Background: an optimization exercise with open tools, aiming at small area and a short achievable clock period. Do not read the settings as production practice.
At most, simulation tests tie the RTL to the original design; equivalence was not proved.
Some runs may be left out. An edit can pass the tests and still lose a function that they never use.
The RTL of run 4 was laid out without a check of its function.

[design.v]
`timescale 1ns / 1ps
module fa(a, b, c, sum, carry);
  input a, b, c;
  output sum, carry;
  assign sum = a ^ b ^ c;
  assign carry = (a & b) + (b & c) + (c & a);
endmodule
`timescale 1ns / 1ps
module rca_8bit(
    input  signed [7:0] A, B,
    input  Cin,
    output signed [7:0] sum,
    output Cout
);
  wire [6:0] carry;
    fa fa0(A[0], B[0], Cin,     sum[0], carry[0]);
    fa fa1(A[1], B[1], carry[0], sum[1], carry[1]);
    fa fa2(A[2], B[2], carry[1], sum[2], carry[2]);
    fa fa3(A[3], B[3], carry[2], sum[3], carry[3]);
    fa fa4(A[4], B[4], carry[3], sum[4], carry[4]);
    fa fa5(A[5], B[5], carry[4], sum[5], carry[5]);
    fa fa6(A[6], B[6], carry[5], sum[6], carry[6]);
    fa fa7(A[7], B[7], carry[6], sum[7], Cout);
endmodule
`timescale 1ns / 1ps
module rca_16bit(
    input  signed [15:0] a,
    input  signed [15:0] b,
    input  c,
    output signed [15:0] sum,
    output carry
);
    wire x;
    rca_8bit b1(a[7:0], b[7:0], c,     sum[7:0],  x);
    rca_8bit b2(a[15:8], b[15:8], x,   sum[15:8], carry);
endmodule
`timescale 1ns / 1ps
module rca_32bit(
  input signed [31:0] a, b,
  input c,
  output signed [31:0] sum,
  output carry
);
    wire x;
    rca_16bit b1(a[15:0],  b[15:0],  c, sum[15:0],  x);
    rca_16bit b2(a[31:16], b[31:16], x, sum[31:16], carry);
endmodule
`timescale 1ns / 1ps
module mul_16bit(A, B, P);
input signed [15:0] A, B;
output signed [31:0] P;
assign P = A * B;
endmodule
`timescale 1ns / 1ps
module dff_16bit (
    input clk,
    input reset,
    input [15:0] d,
    output reg [15:0] q
);
    always @(posedge clk or posedge reset) begin
        if (reset)
            q <= 16'b0;
        else
            q <= d;
    end
endmodule
module fir_filter (
    input clk,
    input reset,
    input [15:0] xin,
    output [31:0] yout
);
  reg [15:0] d1;
  reg [15:0] d2;
  reg [15:0] d3;
  reg [15:0] d4;
  reg [15:0] d5;
  reg [15:0] d6;
  reg [15:0] d7;
  reg [15:0] d8;
  reg [15:0] d9;
  reg [15:0] d10;
  reg [15:0] d11;
  reg [15:0] d12;
  reg [15:0] d13;
  reg [15:0] d14;
  reg [15:0] d15;
  reg [15:0] d16;
  reg [15:0] d17;
  reg [15:0] d18;
  reg [15:0] d19;
  reg [15:0] d20;
  reg [15:0] d21;
  reg [15:0] d22;
  reg [15:0] d23;
  reg [15:0] d24;
  reg [15:0] d25;
  reg [15:0] d26;
  reg [15:0] d27;
  reg [15:0] d28;
  reg [15:0] d29;
  reg [15:0] d30;
  reg [15:0] d31;
  reg [15:0] d32;
  reg [15:0] d33;
  reg [15:0] d34;
  reg [15:0] d35;
  reg [15:0] d36;
  reg [15:0] d37;
  reg [15:0] d38;
  reg [15:0] d39;
  reg [15:0] d40;
  reg [15:0] d41;
  reg [15:0] d42;
  reg [15:0] d43;
  reg [15:0] d44;
  reg [15:0] d45;
  reg [15:0] d46;
  reg [15:0] d47;
  reg [15:0] d48;
  reg [15:0] d49;
  reg [16:0] e2;
  reg [16:0] e3;
  reg [16:0] e4;
  reg [16:0] e5;
  reg [16:0] e6;
  reg [16:0] e7;
  reg [16:0] e8;
  reg [16:0] e9;
  reg [31:0] rr;
  reg [31:0] yr;
  wire s1, c2;
  ha us1 (.a(d1[0]), .b(d49[0]), .sum(s1), .carry(c2));
  wire s3, c4;
  fa us3 (.a(d1[1]), .b(d49[1]), .c(c2), .sum(s3), .carry(c4));
  wire s5, c6;
  fa us5 (.a(d1[2]), .b(d49[2]), .c(c4), .sum(s5), .carry(c6));
  wire s7, c8;
  fa us7 (.a(d1[3]), .b(d49[3]), .c(c6), .sum(s7), .carry(c8));
  wire s9, c10;
  fa us9 (.a(d1[4]), .b(d49[4]), .c(c8), .sum(s9), .carry(c10));
  wire s11, c12;
  fa us11 (.a(d1[5]), .b(d49[5]), .c(c10), .sum(s11), .carry(c12));
  wire s13, c14;
  fa us13 (.a(d1[6]), .b(d49[6]), .c(c12), .sum(s13), .carry(c14));
  wire s15, c16;
  fa us15 (.a(d1[7]), .b(d49[7]), .c(c14), .sum(s15), .carry(c16));
  wire s17, c18;
  fa us17 (.a(d1[8]), .b(d49[8]), .c(c16), .sum(s17), .carry(c18));
  wire s19, c20;
  fa us19 (.a(d1[9]), .b(d49[9]), .c(c18), .sum(s19), .carry(c20));
  wire s21, c22;
  fa us21 (.a(d1[10]), .b(d49[10]), .c(c20), .sum(s21), .carry(c22));
  wire s23, c24;
  fa us23 (.a(d1[11]), .b(d49[11]), .c(c22), .sum(s23), .carry(c24));
  wire s25, c26;
  fa us25 (.a(d1[12]), .b(d49[12]), .c(c24), .sum(s25), .carry(c26));
  wire s27, c28;
  fa us27 (.a(d1[13]), .b(d49[13]), .c(c26), .sum(s27), .carry(c28));
  wire s29, c30;
  fa us29 (.a(d1[14]), .b(d49[14]), .c(c28), .sum(s29), .carry(c30));
  wire s31, c32;
  fa us31 (.a(d1[15]), .b(d49[15]), .c(c30), .sum(s31), .carry(c32));
  wire s33 = d1[15] ^ d49[15] ^ c32;
  wire [16:0] e1 = {s33, s31, s29, s27, s25, s23, s21, s19, s17, s15, s13, s11, s9, s7, s5, s3, s1};
  wire s34, c35;
  ha us34 (.a(d44[0]), .b(d47[0]), .sum(s34), .carry(c35));
  wire s36, c37;
  fa us36 (.a(d44[1]), .b(d47[1]), .c(c35), .sum(s36), .carry(c37));
  wire s38, c39;
  fa us38 (.a(d44[2]), .b(d47[2]), .c(c37), .sum(s38), .carry(c39));
  wire s40, c41;
  fa us40 (.a(d44[3]), .b(d47[3]), .c(c39), .sum(s40), .carry(c41));
  wire s42, c43;
  fa us42 (.a(d44[4]), .b(d47[4]), .c(c41), .sum(s42), .carry(c43));
  wire s44, c45;
  fa us44 (.a(d44[5]), .b(d47[5]), .c(c43), .sum(s44), .carry(c45));
  wire s46, c47;
  fa us46 (.a(d44[6]), .b(d47[6]), .c(c45), .sum(s46), .carry(c47));
  wire s48, c49;
  fa us48 (.a(d44[7]), .b(d47[7]), .c(c47), .sum(s48), .carry(c49));
  wire s50, c51;
  fa us50 (.a(d44[8]), .b(d47[8]), .c(c49), .sum(s50), .carry(c51));
  wire s52, c53;
  fa us52 (.a(d44[9]), .b(d47[9]), .c(c51), .sum(s52), .carry(c53));
  wire s54, c55;
  fa us54 (.a(d44[10]), .b(d47[10]), .c(c53), .sum(s54), .carry(c55));
  wire s56, c57;
  fa us56 (.a(d44[11]), .b(d47[11]), .c(c55), .sum(s56), .carry(c57));
  wire s58, c59;
  fa us58 (.a(d44[12]), .b(d47[12]), .c(c57), .sum(s58), .carry(c59));
  wire s60, c61;
  fa us60 (.a(d44[13]), .b(d47[13]), .c(c59), .sum(s60), .carry(c61));
  wire s62, c63;
  fa us62 (.a(d44[14]), .b(d47[14]), .c(c61), .sum(s62), .carry(c63));
  wire s64, c65;
  fa us64 (.a(d44[15]), .b(d47[15]), .c(c63), .sum(s64), .carry(c65));
  wire s66 = d44[15] ^ d47[15] ^ c65;
  wire s67, c68;
  ha us67 (.a(s1), .b(d42[0]), .sum(s67), .carry(c68));
  wire s69, c70;
  fa us69 (.a(d42[1]), .b(c68), .c(s3), .sum(s69), .carry(c70));
  wire s71, c72;
  fa us71 (.a(d42[2]), .b(s5), .c(c70), .sum(s71), .carry(c72));
  wire s73, c74;
  fa us73 (.a(d42[3]), .b(s7), .c(c72), .sum(s73), .carry(c74));
  wire s75, c76;
  fa us75 (.a(d42[4]), .b(s9), .c(c74), .sum(s75), .carry(c76));
  wire s77, c78;
  fa us77 (.a(d42[5]), .b(s11), .c(c76), .sum(s77), .carry(c78));
  wire s79, c80;
  fa us79 (.a(d42[6]), .b(s13), .c(c78), .sum(s79), .carry(c80));
  wire s81, c82;
  fa us81 (.a(d42[7]), .b(s15), .c(c80), .sum(s81), .carry(c82));
  wire s83, c84;
  fa us83 (.a(d42[8]), .b(s17), .c(c82), .sum(s83), .carry(c84));
  wire s85, c86;
  fa us85 (.a(d42[9]), .b(s19), .c(c84), .sum(s85), .carry(c86));
  wire s87, c88;
  fa us87 (.a(d42[10]), .b(s21), .c(c86), .sum(s87), .carry(c88));
  wire s89, c90;
  fa us89 (.a(d42[11]), .b(s23), .c(c88), .sum(s89), .carry(c90));
  wire s91, c92;
  fa us91 (.a(d42[12]), .b(s25), .c(c90), .sum(s91), .carry(c92));
  wire s93, c94;
  fa us93 (.a(d42[13]), .b(s27), .c(c92), .sum(s93), .carry(c94));
  wire s95, c96;
  fa us95 (.a(d42[14]), .b(s29), .c(c94), .sum(s95), .carry(c96));
  wire s97, c98;
  fa us97 (.a(d42[15]), .b(s31), .c(c96), .sum(s97), .carry(c98));
  wire s99, c100;
  fa us99 (.a(d42[15]), .b(s33), .c(c98), .sum(s99), .carry(c100));
  wire s101 = s33 ^ d42[15] ^ c100;
  wire s102, c103;
  ha us102 (.a(e2[0]), .b(d41[0]), .sum(s102), .carry(c103));
  wire s104, c105;
  fa us104 (.a(e2[1]), .b(d41[1]), .c(c103), .sum(s104), .carry(c105));
  wire s106, c107;
  fa us106 (.a(e2[2]), .b(d41[2]), .c(c105), .sum(s106), .carry(c107));
  wire s108, c109;
  fa us108 (.a(e2[3]), .b(d41[3]), .c(c107), .sum(s108), .carry(c109));
  wire s110, c111;
  fa us110 (.a(e2[4]), .b(d41[4]), .c(c109), .sum(s110), .carry(c111));
  wire s112, c113;
  fa us112 (.a(e2[5]), .b(d41[5]), .c(c111), .sum(s112), .carry(c113));
  wire s114, c115;
  fa us114 (.a(e2[6]), .b(d41[6]), .c(c113), .sum(s114), .carry(c115));
  wire s116, c117;
  fa us116 (.a(e2[7]), .b(d41[7]), .c(c115), .sum(s116), .carry(c117));
  wire s118, c119;
  fa us118 (.a(e2[8]), .b(d41[8]), .c(c117), .sum(s118), .carry(c119));
  wire s120, c121;
  fa us120 (.a(e2[9]), .b(d41[9]), .c(c119), .sum(s120), .carry(c121));
  wire s122, c123;
  fa us122 (.a(e2[10]), .b(d41[10]), .c(c121), .sum(s122), .carry(c123));
  wire s124, c125;
  fa us124 (.a(e2[11]), .b(d41[11]), .c(c123), .sum(s124), .carry(c125));
  wire s126, c127;
  fa us126 (.a(e2[12]), .b(d41[12]), .c(c125), .sum(s126), .carry(c127));
  wire s128, c129;
  fa us128 (.a(e2[13]), .b(d41[13]), .c(c127), .sum(s128), .carry(c129));
  wire s130, c131;
  fa us130 (.a(e2[14]), .b(d41[14]), .c(c129), .sum(s130), .carry(c131));
  wire s132, c133;
  fa us132 (.a(e2[15]), .b(d41[15]), .c(c131), .sum(s132), .carry(c133));
  wire s134, c135;
  fa us134 (.a(e2[16]), .b(d41[15]), .c(c133), .sum(s134), .carry(c135));
  wire s136 = e2[16] ^ d41[15] ^ c135;
  wire s137, c138;
  ha us137 (.a(e3[0]), .b(d40[0]), .sum(s137), .carry(c138));
  wire s139, c140;
  fa us139 (.a(e3[1]), .b(d40[1]), .c(c138), .sum(s139), .carry(c140));
  wire s141, c142;
  fa us141 (.a(e3[2]), .b(d40[2]), .c(c140), .sum(s141), .carry(c142));
  wire s143, c144;
  fa us143 (.a(e3[3]), .b(d40[3]), .c(c142), .sum(s143), .carry(c144));
  wire s145, c146;
  fa us145 (.a(e3[4]), .b(d40[4]), .c(c144), .sum(s145), .carry(c146));
  wire s147, c148;
  fa us147 (.a(e3[5]), .b(d40[5]), .c(c146), .sum(s147), .carry(c148));
  wire s149, c150;
  fa us149 (.a(e3[6]), .b(d40[6]), .c(c148), .sum(s149), .carry(c150));
  wire s151, c152;
  fa us151 (.a(e3[7]), .b(d40[7]), .c(c150), .sum(s151), .carry(c152));
  wire s153, c154;
  fa us153 (.a(e3[8]), .b(d40[8]), .c(c152), .sum(s153), .carry(c154));
  wire s155, c156;
  fa us155 (.a(e3[9]), .b(d40[9]), .c(c154), .sum(s155), .carry(c156));
  wire s157, c158;
  fa us157 (.a(e3[10]), .b(d40[10]), .c(c156), .sum(s157), .carry(c158));
  wire s159, c160;
  fa us159 (.a(e3[11]), .b(d40[11]), .c(c158), .sum(s159), .carry(c160));
  wire s161, c162;
  fa us161 (.a(e3[12]), .b(d40[12]), .c(c160), .sum(s161), .carry(c162));
  wire s163, c164;
  fa us163 (.a(e3[13]), .b(d40[13]), .c(c162), .sum(s163), .carry(c164));
  wire s165, c166;
  fa us165 (.a(e3[14]), .b(d40[14]), .c(c164), .sum(s165), .carry(c166));
  wire s167, c168;
  fa us167 (.a(e3[15]), .b(d40[15]), .c(c166), .sum(s167), .carry(c168));
  wire s169, c170;
  fa us169 (.a(e3[16]), .b(d40[15]), .c(c168), .sum(s169), .carry(c170));
  wire s171 = e3[16] ^ d40[15] ^ c170;
  wire s172, c173;
  ha us172 (.a(e5[0]), .b(d38[0]), .sum(s172), .carry(c173));
  wire s174, c175;
  fa us174 (.a(e5[1]), .b(d38[1]), .c(c173), .sum(s174), .carry(c175));
  wire s176, c177;
  fa us176 (.a(e5[2]), .b(d38[2]), .c(c175), .sum(s176), .carry(c177));
  wire s178, c179;
  fa us178 (.a(e5[3]), .b(d38[3]), .c(c177), .sum(s178), .carry(c179));
  wire s180, c181;
  fa us180 (.a(e5[4]), .b(d38[4]), .c(c179), .sum(s180), .carry(c181));
  wire s182, c183;
  fa us182 (.a(e5[5]), .b(d38[5]), .c(c181), .sum(s182), .carry(c183));
  wire s184, c185;
  fa us184 (.a(e5[6]), .b(d38[6]), .c(c183), .sum(s184), .carry(c185));
  wire s186, c187;
  fa us186 (.a(e5[7]), .b(d38[7]), .c(c185), .sum(s186), .carry(c187));
  wire s188, c189;
  fa us188 (.a(e5[8]), .b(d38[8]), .c(c187), .sum(s188), .carry(c189));
  wire s190, c191;
  fa us190 (.a(e5[9]), .b(d38[9]), .c(c189), .sum(s190), .carry(c191));
  wire s192, c193;
  fa us192 (.a(e5[10]), .b(d38[10]), .c(c191), .sum(s192), .carry(c193));
  wire s194, c195;
  fa us194 (.a(e5[11]), .b(d38[11]), .c(c193), .sum(s194), .carry(c195));
  wire s196, c197;
  fa us196 (.a(e5[12]), .b(d38[12]), .c(c195), .sum(s196), .carry(c197));
  wire s198, c199;
  fa us198 (.a(e5[13]), .b(d38[13]), .c(c197), .sum(s198), .carry(c199));
  wire s200, c201;
  fa us200 (.a(e5[14]), .b(d38[14]), .c(c199), .sum(s200), .carry(c201));
  wire s202, c203;
  fa us202 (.a(e5[15]), .b(d38[15]), .c(c201), .sum(s202), .carry(c203));
  wire s204, c205;
  fa us204 (.a(e5[16]), .b(d38[15]), .c(c203), .sum(s204), .carry(c205));
  wire s206 = e5[16] ^ d38[15] ^ c205;
  wire s207, c208;
  ha us207 (.a(e6[0]), .b(d37[0]), .sum(s207), .carry(c208));
  wire s209, c210;
  fa us209 (.a(e6[1]), .b(d37[1]), .c(c208), .sum(s209), .carry(c210));
  wire s211, c212;
  fa us211 (.a(e6[2]), .b(d37[2]), .c(c210), .sum(s211), .carry(c212));
  wire s213, c214;
  fa us213 (.a(e6[3]), .b(d37[3]), .c(c212), .sum(s213), .carry(c214));
  wire s215, c216;
  fa us215 (.a(e6[4]), .b(d37[4]), .c(c214), .sum(s215), .carry(c216));
  wire s217, c218;
  fa us217 (.a(e6[5]), .b(d37[5]), .c(c216), .sum(s217), .carry(c218));
  wire s219, c220;
  fa us219 (.a(e6[6]), .b(d37[6]), .c(c218), .sum(s219), .carry(c220));
  wire s221, c222;
  fa us221 (.a(e6[7]), .b(d37[7]), .c(c220), .sum(s221), .carry(c222));
  wire s223, c224;
  fa us223 (.a(e6[8]), .b(d37[8]), .c(c222), .sum(s223), .carry(c224));
  wire s225, c226;
  fa us225 (.a(e6[9]), .b(d37[9]), .c(c224), .sum(s225), .carry(c226));
  wire s227, c228;
  fa us227 (.a(e6[10]), .b(d37[10]), .c(c226), .sum(s227), .carry(c228));
  wire s229, c230;
  fa us229 (.a(e6[11]), .b(d37[11]), .c(c228), .sum(s229), .carry(c230));
  wire s231, c232;
  fa us231 (.a(e6[12]), .b(d37[12]), .c(c230), .sum(s231), .carry(c232));
  wire s233, c234;
  fa us233 (.a(e6[13]), .b(d37[13]), .c(c232), .sum(s233), .carry(c234));
  wire s235, c236;
  fa us235 (.a(e6[14]), .b(d37[14]), .c(c234), .sum(s235), .carry(c236));
  wire s237, c238;
  fa us237 (.a(e6[15]), .b(d37[15]), .c(c236), .sum(s237), .carry(c238));
  wire s239, c240;
  fa us239 (.a(e6[16]), .b(d37[15]), .c(c238), .sum(s239), .carry(c240));
  wire s241 = e6[16] ^ d37[15] ^ c240;
  wire s242, c243;
  ha us242 (.a(e7[0]), .b(d36[0]), .sum(s242), .carry(c243));
  wire s244, c245;
  fa us244 (.a(e7[1]), .b(d36[1]), .c(c243), .sum(s244), .carry(c245));
  wire s246, c247;
  fa us246 (.a(e7[2]), .b(d36[2]), .c(c245), .sum(s246), .carry(c247));
  wire s248, c249;
  fa us248 (.a(e7[3]), .b(d36[3]), .c(c247), .sum(s248), .carry(c249));
  wire s250, c251;
  fa us250 (.a(e7[4]), .b(d36[4]), .c(c249), .sum(s250), .carry(c251));
  wire s252, c253;
  fa us252 (.a(e7[5]), .b(d36[5]), .c(c251), .sum(s252), .carry(c253));
  wire s254, c255;
  fa us254 (.a(e7[6]), .b(d36[6]), .c(c253), .sum(s254), .carry(c255));
  wire s256, c257;
  fa us256 (.a(e7[7]), .b(d36[7]), .c(c255), .sum(s256), .carry(c257));
  wire s258, c259;
  fa us258 (.a(e7[8]), .b(d36[8]), .c(c257), .sum(s258), .carry(c259));
  wire s260, c261;
  fa us260 (.a(e7[9]), .b(d36[9]), .c(c259), .sum(s260), .carry(c261));
  wire s262, c263;
  fa us262 (.a(e7[10]), .b(d36[10]), .c(c261), .sum(s262), .carry(c263));
  wire s264, c265;
  fa us264 (.a(e7[11]), .b(d36[11]), .c(c263), .sum(s264), .carry(c265));
  wire s266, c267;
  fa us266 (.a(e7[12]), .b(d36[12]), .c(c265), .sum(s266), .carry(c267));
  wire s268, c269;
  fa us268 (.a(e7[13]), .b(d36[13]), .c(c267), .sum(s268), .carry(c269));
  wire s270, c271;
  fa us270 (.a(e7[14]), .b(d36[14]), .c(c269), .sum(s270), .carry(c271));
  wire s272, c273;
  fa us272 (.a(e7[15]), .b(d36[15]), .c(c271), .sum(s272), .carry(c273));
  wire s274, c275;
  fa us274 (.a(e7[16]), .b(d36[15]), .c(c273), .sum(s274), .carry(c275));
  wire s276 = e7[16] ^ d36[15] ^ c275;
  wire s277, c278;
  ha us277 (.a(e8[0]), .b(d35[0]), .sum(s277), .carry(c278));
  wire s279, c280;
  fa us279 (.a(e8[1]), .b(d35[1]), .c(c278), .sum(s279), .carry(c280));
  wire s281, c282;
  fa us281 (.a(e8[2]), .b(d35[2]), .c(c280), .sum(s281), .carry(c282));
  wire s283, c284;
  fa us283 (.a(e8[3]), .b(d35[3]), .c(c282), .sum(s283), .carry(c284));
  wire s285, c286;
  fa us285 (.a(e8[4]), .b(d35[4]), .c(c284), .sum(s285), .carry(c286));
  wire s287, c288;
  fa us287 (.a(e8[5]), .b(d35[5]), .c(c286), .sum(s287), .carry(c288));
  wire s289, c290;
  fa us289 (.a(e8[6]), .b(d35[6]), .c(c288), .sum(s289), .carry(c290));
  wire s291, c292;
  fa us291 (.a(e8[7]), .b(d35[7]), .c(c290), .sum(s291), .carry(c292));
  wire s293, c294;
  fa us293 (.a(e8[8]), .b(d35[8]), .c(c292), .sum(s293), .carry(c294));
  wire s295, c296;
  fa us295 (.a(e8[9]), .b(d35[9]), .c(c294), .sum(s295), .carry(c296));
  wire s297, c298;
  fa us297 (.a(e8[10]), .b(d35[10]), .c(c296), .sum(s297), .carry(c298));
  wire s299, c300;
  fa us299 (.a(e8[11]), .b(d35[11]), .c(c298), .sum(s299), .carry(c300));
  wire s301, c302;
  fa us301 (.a(e8[12]), .b(d35[12]), .c(c300), .sum(s301), .carry(c302));
  wire s303, c304;
  fa us303 (.a(e8[13]), .b(d35[13]), .c(c302), .sum(s303), .carry(c304));
  wire s305, c306;
  fa us305 (.a(e8[14]), .b(d35[14]), .c(c304), .sum(s305), .carry(c306));
  wire s307, c308;
  fa us307 (.a(e8[15]), .b(d35[15]), .c(c306), .sum(s307), .carry(c308));
  wire s309, c310;
  fa us309 (.a(e8[16]), .b(d35[15]), .c(c308), .sum(s309), .carry(c310));
  wire s311 = e8[16] ^ d35[15] ^ c310;
  wire s312, c313;
  ha us312 (.a(e9[0]), .b(d34[0]), .sum(s312), .carry(c313));
  wire s314, c315;
  fa us314 (.a(e9[1]), .b(d34[1]), .c(c313), .sum(s314), .carry(c315));
  wire s316, c317;
  fa us316 (.a(e9[2]), .b(d34[2]), .c(c315), .sum(s316), .carry(c317));
  wire s318, c319;
  fa us318 (.a(e9[3]), .b(d34[3]), .c(c317), .sum(s318), .carry(c319));
  wire s320, c321;
  fa us320 (.a(e9[4]), .b(d34[4]), .c(c319), .sum(s320), .carry(c321));
  wire s322, c323;
  fa us322 (.a(e9[5]), .b(d34[5]), .c(c321), .sum(s322), .carry(c323));
  wire s324, c325;
  fa us324 (.a(e9[6]), .b(d34[6]), .c(c323), .sum(s324), .carry(c325));
  wire s326, c327;
  fa us326 (.a(e9[7]), .b(d34[7]), .c(c325), .sum(s326), .carry(c327));
  wire s328, c329;
  fa us328 (.a(e9[8]), .b(d34[8]), .c(c327), .sum(s328), .carry(c329));
  wire s330, c331;
  fa us330 (.a(e9[9]), .b(d34[9]), .c(c329), .sum(s330), .carry(c331));
  wire s332, c333;
  fa us332 (.a(e9[10]), .b(d34[10]), .c(c331), .sum(s332), .carry(c333));
  wire s334, c335;
  fa us334 (.a(e9[11]), .b(d34[11]), .c(c333), .sum(s334), .carry(c335));
  wire s336, c337;
  fa us336 (.a(e9[12]), .b(d34[12]), .c(c335), .sum(s336), .carry(c337));
  wire s338, c339;
  fa us338 (.a(e9[13]), .b(d34[13]), .c(c337), .sum(s338), .carry(c339));
  wire s340, c341;
  fa us340 (.a(e9[14]), .b(d34[14]), .c(c339), .sum(s340), .carry(c341));
  wire s342, c343;
  fa us342 (.a(e9[15]), .b(d34[15]), .c(c341), .sum(s342), .carry(c343));
  wire s344, c345;
  fa us344 (.a(e9[16]), .b(d34[15]), .c(c343), .sum(s344), .carry(c345));
  wire s346 = e9[16] ^ d34[15] ^ c345;
  wire s347, c348;
  ha us347 (.a(d10[0]), .b(d33[0]), .sum(s347), .carry(c348));
  wire s349, c350;
  fa us349 (.a(d10[1]), .b(d33[1]), .c(c348), .sum(s349), .carry(c350));
  wire s351, c352;
  fa us351 (.a(d10[2]), .b(d33[2]), .c(c350), .sum(s351), .carry(c352));
  wire s353, c354;
  fa us353 (.a(d10[3]), .b(d33[3]), .c(c352), .sum(s353), .carry(c354));
  wire s355, c356;
  fa us355 (.a(d10[4]), .b(d33[4]), .c(c354), .sum(s355), .carry(c356));
  wire s357, c358;
  fa us357 (.a(d10[5]), .b(d33[5]), .c(c356), .sum(s357), .carry(c358));
  wire s359, c360;
  fa us359 (.a(d10[6]), .b(d33[6]), .c(c358), .sum(s359), .carry(c360));
  wire s361, c362;
  fa us361 (.a(d10[7]), .b(d33[7]), .c(c360), .sum(s361), .carry(c362));
  wire s363, c364;
  fa us363 (.a(d10[8]), .b(d33[8]), .c(c362), .sum(s363), .carry(c364));
  wire s365, c366;
  fa us365 (.a(d10[9]), .b(d33[9]), .c(c364), .sum(s365), .carry(c366));
  wire s367, c368;
  fa us367 (.a(d10[10]), .b(d33[10]), .c(c366), .sum(s367), .carry(c368));
  wire s369, c370;
  fa us369 (.a(d10[11]), .b(d33[11]), .c(c368), .sum(s369), .carry(c370));
  wire s371, c372;
  fa us371 (.a(d10[12]), .b(d33[12]), .c(c370), .sum(s371), .carry(c372));
  wire s373, c374;
  fa us373 (.a(d10[13]), .b(d33[13]), .c(c372), .sum(s373), .carry(c374));
  wire s375, c376;
  fa us375 (.a(d10[14]), .b(d33[14]), .c(c374), .sum(s375), .carry(c376));
  wire s377, c378;
  fa us377 (.a(d10[15]), .b(d33[15]), .c(c376), .sum(s377), .carry(c378));
  wire s379 = d10[15] ^ d33[15] ^ c378;
  wire s380, c381;
  ha us380 (.a(d11[0]), .b(d32[0]), .sum(s380), .carry(c381));
  wire s382, c383;
  fa us382 (.a(d11[1]), .b(d32[1]), .c(c381), .sum(s382), .carry(c383));
  wire s384, c385;
  fa us384 (.a(d11[2]), .b(d32[2]), .c(c383), .sum(s384), .carry(c385));
  wire s386, c387;
  fa us386 (.a(d11[3]), .b(d32[3]), .c(c385), .sum(s386), .carry(c387));
  wire s388, c389;
  fa us388 (.a(d11[4]), .b(d32[4]), .c(c387), .sum(s388), .carry(c389));
  wire s390, c391;
  fa us390 (.a(d11[5]), .b(d32[5]), .c(c389), .sum(s390), .carry(c391));
  wire s392, c393;
  fa us392 (.a(d11[6]), .b(d32[6]), .c(c391), .sum(s392), .carry(c393));
  wire s394, c395;
  fa us394 (.a(d11[7]), .b(d32[7]), .c(c393), .sum(s394), .carry(c395));
  wire s396, c397;
  fa us396 (.a(d11[8]), .b(d32[8]), .c(c395), .sum(s396), .carry(c397));
  wire s398, c399;
  fa us398 (.a(d11[9]), .b(d32[9]), .c(c397), .sum(s398), .carry(c399));
  wire s400, c401;
  fa us400 (.a(d11[10]), .b(d32[10]), .c(c399), .sum(s400), .carry(c401));
  wire s402, c403;
  fa us402 (.a(d11[11]), .b(d32[11]), .c(c401), .sum(s402), .carry(c403));
  wire s404, c405;
  fa us404 (.a(d11[12]), .b(d32[12]), .c(c403), .sum(s404), .carry(c405));
  wire s406, c407;
  fa us406 (.a(d11[13]), .b(d32[13]), .c(c405), .sum(s406), .carry(c407));
  wire s408, c409;
  fa us408 (.a(d11[14]), .b(d32[14]), .c(c407), .sum(s408), .carry(c409));
  wire s410, c411;
  fa us410 (.a(d11[15]), .b(d32[15]), .c(c409), .sum(s410), .carry(c411));
  wire s412 = d11[15] ^ d32[15] ^ c411;
  wire s413, c414;
  ha us413 (.a(d12[0]), .b(d31[0]), .sum(s413), .carry(c414));
  wire s415, c416;
  fa us415 (.a(d12[1]), .b(d31[1]), .c(c414), .sum(s415), .carry(c416));
  wire s417, c418;
  fa us417 (.a(d12[2]), .b(d31[2]), .c(c416), .sum(s417), .carry(c418));
  wire s419, c420;
  fa us419 (.a(d12[3]), .b(d31[3]), .c(c418), .sum(s419), .carry(c420));
  wire s421, c422;
  fa us421 (.a(d12[4]), .b(d31[4]), .c(c420), .sum(s421), .carry(c422));
  wire s423, c424;
  fa us423 (.a(d12[5]), .b(d31[5]), .c(c422), .sum(s423), .carry(c424));
  wire s425, c426;
  fa us425 (.a(d12[6]), .b(d31[6]), .c(c424), .sum(s425), .carry(c426));
  wire s427, c428;
  fa us427 (.a(d12[7]), .b(d31[7]), .c(c426), .sum(s427), .carry(c428));
  wire s429, c430;
  fa us429 (.a(d12[8]), .b(d31[8]), .c(c428), .sum(s429), .carry(c430));
  wire s431, c432;
  fa us431 (.a(d12[9]), .b(d31[9]), .c(c430), .sum(s431), .carry(c432));
  wire s433, c434;
  fa us433 (.a(d12[10]), .b(d31[10]), .c(c432), .sum(s433), .carry(c434));
  wire s435, c436;
  fa us435 (.a(d12[11]), .b(d31[11]), .c(c434), .sum(s435), .carry(c436));
  wire s437, c438;
  fa us437 (.a(d12[12]), .b(d31[12]), .c(c436), .sum(s437), .carry(c438));
  wire s439, c440;
  fa us439 (.a(d12[13]), .b(d31[13]), .c(c438), .sum(s439), .carry(c440));
  wire s441, c442;
  fa us441 (.a(d12[14]), .b(d31[14]), .c(c440), .sum(s441), .carry(c442));
  wire s443, c444;
  fa us443 (.a(d12[15]), .b(d31[15]), .c(c442), .sum(s443), .carry(c444));
  wire s445 = d12[15] ^ d31[15] ^ c444;
  wire s446, c447;
  ha us446 (.a(d14[0]), .b(d29[0]), .sum(s446), .carry(c447));
  wire s448, c449;
  fa us448 (.a(d14[1]), .b(d29[1]), .c(c447), .sum(s448), .carry(c449));
  wire s450, c451;
  fa us450 (.a(d14[2]), .b(d29[2]), .c(c449), .sum(s450), .carry(c451));
  wire s452, c453;
  fa us452 (.a(d14[3]), .b(d29[3]), .c(c451), .sum(s452), .carry(c453));
  wire s454, c455;
  fa us454 (.a(d14[4]), .b(d29[4]), .c(c453), .sum(s454), .carry(c455));
  wire s456, c457;
  fa us456 (.a(d14[5]), .b(d29[5]), .c(c455), .sum(s456), .carry(c457));
  wire s458, c459;
  fa us458 (.a(d14[6]), .b(d29[6]), .c(c457), .sum(s458), .carry(c459));
  wire s460, c461;
  fa us460 (.a(d14[7]), .b(d29[7]), .c(c459), .sum(s460), .carry(c461));
  wire s462, c463;
  fa us462 (.a(d14[8]), .b(d29[8]), .c(c461), .sum(s462), .carry(c463));
  wire s464, c465;
  fa us464 (.a(d14[9]), .b(d29[9]), .c(c463), .sum(s464), .carry(c465));
  wire s466, c467;
  fa us466 (.a(d14[10]), .b(d29[10]), .c(c465), .sum(s466), .carry(c467));
  wire s468, c469;
  fa us468 (.a(d14[11]), .b(d29[11]), .c(c467), .sum(s468), .carry(c469));
  wire s470, c471;
  fa us470 (.a(d14[12]), .b(d29[12]), .c(c469), .sum(s470), .carry(c471));
  wire s472, c473;
  fa us472 (.a(d14[13]), .b(d29[13]), .c(c471), .sum(s472), .carry(c473));
  wire s474, c475;
  fa us474 (.a(d14[14]), .b(d29[14]), .c(c473), .sum(s474), .carry(c475));
  wire s476, c477;
  fa us476 (.a(d14[15]), .b(d29[15]), .c(c475), .sum(s476), .carry(c477));
  wire s478 = d14[15] ^ d29[15] ^ c477;
  wire s479, c480;
  ha us479 (.a(d15[0]), .b(d28[0]), .sum(s479), .carry(c480));
  wire s481, c482;
  fa us481 (.a(d15[1]), .b(d28[1]), .c(c480), .sum(s481), .carry(c482));
  wire s483, c484;
  fa us483 (.a(d15[2]), .b(d28[2]), .c(c482), .sum(s483), .carry(c484));
  wire s485, c486;
  fa us485 (.a(d15[3]), .b(d28[3]), .c(c484), .sum(s485), .carry(c486));
  wire s487, c488;
  fa us487 (.a(d15[4]), .b(d28[4]), .c(c486), .sum(s487), .carry(c488));
  wire s489, c490;
  fa us489 (.a(d15[5]), .b(d28[5]), .c(c488), .sum(s489), .carry(c490));
  wire s491, c492;
  fa us491 (.a(d15[6]), .b(d28[6]), .c(c490), .sum(s491), .carry(c492));
  wire s493, c494;
  fa us493 (.a(d15[7]), .b(d28[7]), .c(c492), .sum(s493), .carry(c494));
  wire s495, c496;
  fa us495 (.a(d15[8]), .b(d28[8]), .c(c494), .sum(s495), .carry(c496));
  wire s497, c498;
  fa us497 (.a(d15[9]), .b(d28[9]), .c(c496), .sum(s497), .carry(c498));
  wire s499, c500;
  fa us499 (.a(d15[10]), .b(d28[10]), .c(c498), .sum(s499), .carry(c500));
  wire s501, c502;
  fa us501 (.a(d15[11]), .b(d28[11]), .c(c500), .sum(s501), .carry(c502));
  wire s503, c504;
  fa us503 (.a(d15[12]), .b(d28[12]), .c(c502), .sum(s503), .carry(c504));
  wire s505, c506;
  fa us505 (.a(d15[13]), .b(d28[13]), .c(c504), .sum(s505), .carry(c506));
  wire s507, c508;
  fa us507 (.a(d15[14]), .b(d28[14]), .c(c506), .sum(s507), .carry(c508));
  wire s509, c510;
  fa us509 (.a(d15[15]), .b(d28[15]), .c(c508), .sum(s509), .carry(c510));
  wire s511 = d15[15] ^ d28[15] ^ c510;
  wire s512, c513;
  ha us512 (.a(d16[0]), .b(d27[0]), .sum(s512), .carry(c513));
  wire s514, c515;
  fa us514 (.a(d16[1]), .b(d27[1]), .c(c513), .sum(s514), .carry(c515));
  wire s516, c517;
  fa us516 (.a(d16[2]), .b(d27[2]), .c(c515), .sum(s516), .carry(c517));
  wire s518, c519;
  fa us518 (.a(d16[3]), .b(d27[3]), .c(c517), .sum(s518), .carry(c519));
  wire s520, c521;
  fa us520 (.a(d16[4]), .b(d27[4]), .c(c519), .sum(s520), .carry(c521));
  wire s522, c523;
  fa us522 (.a(d16[5]), .b(d27[5]), .c(c521), .sum(s522), .carry(c523));
  wire s524, c525;
  fa us524 (.a(d16[6]), .b(d27[6]), .c(c523), .sum(s524), .carry(c525));
  wire s526, c527;
  fa us526 (.a(d16[7]), .b(d27[7]), .c(c525), .sum(s526), .carry(c527));
  wire s528, c529;
  fa us528 (.a(d16[8]), .b(d27[8]), .c(c527), .sum(s528), .carry(c529));
  wire s530, c531;
  fa us530 (.a(d16[9]), .b(d27[9]), .c(c529), .sum(s530), .carry(c531));
  wire s532, c533;
  fa us532 (.a(d16[10]), .b(d27[10]), .c(c531), .sum(s532), .carry(c533));
  wire s534, c535;
  fa us534 (.a(d16[11]), .b(d27[11]), .c(c533), .sum(s534), .carry(c535));
  wire s536, c537;
  fa us536 (.a(d16[12]), .b(d27[12]), .c(c535), .sum(s536), .carry(c537));
  wire s538, c539;
  fa us538 (.a(d16[13]), .b(d27[13]), .c(c537), .sum(s538), .carry(c539));
  wire s540, c541;
  fa us540 (.a(d16[14]), .b(d27[14]), .c(c539), .sum(s540), .carry(c541));
  wire s542, c543;
  fa us542 (.a(d16[15]), .b(d27[15]), .c(c541), .sum(s542), .carry(c543));
  wire s544 = d16[15] ^ d27[15] ^ c543;
  wire s545, c546;
  ha us545 (.a(d18[0]), .b(d25[0]), .sum(s545), .carry(c546));
  wire s547, c548;
  fa us547 (.a(d18[1]), .b(d25[1]), .c(c546), .sum(s547), .carry(c548));
  wire s549, c550;
  fa us549 (.a(d18[2]), .b(d25[2]), .c(c548), .sum(s549), .carry(c550));
  wire s551, c552;
  fa us551 (.a(d18[3]), .b(d25[3]), .c(c550), .sum(s551), .carry(c552));
  wire s553, c554;
  fa us553 (.a(d18[4]), .b(d25[4]), .c(c552), .sum(s553), .carry(c554));
  wire s555, c556;
  fa us555 (.a(d18[5]), .b(d25[5]), .c(c554), .sum(s555), .carry(c556));
  wire s557, c558;
  fa us557 (.a(d18[6]), .b(d25[6]), .c(c556), .sum(s557), .carry(c558));
  wire s559, c560;
  fa us559 (.a(d18[7]), .b(d25[7]), .c(c558), .sum(s559), .carry(c560));
  wire s561, c562;
  fa us561 (.a(d18[8]), .b(d25[8]), .c(c560), .sum(s561), .carry(c562));
  wire s563, c564;
  fa us563 (.a(d18[9]), .b(d25[9]), .c(c562), .sum(s563), .carry(c564));
  wire s565, c566;
  fa us565 (.a(d18[10]), .b(d25[10]), .c(c564), .sum(s565), .carry(c566));
  wire s567, c568;
  fa us567 (.a(d18[11]), .b(d25[11]), .c(c566), .sum(s567), .carry(c568));
  wire s569, c570;
  fa us569 (.a(d18[12]), .b(d25[12]), .c(c568), .sum(s569), .carry(c570));
  wire s571, c572;
  fa us571 (.a(d18[13]), .b(d25[13]), .c(c570), .sum(s571), .carry(c572));
  wire s573, c574;
  fa us573 (.a(d18[14]), .b(d25[14]), .c(c572), .sum(s573), .carry(c574));
  wire s575, c576;
  fa us575 (.a(d18[15]), .b(d25[15]), .c(c574), .sum(s575), .carry(c576));
  wire s577 = d18[15] ^ d25[15] ^ c576;
  wire s578, c579;
  ha us578 (.a(d19[0]), .b(d24[0]), .sum(s578), .carry(c579));
  wire s580, c581;
  fa us580 (.a(d19[1]), .b(d24[1]), .c(c579), .sum(s580), .carry(c581));
  wire s582, c583;
  fa us582 (.a(d19[2]), .b(d24[2]), .c(c581), .sum(s582), .carry(c583));
  wire s584, c585;
  fa us584 (.a(d19[3]), .b(d24[3]), .c(c583), .sum(s584), .carry(c585));
  wire s586, c587;
  fa us586 (.a(d19[4]), .b(d24[4]), .c(c585), .sum(s586), .carry(c587));
  wire s588, c589;
  fa us588 (.a(d19[5]), .b(d24[5]), .c(c587), .sum(s588), .carry(c589));
  wire s590, c591;
  fa us590 (.a(d19[6]), .b(d24[6]), .c(c589), .sum(s590), .carry(c591));
  wire s592, c593;
  fa us592 (.a(d19[7]), .b(d24[7]), .c(c591), .sum(s592), .carry(c593));
  wire s594, c595;
  fa us594 (.a(d19[8]), .b(d24[8]), .c(c593), .sum(s594), .carry(c595));
  wire s596, c597;
  fa us596 (.a(d19[9]), .b(d24[9]), .c(c595), .sum(s596), .carry(c597));
  wire s598, c599;
  fa us598 (.a(d19[10]), .b(d24[10]), .c(c597), .sum(s598), .carry(c599));
  wire s600, c601;
  fa us600 (.a(d19[11]), .b(d24[11]), .c(c599), .sum(s600), .carry(c601));
  wire s602, c603;
  fa us602 (.a(d19[12]), .b(d24[12]), .c(c601), .sum(s602), .carry(c603));
  wire s604, c605;
  fa us604 (.a(d19[13]), .b(d24[13]), .c(c603), .sum(s604), .carry(c605));
  wire s606, c607;
  fa us606 (.a(d19[14]), .b(d24[14]), .c(c605), .sum(s606), .carry(c607));
  wire s608, c609;
  fa us608 (.a(d19[15]), .b(d24[15]), .c(c607), .sum(s608), .carry(c609));
  wire s610 = d19[15] ^ d24[15] ^ c609;
  wire s611, c612;
  ha us611 (.a(d21[0]), .b(d22[0]), .sum(s611), .carry(c612));
  wire s613, c614;
  fa us613 (.a(d21[1]), .b(d22[1]), .c(c612), .sum(s613), .carry(c614));
  wire s615, c616;
  fa us615 (.a(d21[2]), .b(d22[2]), .c(c614), .sum(s615), .carry(c616));
  wire s617, c618;
  fa us617 (.a(d21[3]), .b(d22[3]), .c(c616), .sum(s617), .carry(c618));
  wire s619, c620;
  fa us619 (.a(d21[4]), .b(d22[4]), .c(c618), .sum(s619), .carry(c620));
  wire s621, c622;
  fa us621 (.a(d21[5]), .b(d22[5]), .c(c620), .sum(s621), .carry(c622));
  wire s623, c624;
  fa us623 (.a(d21[6]), .b(d22[6]), .c(c622), .sum(s623), .carry(c624));
  wire s625, c626;
  fa us625 (.a(d21[7]), .b(d22[7]), .c(c624), .sum(s625), .carry(c626));
  wire s627, c628;
  fa us627 (.a(d21[8]), .b(d22[8]), .c(c626), .sum(s627), .carry(c628));
  wire s629, c630;
  fa us629 (.a(d21[9]), .b(d22[9]), .c(c628), .sum(s629), .carry(c630));
  wire s631, c632;
  fa us631 (.a(d21[10]), .b(d22[10]), .c(c630), .sum(s631), .carry(c632));
  wire s633, c634;
  fa us633 (.a(d21[11]), .b(d22[11]), .c(c632), .sum(s633), .carry(c634));
  wire s635, c636;
  fa us635 (.a(d21[12]), .b(d22[12]), .c(c634), .sum(s635), .carry(c636));
  wire s637, c638;
  fa us637 (.a(d21[13]), .b(d22[13]), .c(c636), .sum(s637), .carry(c638));
  wire s639, c640;
  fa us639 (.a(d21[14]), .b(d22[14]), .c(c638), .sum(s639), .carry(c640));
  wire s641, c642;
  fa us641 (.a(d21[15]), .b(d22[15]), .c(c640), .sum(s641), .carry(c642));
  wire s643 = d21[15] ^ d22[15] ^ c642;
  wire s644, c645;
  ha us644 (.a(d20[0]), .b(d23[0]), .sum(s644), .carry(c645));
  wire s646, c647;
  fa us646 (.a(d20[1]), .b(d23[1]), .c(c645), .sum(s646), .carry(c647));
  wire s648, c649;
  fa us648 (.a(d20[2]), .b(d23[2]), .c(c647), .sum(s648), .carry(c649));
  wire s650, c651;
  fa us650 (.a(d20[3]), .b(d23[3]), .c(c649), .sum(s650), .carry(c651));
  wire s652, c653;
  fa us652 (.a(d20[4]), .b(d23[4]), .c(c651), .sum(s652), .carry(c653));
  wire s654, c655;
  fa us654 (.a(d20[5]), .b(d23[5]), .c(c653), .sum(s654), .carry(c655));
  wire s656, c657;
  fa us656 (.a(d20[6]), .b(d23[6]), .c(c655), .sum(s656), .carry(c657));
  wire s658, c659;
  fa us658 (.a(d20[7]), .b(d23[7]), .c(c657), .sum(s658), .carry(c659));
  wire s660, c661;
  fa us660 (.a(d20[8]), .b(d23[8]), .c(c659), .sum(s660), .carry(c661));
  wire s662, c663;
  fa us662 (.a(d20[9]), .b(d23[9]), .c(c661), .sum(s662), .carry(c663));
  wire s664, c665;
  fa us664 (.a(d20[10]), .b(d23[10]), .c(c663), .sum(s664), .carry(c665));
  wire s666, c667;
  fa us666 (.a(d20[11]), .b(d23[11]), .c(c665), .sum(s666), .carry(c667));
  wire s668, c669;
  fa us668 (.a(d20[12]), .b(d23[12]), .c(c667), .sum(s668), .carry(c669));
  wire s670, c671;
  fa us670 (.a(d20[13]), .b(d23[13]), .c(c669), .sum(s670), .carry(c671));
  wire s672, c673;
  fa us672 (.a(d20[14]), .b(d23[14]), .c(c671), .sum(s672), .carry(c673));
  wire s674, c675;
  fa us674 (.a(d20[15]), .b(d23[15]), .c(c673), .sum(s674), .carry(c675));
  wire s676 = d20[15] ^ d23[15] ^ c675;
  wire s677, c678;
  ha us677 (.a(s611), .b(s644), .sum(s677), .carry(c678));
  wire s679, c680;
  fa us679 (.a(c678), .b(s613), .c(s646), .sum(s679), .carry(c680));
  wire s681, c682;
  fa us681 (.a(s615), .b(s648), .c(c680), .sum(s681), .carry(c682));
  wire s683, c684;
  fa us683 (.a(s617), .b(s650), .c(c682), .sum(s683), .carry(c684));
  wire s685, c686;
  fa us685 (.a(s619), .b(s652), .c(c684), .sum(s685), .carry(c686));
  wire s687, c688;
  fa us687 (.a(s621), .b(s654), .c(c686), .sum(s687), .carry(c688));
  wire s689, c690;
  fa us689 (.a(s623), .b(s656), .c(c688), .sum(s689), .carry(c690));
  wire s691, c692;
  fa us691 (.a(s625), .b(s658), .c(c690), .sum(s691), .carry(c692));
  wire s693, c694;
  fa us693 (.a(s627), .b(s660), .c(c692), .sum(s693), .carry(c694));
  wire s695, c696;
  fa us695 (.a(s629), .b(s662), .c(c694), .sum(s695), .carry(c696));
  wire s697, c698;
  fa us697 (.a(s631), .b(s664), .c(c696), .sum(s697), .carry(c698));
  wire s699, c700;
  fa us699 (.a(s633), .b(s666), .c(c698), .sum(s699), .carry(c700));
  wire s701, c702;
  fa us701 (.a(s635), .b(s668), .c(c700), .sum(s701), .carry(c702));
  wire s703, c704;
  fa us703 (.a(s637), .b(s670), .c(c702), .sum(s703), .carry(c704));
  wire s705, c706;
  fa us705 (.a(s639), .b(s672), .c(c704), .sum(s705), .carry(c706));
  wire s707, c708;
  fa us707 (.a(s641), .b(s674), .c(c706), .sum(s707), .carry(c708));
  wire s709, c710;
  fa us709 (.a(s643), .b(s676), .c(c708), .sum(s709), .carry(c710));
  wire s711 = s643 ^ s676 ^ c710;
  wire s712, c713;
  fa us712 (.a(s34), .b(s102), .c(s413), .sum(s712), .carry(c713));
  wire s714, c715;
  fa us714 (.a(s479), .b(s512), .c(s545), .sum(s714), .carry(c715));
  wire s716, c717;
  fa us716 (.a(s67), .b(s712), .c(s714), .sum(s716), .carry(c717));
  wire s718, c719;
  fa us718 (.a(s137), .b(s172), .c(s207), .sum(s718), .carry(c719));
  wire s720, c721;
  fa us720 (.a(c713), .b(c715), .c(s36), .sum(s720), .carry(c721));
  wire s722, c723;
  fa us722 (.a(s104), .b(s415), .c(s481), .sum(s722), .carry(c723));
  wire s724, c725;
  fa us724 (.a(s514), .b(s547), .c(s718), .sum(s724), .carry(c725));
  wire s726, c727;
  fa us726 (.a(c717), .b(s69), .c(s720), .sum(s726), .carry(c727));
  wire s728, c729;
  fa us728 (.a(s722), .b(s724), .c(s726), .sum(s728), .carry(c729));
  wire s730, c731;
  fa us730 (.a(s34), .b(s277), .c(s312), .sum(s730), .carry(c731));
  wire s732, c733;
  fa us732 (.a(s380), .b(s479), .c(s512), .sum(s732), .carry(c733));
  wire s734, c735;
  fa us734 (.a(s611), .b(s677), .c(c719), .sum(s734), .carry(c735));
  wire s736, c737;
  fa us736 (.a(s139), .b(s174), .c(s209), .sum(s736), .carry(c737));
  wire s738, c739;
  fa us738 (.a(s730), .b(s732), .c(s38), .sum(s738), .carry(c739));
  wire s740, c741;
  fa us740 (.a(s106), .b(s417), .c(s483), .sum(s740), .carry(c741));
  wire s742, c743;
  fa us742 (.a(s516), .b(s549), .c(c721), .sum(s742), .carry(c743));
  wire s744, c745;
  fa us744 (.a(c723), .b(c725), .c(s734), .sum(s744), .carry(c745));
  wire s746, c747;
  fa us746 (.a(s736), .b(s71), .c(c727), .sum(s746), .carry(c747));
  wire s748, c749;
  fa us748 (.a(s738), .b(s740), .c(s742), .sum(s748), .carry(c749));
  wire s750, c751;
  fa us750 (.a(s744), .b(s746), .c(s748), .sum(s750), .carry(c751));
  wire s752, c753;
  fa us752 (.a(s172), .b(c731), .c(c733), .sum(s752), .carry(c753));
  wire s754, c755;
  fa us754 (.a(s36), .b(s279), .c(s314), .sum(s754), .carry(c755));
  wire s756, c757;
  fa us756 (.a(s382), .b(s481), .c(s514), .sum(s756), .carry(c757));
  wire s758, c759;
  fa us758 (.a(s613), .b(c735), .c(s141), .sum(s758), .carry(c759));
  wire s760, c761;
  fa us760 (.a(s176), .b(s211), .c(c737), .sum(s760), .carry(c761));
  wire s762, c763;
  fa us762 (.a(s752), .b(s679), .c(s754), .sum(s762), .carry(c763));
  wire s764, c765;
  fa us764 (.a(s756), .b(s40), .c(s108), .sum(s764), .carry(c765));
  wire s766, c767;
  fa us766 (.a(s419), .b(s485), .c(s518), .sum(s766), .carry(c767));
  wire s768, c769;
  fa us768 (.a(s551), .b(c739), .c(c741), .sum(s768), .carry(c769));
  wire s770, c771;
  fa us770 (.a(c743), .b(c745), .c(s758), .sum(s770), .carry(c771));
  wire s772, c773;
  fa us772 (.a(s760), .b(s762), .c(s73), .sum(s772), .carry(c773));
  wire s774, c775;
  fa us774 (.a(c747), .b(c749), .c(s764), .sum(s774), .carry(c775));
  wire s776, c777;
  fa us776 (.a(s766), .b(s768), .c(s770), .sum(s776), .carry(c777));
  wire s778, c779;
  fa us778 (.a(c751), .b(s772), .c(s774), .sum(s778), .carry(c779));
  wire s780, c781;
  fa us780 (.a(s207), .b(s277), .c(s413), .sum(s780), .carry(c781));
  wire s782, c783;
  fa us782 (.a(s446), .b(s479), .c(s677), .sum(s782), .carry(c783));
  wire s784, c785;
  fa us784 (.a(s174), .b(s780), .c(c753), .sum(s784), .carry(c785));
  wire s786, c787;
  fa us786 (.a(s38), .b(s281), .c(s316), .sum(s786), .carry(c787));
  wire s788, c789;
  fa us788 (.a(s384), .b(s483), .c(s516), .sum(s788), .carry(c789));
  wire s790, c791;
  fa us790 (.a(s615), .b(c755), .c(c757), .sum(s790), .carry(c791));
  wire s792, c793;
  fa us792 (.a(s782), .b(s143), .c(s178), .sum(s792), .carry(c793));
  wire s794, c795;
  fa us794 (.a(s213), .b(c759), .c(c761), .sum(s794), .carry(c795));
  wire s796, c797;
  fa us796 (.a(s681), .b(c763), .c(s784), .sum(s796), .carry(c797));
  wire s798, c799;
  fa us798 (.a(s786), .b(s788), .c(s790), .sum(s798), .carry(c799));
  wire s800, c801;
  fa us800 (.a(s42), .b(s110), .c(s421), .sum(s800), .carry(c801));
  wire s802, c803;
  fa us802 (.a(s487), .b(s520), .c(s553), .sum(s802), .carry(c803));
  wire s804, c805;
  fa us804 (.a(c765), .b(c767), .c(c769), .sum(s804), .carry(c805));
  wire s806, c807;
  fa us806 (.a(c771), .b(s792), .c(s794), .sum(s806), .carry(c807));
  wire s808, c809;
  fa us808 (.a(s796), .b(s798), .c(s800), .sum(s808), .carry(c809));
  wire s810, c811;
  fa us810 (.a(s802), .b(s75), .c(c773), .sum(s810), .carry(c811));
  wire s812, c813;
  fa us812 (.a(c775), .b(s804), .c(c777), .sum(s812), .carry(c813));
  wire s814, c815;
  fa us814 (.a(s806), .b(s808), .c(c779), .sum(s814), .carry(c815));
  wire s816, c817;
  fa us816 (.a(s810), .b(s812), .c(s814), .sum(s816), .carry(c817));
  wire s818, c819;
  fa us818 (.a(s242), .b(s380), .c(s611), .sum(s818), .carry(c819));
  wire s820, c821;
  fa us820 (.a(c781), .b(s209), .c(s279), .sum(s820), .carry(c821));
  wire s822, c823;
  fa us822 (.a(s415), .b(s448), .c(s481), .sum(s822), .carry(c823));
  wire s824, c825;
  fa us824 (.a(s818), .b(c783), .c(s176), .sum(s824), .carry(c825));
  wire s826, c827;
  fa us826 (.a(s679), .b(s820), .c(s822), .sum(s826), .carry(c827));
  wire s828, c829;
  fa us828 (.a(s40), .b(s283), .c(s318), .sum(s828), .carry(c829));
  wire s830, c831;
  fa us830 (.a(s386), .b(s485), .c(s518), .sum(s830), .carry(c831));
  wire s832, c833;
  fa us832 (.a(s617), .b(c785), .c(c787), .sum(s832), .carry(c833));
  wire s834, c835;
  fa us834 (.a(c789), .b(c791), .c(s824), .sum(s834), .carry(c835));
  wire s836, c837;
  fa us836 (.a(s826), .b(s145), .c(s180), .sum(s836), .carry(c837));
  wire s838, c839;
  fa us838 (.a(s215), .b(c793), .c(c795), .sum(s838), .carry(c839));
  wire s840, c841;
  fa us840 (.a(s683), .b(c797), .c(c799), .sum(s840), .carry(c841));
  wire s842, c843;
  fa us842 (.a(s828), .b(s830), .c(s832), .sum(s842), .carry(c843));
  wire s844, c845;
  fa us844 (.a(s834), .b(s44), .c(s112), .sum(s844), .carry(c845));
  wire s846, c847;
  fa us846 (.a(s423), .b(s489), .c(s522), .sum(s846), .carry(c847));
  wire s848, c849;
  fa us848 (.a(s555), .b(c801), .c(c803), .sum(s848), .carry(c849));
  wire s850, c851;
  fa us850 (.a(c805), .b(s836), .c(c807), .sum(s850), .carry(c851));
  wire s852, c853;
  fa us852 (.a(s838), .b(s840), .c(s842), .sum(s852), .carry(c853));
  wire s854, c855;
  fa us854 (.a(c809), .b(s844), .c(s846), .sum(s854), .carry(c855));
  wire s856, c857;
  fa us856 (.a(s848), .b(s77), .c(c811), .sum(s856), .carry(c857));
  wire s858, c859;
  fa us858 (.a(c813), .b(s850), .c(s852), .sum(s858), .carry(c859));
  wire s860, c861;
  fa us860 (.a(s854), .b(c815), .c(s856), .sum(s860), .carry(c861));
  wire s862, c863;
  fa us862 (.a(s858), .b(c817), .c(s860), .sum(s862), .carry(c863));
  wire s864, c865;
  fa us864 (.a(s446), .b(c819), .c(s244), .sum(s864), .carry(c865));
  wire s866, c867;
  fa us866 (.a(s382), .b(s613), .c(s211), .sum(s866), .carry(c867));
  wire s868, c869;
  fa us868 (.a(s281), .b(s417), .c(s450), .sum(s868), .carry(c869));
  wire s870, c871;
  fa us870 (.a(s483), .b(c821), .c(c823), .sum(s870), .carry(c871));
  wire s872, c873;
  fa us872 (.a(s864), .b(s178), .c(c825), .sum(s872), .carry(c873));
  wire s874, c875;
  fa us874 (.a(s681), .b(c827), .c(s866), .sum(s874), .carry(c875));
  wire s876, c877;
  fa us876 (.a(s868), .b(s870), .c(s42), .sum(s876), .carry(c877));
  wire s878, c879;
  fa us878 (.a(s285), .b(s320), .c(s388), .sum(s878), .carry(c879));
  wire s880, c881;
  fa us880 (.a(s487), .b(s520), .c(s619), .sum(s880), .carry(c881));
  wire s882, c883;
  fa us882 (.a(c829), .b(c831), .c(c833), .sum(s882), .carry(c883));
  wire s884, c885;
  fa us884 (.a(c835), .b(s872), .c(s874), .sum(s884), .carry(c885));
  wire s886, c887;
  fa us886 (.a(s147), .b(s182), .c(s217), .sum(s886), .carry(c887));
  wire s888, c889;
  fa us888 (.a(c837), .b(c839), .c(s876), .sum(s888), .carry(c889));
  wire s890, c891;
  fa us890 (.a(s878), .b(s880), .c(s685), .sum(s890), .carry(c891));
  wire s892, c893;
  fa us892 (.a(c841), .b(c843), .c(s882), .sum(s892), .carry(c893));
  wire s894, c895;
  fa us894 (.a(s884), .b(s46), .c(s114), .sum(s894), .carry(c895));
  wire s896, c897;
  fa us896 (.a(s425), .b(s491), .c(s524), .sum(s896), .carry(c897));
  wire s898, c899;
  fa us898 (.a(s557), .b(c845), .c(c847), .sum(s898), .carry(c899));
  wire s900, c901;
  fa us900 (.a(c849), .b(s886), .c(c851), .sum(s900), .carry(c901));
  wire s902, c903;
  fa us902 (.a(s888), .b(c853), .c(s890), .sum(s902), .carry(c903));
  wire s904, c905;
  fa us904 (.a(s892), .b(c855), .c(s894), .sum(s904), .carry(c905));
  wire s906, c907;
  fa us906 (.a(s896), .b(s898), .c(s79), .sum(s906), .carry(c907));
  wire s908, c909;
  fa us908 (.a(c857), .b(s900), .c(c859), .sum(s908), .carry(c909));
  wire s910, c911;
  fa us910 (.a(s902), .b(s904), .c(c861), .sum(s910), .carry(c911));
  wire s912, c913;
  fa us912 (.a(s906), .b(s908), .c(c863), .sum(s912), .carry(c913));
  wire s914, c915;
  fa us914 (.a(s479), .b(s512), .c(s448), .sum(s914), .carry(c915));
  wire s916, c917;
  fa us916 (.a(s246), .b(s384), .c(s615), .sum(s916), .carry(c917));
  wire s918, c919;
  fa us918 (.a(c865), .b(s914), .c(s213), .sum(s918), .carry(c919));
  wire s920, c921;
  fa us920 (.a(s283), .b(s419), .c(s452), .sum(s920), .carry(c921));
  wire s922, c923;
  fa us922 (.a(s485), .b(c867), .c(c869), .sum(s922), .carry(c923));
  wire s924, c925;
  fa us924 (.a(c871), .b(s916), .c(s180), .sum(s924), .carry(c925));
  wire s926, c927;
  fa us926 (.a(c873), .b(s683), .c(c875), .sum(s926), .carry(c927));
  wire s928, c929;
  fa us928 (.a(s918), .b(s920), .c(s922), .sum(s928), .carry(c929));
  wire s930, c931;
  fa us930 (.a(s44), .b(s287), .c(s322), .sum(s930), .carry(c931));
  wire s932, c933;
  fa us932 (.a(s390), .b(s489), .c(s522), .sum(s932), .carry(c933));
  wire s934, c935;
  fa us934 (.a(s621), .b(c877), .c(c879), .sum(s934), .carry(c935));
  wire s936, c937;
  fa us936 (.a(c881), .b(c883), .c(s924), .sum(s936), .carry(c937));
  wire s938, c939;
  fa us938 (.a(c885), .b(s926), .c(s928), .sum(s938), .carry(c939));
  wire s940, c941;
  fa us940 (.a(s149), .b(s184), .c(s219), .sum(s940), .carry(c941));
  wire s942, c943;
  fa us942 (.a(c887), .b(c889), .c(s930), .sum(s942), .carry(c943));
  wire s944, c945;
  fa us944 (.a(s932), .b(s934), .c(s687), .sum(s944), .carry(c945));
  wire s946, c947;
  fa us946 (.a(c891), .b(c893), .c(s936), .sum(s946), .carry(c947));
  wire s948, c949;
  fa us948 (.a(s938), .b(s48), .c(s116), .sum(s948), .carry(c949));
  wire s950, c951;
  fa us950 (.a(s427), .b(s493), .c(s526), .sum(s950), .carry(c951));
  wire s952, c953;
  fa us952 (.a(s559), .b(c895), .c(c897), .sum(s952), .carry(c953));
  wire s954, c955;
  fa us954 (.a(c899), .b(s940), .c(c901), .sum(s954), .carry(c955));
  wire s956, c957;
  fa us956 (.a(s942), .b(c903), .c(s944), .sum(s956), .carry(c957));
  wire s958, c959;
  fa us958 (.a(s946), .b(c905), .c(s948), .sum(s958), .carry(c959));
  wire s960, c961;
  fa us960 (.a(s950), .b(s952), .c(s81), .sum(s960), .carry(c961));
  wire s962, c963;
  fa us962 (.a(c907), .b(s954), .c(c909), .sum(s962), .carry(c963));
  wire s964, c965;
  fa us964 (.a(s956), .b(s958), .c(c911), .sum(s964), .carry(c965));
  wire s966, c967;
  fa us966 (.a(s960), .b(s962), .c(c913), .sum(s966), .carry(c967));
  wire s968, c969;
  fa us968 (.a(s578), .b(s481), .c(s514), .sum(s968), .carry(c969));
  wire s970, c971;
  fa us970 (.a(s450), .b(c915), .c(s968), .sum(s970), .carry(c971));
  wire s972, c973;
  fa us972 (.a(s248), .b(s386), .c(s617), .sum(s972), .carry(c973));
  wire s974, c975;
  fa us974 (.a(c917), .b(s970), .c(s215), .sum(s974), .carry(c975));
  wire s976, c977;
  fa us976 (.a(s285), .b(s421), .c(s454), .sum(s976), .carry(c977));
  wire s978, c979;
  fa us978 (.a(s487), .b(c919), .c(c921), .sum(s978), .carry(c979));
  wire s980, c981;
  fa us980 (.a(c923), .b(s972), .c(s182), .sum(s980), .carry(c981));
  wire s982, c983;
  fa us982 (.a(c925), .b(s974), .c(s976), .sum(s982), .carry(c983));
  wire s984, c985;
  fa us984 (.a(s685), .b(c927), .c(c929), .sum(s984), .carry(c985));
  wire s986, c987;
  fa us986 (.a(s978), .b(s46), .c(s289), .sum(s986), .carry(c987));
  wire s988, c989;
  fa us988 (.a(s324), .b(s392), .c(s491), .sum(s988), .carry(c989));
  wire s990, c991;
  fa us990 (.a(s524), .b(s623), .c(c931), .sum(s990), .carry(c991));
  wire s992, c993;
  fa us992 (.a(c933), .b(c935), .c(c937), .sum(s992), .carry(c993));
  wire s994, c995;
  fa us994 (.a(s980), .b(s982), .c(c939), .sum(s994), .carry(c995));
  wire s996, c997;
  fa us996 (.a(s984), .b(s151), .c(s186), .sum(s996), .carry(c997));
  wire s998, c999;
  fa us998 (.a(s221), .b(c941), .c(c943), .sum(s998), .carry(c999));
  wire s1000, c1001;
  fa us1000 (.a(s986), .b(s988), .c(s990), .sum(s1000), .carry(c1001));
  wire s1002, c1003;
  fa us1002 (.a(s689), .b(c945), .c(c947), .sum(s1002), .carry(c1003));
  wire s1004, c1005;
  fa us1004 (.a(s992), .b(s994), .c(s50), .sum(s1004), .carry(c1005));
  wire s1006, c1007;
  fa us1006 (.a(s118), .b(s429), .c(s495), .sum(s1006), .carry(c1007));
  wire s1008, c1009;
  fa us1008 (.a(s528), .b(s561), .c(c949), .sum(s1008), .carry(c1009));
  wire s1010, c1011;
  fa us1010 (.a(c951), .b(c953), .c(s996), .sum(s1010), .carry(c1011));
  wire s1012, c1013;
  fa us1012 (.a(c955), .b(s998), .c(s1000), .sum(s1012), .carry(c1013));
  wire s1014, c1015;
  fa us1014 (.a(c957), .b(s1002), .c(s83), .sum(s1014), .carry(c1015));
  wire s1016, c1017;
  fa us1016 (.a(c959), .b(s1004), .c(s1006), .sum(s1016), .carry(c1017));
  wire s1018, c1019;
  fa us1018 (.a(s1008), .b(c961), .c(s1010), .sum(s1018), .carry(c1019));
  wire s1020, c1021;
  fa us1020 (.a(s1012), .b(c963), .c(s1014), .sum(s1020), .carry(c1021));
  wire s1022, c1023;
  fa us1022 (.a(s1016), .b(c965), .c(s1018), .sum(s1022), .carry(c1023));
  wire s1024, c1025;
  fa us1024 (.a(s1020), .b(c967), .c(s1022), .sum(s1024), .carry(c1025));
  wire s1026, c1027;
  fa us1026 (.a(s580), .b(s483), .c(s516), .sum(s1026), .carry(c1027));
  wire s1028, c1029;
  fa us1028 (.a(c969), .b(s452), .c(c971), .sum(s1028), .carry(c1029));
  wire s1030, c1031;
  fa us1030 (.a(s1026), .b(s250), .c(s388), .sum(s1030), .carry(c1031));
  wire s1032, c1033;
  fa us1032 (.a(s619), .b(c973), .c(s1028), .sum(s1032), .carry(c1033));
  wire s1034, c1035;
  fa us1034 (.a(s217), .b(s287), .c(s423), .sum(s1034), .carry(c1035));
  wire s1036, c1037;
  fa us1036 (.a(s456), .b(s489), .c(c975), .sum(s1036), .carry(c1037));
  wire s1038, c1039;
  fa us1038 (.a(c977), .b(c979), .c(s1030), .sum(s1038), .carry(c1039));
  wire s1040, c1041;
  fa us1040 (.a(s1032), .b(s184), .c(c981), .sum(s1040), .carry(c1041));
  wire s1042, c1043;
  fa us1042 (.a(c983), .b(s1034), .c(s1036), .sum(s1042), .carry(c1043));
  wire s1044, c1045;
  fa us1044 (.a(s687), .b(c985), .c(s1038), .sum(s1044), .carry(c1045));
  wire s1046, c1047;
  fa us1046 (.a(s48), .b(s291), .c(s326), .sum(s1046), .carry(c1047));
  wire s1048, c1049;
  fa us1048 (.a(s394), .b(s493), .c(s526), .sum(s1048), .carry(c1049));
  wire s1050, c1051;
  fa us1050 (.a(s625), .b(c987), .c(c989), .sum(s1050), .carry(c1051));
  wire s1052, c1053;
  fa us1052 (.a(c991), .b(c993), .c(s1040), .sum(s1052), .carry(c1053));
  wire s1054, c1055;
  fa us1054 (.a(s1042), .b(c995), .c(s1044), .sum(s1054), .carry(c1055));
  wire s1056, c1057;
  fa us1056 (.a(s153), .b(s188), .c(s223), .sum(s1056), .carry(c1057));
  wire s1058, c1059;
  fa us1058 (.a(c997), .b(c999), .c(c1001), .sum(s1058), .carry(c1059));
  wire s1060, c1061;
  fa us1060 (.a(s1046), .b(s1048), .c(s1050), .sum(s1060), .carry(c1061));
  wire s1062, c1063;
  fa us1062 (.a(s691), .b(c1003), .c(s1052), .sum(s1062), .carry(c1063));
  wire s1064, c1065;
  fa us1064 (.a(s1054), .b(s52), .c(s120), .sum(s1064), .carry(c1065));
  wire s1066, c1067;
  fa us1066 (.a(s431), .b(s497), .c(s530), .sum(s1066), .carry(c1067));
  wire s1068, c1069;
  fa us1068 (.a(s563), .b(c1005), .c(c1007), .sum(s1068), .carry(c1069));
  wire s1070, c1071;
  fa us1070 (.a(c1009), .b(c1011), .c(s1056), .sum(s1070), .carry(c1071));
  wire s1072, c1073;
  fa us1072 (.a(c1013), .b(s1058), .c(s1060), .sum(s1072), .carry(c1073));
  wire s1074, c1075;
  fa us1074 (.a(s1062), .b(s85), .c(c1015), .sum(s1074), .carry(c1075));
  wire s1076, c1077;
  fa us1076 (.a(c1017), .b(s1064), .c(s1066), .sum(s1076), .carry(c1077));
  wire s1078, c1079;
  fa us1078 (.a(s1068), .b(c1019), .c(s1070), .sum(s1078), .carry(c1079));
  wire s1080, c1081;
  fa us1080 (.a(s1072), .b(c1021), .c(s1074), .sum(s1080), .carry(c1081));
  wire s1082, c1083;
  fa us1082 (.a(s1076), .b(c1023), .c(s1078), .sum(s1082), .carry(c1083));
  wire s1084, c1085;
  fa us1084 (.a(s1080), .b(c1025), .c(s1082), .sum(s1084), .carry(c1085));
  wire s1086, c1087;
  fa us1086 (.a(s582), .b(s485), .c(s518), .sum(s1086), .carry(c1087));
  wire s1088, c1089;
  fa us1088 (.a(c1027), .b(s454), .c(c1029), .sum(s1088), .carry(c1089));
  wire s1090, c1091;
  fa us1090 (.a(s1086), .b(s252), .c(s390), .sum(s1090), .carry(c1091));
  wire s1092, c1093;
  fa us1092 (.a(s621), .b(c1031), .c(c1033), .sum(s1092), .carry(c1093));
  wire s1094, c1095;
  fa us1094 (.a(s1088), .b(s219), .c(s289), .sum(s1094), .carry(c1095));
  wire s1096, c1097;
  fa us1096 (.a(s425), .b(s458), .c(s491), .sum(s1096), .carry(c1097));
  wire s1098, c1099;
  fa us1098 (.a(c1035), .b(c1037), .c(c1039), .sum(s1098), .carry(c1099));
  wire s1100, c1101;
  fa us1100 (.a(s1090), .b(s1092), .c(s186), .sum(s1100), .carry(c1101));
  wire s1102, c1103;
  fa us1102 (.a(c1041), .b(c1043), .c(s1094), .sum(s1102), .carry(c1103));
  wire s1104, c1105;
  fa us1104 (.a(s1096), .b(s689), .c(c1045), .sum(s1104), .carry(c1105));
  wire s1106, c1107;
  fa us1106 (.a(s1098), .b(s50), .c(s293), .sum(s1106), .carry(c1107));
  wire s1108, c1109;
  fa us1108 (.a(s328), .b(s396), .c(s495), .sum(s1108), .carry(c1109));
  wire s1110, c1111;
  fa us1110 (.a(s528), .b(s627), .c(c1047), .sum(s1110), .carry(c1111));
  wire s1112, c1113;
  fa us1112 (.a(c1049), .b(c1051), .c(c1053), .sum(s1112), .carry(c1113));
  wire s1114, c1115;
  fa us1114 (.a(s1100), .b(s1102), .c(c1055), .sum(s1114), .carry(c1115));
  wire s1116, c1117;
  fa us1116 (.a(s1104), .b(s155), .c(s190), .sum(s1116), .carry(c1117));
  wire s1118, c1119;
  fa us1118 (.a(s225), .b(c1057), .c(s693), .sum(s1118), .carry(c1119));
  wire s1120, c1121;
  fa us1120 (.a(c1059), .b(c1061), .c(s1106), .sum(s1120), .carry(c1121));
  wire s1122, c1123;
  fa us1122 (.a(s1108), .b(s1110), .c(c1063), .sum(s1122), .carry(c1123));
  wire s1124, c1125;
  fa us1124 (.a(s1112), .b(s1114), .c(s54), .sum(s1124), .carry(c1125));
  wire s1126, c1127;
  fa us1126 (.a(s122), .b(s433), .c(s499), .sum(s1126), .carry(c1127));
  wire s1128, c1129;
  fa us1128 (.a(s532), .b(s565), .c(c1065), .sum(s1128), .carry(c1129));
  wire s1130, c1131;
  fa us1130 (.a(c1067), .b(c1069), .c(c1071), .sum(s1130), .carry(c1131));
  wire s1132, c1133;
  fa us1132 (.a(s1116), .b(c1073), .c(s1118), .sum(s1132), .carry(c1133));
  wire s1134, c1135;
  fa us1134 (.a(s1120), .b(s1122), .c(s87), .sum(s1134), .carry(c1135));
  wire s1136, c1137;
  fa us1136 (.a(c1075), .b(c1077), .c(s1124), .sum(s1136), .carry(c1137));
  wire s1138, c1139;
  fa us1138 (.a(s1126), .b(s1128), .c(c1079), .sum(s1138), .carry(c1139));
  wire s1140, c1141;
  fa us1140 (.a(s1130), .b(s1132), .c(c1081), .sum(s1140), .carry(c1141));
  wire s1142, c1143;
  fa us1142 (.a(s1134), .b(s1136), .c(c1083), .sum(s1142), .carry(c1143));
  wire s1144, c1145;
  fa us1144 (.a(s1138), .b(s1140), .c(c1085), .sum(s1144), .carry(c1145));
  wire s1146, c1147;
  fa us1146 (.a(s584), .b(s487), .c(s520), .sum(s1146), .carry(c1147));
  wire s1148, c1149;
  fa us1148 (.a(c1087), .b(s456), .c(s1146), .sum(s1148), .carry(c1149));
  wire s1150, c1151;
  fa us1150 (.a(c1089), .b(s254), .c(s392), .sum(s1150), .carry(c1151));
  wire s1152, c1153;
  fa us1152 (.a(s623), .b(c1091), .c(s1148), .sum(s1152), .carry(c1153));
  wire s1154, c1155;
  fa us1154 (.a(c1093), .b(s221), .c(s291), .sum(s1154), .carry(c1155));
  wire s1156, c1157;
  fa us1156 (.a(s427), .b(s460), .c(s493), .sum(s1156), .carry(c1157));
  wire s1158, c1159;
  fa us1158 (.a(c1095), .b(c1097), .c(c1099), .sum(s1158), .carry(c1159));
  wire s1160, c1161;
  fa us1160 (.a(s1150), .b(s1152), .c(s188), .sum(s1160), .carry(c1161));
  wire s1162, c1163;
  fa us1162 (.a(c1101), .b(c1103), .c(s1154), .sum(s1162), .carry(c1163));
  wire s1164, c1165;
  fa us1164 (.a(s1156), .b(s691), .c(c1105), .sum(s1164), .carry(c1165));
  wire s1166, c1167;
  fa us1166 (.a(s1158), .b(s52), .c(s295), .sum(s1166), .carry(c1167));
  wire s1168, c1169;
  fa us1168 (.a(s330), .b(s398), .c(s497), .sum(s1168), .carry(c1169));
  wire s1170, c1171;
  fa us1170 (.a(s530), .b(s629), .c(c1107), .sum(s1170), .carry(c1171));
  wire s1172, c1173;
  fa us1172 (.a(c1109), .b(c1111), .c(c1113), .sum(s1172), .carry(c1173));
  wire s1174, c1175;
  fa us1174 (.a(s1160), .b(s1162), .c(c1115), .sum(s1174), .carry(c1175));
  wire s1176, c1177;
  fa us1176 (.a(s1164), .b(s157), .c(s192), .sum(s1176), .carry(c1177));
  wire s1178, c1179;
  fa us1178 (.a(s227), .b(c1117), .c(s695), .sum(s1178), .carry(c1179));
  wire s1180, c1181;
  fa us1180 (.a(c1119), .b(c1121), .c(s1166), .sum(s1180), .carry(c1181));
  wire s1182, c1183;
  fa us1182 (.a(s1168), .b(s1170), .c(c1123), .sum(s1182), .carry(c1183));
  wire s1184, c1185;
  fa us1184 (.a(s1172), .b(s1174), .c(s56), .sum(s1184), .carry(c1185));
  wire s1186, c1187;
  fa us1186 (.a(s124), .b(s435), .c(s501), .sum(s1186), .carry(c1187));
  wire s1188, c1189;
  fa us1188 (.a(s534), .b(s567), .c(c1125), .sum(s1188), .carry(c1189));
  wire s1190, c1191;
  fa us1190 (.a(c1127), .b(c1129), .c(c1131), .sum(s1190), .carry(c1191));
  wire s1192, c1193;
  fa us1192 (.a(s1176), .b(c1133), .c(s1178), .sum(s1192), .carry(c1193));
  wire s1194, c1195;
  fa us1194 (.a(s1180), .b(s1182), .c(s89), .sum(s1194), .carry(c1195));
  wire s1196, c1197;
  fa us1196 (.a(c1135), .b(c1137), .c(s1184), .sum(s1196), .carry(c1197));
  wire s1198, c1199;
  fa us1198 (.a(s1186), .b(s1188), .c(c1139), .sum(s1198), .carry(c1199));
  wire s1200, c1201;
  fa us1200 (.a(s1190), .b(s1192), .c(c1141), .sum(s1200), .carry(c1201));
  wire s1202, c1203;
  fa us1202 (.a(s1194), .b(s1196), .c(c1143), .sum(s1202), .carry(c1203));
  wire s1204, c1205;
  fa us1204 (.a(s1198), .b(s1200), .c(c1145), .sum(s1204), .carry(c1205));
  wire s1206, c1207;
  fa us1206 (.a(s586), .b(s489), .c(s522), .sum(s1206), .carry(c1207));
  wire s1208, c1209;
  fa us1208 (.a(c1147), .b(s458), .c(c1149), .sum(s1208), .carry(c1209));
  wire s1210, c1211;
  fa us1210 (.a(s1206), .b(s256), .c(s394), .sum(s1210), .carry(c1211));
  wire s1212, c1213;
  fa us1212 (.a(s625), .b(c1151), .c(c1153), .sum(s1212), .carry(c1213));
  wire s1214, c1215;
  fa us1214 (.a(s1208), .b(s223), .c(s293), .sum(s1214), .carry(c1215));
  wire s1216, c1217;
  fa us1216 (.a(s429), .b(s462), .c(s495), .sum(s1216), .carry(c1217));
  wire s1218, c1219;
  fa us1218 (.a(c1155), .b(c1157), .c(c1159), .sum(s1218), .carry(c1219));
  wire s1220, c1221;
  fa us1220 (.a(s1210), .b(s1212), .c(s190), .sum(s1220), .carry(c1221));
  wire s1222, c1223;
  fa us1222 (.a(c1161), .b(s693), .c(c1163), .sum(s1222), .carry(c1223));
  wire s1224, c1225;
  fa us1224 (.a(s1214), .b(s1216), .c(c1165), .sum(s1224), .carry(c1225));
  wire s1226, c1227;
  fa us1226 (.a(s1218), .b(s54), .c(s297), .sum(s1226), .carry(c1227));
  wire s1228, c1229;
  fa us1228 (.a(s332), .b(s400), .c(s499), .sum(s1228), .carry(c1229));
  wire s1230, c1231;
  fa us1230 (.a(s532), .b(s631), .c(c1167), .sum(s1230), .carry(c1231));
  wire s1232, c1233;
  fa us1232 (.a(c1169), .b(c1171), .c(c1173), .sum(s1232), .carry(c1233));
  wire s1234, c1235;
  fa us1234 (.a(s1220), .b(s1222), .c(c1175), .sum(s1234), .carry(c1235));
  wire s1236, c1237;
  fa us1236 (.a(s1224), .b(s159), .c(s194), .sum(s1236), .carry(c1237));
  wire s1238, c1239;
  fa us1238 (.a(s229), .b(c1177), .c(s697), .sum(s1238), .carry(c1239));
  wire s1240, c1241;
  fa us1240 (.a(c1179), .b(c1181), .c(s1226), .sum(s1240), .carry(c1241));
  wire s1242, c1243;
  fa us1242 (.a(s1228), .b(s1230), .c(c1183), .sum(s1242), .carry(c1243));
  wire s1244, c1245;
  fa us1244 (.a(s1232), .b(s1234), .c(s58), .sum(s1244), .carry(c1245));
  wire s1246, c1247;
  fa us1246 (.a(s126), .b(s437), .c(s503), .sum(s1246), .carry(c1247));
  wire s1248, c1249;
  fa us1248 (.a(s536), .b(s569), .c(c1185), .sum(s1248), .carry(c1249));
  wire s1250, c1251;
  fa us1250 (.a(c1187), .b(c1189), .c(c1191), .sum(s1250), .carry(c1251));
  wire s1252, c1253;
  fa us1252 (.a(s1236), .b(c1193), .c(s1238), .sum(s1252), .carry(c1253));
  wire s1254, c1255;
  fa us1254 (.a(s1240), .b(s1242), .c(s91), .sum(s1254), .carry(c1255));
  wire s1256, c1257;
  fa us1256 (.a(c1195), .b(c1197), .c(s1244), .sum(s1256), .carry(c1257));
  wire s1258, c1259;
  fa us1258 (.a(s1246), .b(s1248), .c(c1199), .sum(s1258), .carry(c1259));
  wire s1260, c1261;
  fa us1260 (.a(s1250), .b(s1252), .c(c1201), .sum(s1260), .carry(c1261));
  wire s1262, c1263;
  fa us1262 (.a(s1254), .b(s1256), .c(c1203), .sum(s1262), .carry(c1263));
  wire s1264, c1265;
  fa us1264 (.a(s1258), .b(s1260), .c(c1205), .sum(s1264), .carry(c1265));
  wire s1266, c1267;
  fa us1266 (.a(s677), .b(s588), .c(s491), .sum(s1266), .carry(c1267));
  wire s1268, c1269;
  fa us1268 (.a(s524), .b(c1207), .c(s460), .sum(s1268), .carry(c1269));
  wire s1270, c1271;
  fa us1270 (.a(c1209), .b(s1266), .c(s258), .sum(s1270), .carry(c1271));
  wire s1272, c1273;
  fa us1272 (.a(s396), .b(s627), .c(c1211), .sum(s1272), .carry(c1273));
  wire s1274, c1275;
  fa us1274 (.a(s1268), .b(c1213), .c(s225), .sum(s1274), .carry(c1275));
  wire s1276, c1277;
  fa us1276 (.a(s295), .b(s431), .c(s464), .sum(s1276), .carry(c1277));
  wire s1278, c1279;
  fa us1278 (.a(s497), .b(c1215), .c(c1217), .sum(s1278), .carry(c1279));
  wire s1280, c1281;
  fa us1280 (.a(c1219), .b(s1270), .c(s1272), .sum(s1280), .carry(c1281));
  wire s1282, c1283;
  fa us1282 (.a(s192), .b(c1221), .c(s695), .sum(s1282), .carry(c1283));
  wire s1284, c1285;
  fa us1284 (.a(c1223), .b(s1274), .c(s1276), .sum(s1284), .carry(c1285));
  wire s1286, c1287;
  fa us1286 (.a(s1278), .b(c1225), .c(s1280), .sum(s1286), .carry(c1287));
  wire s1288, c1289;
  fa us1288 (.a(s56), .b(s299), .c(s334), .sum(s1288), .carry(c1289));
  wire s1290, c1291;
  fa us1290 (.a(s402), .b(s501), .c(s534), .sum(s1290), .carry(c1291));
  wire s1292, c1293;
  fa us1292 (.a(s633), .b(c1227), .c(c1229), .sum(s1292), .carry(c1293));
  wire s1294, c1295;
  fa us1294 (.a(c1231), .b(c1233), .c(s1282), .sum(s1294), .carry(c1295));
  wire s1296, c1297;
  fa us1296 (.a(s1284), .b(c1235), .c(s1286), .sum(s1296), .carry(c1297));
  wire s1298, c1299;
  fa us1298 (.a(s161), .b(s196), .c(s231), .sum(s1298), .carry(c1299));
  wire s1300, c1301;
  fa us1300 (.a(c1237), .b(s699), .c(c1239), .sum(s1300), .carry(c1301));
  wire s1302, c1303;
  fa us1302 (.a(c1241), .b(s1288), .c(s1290), .sum(s1302), .carry(c1303));
  wire s1304, c1305;
  fa us1304 (.a(s1292), .b(c1243), .c(s1294), .sum(s1304), .carry(c1305));
  wire s1306, c1307;
  fa us1306 (.a(s1296), .b(s60), .c(s128), .sum(s1306), .carry(c1307));
  wire s1308, c1309;
  fa us1308 (.a(s439), .b(s505), .c(s538), .sum(s1308), .carry(c1309));
  wire s1310, c1311;
  fa us1310 (.a(s571), .b(c1245), .c(c1247), .sum(s1310), .carry(c1311));
  wire s1312, c1313;
  fa us1312 (.a(c1249), .b(c1251), .c(s1298), .sum(s1312), .carry(c1313));
  wire s1314, c1315;
  fa us1314 (.a(c1253), .b(s1300), .c(s1302), .sum(s1314), .carry(c1315));
  wire s1316, c1317;
  fa us1316 (.a(s1304), .b(s93), .c(c1255), .sum(s1316), .carry(c1317));
  wire s1318, c1319;
  fa us1318 (.a(c1257), .b(s1306), .c(s1308), .sum(s1318), .carry(c1319));
  wire s1320, c1321;
  fa us1320 (.a(s1310), .b(c1259), .c(s1312), .sum(s1320), .carry(c1321));
  wire s1322, c1323;
  fa us1322 (.a(s1314), .b(c1261), .c(s1316), .sum(s1322), .carry(c1323));
  wire s1324, c1325;
  fa us1324 (.a(s1318), .b(c1263), .c(s1320), .sum(s1324), .carry(c1325));
  wire s1326, c1327;
  fa us1326 (.a(s1322), .b(c1265), .c(s1324), .sum(s1326), .carry(c1327));
  wire s1328, c1329;
  fa us1328 (.a(s679), .b(s590), .c(s493), .sum(s1328), .carry(c1329));
  wire s1330, c1331;
  fa us1330 (.a(s526), .b(c1267), .c(s462), .sum(s1330), .carry(c1331));
  wire s1332, c1333;
  fa us1332 (.a(c1269), .b(s1328), .c(s260), .sum(s1332), .carry(c1333));
  wire s1334, c1335;
  fa us1334 (.a(s398), .b(s629), .c(c1271), .sum(s1334), .carry(c1335));
  wire s1336, c1337;
  fa us1336 (.a(c1273), .b(s1330), .c(s227), .sum(s1336), .carry(c1337));
  wire s1338, c1339;
  fa us1338 (.a(s297), .b(s433), .c(s466), .sum(s1338), .carry(c1339));
  wire s1340, c1341;
  fa us1340 (.a(s499), .b(c1275), .c(c1277), .sum(s1340), .carry(c1341));
  wire s1342, c1343;
  fa us1342 (.a(c1279), .b(c1281), .c(s1332), .sum(s1342), .carry(c1343));
  wire s1344, c1345;
  fa us1344 (.a(s1334), .b(s194), .c(s697), .sum(s1344), .carry(c1345));
  wire s1346, c1347;
  fa us1346 (.a(c1283), .b(c1285), .c(s1336), .sum(s1346), .carry(c1347));
  wire s1348, c1349;
  fa us1348 (.a(s1338), .b(s1340), .c(c1287), .sum(s1348), .carry(c1349));
  wire s1350, c1351;
  fa us1350 (.a(s1342), .b(s58), .c(s301), .sum(s1350), .carry(c1351));
  wire s1352, c1353;
  fa us1352 (.a(s336), .b(s404), .c(s503), .sum(s1352), .carry(c1353));
  wire s1354, c1355;
  fa us1354 (.a(s536), .b(s635), .c(c1289), .sum(s1354), .carry(c1355));
  wire s1356, c1357;
  fa us1356 (.a(c1291), .b(c1293), .c(c1295), .sum(s1356), .carry(c1357));
  wire s1358, c1359;
  fa us1358 (.a(s1344), .b(s1346), .c(c1297), .sum(s1358), .carry(c1359));
  wire s1360, c1361;
  fa us1360 (.a(s1348), .b(s163), .c(s198), .sum(s1360), .carry(c1361));
  wire s1362, c1363;
  fa us1362 (.a(s233), .b(c1299), .c(s701), .sum(s1362), .carry(c1363));
  wire s1364, c1365;
  fa us1364 (.a(c1301), .b(c1303), .c(s1350), .sum(s1364), .carry(c1365));
  wire s1366, c1367;
  fa us1366 (.a(s1352), .b(s1354), .c(c1305), .sum(s1366), .carry(c1367));
  wire s1368, c1369;
  fa us1368 (.a(s1356), .b(s1358), .c(s62), .sum(s1368), .carry(c1369));
  wire s1370, c1371;
  fa us1370 (.a(s130), .b(s441), .c(s507), .sum(s1370), .carry(c1371));
  wire s1372, c1373;
  fa us1372 (.a(s540), .b(s573), .c(c1307), .sum(s1372), .carry(c1373));
  wire s1374, c1375;
  fa us1374 (.a(c1309), .b(c1311), .c(c1313), .sum(s1374), .carry(c1375));
  wire s1376, c1377;
  fa us1376 (.a(s1360), .b(c1315), .c(s1362), .sum(s1376), .carry(c1377));
  wire s1378, c1379;
  fa us1378 (.a(s1364), .b(s1366), .c(s95), .sum(s1378), .carry(c1379));
  wire s1380, c1381;
  fa us1380 (.a(c1317), .b(c1319), .c(s1368), .sum(s1380), .carry(c1381));
  wire s1382, c1383;
  fa us1382 (.a(s1370), .b(s1372), .c(c1321), .sum(s1382), .carry(c1383));
  wire s1384, c1385;
  fa us1384 (.a(s1374), .b(s1376), .c(c1323), .sum(s1384), .carry(c1385));
  wire s1386, c1387;
  fa us1386 (.a(s1378), .b(s1380), .c(c1325), .sum(s1386), .carry(c1387));
  wire s1388, c1389;
  fa us1388 (.a(s1382), .b(s1384), .c(c1327), .sum(s1388), .carry(c1389));
  wire s1390, c1391;
  fa us1390 (.a(s681), .b(s592), .c(s495), .sum(s1390), .carry(c1391));
  wire s1392, c1393;
  fa us1392 (.a(s528), .b(c1329), .c(s464), .sum(s1392), .carry(c1393));
  wire s1394, c1395;
  fa us1394 (.a(c1331), .b(s1390), .c(s262), .sum(s1394), .carry(c1395));
  wire s1396, c1397;
  fa us1396 (.a(s400), .b(s631), .c(c1333), .sum(s1396), .carry(c1397));
  wire s1398, c1399;
  fa us1398 (.a(c1335), .b(s1392), .c(s229), .sum(s1398), .carry(c1399));
  wire s1400, c1401;
  fa us1400 (.a(s299), .b(s435), .c(s468), .sum(s1400), .carry(c1401));
  wire s1402, c1403;
  fa us1402 (.a(s501), .b(c1337), .c(c1339), .sum(s1402), .carry(c1403));
  wire s1404, c1405;
  fa us1404 (.a(c1341), .b(c1343), .c(s1394), .sum(s1404), .carry(c1405));
  wire s1406, c1407;
  fa us1406 (.a(s1396), .b(s196), .c(s699), .sum(s1406), .carry(c1407));
  wire s1408, c1409;
  fa us1408 (.a(c1345), .b(c1347), .c(s1398), .sum(s1408), .carry(c1409));
  wire s1410, c1411;
  fa us1410 (.a(s1400), .b(s1402), .c(c1349), .sum(s1410), .carry(c1411));
  wire s1412, c1413;
  fa us1412 (.a(s1404), .b(s60), .c(s303), .sum(s1412), .carry(c1413));
  wire s1414, c1415;
  fa us1414 (.a(s338), .b(s406), .c(s505), .sum(s1414), .carry(c1415));
  wire s1416, c1417;
  fa us1416 (.a(s538), .b(s637), .c(c1351), .sum(s1416), .carry(c1417));
  wire s1418, c1419;
  fa us1418 (.a(c1353), .b(c1355), .c(c1357), .sum(s1418), .carry(c1419));
  wire s1420, c1421;
  fa us1420 (.a(s1406), .b(s1408), .c(c1359), .sum(s1420), .carry(c1421));
  wire s1422, c1423;
  fa us1422 (.a(s1410), .b(s165), .c(s200), .sum(s1422), .carry(c1423));
  wire s1424, c1425;
  fa us1424 (.a(s235), .b(c1361), .c(s703), .sum(s1424), .carry(c1425));
  wire s1426, c1427;
  fa us1426 (.a(c1363), .b(c1365), .c(s1412), .sum(s1426), .carry(c1427));
  wire s1428, c1429;
  fa us1428 (.a(s1414), .b(s1416), .c(c1367), .sum(s1428), .carry(c1429));
  wire s1430, c1431;
  fa us1430 (.a(s1418), .b(s1420), .c(s64), .sum(s1430), .carry(c1431));
  wire s1432, c1433;
  fa us1432 (.a(s132), .b(s443), .c(s509), .sum(s1432), .carry(c1433));
  wire s1434, c1435;
  fa us1434 (.a(s542), .b(s575), .c(c1369), .sum(s1434), .carry(c1435));
  wire s1436, c1437;
  fa us1436 (.a(c1371), .b(c1373), .c(c1375), .sum(s1436), .carry(c1437));
  wire s1438, c1439;
  fa us1438 (.a(s1422), .b(c1377), .c(s1424), .sum(s1438), .carry(c1439));
  wire s1440, c1441;
  fa us1440 (.a(s1426), .b(s1428), .c(c1379), .sum(s1440), .carry(c1441));
  wire s1442, c1443;
  fa us1442 (.a(c1381), .b(s97), .c(s1430), .sum(s1442), .carry(c1443));
  wire s1444, c1445;
  fa us1444 (.a(s1432), .b(s1434), .c(c1383), .sum(s1444), .carry(c1445));
  wire s1446, c1447;
  fa us1446 (.a(s1436), .b(s1438), .c(c1385), .sum(s1446), .carry(c1447));
  wire s1448, c1449;
  fa us1448 (.a(s1440), .b(s1442), .c(c1387), .sum(s1448), .carry(c1449));
  wire s1450, c1451;
  fa us1450 (.a(s1444), .b(s1446), .c(c1389), .sum(s1450), .carry(c1451));
  wire s1452, c1453;
  fa us1452 (.a(s683), .b(s594), .c(s497), .sum(s1452), .carry(c1453));
  wire s1454, c1455;
  fa us1454 (.a(s530), .b(c1391), .c(s466), .sum(s1454), .carry(c1455));
  wire s1456, c1457;
  fa us1456 (.a(c1393), .b(s1452), .c(s264), .sum(s1456), .carry(c1457));
  wire s1458, c1459;
  fa us1458 (.a(s402), .b(s633), .c(c1395), .sum(s1458), .carry(c1459));
  wire s1460, c1461;
  fa us1460 (.a(c1397), .b(s1454), .c(s231), .sum(s1460), .carry(c1461));
  wire s1462, c1463;
  fa us1462 (.a(s301), .b(s437), .c(s470), .sum(s1462), .carry(c1463));
  wire s1464, c1465;
  fa us1464 (.a(s503), .b(c1399), .c(c1401), .sum(s1464), .carry(c1465));
  wire s1466, c1467;
  fa us1466 (.a(c1403), .b(c1405), .c(s1456), .sum(s1466), .carry(c1467));
  wire s1468, c1469;
  fa us1468 (.a(s1458), .b(s198), .c(s701), .sum(s1468), .carry(c1469));
  wire s1470, c1471;
  fa us1470 (.a(c1407), .b(c1409), .c(s1460), .sum(s1470), .carry(c1471));
  wire s1472, c1473;
  fa us1472 (.a(s1462), .b(s1464), .c(c1411), .sum(s1472), .carry(c1473));
  wire s1474, c1475;
  fa us1474 (.a(s1466), .b(s62), .c(s305), .sum(s1474), .carry(c1475));
  wire s1476, c1477;
  fa us1476 (.a(s340), .b(s408), .c(s507), .sum(s1476), .carry(c1477));
  wire s1478, c1479;
  fa us1478 (.a(s540), .b(s639), .c(c1413), .sum(s1478), .carry(c1479));
  wire s1480, c1481;
  fa us1480 (.a(c1415), .b(c1417), .c(c1419), .sum(s1480), .carry(c1481));
  wire s1482, c1483;
  fa us1482 (.a(s1468), .b(s1470), .c(c1421), .sum(s1482), .carry(c1483));
  wire s1484, c1485;
  fa us1484 (.a(s1472), .b(s167), .c(s202), .sum(s1484), .carry(c1485));
  wire s1486, c1487;
  fa us1486 (.a(s237), .b(c1423), .c(s705), .sum(s1486), .carry(c1487));
  wire s1488, c1489;
  fa us1488 (.a(c1425), .b(c1427), .c(s1474), .sum(s1488), .carry(c1489));
  wire s1490, c1491;
  fa us1490 (.a(s1476), .b(s1478), .c(c1429), .sum(s1490), .carry(c1491));
  wire s1492, c1493;
  fa us1492 (.a(s1480), .b(s1482), .c(s134), .sum(s1492), .carry(c1493));
  wire s1494, c1495;
  fa us1494 (.a(s412), .b(s643), .c(c1431), .sum(s1494), .carry(c1495));
  wire s1496, c1497;
  fa us1496 (.a(c1433), .b(c1435), .c(c1437), .sum(s1496), .carry(c1497));
  wire s1498, c1499;
  fa us1498 (.a(s1484), .b(c1439), .c(s1486), .sum(s1498), .carry(c1499));
  wire s1500, c1501;
  fa us1500 (.a(s1488), .b(s1490), .c(c1441), .sum(s1500), .carry(c1501));
  wire s1502, c1503;
  fa us1502 (.a(s99), .b(c1443), .c(s1492), .sum(s1502), .carry(c1503));
  wire s1504, c1505;
  fa us1504 (.a(s1494), .b(c1445), .c(s1496), .sum(s1504), .carry(c1505));
  wire s1506, c1507;
  fa us1506 (.a(s1498), .b(c1447), .c(s1500), .sum(s1506), .carry(c1507));
  wire s1508, c1509;
  fa us1508 (.a(s1502), .b(c1449), .c(s1504), .sum(s1508), .carry(c1509));
  wire s1510, c1511;
  fa us1510 (.a(s1506), .b(c1451), .c(s1508), .sum(s1510), .carry(c1511));
  wire s1512, c1513;
  fa us1512 (.a(s685), .b(s596), .c(s499), .sum(s1512), .carry(c1513));
  wire s1514, c1515;
  fa us1514 (.a(s532), .b(c1453), .c(s468), .sum(s1514), .carry(c1515));
  wire s1516, c1517;
  fa us1516 (.a(c1455), .b(s1512), .c(s266), .sum(s1516), .carry(c1517));
  wire s1518, c1519;
  fa us1518 (.a(s404), .b(s635), .c(c1457), .sum(s1518), .carry(c1519));
  wire s1520, c1521;
  fa us1520 (.a(c1459), .b(s1514), .c(s233), .sum(s1520), .carry(c1521));
  wire s1522, c1523;
  fa us1522 (.a(s303), .b(s439), .c(s472), .sum(s1522), .carry(c1523));
  wire s1524, c1525;
  fa us1524 (.a(s505), .b(c1461), .c(c1463), .sum(s1524), .carry(c1525));
  wire s1526, c1527;
  fa us1526 (.a(c1465), .b(c1467), .c(s1516), .sum(s1526), .carry(c1527));
  wire s1528, c1529;
  fa us1528 (.a(s1518), .b(s200), .c(s703), .sum(s1528), .carry(c1529));
  wire s1530, c1531;
  fa us1530 (.a(c1469), .b(c1471), .c(s1520), .sum(s1530), .carry(c1531));
  wire s1532, c1533;
  fa us1532 (.a(s1522), .b(s1524), .c(c1473), .sum(s1532), .carry(c1533));
  wire s1534, c1535;
  fa us1534 (.a(s1526), .b(s64), .c(s307), .sum(s1534), .carry(c1535));
  wire s1536, c1537;
  fa us1536 (.a(s342), .b(s410), .c(s509), .sum(s1536), .carry(c1537));
  wire s1538, c1539;
  fa us1538 (.a(s542), .b(s641), .c(c1475), .sum(s1538), .carry(c1539));
  wire s1540, c1541;
  fa us1540 (.a(c1477), .b(c1479), .c(c1481), .sum(s1540), .carry(c1541));
  wire s1542, c1543;
  fa us1542 (.a(s1528), .b(s1530), .c(c1483), .sum(s1542), .carry(c1543));
  wire s1544, c1545;
  fa us1544 (.a(s1532), .b(s169), .c(s204), .sum(s1544), .carry(c1545));
  wire s1546, c1547;
  fa us1546 (.a(s239), .b(s379), .c(c1485), .sum(s1546), .carry(c1547));
  wire s1548, c1549;
  fa us1548 (.a(c1487), .b(c1489), .c(s707), .sum(s1548), .carry(c1549));
  wire s1550, c1551;
  fa us1550 (.a(s1534), .b(s1536), .c(s1538), .sum(s1550), .carry(c1551));
  wire s1552, c1553;
  fa us1552 (.a(c1491), .b(s1540), .c(s1542), .sum(s1552), .carry(c1553));
  wire s1554, c1555;
  fa us1554 (.a(s276), .b(s346), .c(c1493), .sum(s1554), .carry(c1555));
  wire s1556, c1557;
  fa us1556 (.a(c1495), .b(c1497), .c(s1544), .sum(s1556), .carry(c1557));
  wire s1558, c1559;
  fa us1558 (.a(s1546), .b(c1499), .c(s1548), .sum(s1558), .carry(c1559));
  wire s1560, c1561;
  fa us1560 (.a(s1550), .b(s1552), .c(c1501), .sum(s1560), .carry(c1561));
  wire s1562, c1563;
  fa us1562 (.a(c1503), .b(s711), .c(s1554), .sum(s1562), .carry(c1563));
  wire s1564, c1565;
  fa us1564 (.a(c1505), .b(s1556), .c(s1558), .sum(s1564), .carry(c1565));
  wire s1566, c1567;
  fa us1566 (.a(c1507), .b(s1560), .c(s1562), .sum(s1566), .carry(c1567));
  wire s1568, c1569;
  fa us1568 (.a(c1509), .b(s1564), .c(s1566), .sum(s1568), .carry(c1569));
  wire s1570, c1571;
  fa us1570 (.a(s687), .b(s598), .c(s501), .sum(s1570), .carry(c1571));
  wire s1572, c1573;
  fa us1572 (.a(s534), .b(c1513), .c(s470), .sum(s1572), .carry(c1573));
  wire s1574, c1575;
  fa us1574 (.a(c1515), .b(s1570), .c(s268), .sum(s1574), .carry(c1575));
  wire s1576, c1577;
  fa us1576 (.a(s406), .b(s637), .c(c1517), .sum(s1576), .carry(c1577));
  wire s1578, c1579;
  fa us1578 (.a(c1519), .b(s1572), .c(s235), .sum(s1578), .carry(c1579));
  wire s1580, c1581;
  fa us1580 (.a(s305), .b(s441), .c(s474), .sum(s1580), .carry(c1581));
  wire s1582, c1583;
  fa us1582 (.a(s507), .b(c1521), .c(c1523), .sum(s1582), .carry(c1583));
  wire s1584, c1585;
  fa us1584 (.a(c1525), .b(c1527), .c(s1574), .sum(s1584), .carry(c1585));
  wire s1586, c1587;
  fa us1586 (.a(s1576), .b(s202), .c(s705), .sum(s1586), .carry(c1587));
  wire s1588, c1589;
  fa us1588 (.a(c1529), .b(c1531), .c(s1578), .sum(s1588), .carry(c1589));
  wire s1590, c1591;
  fa us1590 (.a(s1580), .b(s1582), .c(c1533), .sum(s1590), .carry(c1591));
  wire s1592, c1593;
  fa us1592 (.a(s1584), .b(s309), .c(s344), .sum(s1592), .carry(c1593));
  wire s1594, c1595;
  fa us1594 (.a(s445), .b(s478), .c(s577), .sum(s1594), .carry(c1595));
  wire s1596, c1597;
  fa us1596 (.a(s610), .b(c1535), .c(c1537), .sum(s1596), .carry(c1597));
  wire s1598, c1599;
  fa us1598 (.a(c1539), .b(c1541), .c(s1586), .sum(s1598), .carry(c1599));
  wire s1600, c1601;
  fa us1600 (.a(s1588), .b(c1543), .c(s1590), .sum(s1600), .carry(c1601));
  wire s1602, c1603;
  fa us1602 (.a(c1545), .b(c1547), .c(s709), .sum(s1602), .carry(c1603));
  wire s1604, c1605;
  fa us1604 (.a(c1549), .b(c1551), .c(s1592), .sum(s1604), .carry(c1605));
  wire s1606, c1607;
  fa us1606 (.a(s1594), .b(s1596), .c(s1598), .sum(s1606), .carry(c1607));
  wire s1608, c1609;
  fa us1608 (.a(c1553), .b(s1600), .c(c1555), .sum(s1608), .carry(c1609));
  wire s1610, c1611;
  fa us1610 (.a(c1557), .b(c1559), .c(s1602), .sum(s1610), .carry(c1611));
  wire s1612, c1613;
  fa us1612 (.a(s1604), .b(s1606), .c(c1561), .sum(s1612), .carry(c1613));
  wire s1614, c1615;
  fa us1614 (.a(c1563), .b(s1608), .c(c1565), .sum(s1614), .carry(c1615));
  wire s1616, c1617;
  fa us1616 (.a(s1610), .b(s1612), .c(c1567), .sum(s1616), .carry(c1617));
  wire s1618, c1619;
  fa us1618 (.a(s1614), .b(c1569), .c(s1616), .sum(s1618), .carry(c1619));
  wire s1620, c1621;
  fa us1620 (.a(s689), .b(s600), .c(s503), .sum(s1620), .carry(c1621));
  wire s1622, c1623;
  fa us1622 (.a(s536), .b(c1571), .c(s472), .sum(s1622), .carry(c1623));
  wire s1624, c1625;
  fa us1624 (.a(c1573), .b(s1620), .c(s270), .sum(s1624), .carry(c1625));
  wire s1626, c1627;
  fa us1626 (.a(s408), .b(s639), .c(c1575), .sum(s1626), .carry(c1627));
  wire s1628, c1629;
  fa us1628 (.a(c1577), .b(s1622), .c(s237), .sum(s1628), .carry(c1629));
  wire s1630, c1631;
  fa us1630 (.a(s307), .b(s443), .c(s476), .sum(s1630), .carry(c1631));
  wire s1632, c1633;
  fa us1632 (.a(s509), .b(c1579), .c(c1581), .sum(s1632), .carry(c1633));
  wire s1634, c1635;
  fa us1634 (.a(c1583), .b(c1585), .c(s1624), .sum(s1634), .carry(c1635));
  wire s1636, c1637;
  fa us1636 (.a(s1626), .b(s204), .c(s379), .sum(s1636), .carry(c1637));
  wire s1638, c1639;
  fa us1638 (.a(c1587), .b(c1589), .c(s707), .sum(s1638), .carry(c1639));
  wire s1640, c1641;
  fa us1640 (.a(s1628), .b(s1630), .c(s1632), .sum(s1640), .carry(c1641));
  wire s1642, c1643;
  fa us1642 (.a(c1591), .b(s1634), .c(c1593), .sum(s1642), .carry(c1643));
  wire s1644, c1645;
  fa us1644 (.a(c1595), .b(c1597), .c(s1636), .sum(s1644), .carry(c1645));
  wire s1646, c1647;
  fa us1646 (.a(c1599), .b(s1638), .c(s1640), .sum(s1646), .carry(c1647));
  wire s1648, c1649;
  fa us1648 (.a(c1601), .b(c1603), .c(c1605), .sum(s1648), .carry(c1649));
  wire s1650, c1651;
  fa us1650 (.a(s101), .b(s1642), .c(s1644), .sum(s1650), .carry(c1651));
  wire s1652, c1653;
  fa us1652 (.a(c1607), .b(s1646), .c(c1609), .sum(s1652), .carry(c1653));
  wire s1654, c1655;
  fa us1654 (.a(c1611), .b(s1648), .c(s1650), .sum(s1654), .carry(c1655));
  wire s1656, c1657;
  fa us1656 (.a(c1613), .b(s1652), .c(c1615), .sum(s1656), .carry(c1657));
  wire s1658, c1659;
  fa us1658 (.a(s1654), .b(c1617), .c(s1656), .sum(s1658), .carry(c1659));
  wire s1660, c1661;
  fa us1660 (.a(s691), .b(s602), .c(s505), .sum(s1660), .carry(c1661));
  wire s1662, c1663;
  fa us1662 (.a(s538), .b(c1621), .c(s474), .sum(s1662), .carry(c1663));
  wire s1664, c1665;
  fa us1664 (.a(c1623), .b(s1660), .c(s272), .sum(s1664), .carry(c1665));
  wire s1666, c1667;
  fa us1666 (.a(s410), .b(s641), .c(c1625), .sum(s1666), .carry(c1667));
  wire s1668, c1669;
  fa us1668 (.a(c1627), .b(s1662), .c(s239), .sum(s1668), .carry(c1669));
  wire s1670, c1671;
  fa us1670 (.a(s309), .b(s577), .c(c1629), .sum(s1670), .carry(c1671));
  wire s1672, c1673;
  fa us1672 (.a(c1631), .b(c1633), .c(c1635), .sum(s1672), .carry(c1673));
  wire s1674, c1675;
  fa us1674 (.a(s1664), .b(s1666), .c(s136), .sum(s1674), .carry(c1675));
  wire s1676, c1677;
  fa us1676 (.a(s171), .b(c1637), .c(s709), .sum(s1676), .carry(c1677));
  wire s1678, c1679;
  fa us1678 (.a(c1639), .b(c1641), .c(s1668), .sum(s1678), .carry(c1679));
  wire s1680, c1681;
  fa us1680 (.a(s1670), .b(s1672), .c(c1643), .sum(s1680), .carry(c1681));
  wire s1682, c1683;
  fa us1682 (.a(c1645), .b(s1674), .c(c1647), .sum(s1682), .carry(c1683));
  wire s1684, c1685;
  fa us1684 (.a(s1676), .b(s1678), .c(c1649), .sum(s1684), .carry(c1685));
  wire s1686, c1687;
  fa us1686 (.a(s1680), .b(c1651), .c(s1682), .sum(s1686), .carry(c1687));
  wire s1688, c1689;
  fa us1688 (.a(c1653), .b(s1684), .c(c1655), .sum(s1688), .carry(c1689));
  wire s1690, c1691;
  fa us1690 (.a(s1686), .b(c1657), .c(s1688), .sum(s1690), .carry(c1691));
  wire s1692, c1693;
  fa us1692 (.a(s693), .b(s604), .c(s507), .sum(s1692), .carry(c1693));
  wire s1694, c1695;
  fa us1694 (.a(s540), .b(c1661), .c(s476), .sum(s1694), .carry(c1695));
  wire s1696, c1697;
  fa us1696 (.a(c1663), .b(s1692), .c(s274), .sum(s1696), .carry(c1697));
  wire s1698, c1699;
  fa us1698 (.a(c1665), .b(c1667), .c(s1694), .sum(s1698), .carry(c1699));
  wire s1700, c1701;
  fa us1700 (.a(c1669), .b(c1671), .c(c1673), .sum(s1700), .carry(c1701));
  wire s1702, c1703;
  fa us1702 (.a(s1696), .b(s1698), .c(c1675), .sum(s1702), .carry(c1703));
  wire s1704, c1705;
  fa us1704 (.a(c1677), .b(c1679), .c(s1700), .sum(s1704), .carry(c1705));
  wire s1706, c1707;
  fa us1706 (.a(c1681), .b(s1702), .c(c1683), .sum(s1706), .carry(c1707));
  wire s1708, c1709;
  fa us1708 (.a(s1704), .b(c1685), .c(c1687), .sum(s1708), .carry(c1709));
  wire s1710, c1711;
  fa us1710 (.a(s1706), .b(c1689), .c(s1708), .sum(s1710), .carry(c1711));
  wire s1712, c1713;
  fa us1712 (.a(s695), .b(s606), .c(s509), .sum(s1712), .carry(c1713));
  wire s1714, c1715;
  fa us1714 (.a(s542), .b(c1693), .c(s379), .sum(s1714), .carry(c1715));
  wire s1716, c1717;
  fa us1716 (.a(s445), .b(s577), .c(s610), .sum(s1716), .carry(c1717));
  wire s1718, c1719;
  fa us1718 (.a(c1695), .b(s1712), .c(s346), .sum(s1718), .carry(c1719));
  wire s1720, c1721;
  fa us1720 (.a(c1697), .b(c1699), .c(s1714), .sum(s1720), .carry(c1721));
  wire s1722, c1723;
  fa us1722 (.a(s1716), .b(c1701), .c(s1718), .sum(s1722), .carry(c1723));
  wire s1724, c1725;
  fa us1724 (.a(s1720), .b(c1703), .c(c1705), .sum(s1724), .carry(c1725));
  wire s1726, c1727;
  fa us1726 (.a(s1722), .b(c1707), .c(s1724), .sum(s1726), .carry(c1727));
  wire s1728, c1729;
  fa us1728 (.a(c1709), .b(s1726), .c(c1711), .sum(s1728), .carry(c1729));
  wire s1730, c1731;
  fa us1730 (.a(s697), .b(s608), .c(s412), .sum(s1730), .carry(c1731));
  wire s1732, c1733;
  fa us1732 (.a(c1713), .b(c1715), .c(c1717), .sum(s1732), .carry(c1733));
  wire s1734, c1735;
  fa us1734 (.a(s1730), .b(c1719), .c(c1721), .sum(s1734), .carry(c1735));
  wire s1736, c1737;
  fa us1736 (.a(s711), .b(s1732), .c(c1723), .sum(s1736), .carry(c1737));
  wire s1738, c1739;
  fa us1738 (.a(s1734), .b(c1725), .c(s1736), .sum(s1738), .carry(c1739));
  wire s1740, c1741;
  fa us1740 (.a(c1727), .b(s1738), .c(c1729), .sum(s1740), .carry(c1741));
  wire s1742, c1743;
  fa us1742 (.a(s699), .b(s577), .c(c1731), .sum(s1742), .carry(c1743));
  wire s1744, c1745;
  fa us1744 (.a(c1733), .b(s1742), .c(c1735), .sum(s1744), .carry(c1745));
  wire s1746, c1747;
  fa us1746 (.a(c1737), .b(s1744), .c(c1739), .sum(s1746), .carry(c1747));
  wire s1748, c1749;
  fa us1748 (.a(s701), .b(c1743), .c(c1745), .sum(s1748), .carry(c1749));
  wire s1750, c1751;
  fa us1750 (.a(s703), .b(s610), .c(c1749), .sum(s1750), .carry(c1751));
  wire s1752, c1753;
  fa us1752 (.a(s242), .b(s312), .c(s380), .sum(s1752), .carry(c1753));
  wire s1754, c1755;
  fa us1754 (.a(s611), .b(s677), .c(s1752), .sum(s1754), .carry(c1755));
  wire s1756, c1757;
  fa us1756 (.a(s347), .b(c1753), .c(s244), .sum(s1756), .carry(c1757));
  wire s1758, c1759;
  fa us1758 (.a(s314), .b(s382), .c(s613), .sum(s1758), .carry(c1759));
  wire s1760, c1761;
  fa us1760 (.a(c1755), .b(s679), .c(s1756), .sum(s1760), .carry(c1761));
  wire s1762, c1763;
  fa us1762 (.a(s413), .b(s446), .c(s545), .sum(s1762), .carry(c1763));
  wire s1764, c1765;
  fa us1764 (.a(s578), .b(s67), .c(s349), .sum(s1764), .carry(c1765));
  wire s1766, c1767;
  fa us1766 (.a(s1762), .b(s246), .c(s316), .sum(s1766), .carry(c1767));
  wire s1768, c1769;
  fa us1768 (.a(s384), .b(s615), .c(c1757), .sum(s1768), .carry(c1769));
  wire s1770, c1771;
  fa us1770 (.a(c1759), .b(s1764), .c(s681), .sum(s1770), .carry(c1771));
  wire s1772, c1773;
  fa us1772 (.a(c1761), .b(s1766), .c(s1768), .sum(s1772), .carry(c1773));
  wire s1774, c1775;
  fa us1774 (.a(s102), .b(s137), .c(s347), .sum(s1774), .carry(c1775));
  wire s1776, c1777;
  fa us1776 (.a(c1763), .b(s415), .c(s448), .sum(s1776), .carry(c1777));
  wire s1778, c1779;
  fa us1778 (.a(s547), .b(s580), .c(s1774), .sum(s1778), .carry(c1779));
  wire s1780, c1781;
  fa us1780 (.a(s351), .b(c1765), .c(s69), .sum(s1780), .carry(c1781));
  wire s1782, c1783;
  fa us1782 (.a(s1776), .b(s1778), .c(s248), .sum(s1782), .carry(c1783));
  wire s1784, c1785;
  fa us1784 (.a(s318), .b(s386), .c(s617), .sum(s1784), .carry(c1785));
  wire s1786, c1787;
  fa us1786 (.a(c1767), .b(c1769), .c(s1780), .sum(s1786), .carry(c1787));
  wire s1788, c1789;
  fa us1788 (.a(s683), .b(c1771), .c(c1773), .sum(s1788), .carry(c1789));
  wire s1790, c1791;
  fa us1790 (.a(s1782), .b(s1784), .c(s1786), .sum(s1790), .carry(c1791));
  wire s1792, c1793;
  fa us1792 (.a(s545), .b(c1775), .c(s104), .sum(s1792), .carry(c1793));
  wire s1794, c1795;
  fa us1794 (.a(s139), .b(s349), .c(s417), .sum(s1794), .carry(c1795));
  wire s1796, c1797;
  fa us1796 (.a(s450), .b(s549), .c(s582), .sum(s1796), .carry(c1797));
  wire s1798, c1799;
  fa us1798 (.a(c1777), .b(c1779), .c(s1792), .sum(s1798), .carry(c1799));
  wire s1800, c1801;
  fa us1800 (.a(s353), .b(s71), .c(c1781), .sum(s1800), .carry(c1801));
  wire s1802, c1803;
  fa us1802 (.a(s1794), .b(s1796), .c(s1798), .sum(s1802), .carry(c1803));
  wire s1804, c1805;
  fa us1804 (.a(s250), .b(s320), .c(s388), .sum(s1804), .carry(c1805));
  wire s1806, c1807;
  fa us1806 (.a(s619), .b(c1783), .c(c1785), .sum(s1806), .carry(c1807));
  wire s1808, c1809;
  fa us1808 (.a(s1800), .b(c1787), .c(s1802), .sum(s1808), .carry(c1809));
  wire s1810, c1811;
  fa us1810 (.a(s1804), .b(s685), .c(c1789), .sum(s1810), .carry(c1811));
  wire s1812, c1813;
  fa us1812 (.a(s1806), .b(c1791), .c(s1808), .sum(s1812), .carry(c1813));
  wire s1814, c1815;
  fa us1814 (.a(s312), .b(s547), .c(s106), .sum(s1814), .carry(c1815));
  wire s1816, c1817;
  fa us1816 (.a(s141), .b(s351), .c(c1793), .sum(s1816), .carry(c1817));
  wire s1818, c1819;
  fa us1818 (.a(s419), .b(s452), .c(s551), .sum(s1818), .carry(c1819));
  wire s1820, c1821;
  fa us1820 (.a(s584), .b(c1795), .c(c1797), .sum(s1820), .carry(c1821));
  wire s1822, c1823;
  fa us1822 (.a(c1799), .b(s1814), .c(s1816), .sum(s1822), .carry(c1823));
  wire s1824, c1825;
  fa us1824 (.a(s355), .b(s73), .c(c1801), .sum(s1824), .carry(c1825));
  wire s1826, c1827;
  fa us1826 (.a(s1818), .b(s1820), .c(s1822), .sum(s1826), .carry(c1827));
  wire s1828, c1829;
  fa us1828 (.a(c1803), .b(s252), .c(s322), .sum(s1828), .carry(c1829));
  wire s1830, c1831;
  fa us1830 (.a(s390), .b(s621), .c(c1805), .sum(s1830), .carry(c1831));
  wire s1832, c1833;
  fa us1832 (.a(c1807), .b(s1824), .c(s1826), .sum(s1832), .carry(c1833));
  wire s1834, c1835;
  fa us1834 (.a(c1809), .b(s1828), .c(s1830), .sum(s1834), .carry(c1835));
  wire s1836, c1837;
  fa us1836 (.a(s687), .b(c1811), .c(s1832), .sum(s1836), .carry(c1837));
  wire s1838, c1839;
  fa us1838 (.a(c1813), .b(s1834), .c(s1836), .sum(s1838), .carry(c1839));
  wire s1840, c1841;
  fa us1840 (.a(s347), .b(s413), .c(s545), .sum(s1840), .carry(c1841));
  wire s1842, c1843;
  fa us1842 (.a(s578), .b(s677), .c(s314), .sum(s1842), .carry(c1843));
  wire s1844, c1845;
  fa us1844 (.a(s1840), .b(s549), .c(s1842), .sum(s1844), .carry(c1845));
  wire s1846, c1847;
  fa us1846 (.a(s108), .b(s143), .c(s353), .sum(s1846), .carry(c1847));
  wire s1848, c1849;
  fa us1848 (.a(c1815), .b(c1817), .c(s1844), .sum(s1848), .carry(c1849));
  wire s1850, c1851;
  fa us1850 (.a(s421), .b(s454), .c(s553), .sum(s1850), .carry(c1851));
  wire s1852, c1853;
  fa us1852 (.a(s586), .b(c1819), .c(c1821), .sum(s1852), .carry(c1853));
  wire s1854, c1855;
  fa us1854 (.a(c1823), .b(s1846), .c(s1848), .sum(s1854), .carry(c1855));
  wire s1856, c1857;
  fa us1856 (.a(s357), .b(s1850), .c(s75), .sum(s1856), .carry(c1857));
  wire s1858, c1859;
  fa us1858 (.a(c1825), .b(s1852), .c(c1827), .sum(s1858), .carry(c1859));
  wire s1860, c1861;
  fa us1860 (.a(s1854), .b(s254), .c(s324), .sum(s1860), .carry(c1861));
  wire s1862, c1863;
  fa us1862 (.a(s392), .b(s623), .c(c1829), .sum(s1862), .carry(c1863));
  wire s1864, c1865;
  fa us1864 (.a(c1831), .b(s1856), .c(c1833), .sum(s1864), .carry(c1865));
  wire s1866, c1867;
  fa us1866 (.a(s1858), .b(c1835), .c(s1860), .sum(s1866), .carry(c1867));
  wire s1868, c1869;
  fa us1868 (.a(s1862), .b(s689), .c(c1837), .sum(s1868), .carry(c1869));
  wire s1870, c1871;
  fa us1870 (.a(s1864), .b(s1866), .c(c1839), .sum(s1870), .carry(c1871));
  wire s1872, c1873;
  fa us1872 (.a(s380), .b(c1841), .c(s349), .sum(s1872), .carry(c1873));
  wire s1874, c1875;
  fa us1874 (.a(s415), .b(s547), .c(s580), .sum(s1874), .carry(c1875));
  wire s1876, c1877;
  fa us1876 (.a(s316), .b(c1843), .c(s679), .sum(s1876), .carry(c1877));
  wire s1878, c1879;
  fa us1878 (.a(s1872), .b(s1874), .c(s551), .sum(s1878), .carry(c1879));
  wire s1880, c1881;
  fa us1880 (.a(c1845), .b(s1876), .c(s110), .sum(s1880), .carry(c1881));
  wire s1882, c1883;
  fa us1882 (.a(s145), .b(s355), .c(c1847), .sum(s1882), .carry(c1883));
  wire s1884, c1885;
  fa us1884 (.a(s1878), .b(c1849), .c(s423), .sum(s1884), .carry(c1885));
  wire s1886, c1887;
  fa us1886 (.a(s456), .b(s555), .c(s588), .sum(s1886), .carry(c1887));
  wire s1888, c1889;
  fa us1888 (.a(c1851), .b(c1853), .c(s1880), .sum(s1888), .carry(c1889));
  wire s1890, c1891;
  fa us1890 (.a(s1882), .b(c1855), .c(s359), .sum(s1890), .carry(c1891));
  wire s1892, c1893;
  fa us1892 (.a(s1884), .b(s1886), .c(s77), .sum(s1892), .carry(c1893));
  wire s1894, c1895;
  fa us1894 (.a(c1857), .b(s1888), .c(c1859), .sum(s1894), .carry(c1895));
  wire s1896, c1897;
  fa us1896 (.a(s256), .b(s326), .c(s394), .sum(s1896), .carry(c1897));
  wire s1898, c1899;
  fa us1898 (.a(s625), .b(c1861), .c(c1863), .sum(s1898), .carry(c1899));
  wire s1900, c1901;
  fa us1900 (.a(s1890), .b(s1892), .c(c1865), .sum(s1900), .carry(c1901));
  wire s1902, c1903;
  fa us1902 (.a(s1894), .b(c1867), .c(s1896), .sum(s1902), .carry(c1903));
  wire s1904, c1905;
  fa us1904 (.a(s1898), .b(s691), .c(c1869), .sum(s1904), .carry(c1905));
  wire s1906, c1907;
  fa us1906 (.a(s1900), .b(s1902), .c(c1871), .sum(s1906), .carry(c1907));
  wire s1908, c1909;
  fa us1908 (.a(s545), .b(s382), .c(s351), .sum(s1908), .carry(c1909));
  wire s1910, c1911;
  fa us1910 (.a(s417), .b(s549), .c(s582), .sum(s1910), .carry(c1911));
  wire s1912, c1913;
  fa us1912 (.a(c1873), .b(c1875), .c(s318), .sum(s1912), .carry(c1913));
  wire s1914, c1915;
  fa us1914 (.a(s681), .b(c1877), .c(s1908), .sum(s1914), .carry(c1915));
  wire s1916, c1917;
  fa us1916 (.a(s1910), .b(s553), .c(c1879), .sum(s1916), .carry(c1917));
  wire s1918, c1919;
  fa us1918 (.a(s1912), .b(s1914), .c(s112), .sum(s1918), .carry(c1919));
  wire s1920, c1921;
  fa us1920 (.a(s147), .b(s357), .c(c1881), .sum(s1920), .carry(c1921));
  wire s1922, c1923;
  fa us1922 (.a(c1883), .b(s1916), .c(s425), .sum(s1922), .carry(c1923));
  wire s1924, c1925;
  fa us1924 (.a(s458), .b(s557), .c(s590), .sum(s1924), .carry(c1925));
  wire s1926, c1927;
  fa us1926 (.a(c1885), .b(c1887), .c(c1889), .sum(s1926), .carry(c1927));
  wire s1928, c1929;
  fa us1928 (.a(s1918), .b(s1920), .c(s361), .sum(s1928), .carry(c1929));
  wire s1930, c1931;
  fa us1930 (.a(c1891), .b(s1922), .c(s1924), .sum(s1930), .carry(c1931));
  wire s1932, c1933;
  fa us1932 (.a(s79), .b(c1893), .c(s1926), .sum(s1932), .carry(c1933));
  wire s1934, c1935;
  fa us1934 (.a(c1895), .b(s258), .c(s328), .sum(s1934), .carry(c1935));
  wire s1936, c1937;
  fa us1936 (.a(s396), .b(s627), .c(c1897), .sum(s1936), .carry(c1937));
  wire s1938, c1939;
  fa us1938 (.a(c1899), .b(s1928), .c(s1930), .sum(s1938), .carry(c1939));
  wire s1940, c1941;
  fa us1940 (.a(s1932), .b(c1901), .c(s693), .sum(s1940), .carry(c1941));
  wire s1942, c1943;
  fa us1942 (.a(c1903), .b(s1934), .c(s1936), .sum(s1942), .carry(c1943));
  wire s1944, c1945;
  fa us1944 (.a(s1938), .b(c1905), .c(s1940), .sum(s1944), .carry(c1945));
  wire s1946, c1947;
  fa us1946 (.a(s1942), .b(c1907), .c(s1944), .sum(s1946), .carry(c1947));
  wire s1948, c1949;
  fa us1948 (.a(s547), .b(s384), .c(s353), .sum(s1948), .carry(c1949));
  wire s1950, c1951;
  fa us1950 (.a(s419), .b(s551), .c(s584), .sum(s1950), .carry(c1951));
  wire s1952, c1953;
  fa us1952 (.a(c1909), .b(c1911), .c(s320), .sum(s1952), .carry(c1953));
  wire s1954, c1955;
  fa us1954 (.a(c1913), .b(s683), .c(c1915), .sum(s1954), .carry(c1955));
  wire s1956, c1957;
  fa us1956 (.a(s1948), .b(s1950), .c(s555), .sum(s1956), .carry(c1957));
  wire s1958, c1959;
  fa us1958 (.a(c1917), .b(s1952), .c(s1954), .sum(s1958), .carry(c1959));
  wire s1960, c1961;
  fa us1960 (.a(s114), .b(s149), .c(s359), .sum(s1960), .carry(c1961));
  wire s1962, c1963;
  fa us1962 (.a(c1919), .b(c1921), .c(s1956), .sum(s1962), .carry(c1963));
  wire s1964, c1965;
  fa us1964 (.a(s1958), .b(s427), .c(s460), .sum(s1964), .carry(c1965));
  wire s1966, c1967;
  fa us1966 (.a(s559), .b(s592), .c(c1923), .sum(s1966), .carry(c1967));
  wire s1968, c1969;
  fa us1968 (.a(c1925), .b(c1927), .c(s1960), .sum(s1968), .carry(c1969));
  wire s1970, c1971;
  fa us1970 (.a(s1962), .b(s363), .c(c1929), .sum(s1970), .carry(c1971));
  wire s1972, c1973;
  fa us1972 (.a(c1931), .b(s1964), .c(s1966), .sum(s1972), .carry(c1973));
  wire s1974, c1975;
  fa us1974 (.a(s81), .b(c1933), .c(s1968), .sum(s1974), .carry(c1975));
  wire s1976, c1977;
  fa us1976 (.a(s260), .b(s330), .c(s398), .sum(s1976), .carry(c1977));
  wire s1978, c1979;
  fa us1978 (.a(s629), .b(c1935), .c(c1937), .sum(s1978), .carry(c1979));
  wire s1980, c1981;
  fa us1980 (.a(s1970), .b(c1939), .c(s1972), .sum(s1980), .carry(c1981));
  wire s1982, c1983;
  fa us1982 (.a(s1974), .b(s695), .c(c1941), .sum(s1982), .carry(c1983));
  wire s1984, c1985;
  fa us1984 (.a(c1943), .b(s1976), .c(s1978), .sum(s1984), .carry(c1985));
  wire s1986, c1987;
  fa us1986 (.a(s1980), .b(c1945), .c(s1982), .sum(s1986), .carry(c1987));
  wire s1988, c1989;
  fa us1988 (.a(s1984), .b(c1947), .c(s1986), .sum(s1988), .carry(c1989));
  wire s1990, c1991;
  fa us1990 (.a(s578), .b(s549), .c(s386), .sum(s1990), .carry(c1991));
  wire s1992, c1993;
  fa us1992 (.a(s355), .b(s421), .c(s553), .sum(s1992), .carry(c1993));
  wire s1994, c1995;
  fa us1994 (.a(s586), .b(c1949), .c(c1951), .sum(s1994), .carry(c1995));
  wire s1996, c1997;
  fa us1996 (.a(s1990), .b(s322), .c(c1953), .sum(s1996), .carry(c1997));
  wire s1998, c1999;
  fa us1998 (.a(s1992), .b(s685), .c(c1955), .sum(s1998), .carry(c1999));
  wire s2000, c2001;
  fa us2000 (.a(s1994), .b(s557), .c(c1957), .sum(s2000), .carry(c2001));
  wire s2002, c2003;
  fa us2002 (.a(s1996), .b(c1959), .c(s1998), .sum(s2002), .carry(c2003));
  wire s2004, c2005;
  fa us2004 (.a(s116), .b(s151), .c(s361), .sum(s2004), .carry(c2005));
  wire s2006, c2007;
  fa us2006 (.a(c1961), .b(c1963), .c(s2000), .sum(s2006), .carry(c2007));
  wire s2008, c2009;
  fa us2008 (.a(s2002), .b(s429), .c(s462), .sum(s2008), .carry(c2009));
  wire s2010, c2011;
  fa us2010 (.a(s561), .b(s594), .c(c1965), .sum(s2010), .carry(c2011));
  wire s2012, c2013;
  fa us2012 (.a(c1967), .b(c1969), .c(s2004), .sum(s2012), .carry(c2013));
  wire s2014, c2015;
  fa us2014 (.a(s2006), .b(s365), .c(c1971), .sum(s2014), .carry(c2015));
  wire s2016, c2017;
  fa us2016 (.a(s83), .b(c1973), .c(s2008), .sum(s2016), .carry(c2017));
  wire s2018, c2019;
  fa us2018 (.a(s2010), .b(c1975), .c(s2012), .sum(s2018), .carry(c2019));
  wire s2020, c2021;
  fa us2020 (.a(s262), .b(s332), .c(s400), .sum(s2020), .carry(c2021));
  wire s2022, c2023;
  fa us2022 (.a(s631), .b(c1977), .c(c1979), .sum(s2022), .carry(c2023));
  wire s2024, c2025;
  fa us2024 (.a(s2014), .b(c1981), .c(s2016), .sum(s2024), .carry(c2025));
  wire s2026, c2027;
  fa us2026 (.a(s2018), .b(s697), .c(c1983), .sum(s2026), .carry(c2027));
  wire s2028, c2029;
  fa us2028 (.a(c1985), .b(s2020), .c(s2022), .sum(s2028), .carry(c2029));
  wire s2030, c2031;
  fa us2030 (.a(s2024), .b(c1987), .c(s2026), .sum(s2030), .carry(c2031));
  wire s2032, c2033;
  fa us2032 (.a(s2028), .b(c1989), .c(s2030), .sum(s2032), .carry(c2033));
  wire s2034, c2035;
  fa us2034 (.a(s677), .b(s580), .c(s551), .sum(s2034), .carry(c2035));
  wire s2036, c2037;
  fa us2036 (.a(s388), .b(c1991), .c(s2034), .sum(s2036), .carry(c2037));
  wire s2038, c2039;
  fa us2038 (.a(s357), .b(s423), .c(s555), .sum(s2038), .carry(c2039));
  wire s2040, c2041;
  fa us2040 (.a(s588), .b(c1993), .c(c1995), .sum(s2040), .carry(c2041));
  wire s2042, c2043;
  fa us2042 (.a(s2036), .b(s324), .c(c1997), .sum(s2042), .carry(c2043));
  wire s2044, c2045;
  fa us2044 (.a(s2038), .b(s687), .c(c1999), .sum(s2044), .carry(c2045));
  wire s2046, c2047;
  fa us2046 (.a(s2040), .b(s559), .c(c2001), .sum(s2046), .carry(c2047));
  wire s2048, c2049;
  fa us2048 (.a(s2042), .b(c2003), .c(s2044), .sum(s2048), .carry(c2049));
  wire s2050, c2051;
  fa us2050 (.a(s118), .b(s153), .c(s363), .sum(s2050), .carry(c2051));
  wire s2052, c2053;
  fa us2052 (.a(c2005), .b(c2007), .c(s2046), .sum(s2052), .carry(c2053));
  wire s2054, c2055;
  fa us2054 (.a(s2048), .b(s431), .c(s464), .sum(s2054), .carry(c2055));
  wire s2056, c2057;
  fa us2056 (.a(s563), .b(s596), .c(c2009), .sum(s2056), .carry(c2057));
  wire s2058, c2059;
  fa us2058 (.a(c2011), .b(c2013), .c(s2050), .sum(s2058), .carry(c2059));
  wire s2060, c2061;
  fa us2060 (.a(s2052), .b(s367), .c(c2015), .sum(s2060), .carry(c2061));
  wire s2062, c2063;
  fa us2062 (.a(s85), .b(c2017), .c(s2054), .sum(s2062), .carry(c2063));
  wire s2064, c2065;
  fa us2064 (.a(s2056), .b(c2019), .c(s2058), .sum(s2064), .carry(c2065));
  wire s2066, c2067;
  fa us2066 (.a(s264), .b(s334), .c(s402), .sum(s2066), .carry(c2067));
  wire s2068, c2069;
  fa us2068 (.a(s633), .b(c2021), .c(c2023), .sum(s2068), .carry(c2069));
  wire s2070, c2071;
  fa us2070 (.a(s2060), .b(c2025), .c(s2062), .sum(s2070), .carry(c2071));
  wire s2072, c2073;
  fa us2072 (.a(s2064), .b(s699), .c(c2027), .sum(s2072), .carry(c2073));
  wire s2074, c2075;
  fa us2074 (.a(c2029), .b(s2066), .c(s2068), .sum(s2074), .carry(c2075));
  wire s2076, c2077;
  fa us2076 (.a(s2070), .b(c2031), .c(s2072), .sum(s2076), .carry(c2077));
  wire s2078, c2079;
  fa us2078 (.a(s2074), .b(c2033), .c(s2076), .sum(s2078), .carry(c2079));
  wire s2080, c2081;
  fa us2080 (.a(s582), .b(s679), .c(s553), .sum(s2080), .carry(c2081));
  wire s2082, c2083;
  fa us2082 (.a(c2035), .b(s390), .c(s2080), .sum(s2082), .carry(c2083));
  wire s2084, c2085;
  fa us2084 (.a(c2037), .b(s359), .c(s425), .sum(s2084), .carry(c2085));
  wire s2086, c2087;
  fa us2086 (.a(s557), .b(s590), .c(c2039), .sum(s2086), .carry(c2087));
  wire s2088, c2089;
  fa us2088 (.a(c2041), .b(s2082), .c(s326), .sum(s2088), .carry(c2089));
  wire s2090, c2091;
  fa us2090 (.a(c2043), .b(s2084), .c(s2086), .sum(s2090), .carry(c2091));
  wire s2092, c2093;
  fa us2092 (.a(s689), .b(c2045), .c(s561), .sum(s2092), .carry(c2093));
  wire s2094, c2095;
  fa us2094 (.a(c2047), .b(s2088), .c(s2090), .sum(s2094), .carry(c2095));
  wire s2096, c2097;
  fa us2096 (.a(c2049), .b(s120), .c(s155), .sum(s2096), .carry(c2097));
  wire s2098, c2099;
  fa us2098 (.a(s365), .b(c2051), .c(c2053), .sum(s2098), .carry(c2099));
  wire s2100, c2101;
  fa us2100 (.a(s2092), .b(s2094), .c(s433), .sum(s2100), .carry(c2101));
  wire s2102, c2103;
  fa us2102 (.a(s466), .b(s565), .c(s598), .sum(s2102), .carry(c2103));
  wire s2104, c2105;
  fa us2104 (.a(c2055), .b(c2057), .c(c2059), .sum(s2104), .carry(c2105));
  wire s2106, c2107;
  fa us2106 (.a(s2096), .b(s2098), .c(s369), .sum(s2106), .carry(c2107));
  wire s2108, c2109;
  fa us2108 (.a(c2061), .b(s87), .c(c2063), .sum(s2108), .carry(c2109));
  wire s2110, c2111;
  fa us2110 (.a(s2100), .b(s2102), .c(c2065), .sum(s2110), .carry(c2111));
  wire s2112, c2113;
  fa us2112 (.a(s2104), .b(s266), .c(s336), .sum(s2112), .carry(c2113));
  wire s2114, c2115;
  fa us2114 (.a(s404), .b(s635), .c(c2067), .sum(s2114), .carry(c2115));
  wire s2116, c2117;
  fa us2116 (.a(c2069), .b(s2106), .c(c2071), .sum(s2116), .carry(c2117));
  wire s2118, c2119;
  fa us2118 (.a(s2108), .b(s2110), .c(s701), .sum(s2118), .carry(c2119));
  wire s2120, c2121;
  fa us2120 (.a(c2073), .b(c2075), .c(s2112), .sum(s2120), .carry(c2121));
  wire s2122, c2123;
  fa us2122 (.a(s2114), .b(s2116), .c(c2077), .sum(s2122), .carry(c2123));
  wire s2124, c2125;
  fa us2124 (.a(s2118), .b(s2120), .c(c2079), .sum(s2124), .carry(c2125));
  wire s2126, c2127;
  fa us2126 (.a(s584), .b(s681), .c(s555), .sum(s2126), .carry(c2127));
  wire s2128, c2129;
  fa us2128 (.a(c2081), .b(s392), .c(c2083), .sum(s2128), .carry(c2129));
  wire s2130, c2131;
  fa us2130 (.a(s2126), .b(s361), .c(s427), .sum(s2130), .carry(c2131));
  wire s2132, c2133;
  fa us2132 (.a(s559), .b(s592), .c(c2085), .sum(s2132), .carry(c2133));
  wire s2134, c2135;
  fa us2134 (.a(c2087), .b(s2128), .c(s328), .sum(s2134), .carry(c2135));
  wire s2136, c2137;
  fa us2136 (.a(c2089), .b(c2091), .c(s2130), .sum(s2136), .carry(c2137));
  wire s2138, c2139;
  fa us2138 (.a(s2132), .b(s691), .c(s563), .sum(s2138), .carry(c2139));
  wire s2140, c2141;
  fa us2140 (.a(c2093), .b(s2134), .c(c2095), .sum(s2140), .carry(c2141));
  wire s2142, c2143;
  fa us2142 (.a(s2136), .b(s122), .c(s157), .sum(s2142), .carry(c2143));
  wire s2144, c2145;
  fa us2144 (.a(s367), .b(c2097), .c(c2099), .sum(s2144), .carry(c2145));
  wire s2146, c2147;
  fa us2146 (.a(s2138), .b(s2140), .c(s435), .sum(s2146), .carry(c2147));
  wire s2148, c2149;
  fa us2148 (.a(s468), .b(s567), .c(s600), .sum(s2148), .carry(c2149));
  wire s2150, c2151;
  fa us2150 (.a(c2101), .b(c2103), .c(c2105), .sum(s2150), .carry(c2151));
  wire s2152, c2153;
  fa us2152 (.a(s2142), .b(s2144), .c(s371), .sum(s2152), .carry(c2153));
  wire s2154, c2155;
  fa us2154 (.a(c2107), .b(s89), .c(c2109), .sum(s2154), .carry(c2155));
  wire s2156, c2157;
  fa us2156 (.a(s2146), .b(s2148), .c(c2111), .sum(s2156), .carry(c2157));
  wire s2158, c2159;
  fa us2158 (.a(s2150), .b(s268), .c(s338), .sum(s2158), .carry(c2159));
  wire s2160, c2161;
  fa us2160 (.a(s406), .b(s637), .c(c2113), .sum(s2160), .carry(c2161));
  wire s2162, c2163;
  fa us2162 (.a(c2115), .b(s2152), .c(c2117), .sum(s2162), .carry(c2163));
  wire s2164, c2165;
  fa us2164 (.a(s2154), .b(s2156), .c(s703), .sum(s2164), .carry(c2165));
  wire s2166, c2167;
  fa us2166 (.a(c2119), .b(c2121), .c(s2158), .sum(s2166), .carry(c2167));
  wire s2168, c2169;
  fa us2168 (.a(s2160), .b(s2162), .c(c2123), .sum(s2168), .carry(c2169));
  wire s2170, c2171;
  fa us2170 (.a(s2164), .b(s2166), .c(c2125), .sum(s2170), .carry(c2171));
  wire s2172, c2173;
  fa us2172 (.a(s586), .b(s683), .c(s557), .sum(s2172), .carry(c2173));
  wire s2174, c2175;
  fa us2174 (.a(c2127), .b(s394), .c(c2129), .sum(s2174), .carry(c2175));
  wire s2176, c2177;
  fa us2176 (.a(s2172), .b(s363), .c(s429), .sum(s2176), .carry(c2177));
  wire s2178, c2179;
  fa us2178 (.a(s561), .b(s594), .c(c2131), .sum(s2178), .carry(c2179));
  wire s2180, c2181;
  fa us2180 (.a(c2133), .b(s2174), .c(s330), .sum(s2180), .carry(c2181));
  wire s2182, c2183;
  fa us2182 (.a(c2135), .b(s693), .c(c2137), .sum(s2182), .carry(c2183));
  wire s2184, c2185;
  fa us2184 (.a(s2176), .b(s2178), .c(s565), .sum(s2184), .carry(c2185));
  wire s2186, c2187;
  fa us2186 (.a(c2139), .b(s2180), .c(c2141), .sum(s2186), .carry(c2187));
  wire s2188, c2189;
  fa us2188 (.a(s2182), .b(s124), .c(s159), .sum(s2188), .carry(c2189));
  wire s2190, c2191;
  fa us2190 (.a(s369), .b(c2143), .c(c2145), .sum(s2190), .carry(c2191));
  wire s2192, c2193;
  fa us2192 (.a(s2184), .b(s2186), .c(s437), .sum(s2192), .carry(c2193));
  wire s2194, c2195;
  fa us2194 (.a(s470), .b(s569), .c(s602), .sum(s2194), .carry(c2195));
  wire s2196, c2197;
  fa us2196 (.a(c2147), .b(c2149), .c(c2151), .sum(s2196), .carry(c2197));
  wire s2198, c2199;
  fa us2198 (.a(s2188), .b(s2190), .c(s373), .sum(s2198), .carry(c2199));
  wire s2200, c2201;
  fa us2200 (.a(c2153), .b(s91), .c(c2155), .sum(s2200), .carry(c2201));
  wire s2202, c2203;
  fa us2202 (.a(s2192), .b(s2194), .c(c2157), .sum(s2202), .carry(c2203));
  wire s2204, c2205;
  fa us2204 (.a(s2196), .b(s270), .c(s340), .sum(s2204), .carry(c2205));
  wire s2206, c2207;
  fa us2206 (.a(s408), .b(s639), .c(c2159), .sum(s2206), .carry(c2207));
  wire s2208, c2209;
  fa us2208 (.a(c2161), .b(s2198), .c(c2163), .sum(s2208), .carry(c2209));
  wire s2210, c2211;
  fa us2210 (.a(s2200), .b(s2202), .c(s705), .sum(s2210), .carry(c2211));
  wire s2212, c2213;
  fa us2212 (.a(c2165), .b(c2167), .c(s2204), .sum(s2212), .carry(c2213));
  wire s2214, c2215;
  fa us2214 (.a(s2206), .b(s2208), .c(c2169), .sum(s2214), .carry(c2215));
  wire s2216, c2217;
  fa us2216 (.a(s2210), .b(s2212), .c(c2171), .sum(s2216), .carry(c2217));
  wire s2218, c2219;
  fa us2218 (.a(s588), .b(s685), .c(s559), .sum(s2218), .carry(c2219));
  wire s2220, c2221;
  fa us2220 (.a(c2173), .b(s396), .c(c2175), .sum(s2220), .carry(c2221));
  wire s2222, c2223;
  fa us2222 (.a(s2218), .b(s365), .c(s431), .sum(s2222), .carry(c2223));
  wire s2224, c2225;
  fa us2224 (.a(s563), .b(s596), .c(c2177), .sum(s2224), .carry(c2225));
  wire s2226, c2227;
  fa us2226 (.a(c2179), .b(s2220), .c(s332), .sum(s2226), .carry(c2227));
  wire s2228, c2229;
  fa us2228 (.a(c2181), .b(s695), .c(c2183), .sum(s2228), .carry(c2229));
  wire s2230, c2231;
  fa us2230 (.a(s2222), .b(s2224), .c(s567), .sum(s2230), .carry(c2231));
  wire s2232, c2233;
  fa us2232 (.a(c2185), .b(s2226), .c(c2187), .sum(s2232), .carry(c2233));
  wire s2234, c2235;
  fa us2234 (.a(s2228), .b(s126), .c(s161), .sum(s2234), .carry(c2235));
  wire s2236, c2237;
  fa us2236 (.a(s371), .b(c2189), .c(c2191), .sum(s2236), .carry(c2237));
  wire s2238, c2239;
  fa us2238 (.a(s2230), .b(s2232), .c(s439), .sum(s2238), .carry(c2239));
  wire s2240, c2241;
  fa us2240 (.a(s472), .b(s571), .c(s604), .sum(s2240), .carry(c2241));
  wire s2242, c2243;
  fa us2242 (.a(c2193), .b(c2195), .c(c2197), .sum(s2242), .carry(c2243));
  wire s2244, c2245;
  fa us2244 (.a(s2234), .b(s2236), .c(s375), .sum(s2244), .carry(c2245));
  wire s2246, c2247;
  fa us2246 (.a(c2199), .b(s93), .c(c2201), .sum(s2246), .carry(c2247));
  wire s2248, c2249;
  fa us2248 (.a(s2238), .b(s2240), .c(c2203), .sum(s2248), .carry(c2249));
  wire s2250, c2251;
  fa us2250 (.a(s2242), .b(s272), .c(s342), .sum(s2250), .carry(c2251));
  wire s2252, c2253;
  fa us2252 (.a(s410), .b(s641), .c(c2205), .sum(s2252), .carry(c2253));
  wire s2254, c2255;
  fa us2254 (.a(c2207), .b(s2244), .c(c2209), .sum(s2254), .carry(c2255));
  wire s2256, c2257;
  fa us2256 (.a(s2246), .b(s2248), .c(c2211), .sum(s2256), .carry(c2257));
  wire s2258, c2259;
  fa us2258 (.a(c2213), .b(s707), .c(s2250), .sum(s2258), .carry(c2259));
  wire s2260, c2261;
  fa us2260 (.a(s2252), .b(s2254), .c(c2215), .sum(s2260), .carry(c2261));
  wire s2262, c2263;
  fa us2262 (.a(s2256), .b(s2258), .c(c2217), .sum(s2262), .carry(c2263));
  wire s2264, c2265;
  fa us2264 (.a(s590), .b(s687), .c(s561), .sum(s2264), .carry(c2265));
  wire s2266, c2267;
  fa us2266 (.a(c2219), .b(s398), .c(c2221), .sum(s2266), .carry(c2267));
  wire s2268, c2269;
  fa us2268 (.a(s2264), .b(s367), .c(s433), .sum(s2268), .carry(c2269));
  wire s2270, c2271;
  fa us2270 (.a(s565), .b(s598), .c(c2223), .sum(s2270), .carry(c2271));
  wire s2272, c2273;
  fa us2272 (.a(c2225), .b(s2266), .c(s334), .sum(s2272), .carry(c2273));
  wire s2274, c2275;
  fa us2274 (.a(c2227), .b(s697), .c(c2229), .sum(s2274), .carry(c2275));
  wire s2276, c2277;
  fa us2276 (.a(s2268), .b(s2270), .c(s569), .sum(s2276), .carry(c2277));
  wire s2278, c2279;
  fa us2278 (.a(c2231), .b(s2272), .c(c2233), .sum(s2278), .carry(c2279));
  wire s2280, c2281;
  fa us2280 (.a(s2274), .b(s128), .c(s163), .sum(s2280), .carry(c2281));
  wire s2282, c2283;
  fa us2282 (.a(s373), .b(c2235), .c(c2237), .sum(s2282), .carry(c2283));
  wire s2284, c2285;
  fa us2284 (.a(s2276), .b(s2278), .c(s441), .sum(s2284), .carry(c2285));
  wire s2286, c2287;
  fa us2286 (.a(s474), .b(s573), .c(s606), .sum(s2286), .carry(c2287));
  wire s2288, c2289;
  fa us2288 (.a(c2239), .b(c2241), .c(c2243), .sum(s2288), .carry(c2289));
  wire s2290, c2291;
  fa us2290 (.a(s2280), .b(s2282), .c(s377), .sum(s2290), .carry(c2291));
  wire s2292, c2293;
  fa us2292 (.a(c2245), .b(s95), .c(c2247), .sum(s2292), .carry(c2293));
  wire s2294, c2295;
  fa us2294 (.a(s2284), .b(s2286), .c(c2249), .sum(s2294), .carry(c2295));
  wire s2296, c2297;
  fa us2296 (.a(s2288), .b(s66), .c(s274), .sum(s2296), .carry(c2297));
  wire s2298, c2299;
  fa us2298 (.a(s344), .b(s445), .c(s511), .sum(s2298), .carry(c2299));
  wire s2300, c2301;
  fa us2300 (.a(s544), .b(s577), .c(c2251), .sum(s2300), .carry(c2301));
  wire s2302, c2303;
  fa us2302 (.a(c2253), .b(s2290), .c(c2255), .sum(s2302), .carry(c2303));
  wire s2304, c2305;
  fa us2304 (.a(s2292), .b(s2294), .c(c2257), .sum(s2304), .carry(c2305));
  wire s2306, c2307;
  fa us2306 (.a(s709), .b(c2259), .c(s2296), .sum(s2306), .carry(c2307));
  wire s2308, c2309;
  fa us2308 (.a(s2298), .b(s2300), .c(s2302), .sum(s2308), .carry(c2309));
  wire s2310, c2311;
  fa us2310 (.a(c2261), .b(s2304), .c(s2306), .sum(s2310), .carry(c2311));
  wire s2312, c2313;
  fa us2312 (.a(s2308), .b(c2263), .c(s2310), .sum(s2312), .carry(c2313));
  wire s2314, c2315;
  fa us2314 (.a(s592), .b(s689), .c(s563), .sum(s2314), .carry(c2315));
  wire s2316, c2317;
  fa us2316 (.a(c2265), .b(s400), .c(c2267), .sum(s2316), .carry(c2317));
  wire s2318, c2319;
  fa us2318 (.a(s2314), .b(s369), .c(s435), .sum(s2318), .carry(c2319));
  wire s2320, c2321;
  fa us2320 (.a(s567), .b(s600), .c(c2269), .sum(s2320), .carry(c2321));
  wire s2322, c2323;
  fa us2322 (.a(c2271), .b(s2316), .c(s336), .sum(s2322), .carry(c2323));
  wire s2324, c2325;
  fa us2324 (.a(c2273), .b(s699), .c(c2275), .sum(s2324), .carry(c2325));
  wire s2326, c2327;
  fa us2326 (.a(s2318), .b(s2320), .c(s571), .sum(s2326), .carry(c2327));
  wire s2328, c2329;
  fa us2328 (.a(c2277), .b(s2322), .c(c2279), .sum(s2328), .carry(c2329));
  wire s2330, c2331;
  fa us2330 (.a(s2324), .b(s130), .c(s165), .sum(s2330), .carry(c2331));
  wire s2332, c2333;
  fa us2332 (.a(s375), .b(c2281), .c(c2283), .sum(s2332), .carry(c2333));
  wire s2334, c2335;
  fa us2334 (.a(s2326), .b(s2328), .c(s443), .sum(s2334), .carry(c2335));
  wire s2336, c2337;
  fa us2336 (.a(s476), .b(s575), .c(s608), .sum(s2336), .carry(c2337));
  wire s2338, c2339;
  fa us2338 (.a(c2285), .b(c2287), .c(c2289), .sum(s2338), .carry(c2339));
  wire s2340, c2341;
  fa us2340 (.a(s2330), .b(s2332), .c(c2291), .sum(s2340), .carry(c2341));
  wire s2342, c2343;
  fa us2342 (.a(c2293), .b(s97), .c(s2334), .sum(s2342), .carry(c2343));
  wire s2344, c2345;
  fa us2344 (.a(s2336), .b(c2295), .c(s2338), .sum(s2344), .carry(c2345));
  wire s2346, c2347;
  fa us2346 (.a(s136), .b(c2297), .c(c2299), .sum(s2346), .carry(c2347));
  wire s2348, c2349;
  fa us2348 (.a(c2301), .b(s2340), .c(c2303), .sum(s2348), .carry(c2349));
  wire s2350, c2351;
  fa us2350 (.a(s2342), .b(s2344), .c(c2305), .sum(s2350), .carry(c2351));
  wire s2352, c2353;
  fa us2352 (.a(c2307), .b(s101), .c(s2346), .sum(s2352), .carry(c2353));
  wire s2354, c2355;
  fa us2354 (.a(c2309), .b(s2348), .c(s2350), .sum(s2354), .carry(c2355));
  wire s2356, c2357;
  fa us2356 (.a(c2311), .b(s2352), .c(s2354), .sum(s2356), .carry(c2357));
  wire s2358, c2359;
  fa us2358 (.a(s594), .b(s691), .c(s565), .sum(s2358), .carry(c2359));
  wire s2360, c2361;
  fa us2360 (.a(c2315), .b(s402), .c(c2317), .sum(s2360), .carry(c2361));
  wire s2362, c2363;
  fa us2362 (.a(s2358), .b(s371), .c(s437), .sum(s2362), .carry(c2363));
  wire s2364, c2365;
  fa us2364 (.a(s569), .b(s602), .c(c2319), .sum(s2364), .carry(c2365));
  wire s2366, c2367;
  fa us2366 (.a(c2321), .b(s2360), .c(s338), .sum(s2366), .carry(c2367));
  wire s2368, c2369;
  fa us2368 (.a(c2323), .b(s701), .c(c2325), .sum(s2368), .carry(c2369));
  wire s2370, c2371;
  fa us2370 (.a(s2362), .b(s2364), .c(s573), .sum(s2370), .carry(c2371));
  wire s2372, c2373;
  fa us2372 (.a(c2327), .b(s2366), .c(c2329), .sum(s2372), .carry(c2373));
  wire s2374, c2375;
  fa us2374 (.a(s2368), .b(s132), .c(s167), .sum(s2374), .carry(c2375));
  wire s2376, c2377;
  fa us2376 (.a(s377), .b(c2331), .c(c2333), .sum(s2376), .carry(c2377));
  wire s2378, c2379;
  fa us2378 (.a(s2370), .b(s2372), .c(s66), .sum(s2378), .carry(c2379));
  wire s2380, c2381;
  fa us2380 (.a(s412), .b(s511), .c(s544), .sum(s2380), .carry(c2381));
  wire s2382, c2383;
  fa us2382 (.a(s643), .b(c2335), .c(c2337), .sum(s2382), .carry(c2383));
  wire s2384, c2385;
  fa us2384 (.a(c2339), .b(s2374), .c(s2376), .sum(s2384), .carry(c2385));
  wire s2386, c2387;
  fa us2386 (.a(s171), .b(s206), .c(s241), .sum(s2386), .carry(c2387));
  wire s2388, c2389;
  fa us2388 (.a(c2341), .b(s99), .c(c2343), .sum(s2388), .carry(c2389));
  wire s2390, c2391;
  fa us2390 (.a(s2378), .b(s2380), .c(s2382), .sum(s2390), .carry(c2391));
  wire s2392, c2393;
  fa us2392 (.a(c2345), .b(s2384), .c(c2347), .sum(s2392), .carry(c2393));
  wire s2394, c2395;
  fa us2394 (.a(s2386), .b(c2349), .c(s2388), .sum(s2394), .carry(c2395));
  wire s2396, c2397;
  fa us2396 (.a(s2390), .b(c2351), .c(c2353), .sum(s2396), .carry(c2397));
  wire s2398, c2399;
  fa us2398 (.a(s2392), .b(s2394), .c(c2355), .sum(s2398), .carry(c2399));
  wire s2400, c2401;
  fa us2400 (.a(s2396), .b(c2357), .c(s2398), .sum(s2400), .carry(c2401));
  wire s2402, c2403;
  fa us2402 (.a(s596), .b(s693), .c(s567), .sum(s2402), .carry(c2403));
  wire s2404, c2405;
  fa us2404 (.a(c2359), .b(s404), .c(c2361), .sum(s2404), .carry(c2405));
  wire s2406, c2407;
  fa us2406 (.a(s2402), .b(s373), .c(s439), .sum(s2406), .carry(c2407));
  wire s2408, c2409;
  fa us2408 (.a(s571), .b(s604), .c(c2363), .sum(s2408), .carry(c2409));
  wire s2410, c2411;
  fa us2410 (.a(c2365), .b(s2404), .c(s340), .sum(s2410), .carry(c2411));
  wire s2412, c2413;
  fa us2412 (.a(c2367), .b(s703), .c(c2369), .sum(s2412), .carry(c2413));
  wire s2414, c2415;
  fa us2414 (.a(s2406), .b(s2408), .c(s575), .sum(s2414), .carry(c2415));
  wire s2416, c2417;
  fa us2416 (.a(c2371), .b(s2410), .c(c2373), .sum(s2416), .carry(c2417));
  wire s2418, c2419;
  fa us2418 (.a(s2412), .b(s134), .c(s169), .sum(s2418), .carry(c2419));
  wire s2420, c2421;
  fa us2420 (.a(c2375), .b(c2377), .c(s2414), .sum(s2420), .carry(c2421));
  wire s2422, c2423;
  fa us2422 (.a(s2416), .b(s311), .c(s346), .sum(s2422), .carry(c2423));
  wire s2424, c2425;
  fa us2424 (.a(c2379), .b(c2381), .c(c2383), .sum(s2424), .carry(c2425));
  wire s2426, c2427;
  fa us2426 (.a(s2418), .b(c2385), .c(s2420), .sum(s2426), .carry(c2427));
  wire s2428, c2429;
  fa us2428 (.a(c2387), .b(c2389), .c(c2391), .sum(s2428), .carry(c2429));
  wire s2430, c2431;
  fa us2430 (.a(s711), .b(s2422), .c(s2424), .sum(s2430), .carry(c2431));
  wire s2432, c2433;
  fa us2432 (.a(s2426), .b(c2393), .c(c2395), .sum(s2432), .carry(c2433));
  wire s2434, c2435;
  fa us2434 (.a(s2428), .b(s2430), .c(c2397), .sum(s2434), .carry(c2435));
  wire s2436, c2437;
  fa us2436 (.a(s2432), .b(c2399), .c(s2434), .sum(s2436), .carry(c2437));
  wire s2438, c2439;
  fa us2438 (.a(s598), .b(s695), .c(s569), .sum(s2438), .carry(c2439));
  wire s2440, c2441;
  fa us2440 (.a(c2403), .b(s406), .c(c2405), .sum(s2440), .carry(c2441));
  wire s2442, c2443;
  fa us2442 (.a(s2438), .b(s375), .c(s441), .sum(s2442), .carry(c2443));
  wire s2444, c2445;
  fa us2444 (.a(s573), .b(s606), .c(c2407), .sum(s2444), .carry(c2445));
  wire s2446, c2447;
  fa us2446 (.a(c2409), .b(s2440), .c(s342), .sum(s2446), .carry(c2447));
  wire s2448, c2449;
  fa us2448 (.a(c2411), .b(s705), .c(c2413), .sum(s2448), .carry(c2449));
  wire s2450, c2451;
  fa us2450 (.a(s2442), .b(s2444), .c(s445), .sum(s2450), .carry(c2451));
  wire s2452, c2453;
  fa us2452 (.a(s478), .b(s511), .c(c2415), .sum(s2452), .carry(c2453));
  wire s2454, c2455;
  fa us2454 (.a(s2446), .b(c2417), .c(s2448), .sum(s2454), .carry(c2455));
  wire s2456, c2457;
  fa us2456 (.a(s206), .b(c2419), .c(c2421), .sum(s2456), .carry(c2457));
  wire s2458, c2459;
  fa us2458 (.a(s2450), .b(s2452), .c(s2454), .sum(s2458), .carry(c2459));
  wire s2460, c2461;
  fa us2460 (.a(c2423), .b(c2425), .c(c2427), .sum(s2460), .carry(c2461));
  wire s2462, c2463;
  fa us2462 (.a(s2456), .b(s2458), .c(c2429), .sum(s2462), .carry(c2463));
  wire s2464, c2465;
  fa us2464 (.a(c2431), .b(s2460), .c(c2433), .sum(s2464), .carry(c2465));
  wire s2466, c2467;
  fa us2466 (.a(s2462), .b(c2435), .c(s2464), .sum(s2466), .carry(c2467));
  wire s2468, c2469;
  fa us2468 (.a(s600), .b(s697), .c(s571), .sum(s2468), .carry(c2469));
  wire s2470, c2471;
  fa us2470 (.a(c2439), .b(s408), .c(c2441), .sum(s2470), .carry(c2471));
  wire s2472, c2473;
  fa us2472 (.a(s2468), .b(s377), .c(s443), .sum(s2472), .carry(c2473));
  wire s2474, c2475;
  fa us2474 (.a(s575), .b(s608), .c(c2443), .sum(s2474), .carry(c2475));
  wire s2476, c2477;
  fa us2476 (.a(c2445), .b(s2470), .c(s344), .sum(s2476), .carry(c2477));
  wire s2478, c2479;
  fa us2478 (.a(s412), .b(s643), .c(c2447), .sum(s2478), .carry(c2479));
  wire s2480, c2481;
  fa us2480 (.a(c2449), .b(s707), .c(s2472), .sum(s2480), .carry(c2481));
  wire s2482, c2483;
  fa us2482 (.a(s2474), .b(s241), .c(s311), .sum(s2482), .carry(c2483));
  wire s2484, c2485;
  fa us2484 (.a(c2451), .b(c2453), .c(s2476), .sum(s2484), .carry(c2485));
  wire s2486, c2487;
  fa us2486 (.a(s2478), .b(c2455), .c(s2480), .sum(s2486), .carry(c2487));
  wire s2488, c2489;
  fa us2488 (.a(c2457), .b(s711), .c(s2482), .sum(s2488), .carry(c2489));
  wire s2490, c2491;
  fa us2490 (.a(s2484), .b(c2459), .c(s2486), .sum(s2490), .carry(c2491));
  wire s2492, c2493;
  fa us2492 (.a(c2461), .b(s2488), .c(s2490), .sum(s2492), .carry(c2493));
  wire s2494, c2495;
  fa us2494 (.a(c2463), .b(s2492), .c(c2465), .sum(s2494), .carry(c2495));
  wire s2496, c2497;
  fa us2496 (.a(s602), .b(s699), .c(s573), .sum(s2496), .carry(c2497));
  wire s2498, c2499;
  fa us2498 (.a(c2469), .b(s410), .c(c2471), .sum(s2498), .carry(c2499));
  wire s2500, c2501;
  fa us2500 (.a(s2496), .b(s478), .c(c2473), .sum(s2500), .carry(c2501));
  wire s2502, c2503;
  fa us2502 (.a(c2475), .b(s2498), .c(s276), .sum(s2502), .carry(c2503));
  wire s2504, c2505;
  fa us2504 (.a(c2477), .b(c2479), .c(s709), .sum(s2504), .carry(c2505));
  wire s2506, c2507;
  fa us2506 (.a(c2481), .b(s2500), .c(c2483), .sum(s2506), .carry(c2507));
  wire s2508, c2509;
  fa us2508 (.a(c2485), .b(s2502), .c(c2487), .sum(s2508), .carry(c2509));
  wire s2510, c2511;
  fa us2510 (.a(s2504), .b(c2489), .c(s2506), .sum(s2510), .carry(c2511));
  wire s2512, c2513;
  fa us2512 (.a(c2491), .b(s2508), .c(s2510), .sum(s2512), .carry(c2513));
  wire s2514, c2515;
  fa us2514 (.a(c2493), .b(s2512), .c(c2495), .sum(s2514), .carry(c2515));
  wire s2516, c2517;
  fa us2516 (.a(s604), .b(s701), .c(s575), .sum(s2516), .carry(c2517));
  wire s2518, c2519;
  fa us2518 (.a(c2497), .b(s511), .c(s544), .sum(s2518), .carry(c2519));
  wire s2520, c2521;
  fa us2520 (.a(c2499), .b(s2516), .c(c2501), .sum(s2520), .carry(c2521));
  wire s2522, c2523;
  fa us2522 (.a(s2518), .b(c2503), .c(c2505), .sum(s2522), .carry(c2523));
  wire s2524, c2525;
  fa us2524 (.a(s2520), .b(c2507), .c(c2509), .sum(s2524), .carry(c2525));
  wire s2526, c2527;
  fa us2526 (.a(s2522), .b(c2511), .c(s2524), .sum(s2526), .carry(c2527));
  wire s2528, c2529;
  fa us2528 (.a(c2513), .b(s2526), .c(c2515), .sum(s2528), .carry(c2529));
  wire s2530, c2531;
  fa us2530 (.a(s606), .b(s703), .c(s610), .sum(s2530), .carry(c2531));
  wire s2532, c2533;
  fa us2532 (.a(c2517), .b(c2519), .c(s2530), .sum(s2532), .carry(c2533));
  wire s2534, c2535;
  fa us2534 (.a(c2521), .b(s2532), .c(c2523), .sum(s2534), .carry(c2535));
  wire s2536, c2537;
  fa us2536 (.a(c2525), .b(s2534), .c(c2527), .sum(s2536), .carry(c2537));
  wire s2538, c2539;
  fa us2538 (.a(s608), .b(s705), .c(c2531), .sum(s2538), .carry(c2539));
  wire s2540, c2541;
  fa us2540 (.a(c2533), .b(s2538), .c(c2535), .sum(s2540), .carry(c2541));
  wire s2542, c2543;
  fa us2542 (.a(s707), .b(c2539), .c(c2541), .sum(s2542), .carry(c2543));
  wire n2544 = ~s1754;
  wire n2545 = ~s1758;
  wire n2546 = ~s1760;
  wire n2547 = ~s1770;
  wire n2548 = ~s1772;
  wire n2549 = ~s1788;
  wire n2550 = ~s1790;
  wire n2551 = ~s1810;
  wire n2552 = ~s1812;
  wire n2553 = ~s1838;
  wire n2554 = ~s1868;
  wire n2555 = ~s1870;
  wire n2556 = ~s1904;
  wire n2557 = ~s1906;
  wire n2558 = ~s1946;
  wire n2559 = ~s1988;
  wire n2560 = ~s2032;
  wire n2561 = ~s2078;
  wire n2562 = ~s2122;
  wire n2563 = ~s2124;
  wire n2564 = ~s2168;
  wire n2565 = ~s2170;
  wire n2566 = ~s2214;
  wire n2567 = ~s2216;
  wire n2568 = ~s2260;
  wire n2569 = ~s2262;
  wire n2570 = ~s2312;
  wire n2571 = ~c2313;
  wire n2572 = ~s2356;
  wire n2573 = ~s2400;
  wire n2574 = ~c2401;
  wire n2575 = ~s2436;
  wire n2576 = ~c2437;
  wire n2577 = ~s2466;
  wire n2578 = ~c2467;
  wire n2579 = ~s2494;
  wire n2580 = ~s2514;
  wire n2581 = ~s2528;
  wire n2582 = ~c2529;
  wire n2583 = ~s2536;
  wire n2584 = ~c2537;
  wire n2585 = ~s2540;
  wire n2586 = ~s2542;
  wire n2587 = ~s709;
  wire n2588 = ~c2543;
  wire n2589 = ~s711;
  wire s2590 = ~(s716 ^ n2544);
  wire c2591 = s716 | n2544;
  wire s2592 = ~(n2545 ^ c2591);
  wire c2593 = n2545 | c2591;
  wire s2594, c2595;
  fa us2594 (.a(n2546), .b(s2592), .c(s728), .sum(s2594), .carry(c2595));
  wire s2596, c2597;
  fa us2596 (.a(c2593), .b(c729), .c(n2547), .sum(s2596), .carry(c2597));
  wire s2598, c2599;
  fa us2598 (.a(n2548), .b(s750), .c(c2595), .sum(s2598), .carry(c2599));
  wire s2600, c2601;
  fa us2600 (.a(s776), .b(n2549), .c(c2597), .sum(s2600), .carry(c2601));
  wire s2602, c2603;
  fa us2602 (.a(n2550), .b(s778), .c(c2599), .sum(s2602), .carry(c2603));
  wire s2604, c2605;
  fa us2604 (.a(n2551), .b(c2601), .c(n2552), .sum(s2604), .carry(c2605));
  wire s2606, c2607;
  fa us2606 (.a(c2603), .b(s2604), .c(s816), .sum(s2606), .carry(c2607));
  wire s2608 = ~(c2605 ^ n2553);
  wire c2609 = c2605 | n2553;
  wire s2610, c2611;
  fa us2610 (.a(s862), .b(c2607), .c(s2608), .sum(s2610), .carry(c2611));
  wire s2612, c2613;
  fa us2612 (.a(n2554), .b(s910), .c(c2609), .sum(s2612), .carry(c2613));
  wire s2614, c2615;
  fa us2614 (.a(n2555), .b(s912), .c(c2611), .sum(s2614), .carry(c2615));
  wire s2616, c2617;
  fa us2616 (.a(n2556), .b(s964), .c(c2613), .sum(s2616), .carry(c2617));
  wire s2618, c2619;
  fa us2618 (.a(n2557), .b(s966), .c(c2615), .sum(s2618), .carry(c2619));
  wire s2620 = ~(c2617 ^ s1024);
  wire c2621 = c2617 | s1024;
  wire s2622, c2623;
  fa us2622 (.a(n2558), .b(c2619), .c(s2620), .sum(s2622), .carry(c2623));
  wire s2624 = ~(c2621 ^ s1084);
  wire c2625 = c2621 | s1084;
  wire s2626, c2627;
  fa us2626 (.a(n2559), .b(c2623), .c(s2624), .sum(s2626), .carry(c2627));
  wire s2628 = ~(s1142 ^ c2625);
  wire c2629 = s1142 | c2625;
  wire s2630, c2631;
  fa us2630 (.a(s1144), .b(n2560), .c(s2628), .sum(s2630), .carry(c2631));
  wire s2632 = ~(s1202 ^ c2629);
  wire c2633 = s1202 | c2629;
  wire s2634, c2635;
  fa us2634 (.a(s2632), .b(s1204), .c(n2561), .sum(s2634), .carry(c2635));
  wire s2636, c2637;
  fa us2636 (.a(s1262), .b(n2562), .c(c2633), .sum(s2636), .carry(c2637));
  wire s2638, c2639;
  fa us2638 (.a(c2635), .b(s1264), .c(n2563), .sum(s2638), .carry(c2639));
  wire s2640, c2641;
  fa us2640 (.a(n2564), .b(c2637), .c(n2565), .sum(s2640), .carry(c2641));
  wire s2642, c2643;
  fa us2642 (.a(c2639), .b(s1326), .c(s2640), .sum(s2642), .carry(c2643));
  wire s2644, c2645;
  fa us2644 (.a(s1386), .b(n2566), .c(n2567), .sum(s2644), .carry(c2645));
  wire s2646, c2647;
  fa us2646 (.a(c2641), .b(s1388), .c(c2643), .sum(s2646), .carry(c2647));
  wire s2648, c2649;
  fa us2648 (.a(s1448), .b(n2568), .c(n2569), .sum(s2648), .carry(c2649));
  wire s2650, c2651;
  fa us2650 (.a(c2645), .b(s1450), .c(c2647), .sum(s2650), .carry(c2651));
  wire s2652 = ~(c2649 ^ s1510);
  wire c2653 = c2649 | s1510;
  wire s2654, c2655;
  fa us2654 (.a(n2570), .b(s2652), .c(c2651), .sum(s2654), .carry(c2655));
  wire s2656, c2657;
  fa us2656 (.a(c1511), .b(n2571), .c(c2653), .sum(s2656), .carry(c2657));
  wire s2658, c2659;
  fa us2658 (.a(s1568), .b(n2572), .c(s2656), .sum(s2658), .carry(c2659));
  wire s2660 = ~(c2657 ^ s1618);
  wire c2661 = c2657 | s1618;
  wire s2662, c2663;
  fa us2662 (.a(n2573), .b(s2660), .c(c2659), .sum(s2662), .carry(c2663));
  wire s2664, c2665;
  fa us2664 (.a(c1619), .b(n2574), .c(n2575), .sum(s2664), .carry(c2665));
  wire s2666, c2667;
  fa us2666 (.a(s1658), .b(c2661), .c(s2664), .sum(s2666), .carry(c2667));
  wire s2668, c2669;
  fa us2668 (.a(n2576), .b(c1659), .c(n2577), .sum(s2668), .carry(c2669));
  wire s2670, c2671;
  fa us2670 (.a(s1690), .b(c2665), .c(s2668), .sum(s2670), .carry(c2671));
  wire s2672, c2673;
  fa us2672 (.a(n2578), .b(n2579), .c(c1691), .sum(s2672), .carry(c2673));
  wire s2674, c2675;
  fa us2674 (.a(s1710), .b(c2669), .c(s2672), .sum(s2674), .carry(c2675));
  wire s2676 = ~(n2580 ^ c2673);
  wire c2677 = n2580 | c2673;
  wire s2678, c2679;
  fa us2678 (.a(s1728), .b(s2676), .c(c2675), .sum(s2678), .carry(c2679));
  wire s2680 = ~(c2677 ^ n2581);
  wire c2681 = c2677 | n2581;
  wire s2682, c2683;
  fa us2682 (.a(s1740), .b(s2680), .c(c2679), .sum(s2682), .carry(c2683));
  wire s2684, c2685;
  fa us2684 (.a(s1746), .b(n2583), .c(n2582), .sum(s2684), .carry(c2685));
  wire s2686, c2687;
  fa us2686 (.a(c1741), .b(c2681), .c(s2684), .sum(s2686), .carry(c2687));
  wire s2688, c2689;
  fa us2688 (.a(s1748), .b(n2585), .c(c1747), .sum(s2688), .carry(c2689));
  wire s2690, c2691;
  fa us2690 (.a(n2584), .b(s2688), .c(c2685), .sum(s2690), .carry(c2691));
  wire s2692 = ~(s1750 ^ n2586);
  wire c2693 = s1750 | n2586;
  wire s2694, c2695;
  fa us2694 (.a(s2692), .b(c2689), .c(c2691), .sum(s2694), .carry(c2695));
  wire s2696, c2697;
  fa us2696 (.a(s705), .b(n2587), .c(c1751), .sum(s2696), .carry(c2697));
  wire s2698, c2699;
  fa us2698 (.a(n2588), .b(c2693), .c(s2696), .sum(s2698), .carry(c2699));
  wire s2700, c2701;
  fa us2700 (.a(s707), .b(s711), .c(c2697), .sum(s2700), .carry(c2701));
  wire s2702 = ~(s709 ^ c2701);
  wire c2703 = s709 | c2701;
  wire [31:0] ra = {1'b1, c2703, s2702, c2699, c2695, s2694, c2687, c2683, s2682, s2678, c2671, c2667, c2663, s2662, c2655, s2654, s2648, s2644, s2642, s2636, c2631, c2627, s2626, s2622, s2616, s2612, s2610, s2606, s2600, s2596, s2594, s2590};
  wire [31:0] rb = {1'b0, n2589, 1'b0, s2700, s2698, 1'b0, s2690, s2686, 1'b0, 1'b0, s2674, s2670, s2666, 1'b0, s2658, 1'b0, s2650, s2646, 1'b0, s2638, s2634, s2630, 1'b0, 1'b0, s2618, s2614, 1'b0, 1'b0, s2602, s2598, 1'b0, 1'b0};
  wire s2704, c2705;
  fa us2704 (.a(rr[2]), .b(xin[2]), .c(xin[0]), .sum(s2704), .carry(c2705));
  wire s2706, c2707;
  fa us2706 (.a(rr[3]), .b(xin[3]), .c(xin[1]), .sum(s2706), .carry(c2707));
  wire s2708, c2709;
  fa us2708 (.a(rr[4]), .b(xin[4]), .c(xin[2]), .sum(s2708), .carry(c2709));
  wire s2710, c2711;
  fa us2710 (.a(rr[5]), .b(xin[5]), .c(xin[3]), .sum(s2710), .carry(c2711));
  wire s2712, c2713;
  fa us2712 (.a(rr[6]), .b(xin[6]), .c(xin[4]), .sum(s2712), .carry(c2713));
  wire s2714, c2715;
  fa us2714 (.a(rr[7]), .b(xin[7]), .c(xin[5]), .sum(s2714), .carry(c2715));
  wire s2716, c2717;
  fa us2716 (.a(rr[8]), .b(xin[8]), .c(xin[6]), .sum(s2716), .carry(c2717));
  wire s2718, c2719;
  fa us2718 (.a(rr[9]), .b(xin[9]), .c(xin[7]), .sum(s2718), .carry(c2719));
  wire s2720, c2721;
  fa us2720 (.a(rr[10]), .b(xin[10]), .c(xin[8]), .sum(s2720), .carry(c2721));
  wire s2722, c2723;
  fa us2722 (.a(rr[11]), .b(xin[11]), .c(xin[9]), .sum(s2722), .carry(c2723));
  wire s2724, c2725;
  fa us2724 (.a(rr[12]), .b(xin[12]), .c(xin[10]), .sum(s2724), .carry(c2725));
  wire s2726, c2727;
  fa us2726 (.a(rr[13]), .b(xin[13]), .c(xin[11]), .sum(s2726), .carry(c2727));
  wire s2728, c2729;
  fa us2728 (.a(rr[14]), .b(xin[14]), .c(xin[12]), .sum(s2728), .carry(c2729));
  wire s2730, c2731;
  fa us2730 (.a(rr[15]), .b(xin[15]), .c(xin[13]), .sum(s2730), .carry(c2731));
  wire s2732, c2733;
  fa us2732 (.a(rr[16]), .b(xin[15]), .c(xin[14]), .sum(s2732), .carry(c2733));
  wire [31:0] ya = {rr[31], rr[30], rr[29], rr[28], rr[27], rr[26], rr[25], rr[24], rr[23], rr[22], rr[21], rr[20], rr[19], rr[18], rr[17], s2732, s2730, s2728, s2726, s2724, s2722, s2720, s2718, s2716, s2714, s2712, s2710, s2708, s2706, s2704, rr[1], rr[0]};
  wire [31:0] yb = {xin[15], xin[15], xin[15], xin[15], xin[15], xin[15], xin[15], xin[15], xin[15], xin[15], xin[15], xin[15], xin[15], xin[15], c2733, c2731, c2729, c2727, c2725, c2723, c2721, c2719, c2717, c2715, c2713, c2711, c2709, c2707, c2705, 1'b0, xin[1], xin[0]};
  always @(posedge clk or posedge reset)
    if (reset) begin
      d1 <= 16'd0;
      d2 <= 16'd0;
      d3 <= 16'd0;
      d4 <= 16'd0;
      d5 <= 16'd0;
      d6 <= 16'd0;
      d7 <= 16'd0;
      d8 <= 16'd0;
      d9 <= 16'd0;
      d10 <= 16'd0;
      d11 <= 16'd0;
      d12 <= 16'd0;
      d13 <= 16'd0;
      d14 <= 16'd0;
      d15 <= 16'd0;
      d16 <= 16'd0;
      d17 <= 16'd0;
      d18 <= 16'd0;
      d19 <= 16'd0;
      d20 <= 16'd0;
      d21 <= 16'd0;
      d22 <= 16'd0;
      d23 <= 16'd0;
      d24 <= 16'd0;
      d25 <= 16'd0;
      d26 <= 16'd0;
      d27 <= 16'd0;
      d28 <= 16'd0;
      d29 <= 16'd0;
      d30 <= 16'd0;
      d31 <= 16'd0;
      d32 <= 16'd0;
      d33 <= 16'd0;
      d34 <= 16'd0;
      d35 <= 16'd0;
      d36 <= 16'd0;
      d37 <= 16'd0;
      d38 <= 16'd0;
      d39 <= 16'd0;
      d40 <= 16'd0;
      d41 <= 16'd0;
      d42 <= 16'd0;
      d43 <= 16'd0;
      d44 <= 16'd0;
      d45 <= 16'd0;
      d46 <= 16'd0;
      d47 <= 16'd0;
      d48 <= 16'd0;
      d49 <= 16'd0;
      e2 <= 17'd0;
      e3 <= 17'd0;
      e4 <= 17'd0;
      e5 <= 17'd0;
      e6 <= 17'd0;
      e7 <= 17'd0;
      e8 <= 17'd0;
      e9 <= 17'd0;
      rr <= 32'd0;
      yr <= 32'd0;
    end else begin
      d1 <= xin;
      d2 <= d1;
      d3 <= d2;
      d4 <= d3;
      d5 <= d4;
      d6 <= d5;
      d7 <= d6;
      d8 <= d7;
      d9 <= d8;
      d10 <= d9;
      d11 <= d10;
      d12 <= d11;
      d13 <= d12;
      d14 <= d13;
      d15 <= d14;
      d16 <= d15;
      d17 <= d16;
      d18 <= d17;
      d19 <= d18;
      d20 <= d19;
      d21 <= d20;
      d22 <= d21;
      d23 <= d22;
      d24 <= d23;
      d25 <= d24;
      d26 <= d25;
      d27 <= d26;
      d28 <= d27;
      d29 <= d28;
      d30 <= d29;
      d31 <= d30;
      d32 <= d31;
      d33 <= d32;
      d34 <= d33;
      d35 <= d34;
      d36 <= d35;
      d37 <= d36;
      d38 <= d37;
      d39 <= d38;
      d40 <= d39;
      d41 <= d40;
      d42 <= d41;
      d43 <= d42;
      d44 <= d43;
      d45 <= d44;
      d46 <= d45;
      d47 <= d46;
      d48 <= d47;
      d49 <= d48;
      e2 <= e1;
      e3 <= e2;
      e4 <= e3;
      e5 <= e4;
      e6 <= e5;
      e7 <= e6;
      e8 <= e7;
      e9 <= e8;
      rr <= ra + rb;
      yr <= ya + yb;
    end
  assign yout = yr;
endmodule
module ha (a, b, sum, carry);
  input a, b;
  output sum, carry;
  assign sum = a ^ b;
  assign carry = a & b;
endmodule
[run.sh]
#!/bin/bash
# synth_recipe.tcl (not shown) runs the flow's synth.tcl, then flattens the netlist and writes it again
# the make line also repeats each setting of config.mk as NAME=value (left out here)
make -C /OpenROAD-flow-scripts/flow DESIGN_CONFIG=/design/flow/config.mk WORK_HOME=/design/flow/orfs CLKGATE_MAP_FILE= SYNTH_SCRIPT=/design/flow/synth_recipe.tcl finish
[config.mk]
export PLATFORM = sky130hd
export DESIGN_NAME = fir_filter
export DESIGN_NICKNAME = fir_filter
export VERILOG_FILES = /design/flow/design.v
export SDC_FILE = /design/flow/constraint.sdc
export NUM_CORES = 4
export LEC_CHECK = 0
export CAP_MARGIN = 20
export CORE_MARGIN = 2
export CORE_UTILIZATION = 50
export SLEW_MARGIN = 20
export SYNTH_HIERARCHICAL = 1
export SYNTH_MINIMUM_KEEP_SIZE = 0
[constraint.sdc]
create_clock -name core_clock -period 65.0 [get_ports {clk}]
set_input_delay 13.0000 -clock core_clock [delete_from_list [all_inputs] [get_ports {clk}]]
set_output_delay 13.0000 -clock core_clock [all_outputs]
set_load 0.01 [all_outputs]
==> parameters.txt, run 1 <==
Parameter                              Value

Final layout
  Buffer share of cell area ... 1.10%
  Most common cell after layout, fill and taps aside ... fa_1
  Largest registers ... rr x32, yr x32
  Area added between synthesis and finish ... 11.1%
  Number of nets in the layout ... roughly 4,400
  Fraction of area in clock buffers and inverters ... approximately 6.0%
  Cell class with the largest area share ... multi-input gates
  Inverters ... 94

Floorplan
  Placeable core area ... ~110,000 µm²
  Number of placed I/O pins ... 50

GRT
  All-layer global routing usage ... between 20% and 30%
  Grt total ovfl ... 0

STA
  Setup repair after global routing missed its margin ... no
  Upper clock frequency limit ... approximately 63 MHz
  Number of setup violations in the final report ... 0
  Transition at the pin with the smallest max-transition slack ... about 1.1 ns

Outcome
  Run status ... no timing/DRC/antenna violations

Yosys
  Library cell occupying the most area in the post-synthesis netlist ... fa_1
  #FFs+latches synth ... 984
  Post-synthesis share of cell area spent on full adders, half adders and majority gates ... between 40% and 50%
  Area fraction in and, or, nand and nor cells after synthesis ... less than 1%

Clock tree
  Number of buffers inserted by post-CTS setup repair ... 0
  Clock latency (worst-skew pair) ... just over 0.7 ns
  Post_cts resized ... 0

Setup path
  Required time of the worst setup path ... roughly 66 ns

Route
  Antenna-violating nets left ... 0
  WL per Instance ... between 30 and 40 µm
==> run 1: per-layer routing <==
| layer | track usage (%) | routed length [µm] |
|---|---|---|
| met3 | 5.15 | 7040 |
| met1 | 36.1 | 53800 |
| met5 | 0 | 0 |
| met4 | 14.3 | 8820 |
| met2 | 48.8 | 77300 |
==> run 1: worst paths after layout <==
| check | endpoint | cells past startpoint |
|---|---|---|
| max | yr[25] | 10 |
| min | d31[5] | 0 |
| max reg2reg | rr[29] | 34 |
| min reg2reg | d31[5] | 0 |
| max in group asynchronous | d43[10] | 5 |
| min in group asynchronous | d6[2] | 2 |
==> run 1: per-module statistics from Yosys, one instance, submodules excluded <==
module	cells	flip-flops and latches	cell area [µm²]	copies in the design
fir_filter	1494	984	28100	1
fa	1	0	20.0	1299
ha	1	0	12.5	21
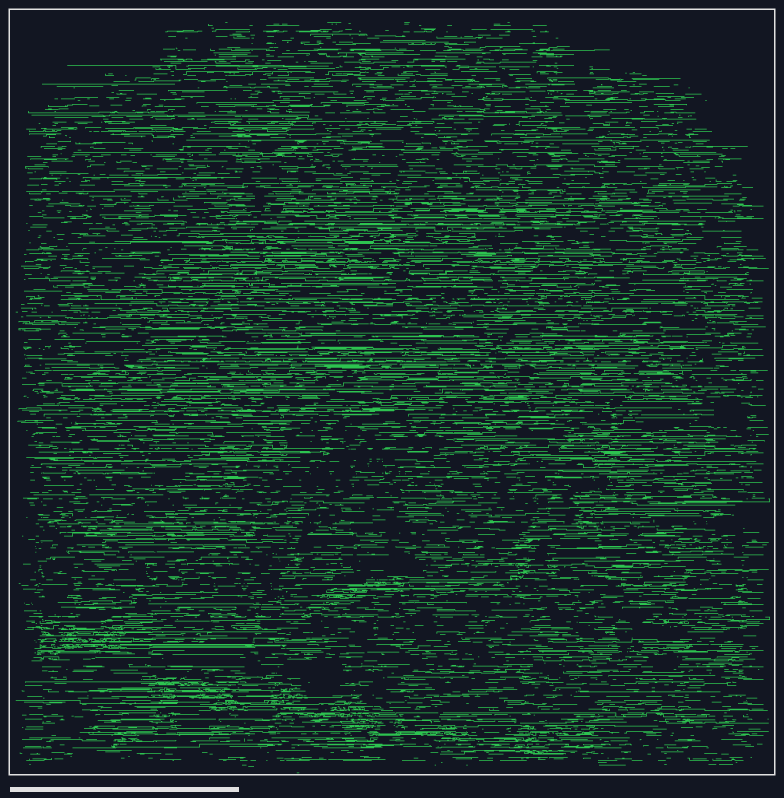
**Above:** run 1 (the metal 1 layer).
Scale bar: 100 µm.
main direction = horizontal
nets with wire on the layer = 4,132
via count of the routed design: 24,200
met1 usage in global routing: 36.1%
WL final: 147 mm

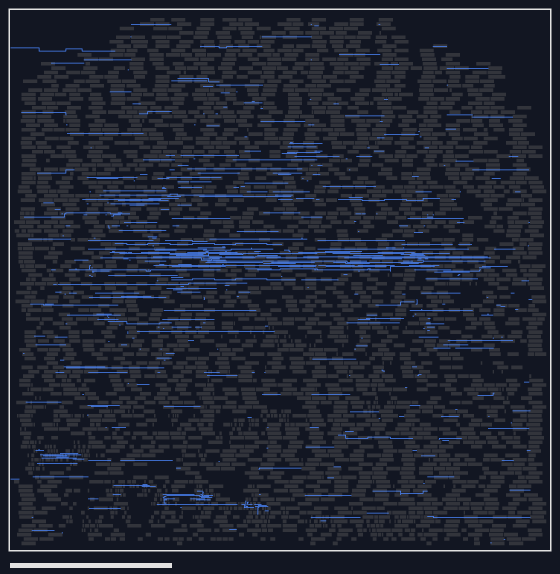
**Above:** run 1 (M3 wires).
Scale bar: 100 µm.
nets with wire on the layer = 250
share of all routed wire = 4.8%
GRT met3 Usage: 5.15%

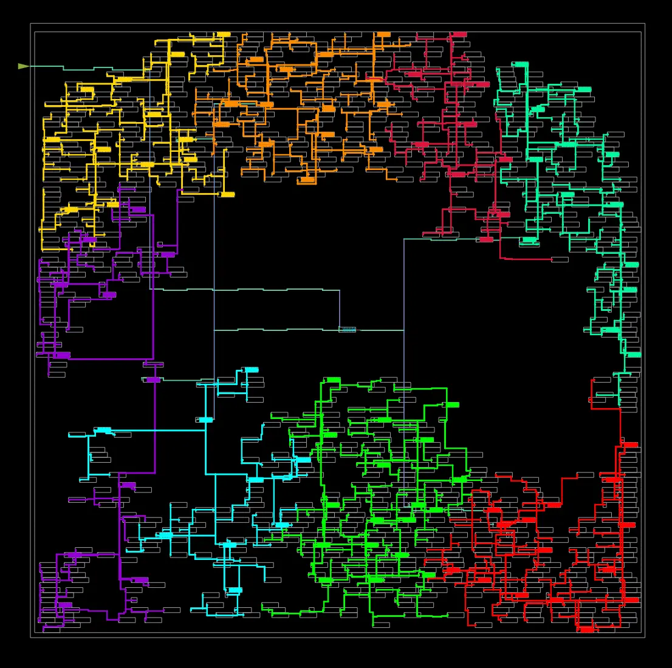
**Above:** run 1 (clock tree branches).
CTS H-tree depth: 3
cts bufs inserted: 103
clock root buffer: clkbuf_16
number of sinks on the clock net: 984
sequential cell count: 984

**Run 1: M4 wires**

Scale bar: 100 µm.
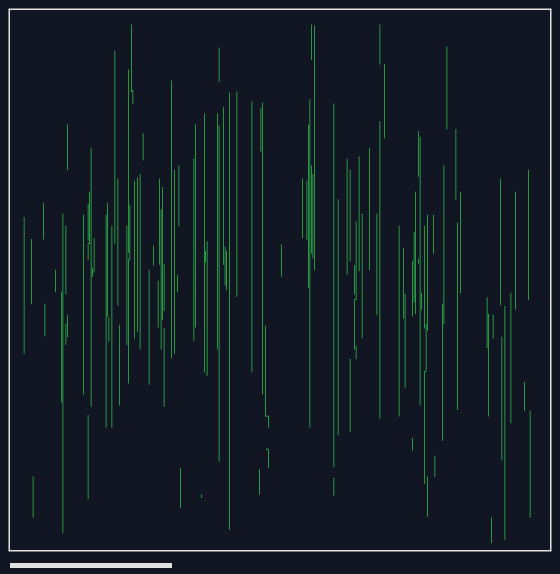

--- run 2: outline of the changes from run 1 ---
design.v: 3000 -> 3901 lines; modules unchanged: 7
  fir_filter: edited, 2927 -> 3793 lines
  p_aoi21: new, 5 lines
  p_maj3: new, 5 lines
  p_nand2: new, 5 lines
  p_nor2: new, 5 lines
  p_oai21: new, 5 lines
  p_xnor2: new, 5 lines
  p_xor2: new, 5 lines
==> module p_xor2 as of run 2 <==
module p_xor2 (a, b, y);
  input a, b;
  output y;
  assign y = a ^ b;
endmodule
==> module p_nor2 as of run 2 <==
module p_nor2 (a, b, y);
  input a, b;
  output y;
  assign y = ~(a | b);
endmodule
==> module p_oai21 as of run 2 <==
module p_oai21 (a, b, c, y);
  input a, b, c;
  output y;
  assign y = ~((a | b) & c);
endmodule
==> module p_nand2 as of run 2 <==
module p_nand2 (a, b, y);
  input a, b;
  output y;
  assign y = ~(a & b);
endmodule
==> module p_xnor2 as of run 2 <==
module p_xnor2 (a, b, y);
  input a, b;
  output y;
  assign y = ~(a ^ b);
endmodule
==> module p_maj3 as of run 2 <==
module p_maj3 (a, b, c, y);
  input a, b, c;
  output y;
  assign y = (a & b) | (a & c) | (b & c);
endmodule
==> module p_aoi21 as of run 2 <==
module p_aoi21 (a, b, c, y);
  input a, b, c;
  output y;
  assign y = ~((a & b) | c);
endmodule
==> flow/run.sh (new file) <==
#!/bin/bash
# The standard layout (standard.sh), unchanged except that the port
# buffers that global placement inserts are buf_2 cells instead of the
# weakest (delay) buffer: flow/port_buffers.tcl runs before global placement
# and only marks the delay buffers and buf_1/clkbuf_1 don't-use for that step.
set -euo pipefail
export PRE_GLOBAL_PLACE_TCL="$(pwd)/flow/port_buffers.tcl"
bash standard.sh > standard_flow.log 2>&1
==> flow/port_buffers.tcl (new file) <==
# Sourced by ORFS global_place.tcl just before buffer_ports: buffer_ports takes
# the weakest buffer that is not don't-use, so hide the delay cells and the
# size-1 buffers for this step; it then inserts sky130_fd_sc_hd__buf_2.
set_dont_use [get_lib_cells {sky130_fd_sc_hd__clkdlybuf4s* sky130_fd_sc_hd__dlygate* sky130_fd_sc_hd__dlymetal* sky130_fd_sc_hd__clkbuf_1 sky130_fd_sc_hd__buf_1}]
==> standard.sh (new file) <==
#!/bin/bash
# synth_recipe.tcl (not shown) runs the flow's synth.tcl, then flattens the netlist and writes it again
# the make line also repeats each setting of config.mk as NAME=value (left out here)
make -C /OpenROAD-flow-scripts/flow DESIGN_CONFIG=/design/flow/config.mk WORK_HOME=/design/flow/orfs CLKGATE_MAP_FILE= SYNTH_SCRIPT=/design/flow/synth_recipe.tcl "${@:-finish}"
removed: run.sh
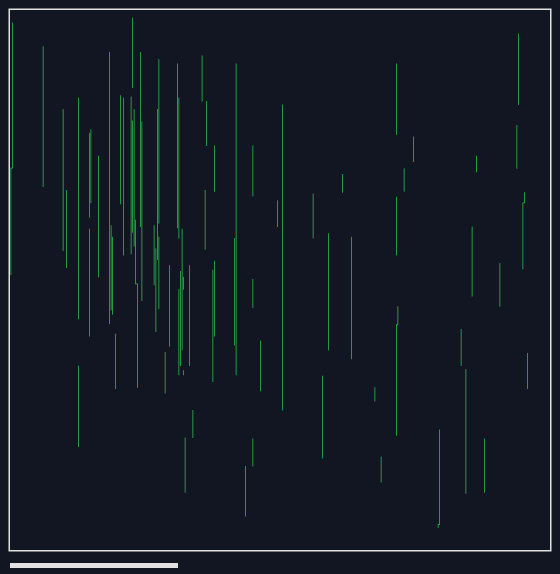
**Above:** run 2 (M4 wires).
Scale bar: 100 µm.
longest straight run = 186 µm
share of all routed wire = 3.5%
main direction = vertical
nets with wire on the layer = 50
WL final: 123 mm
via count of the routed design: 26,900

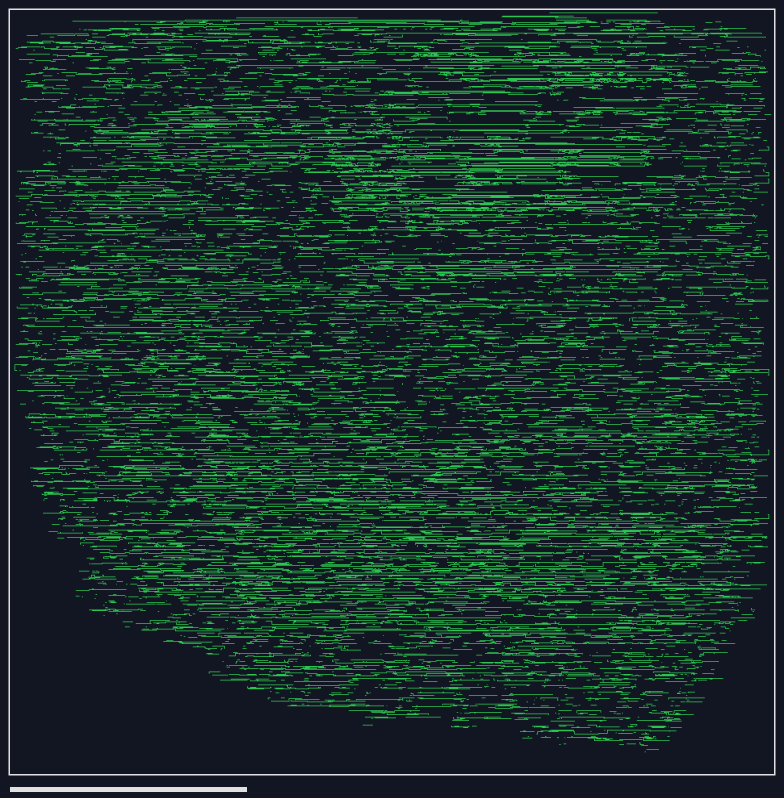
**Above:** run 2 (the metal 1 layer).
Scale bar: 100 µm.
met1 usage in global routing: 34.6%

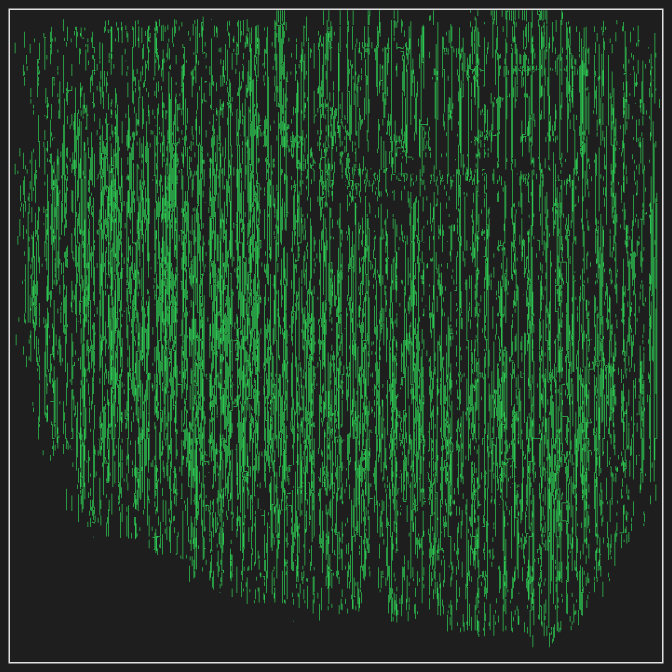
**Above:** run 2 (M2 wires).
wire length on this layer = 59.3 mm
longest straight run = 119 µm
main direction = vertical
grt met2 use: 41.6%

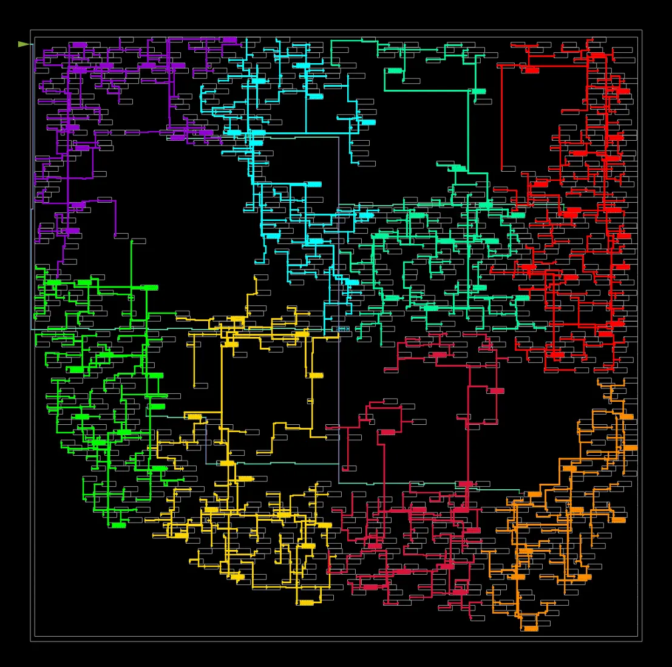
**Above:** run 2 (clock tree branches).
number of sinks on the clock net: 1,007
sequential cell count: 1,007

==> run 2 against run 1 <==
  * Register-to-register slack improved by 1.8 ns
  * Global-route usage decreased by 3.5 points
  * Cell area decreased by 7.5%
  * Highest routed layer is now met5
  * Critical path type unchanged
  * Worst hold slack improved by 0.069 ns
  * Sequential share of layout area decreased by 4.3 points
  * Synthesized cell count increased by 42%
  * Critical path depth unchanged
  * Wire length decreased by 17%
  * Via count increased by 11%
  * Fmax increased by 9.1%
  * Non-clock buffer count decreased by 4
  * Die area decreased by 6.9%
==> parameters.txt, run 2 <==
Parameter                              Value

Route
  Routed length on met3 ... 5.49 mm
  Met2 wirelength from detailed routing ... roughly 59 mm
  Top layer used by detailed routing ... met5
  Iteration-0 DRC count of the detailed router ... roughly 1,700
  WL per Instance ... about 22 µm
  Antenna-violating nets left ... 0

Yosys
  Post-synthesis share of cell area spent on full adders, half adders and majority gates ... between 40 and 50%
  Top cells by area, synth ... fa_1, dfxtp_1, nor2_1
  Post-synthesis cell area ... ~50,000 µm²
  #FFs+latches synth ... 1,007
  Cell count after synthesis ... 4,002
  Library cell occupying the most area in the post-synthesis netlist ... fa_1

GRT
  All-layer global routing usage ... between 20% and 30%
  Grt total ovfl ... 0
  Most Used Layer, Global Route ... met2
  Via count of the first global-routing pass ... around 30,000

Clock tree
  Number of buffers inserted by post-CTS setup repair ... 0
  CTS H-tree depth ... 3
  Clock latency (worst-skew pair) ... 0.71 ns
  Clock root buffer ... clkbuf_16
  Cts bufs inserted ... between 100 and 150

STA
  Setup repair after global routing missed its margin ... no
  Number of setup violations in the final report ... 0
  Maximum clock skew at final layout ... ~0.047 ns

Final layout
  Number of nets in the layout ... slightly above 5,000
  Area added between synthesis and finish ... 10.4%
  Most common cell after layout, fill and taps aside ... fa_1

Min path
  Cell count of the worst hold path ... 1
  Hold-critical path endpoint ... d47[10]

Setup path
  Destination of the critical timing path ... yr[21]
  Length in cells of the worst reg-to-reg path ... 32

Floorplan
  Placeable core area ... ~100,000 µm²
  Number of placed I/O pins ... 50

Outcome
  Run status ... no timing/DRC/antenna violations
run 2: modules after synthesis, one instance, submodules excluded, excerpt:
module	flops+latches	cells	times used	cell area [µm²]
fir_filter	1007	2389	1	26500
p_nand2	0	1	124	3.75
fa	0	1	1021	20.0
p_oai21	0	1	88	5.00
p_xor2	0	1	113	8.76
p_maj3	0	1	15	11.3
p_aoi21	0	1	57	8.76
run 2: stage by stage:
step	hold slack, ns	setup WS (ns)	instances	utilization (%)	cell area, µm²
finish	0.362	50.45	5454	55.8	55800
floorplan	0.352	50.52	4002	-	50600
detailed placement	0.355	49.83	5261	52.1	52200
global route	0.372	50.38	5454	55.8	55800
CTS	0.361	50.52	5454	55.8	55800
global placement	0.353	49.86	5261	52.1	52200
run 2: critical path, delay by kind of cell:
kind / cells / cell delay, ns
buffers and inverters: 1 / 0.20
and+or+nand+nor: 5 / 0.91
AOI/OAI and AO/OA: 1 / 0.42
xor gates and xnor gates: 3 / 0.64
run 2: cell type report:
type	instances	area [µm²]
Fill cell	8435	44300
Multi-Input combinational cell	2597	28700
Sequential cell	1007	20300
Clock buffer	148	3010
Tap cell	1298	1620
Inverter	298	1120
Clock inverter	45	652
Timing Repair Buffer	61	345
**Run 2: M3 wires**

Scale bar: 100 µm.
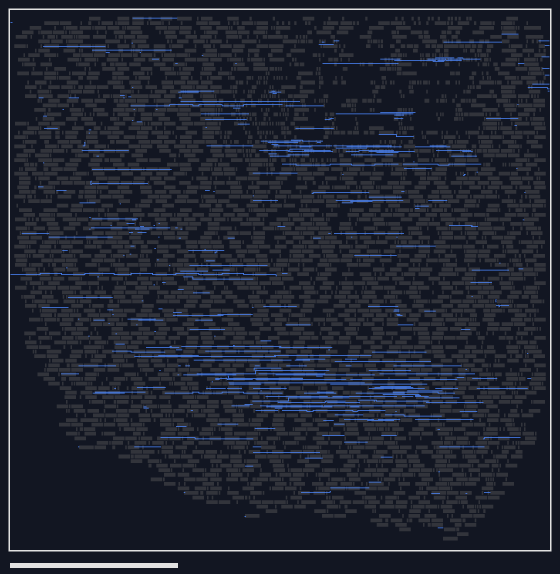

## Run 3: what changed since run 2
==> run.sh (new file) <==
#!/bin/bash
# synth_recipe.tcl (not shown) runs the flow's synth.tcl, then flattens the netlist and writes it again
# the make line also repeats each setting of config.mk as NAME=value (left out here)
make -C /OpenROAD-flow-scripts/flow DESIGN_CONFIG=/design/flow/config.mk WORK_HOME=/design/flow/orfs CLKGATE_MAP_FILE= SYNTH_SCRIPT=/design/flow/synth_recipe.tcl finish
removed: flow/run.sh
removed: flow/port_buffers.tcl
removed: standard.sh
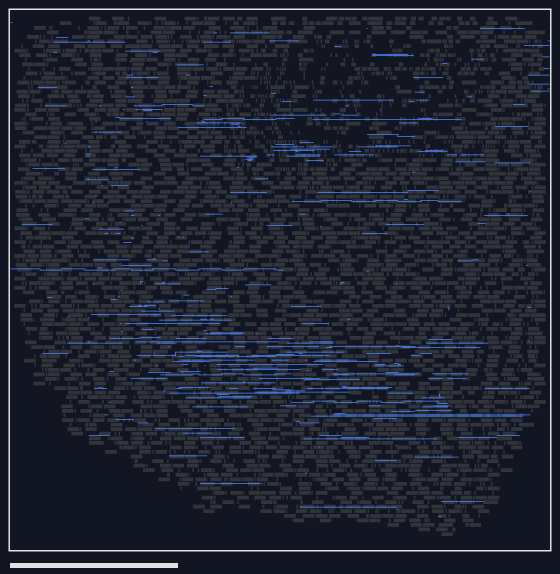
**Above:** run 3 (M3 wires).
Scale bar: 100 µm.
GRT met3 Usage: 4.18%
via count of the routed design: 26,800
WL final: 122 mm

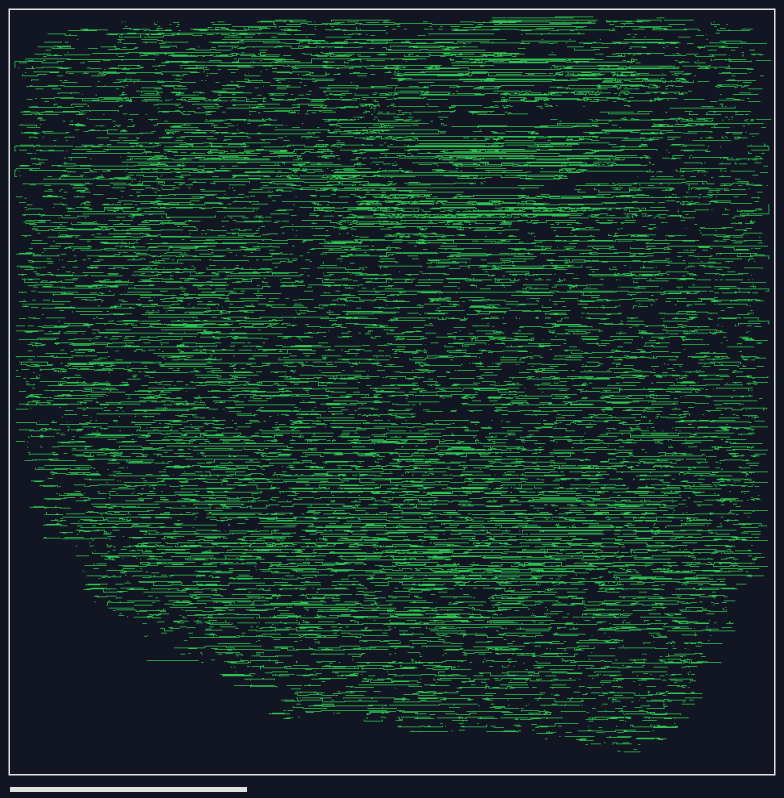
**Above:** run 3 (the metal 1 layer).
Scale bar: 100 µm.
met1 usage in global routing: 33.8%

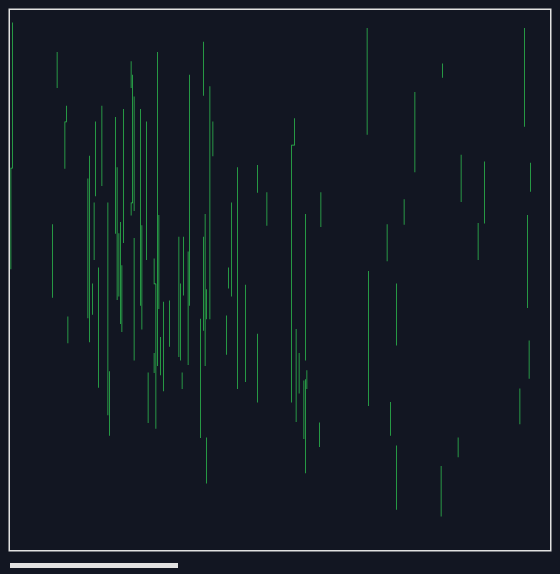
**Above:** run 3 (M4 wires).
Scale bar: 100 µm.
main direction = vertical
longest straight run = 187 µm
wire length on this layer = 4,480 µm

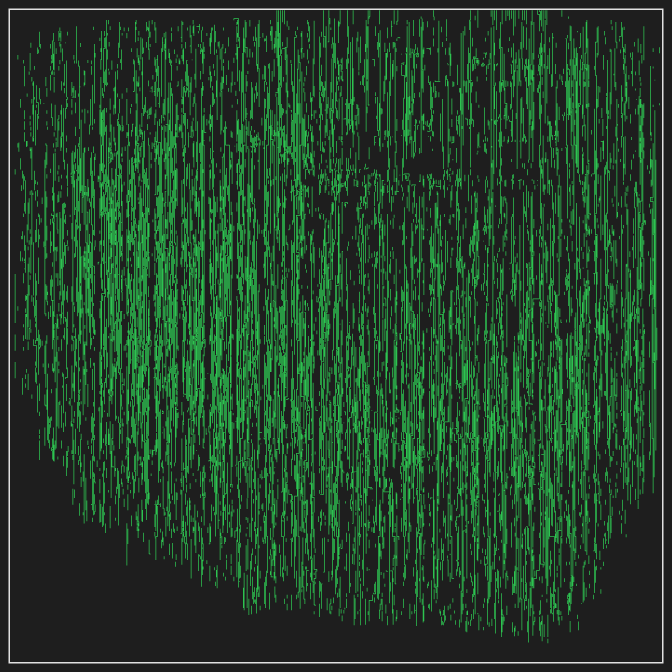
**Above:** run 3 (M2 wires).
nets with wire on the layer = 4,489
wire length on this layer = 59.5 mm
longest straight run = 144 µm
share of all routed wire = 49%
grt met2 use: 41.7%

==> run 3 against run 2 <==
  * Via count fell by 0.32%
  * First-iteration DRC count rose by 7.8%
  * Final cell count barely moved
  * Area after synthesis did not move
  * Cell area rose by 0.52%
  * Sequential share of layout area fell by 0.19 points
  * Global-route usage fell by 0.13 points
  * Sequential cell count did not move
  * Register-to-register slack got worse by 0.05 ns
  * Wire length fell by 0.66%
  * Clock-buffer cell count fell by 8
  * Die area did not move
==> parameters.txt, run 3 <==
Parameter                              Value

STA
  Upper clock frequency limit ... roughly 67 MHz
  Hold slack final ... 0.360 ns
  Post-route setup slack ... approximately 50 ns
  Transition at the pin with the smallest max-transition slack ... roughly 1 ns
  Number of setup violations in the final report ... 0
  Setup repair after global routing missed its margin ... no

Final layout
  Reg area ... slightly above 20,000 µm²
  Area added between synthesis and finish ... 11.0%
  Area of the multi-input gates ... about 29,000 µm²
  N_diodes ... 0
  Most common cell after layout, fill and taps aside ... fa_1
  Final non-filler cell total ... between 5,000 and 6,000
  Finished Cell Area ... between 50,000 and 60,000 µm²
  Number of nets in the layout ... 5,168
  FILL cells ... around 8,400

Clock tree
  Number of hold buffers added after CTS ... 0
  Clock root buffer ... clkbuf_16
  Cts bufs inserted ... around 100
  Post_cts resized ... 0
  Number of sinks on the clock net ... 1,007
  Number of buffers inserted by post-CTS setup repair ... 0
  CTS H-tree depth ... 3
  Clock latency (worst-skew pair) ... between 0.7 and 0.8 ns

Setup path
  Family of cells with the greatest summed delay on the critical path ... compound AO/OA/AOI/OAI gates
  Maximum fanout along the worst path ... 5
  Worst path buffer plus inverter count ... 1
  Required time of the worst setup path ... around 66 ns

Floorplan
  Die boundary height ... 322 µm
  Number of placed I/O pins ... 50

GRT
  All-layer global routing usage ... 25.2%
  Via count of the first global-routing pass ... slightly above 30,000
  Grt total ovfl ... 0
  Most Used Layer, Global Route ... met2

Yosys
  Post-synthesis share of cell area spent on full adders, half adders and majority gates ... a little over two fifths
  Cell count after synthesis ... between 4,000 and 5,000
  Post-synthesis cell area ... a little over 50,000 µm²
  Number of enable-type register cells in the synthesized netlist ... 0
  Library cell occupying the most area in the post-synthesis netlist ... fa_1
  Area fraction in and, or, nand and nor cells after synthesis ... ~8.9%

Route
  Routed length on met3 ... roughly 5.1 mm
  Top layer used by detailed routing ... met4
  WL per Instance ... 22.3 µm
  Routed length on met1 ... 52.6 mm

Placed design
  Area after detailed placement ... around 52,000 µm²
  Placed insts ... approximately 5,300

Outcome
  Run status ... no timing/DRC/antenna violations
[run 3: cell counts after synthesis]
Identical to the previous run, type by type.
[run 3: final cells by class]
cell class / count / share of cell area (%)
Clock inverter: 54 / 1.32
Sequential cell: 1007 / 36.2
Clock buffer: 140 / 5.27
Tap cell: 1298 / 2.89
Inverter: 298 / 1.99
Timing Repair Buffer: 59 / 1.05
Multi-Input combinational cell: 2597 / 51.2
[run 3: path summary, 6_finish.rpt]
| kind | startpoint | slack (ns) | end | depth (start not counted) |
|---|---|---|---|---|
| worst max-delay path | xin[4] | 49.97 | yr[30] | 10 |
| worst min-delay path | d30[8] | 0.36 | d31[8] | 1 |
| worst max register to register | d21[0] | 51.92 | ra23 | 30 |
| worst min register to register | d30[8] | 0.36 | d31[8] | 1 |
| max in group asynchronous | reset | 51.89 | clr_n | 3 |
| min in group asynchronous | reset | 12.72 | clr_n | 3 |
**Run 3: clock tree branches**

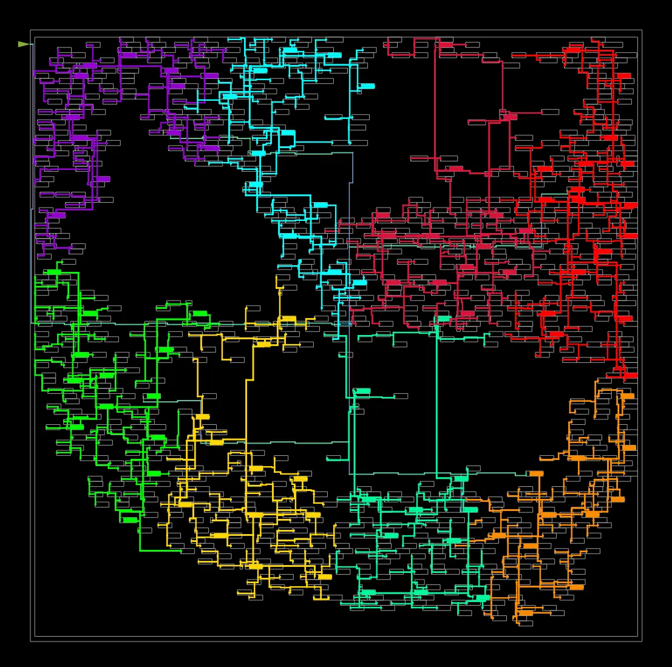

==> run 4: too many edits to list; what changed since run 3 <==
design.v: 3901 -> 3851 lines; modules unchanged: 14
  fir_filter: edited, 3793 -> 3743 lines
==> flow/run.sh (new file) <==
#!/bin/bash
# The standard layout (standard.sh) with two changes to how it is made:
#  * the port buffers that global placement inserts are buf_2 cells instead of
#    the weakest (delay) buffer: flow/port_buffers.tcl runs before global
#    placement and marks the delay buffers and buf_1/clkbuf_1 don't-use there;
#  * ORFS's repair_timing aims for a larger setup slack than the constraint
#    needs (SETUP_SLACK_MARGIN), so it sizes up the cells of the slowest paths;
#    it may not remove buffers (the port buffers stay).
# The SDC, clock period and every other setting are the standard flow's own.
set -euo pipefail
export PRE_GLOBAL_PLACE_TCL="$(pwd)/flow/port_buffers.tcl"
export SETUP_SLACK_MARGIN=50.8
export SKIP_BUFFER_REMOVAL=1
bash standard.sh > standard_flow.log 2>&1
==> flow/port_buffers.tcl (new file) <==
# Sourced by ORFS global_place.tcl just before buffer_ports: buffer_ports takes
# the weakest buffer that is not don't-use, so hide the delay cells and the
# size-1 buffers for this step; it then inserts sky130_fd_sc_hd__buf_2.
set_dont_use [get_lib_cells {sky130_fd_sc_hd__clkdlybuf4s* sky130_fd_sc_hd__dlygate* sky130_fd_sc_hd__dlymetal* sky130_fd_sc_hd__clkbuf_1 sky130_fd_sc_hd__buf_1}]
==> standard.sh (new file) <==
#!/bin/bash
# synth_recipe.tcl (not shown) runs the flow's synth.tcl, then flattens the netlist and writes it again
# the make line also repeats each setting of config.mk as NAME=value (left out here)
make -C /OpenROAD-flow-scripts/flow DESIGN_CONFIG=/design/flow/config.mk WORK_HOME=/design/flow/orfs CLKGATE_MAP_FILE= SYNTH_SCRIPT=/design/flow/synth_recipe.tcl "${@:-finish}"
--- a/config.mk
+++ b/config.mk
@@ -8,5 +8,5 @@
 export CAP_MARGIN = 20
 export CORE_MARGIN = 2
-export CORE_UTILIZATION = 50
+export CORE_UTILIZATION = 60
 export SLEW_MARGIN = 20
 export SYNTH_HIERARCHICAL = 1
removed: run.sh
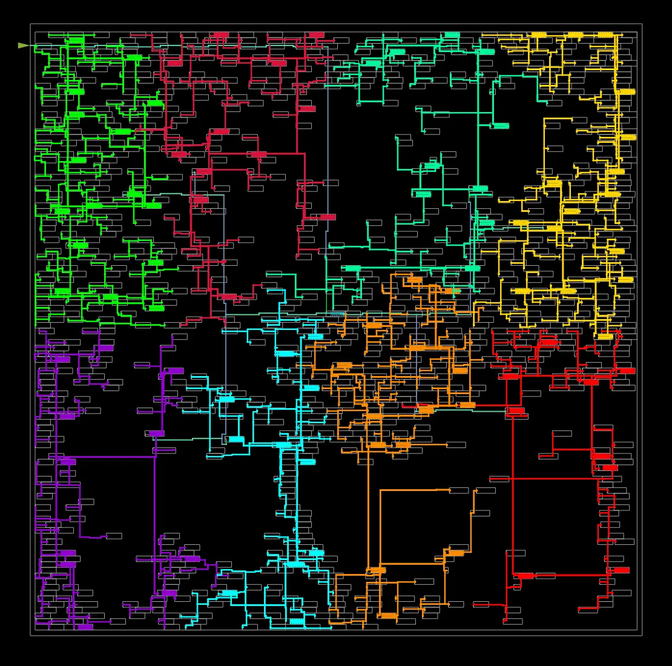
**Above:** run 4 (clock tree branches).
number of sinks on the clock net: 1,011
sequential cell count: 1,011
cts bufs inserted: 101

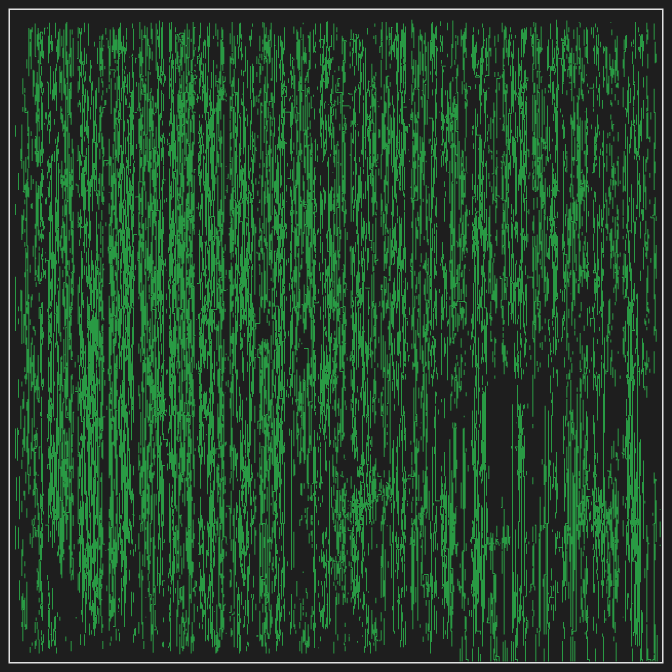
**Above:** run 4 (M2 wires).
via count of the routed design: 27,600
WL final: 125 mm

==> run 4 against run 3 <==
  * Core utilization increased by 11 points
  * Die area decreased by 18%
  * Global-route usage increased by 5.7 points
  * Area after synthesis decreased by 1.4%
  * Worst hold slack got worse by 0.011 ns
  * Via count increased by 2.7%
  * Critical path type is now reg -> out
  * Critical endpoint is now yout[30]
==> parameters.txt, run 4 <==
Parameter                              Value

STA
  Upper clock frequency limit ... around 70 MHz
  Post-route setup slack ... ~51 ns
  Setup repair after global routing missed its margin ... yes

Clock tree
  Clock root buffer ... clkbuf_16
  Clock latency (worst-skew pair) ... ~0.7 ns
  Number of hold buffers added after CTS ... 0
  CTS H-tree depth ... 3

GRT
  All-layer global routing usage ... a little over 30%
  Grt met2 use ... between 50 and 60%
  Met1 usage in global routing ... between 40% and 50%
  Grt total ovfl ... 0

Placed design
  Area after detailed placement ... just over 50,000 µm²
  Placed insts ... between 5,000 and 6,000

Final layout
  Inverters ... between 200 and 300
  Count of clock buffers in the final design ... between 100 and 150
  Area added between synthesis and finish ... 11.1%
  Register share of the cell area ... 36.9%
  Count of multi-input gates ... 2,587
  Buffer share of cell area ... 0.919%
  Reg area ... about 20,000 µm²
  Area of the multi-input gates ... 28,600 µm²
  Cell class with the largest area share ... multi-input gates
  Most common cell after layout, fill and taps aside ... fa_1
  Fraction of area in multi-input gates ... 51.6%
  Fraction of area in clock buffers and inverters ... 6.33%
  Number of nets in the layout ... between 5,000 and 6,000

Route
  Iteration-0 DRC count of the detailed router ... approximately 1,700
  Antenna-violating nets left ... 0

Setup path
  Worst path buffer plus inverter count ... 1
  Maximum fanout along the worst path ... 1
  Family of cells with the greatest summed delay on the critical path ... flip-flops
  Required time of the worst setup path ... around 52 ns

Yosys
  Post-synthesis cell area ... around 50,000 µm²
  #FFs+latches synth ... slightly above 1,000
  Top cells by area, synth ... fa_1, dfxtp_1, nor2_1
  Library cell occupying the most area in the post-synthesis netlist ... fa_1
  Number of enable-type register cells in the synthesized netlist ... 0

Floorplan
  Number of placed I/O pins ... 50
  Die boundary height ... 292 µm

Outcome
  Run status ... no timing/DRC/antenna violations

Min path
  Origin of the worst min-delay path ... d3[10]
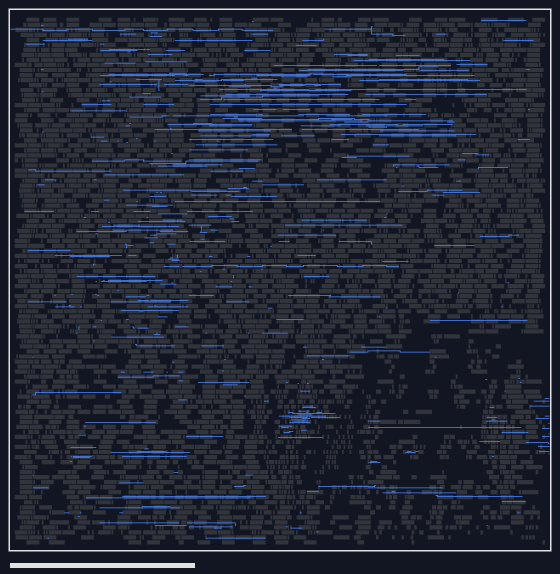
**Above:** run 4 (M3 wires).
Scale bar: 100 µm.
share of all routed wire = 5.8%
nets with wire on the layer = 273
wire length on this layer = 7,210 µm
main direction = horizontal
longest straight run = 114 µm
GRT met3 Usage: 5.62%

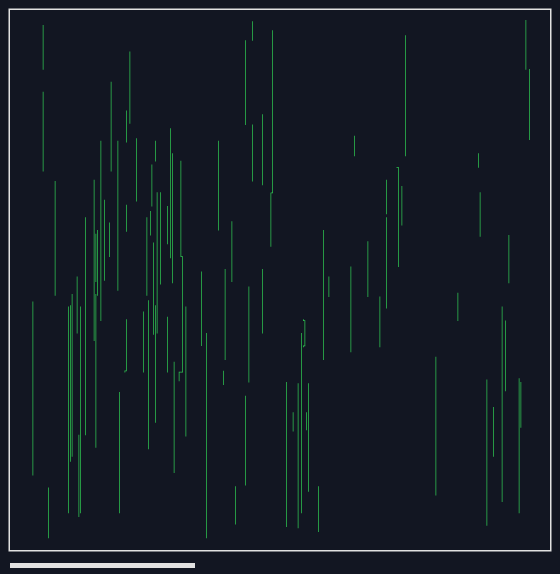
**Above:** run 4 (M4 wires).
Scale bar: 100 µm.

run 4: cells by family after synthesis:
family / synth area share [%]
buf+inv: 2.88
other cells: 0.0151
simple gates: 9.02
compound gates: 1.91
flops: 41.0
xor+xnor: 3.78
fa+ha+maj: 41.4
run 4: metal layers:
metal / vias up / routed length [µm]
met4: 0 / 4460
li1: 12100 / -
met1: 14500 / 52000
met2: 726 / 61800
met3: 204 / 7210
met5: - / 0
run 4: per-stage QoR:
stage	utilization [%]
detailed placement	62.5
global placement	62.5
floorplan	-
global route	67.5
CTS	67.0
finish	67.5
run 4: repair_timing:
item	in CTS	in global routing
endpoints found under the setup margin	31	46
buffers inserted	9	11
gates cloned	0	0
pin swaps	1	5
resized for setup	12	62
run 4: worst paths after layout:
kind                            slack (ns)  cells after the start       end
worst min register to register        0.35                      1    d4[10]
worst max-delay path                 50.74                      1  yout[30]
worst min-delay path                  0.35                      1    d4[10]
max in group asynchronous            51.67                      3     clr_n
worst max register to register       51.33                     30      ra22
min in group asynchronous            12.63                      3    yr[22]

[what the ideal ports hide]
The results above use ideal ports. As a check the final layouts listed here were re-extracted and re-timed, cells and wires unchanged.
Step 1 sets driving cells, clkbuf_16 on the clock port and buf_2 on the other inputs (assumed; they add their load-dependent delay and slew).
Step 2 moves the port delays by t, midway between the first and last clock arrival at a register: inputs arrive t later, outputs are due t later. That takes back most of the time a late clock gives input paths.
a / b / c = no drivers / after step 1 / after step 2; a / b = the first two.
| run | shift t [ns] | setup WS [ns] | hold WS [ns] | slew at the worst register clock pin (ns) | pins driven straight from the clock port |
|---|---|---|---|---|---|
| run 1 | 0.766 | 49.134 / 49.184 / 48.418 | 0.293 / 0.293 / 0.293 | 0.07 / 0.07 | 1 |
| run 2 | 0.759 | 50.452 / 50.467 / 49.708 | 0.362 / 0.362 / 0.362 | 0.07 / 0.07 | 1 |
| run 3 | 0.768 | 49.974 / 50.017 / 49.250 | 0.360 / 0.360 / 0.360 | 0.07 / 0.07 | 1 |
| run 4 | 0.745 | 50.736 / 50.664 / 50.086 | 0.349 / 0.349 / 0.349 | 0.07 / 0.07 | 1 |
After both steps setup and hold are still met in every run listed. For run 2, which loses most, drivers alone change the setup slack by +0.015 ns; drivers and shift together by -0.744 ns.
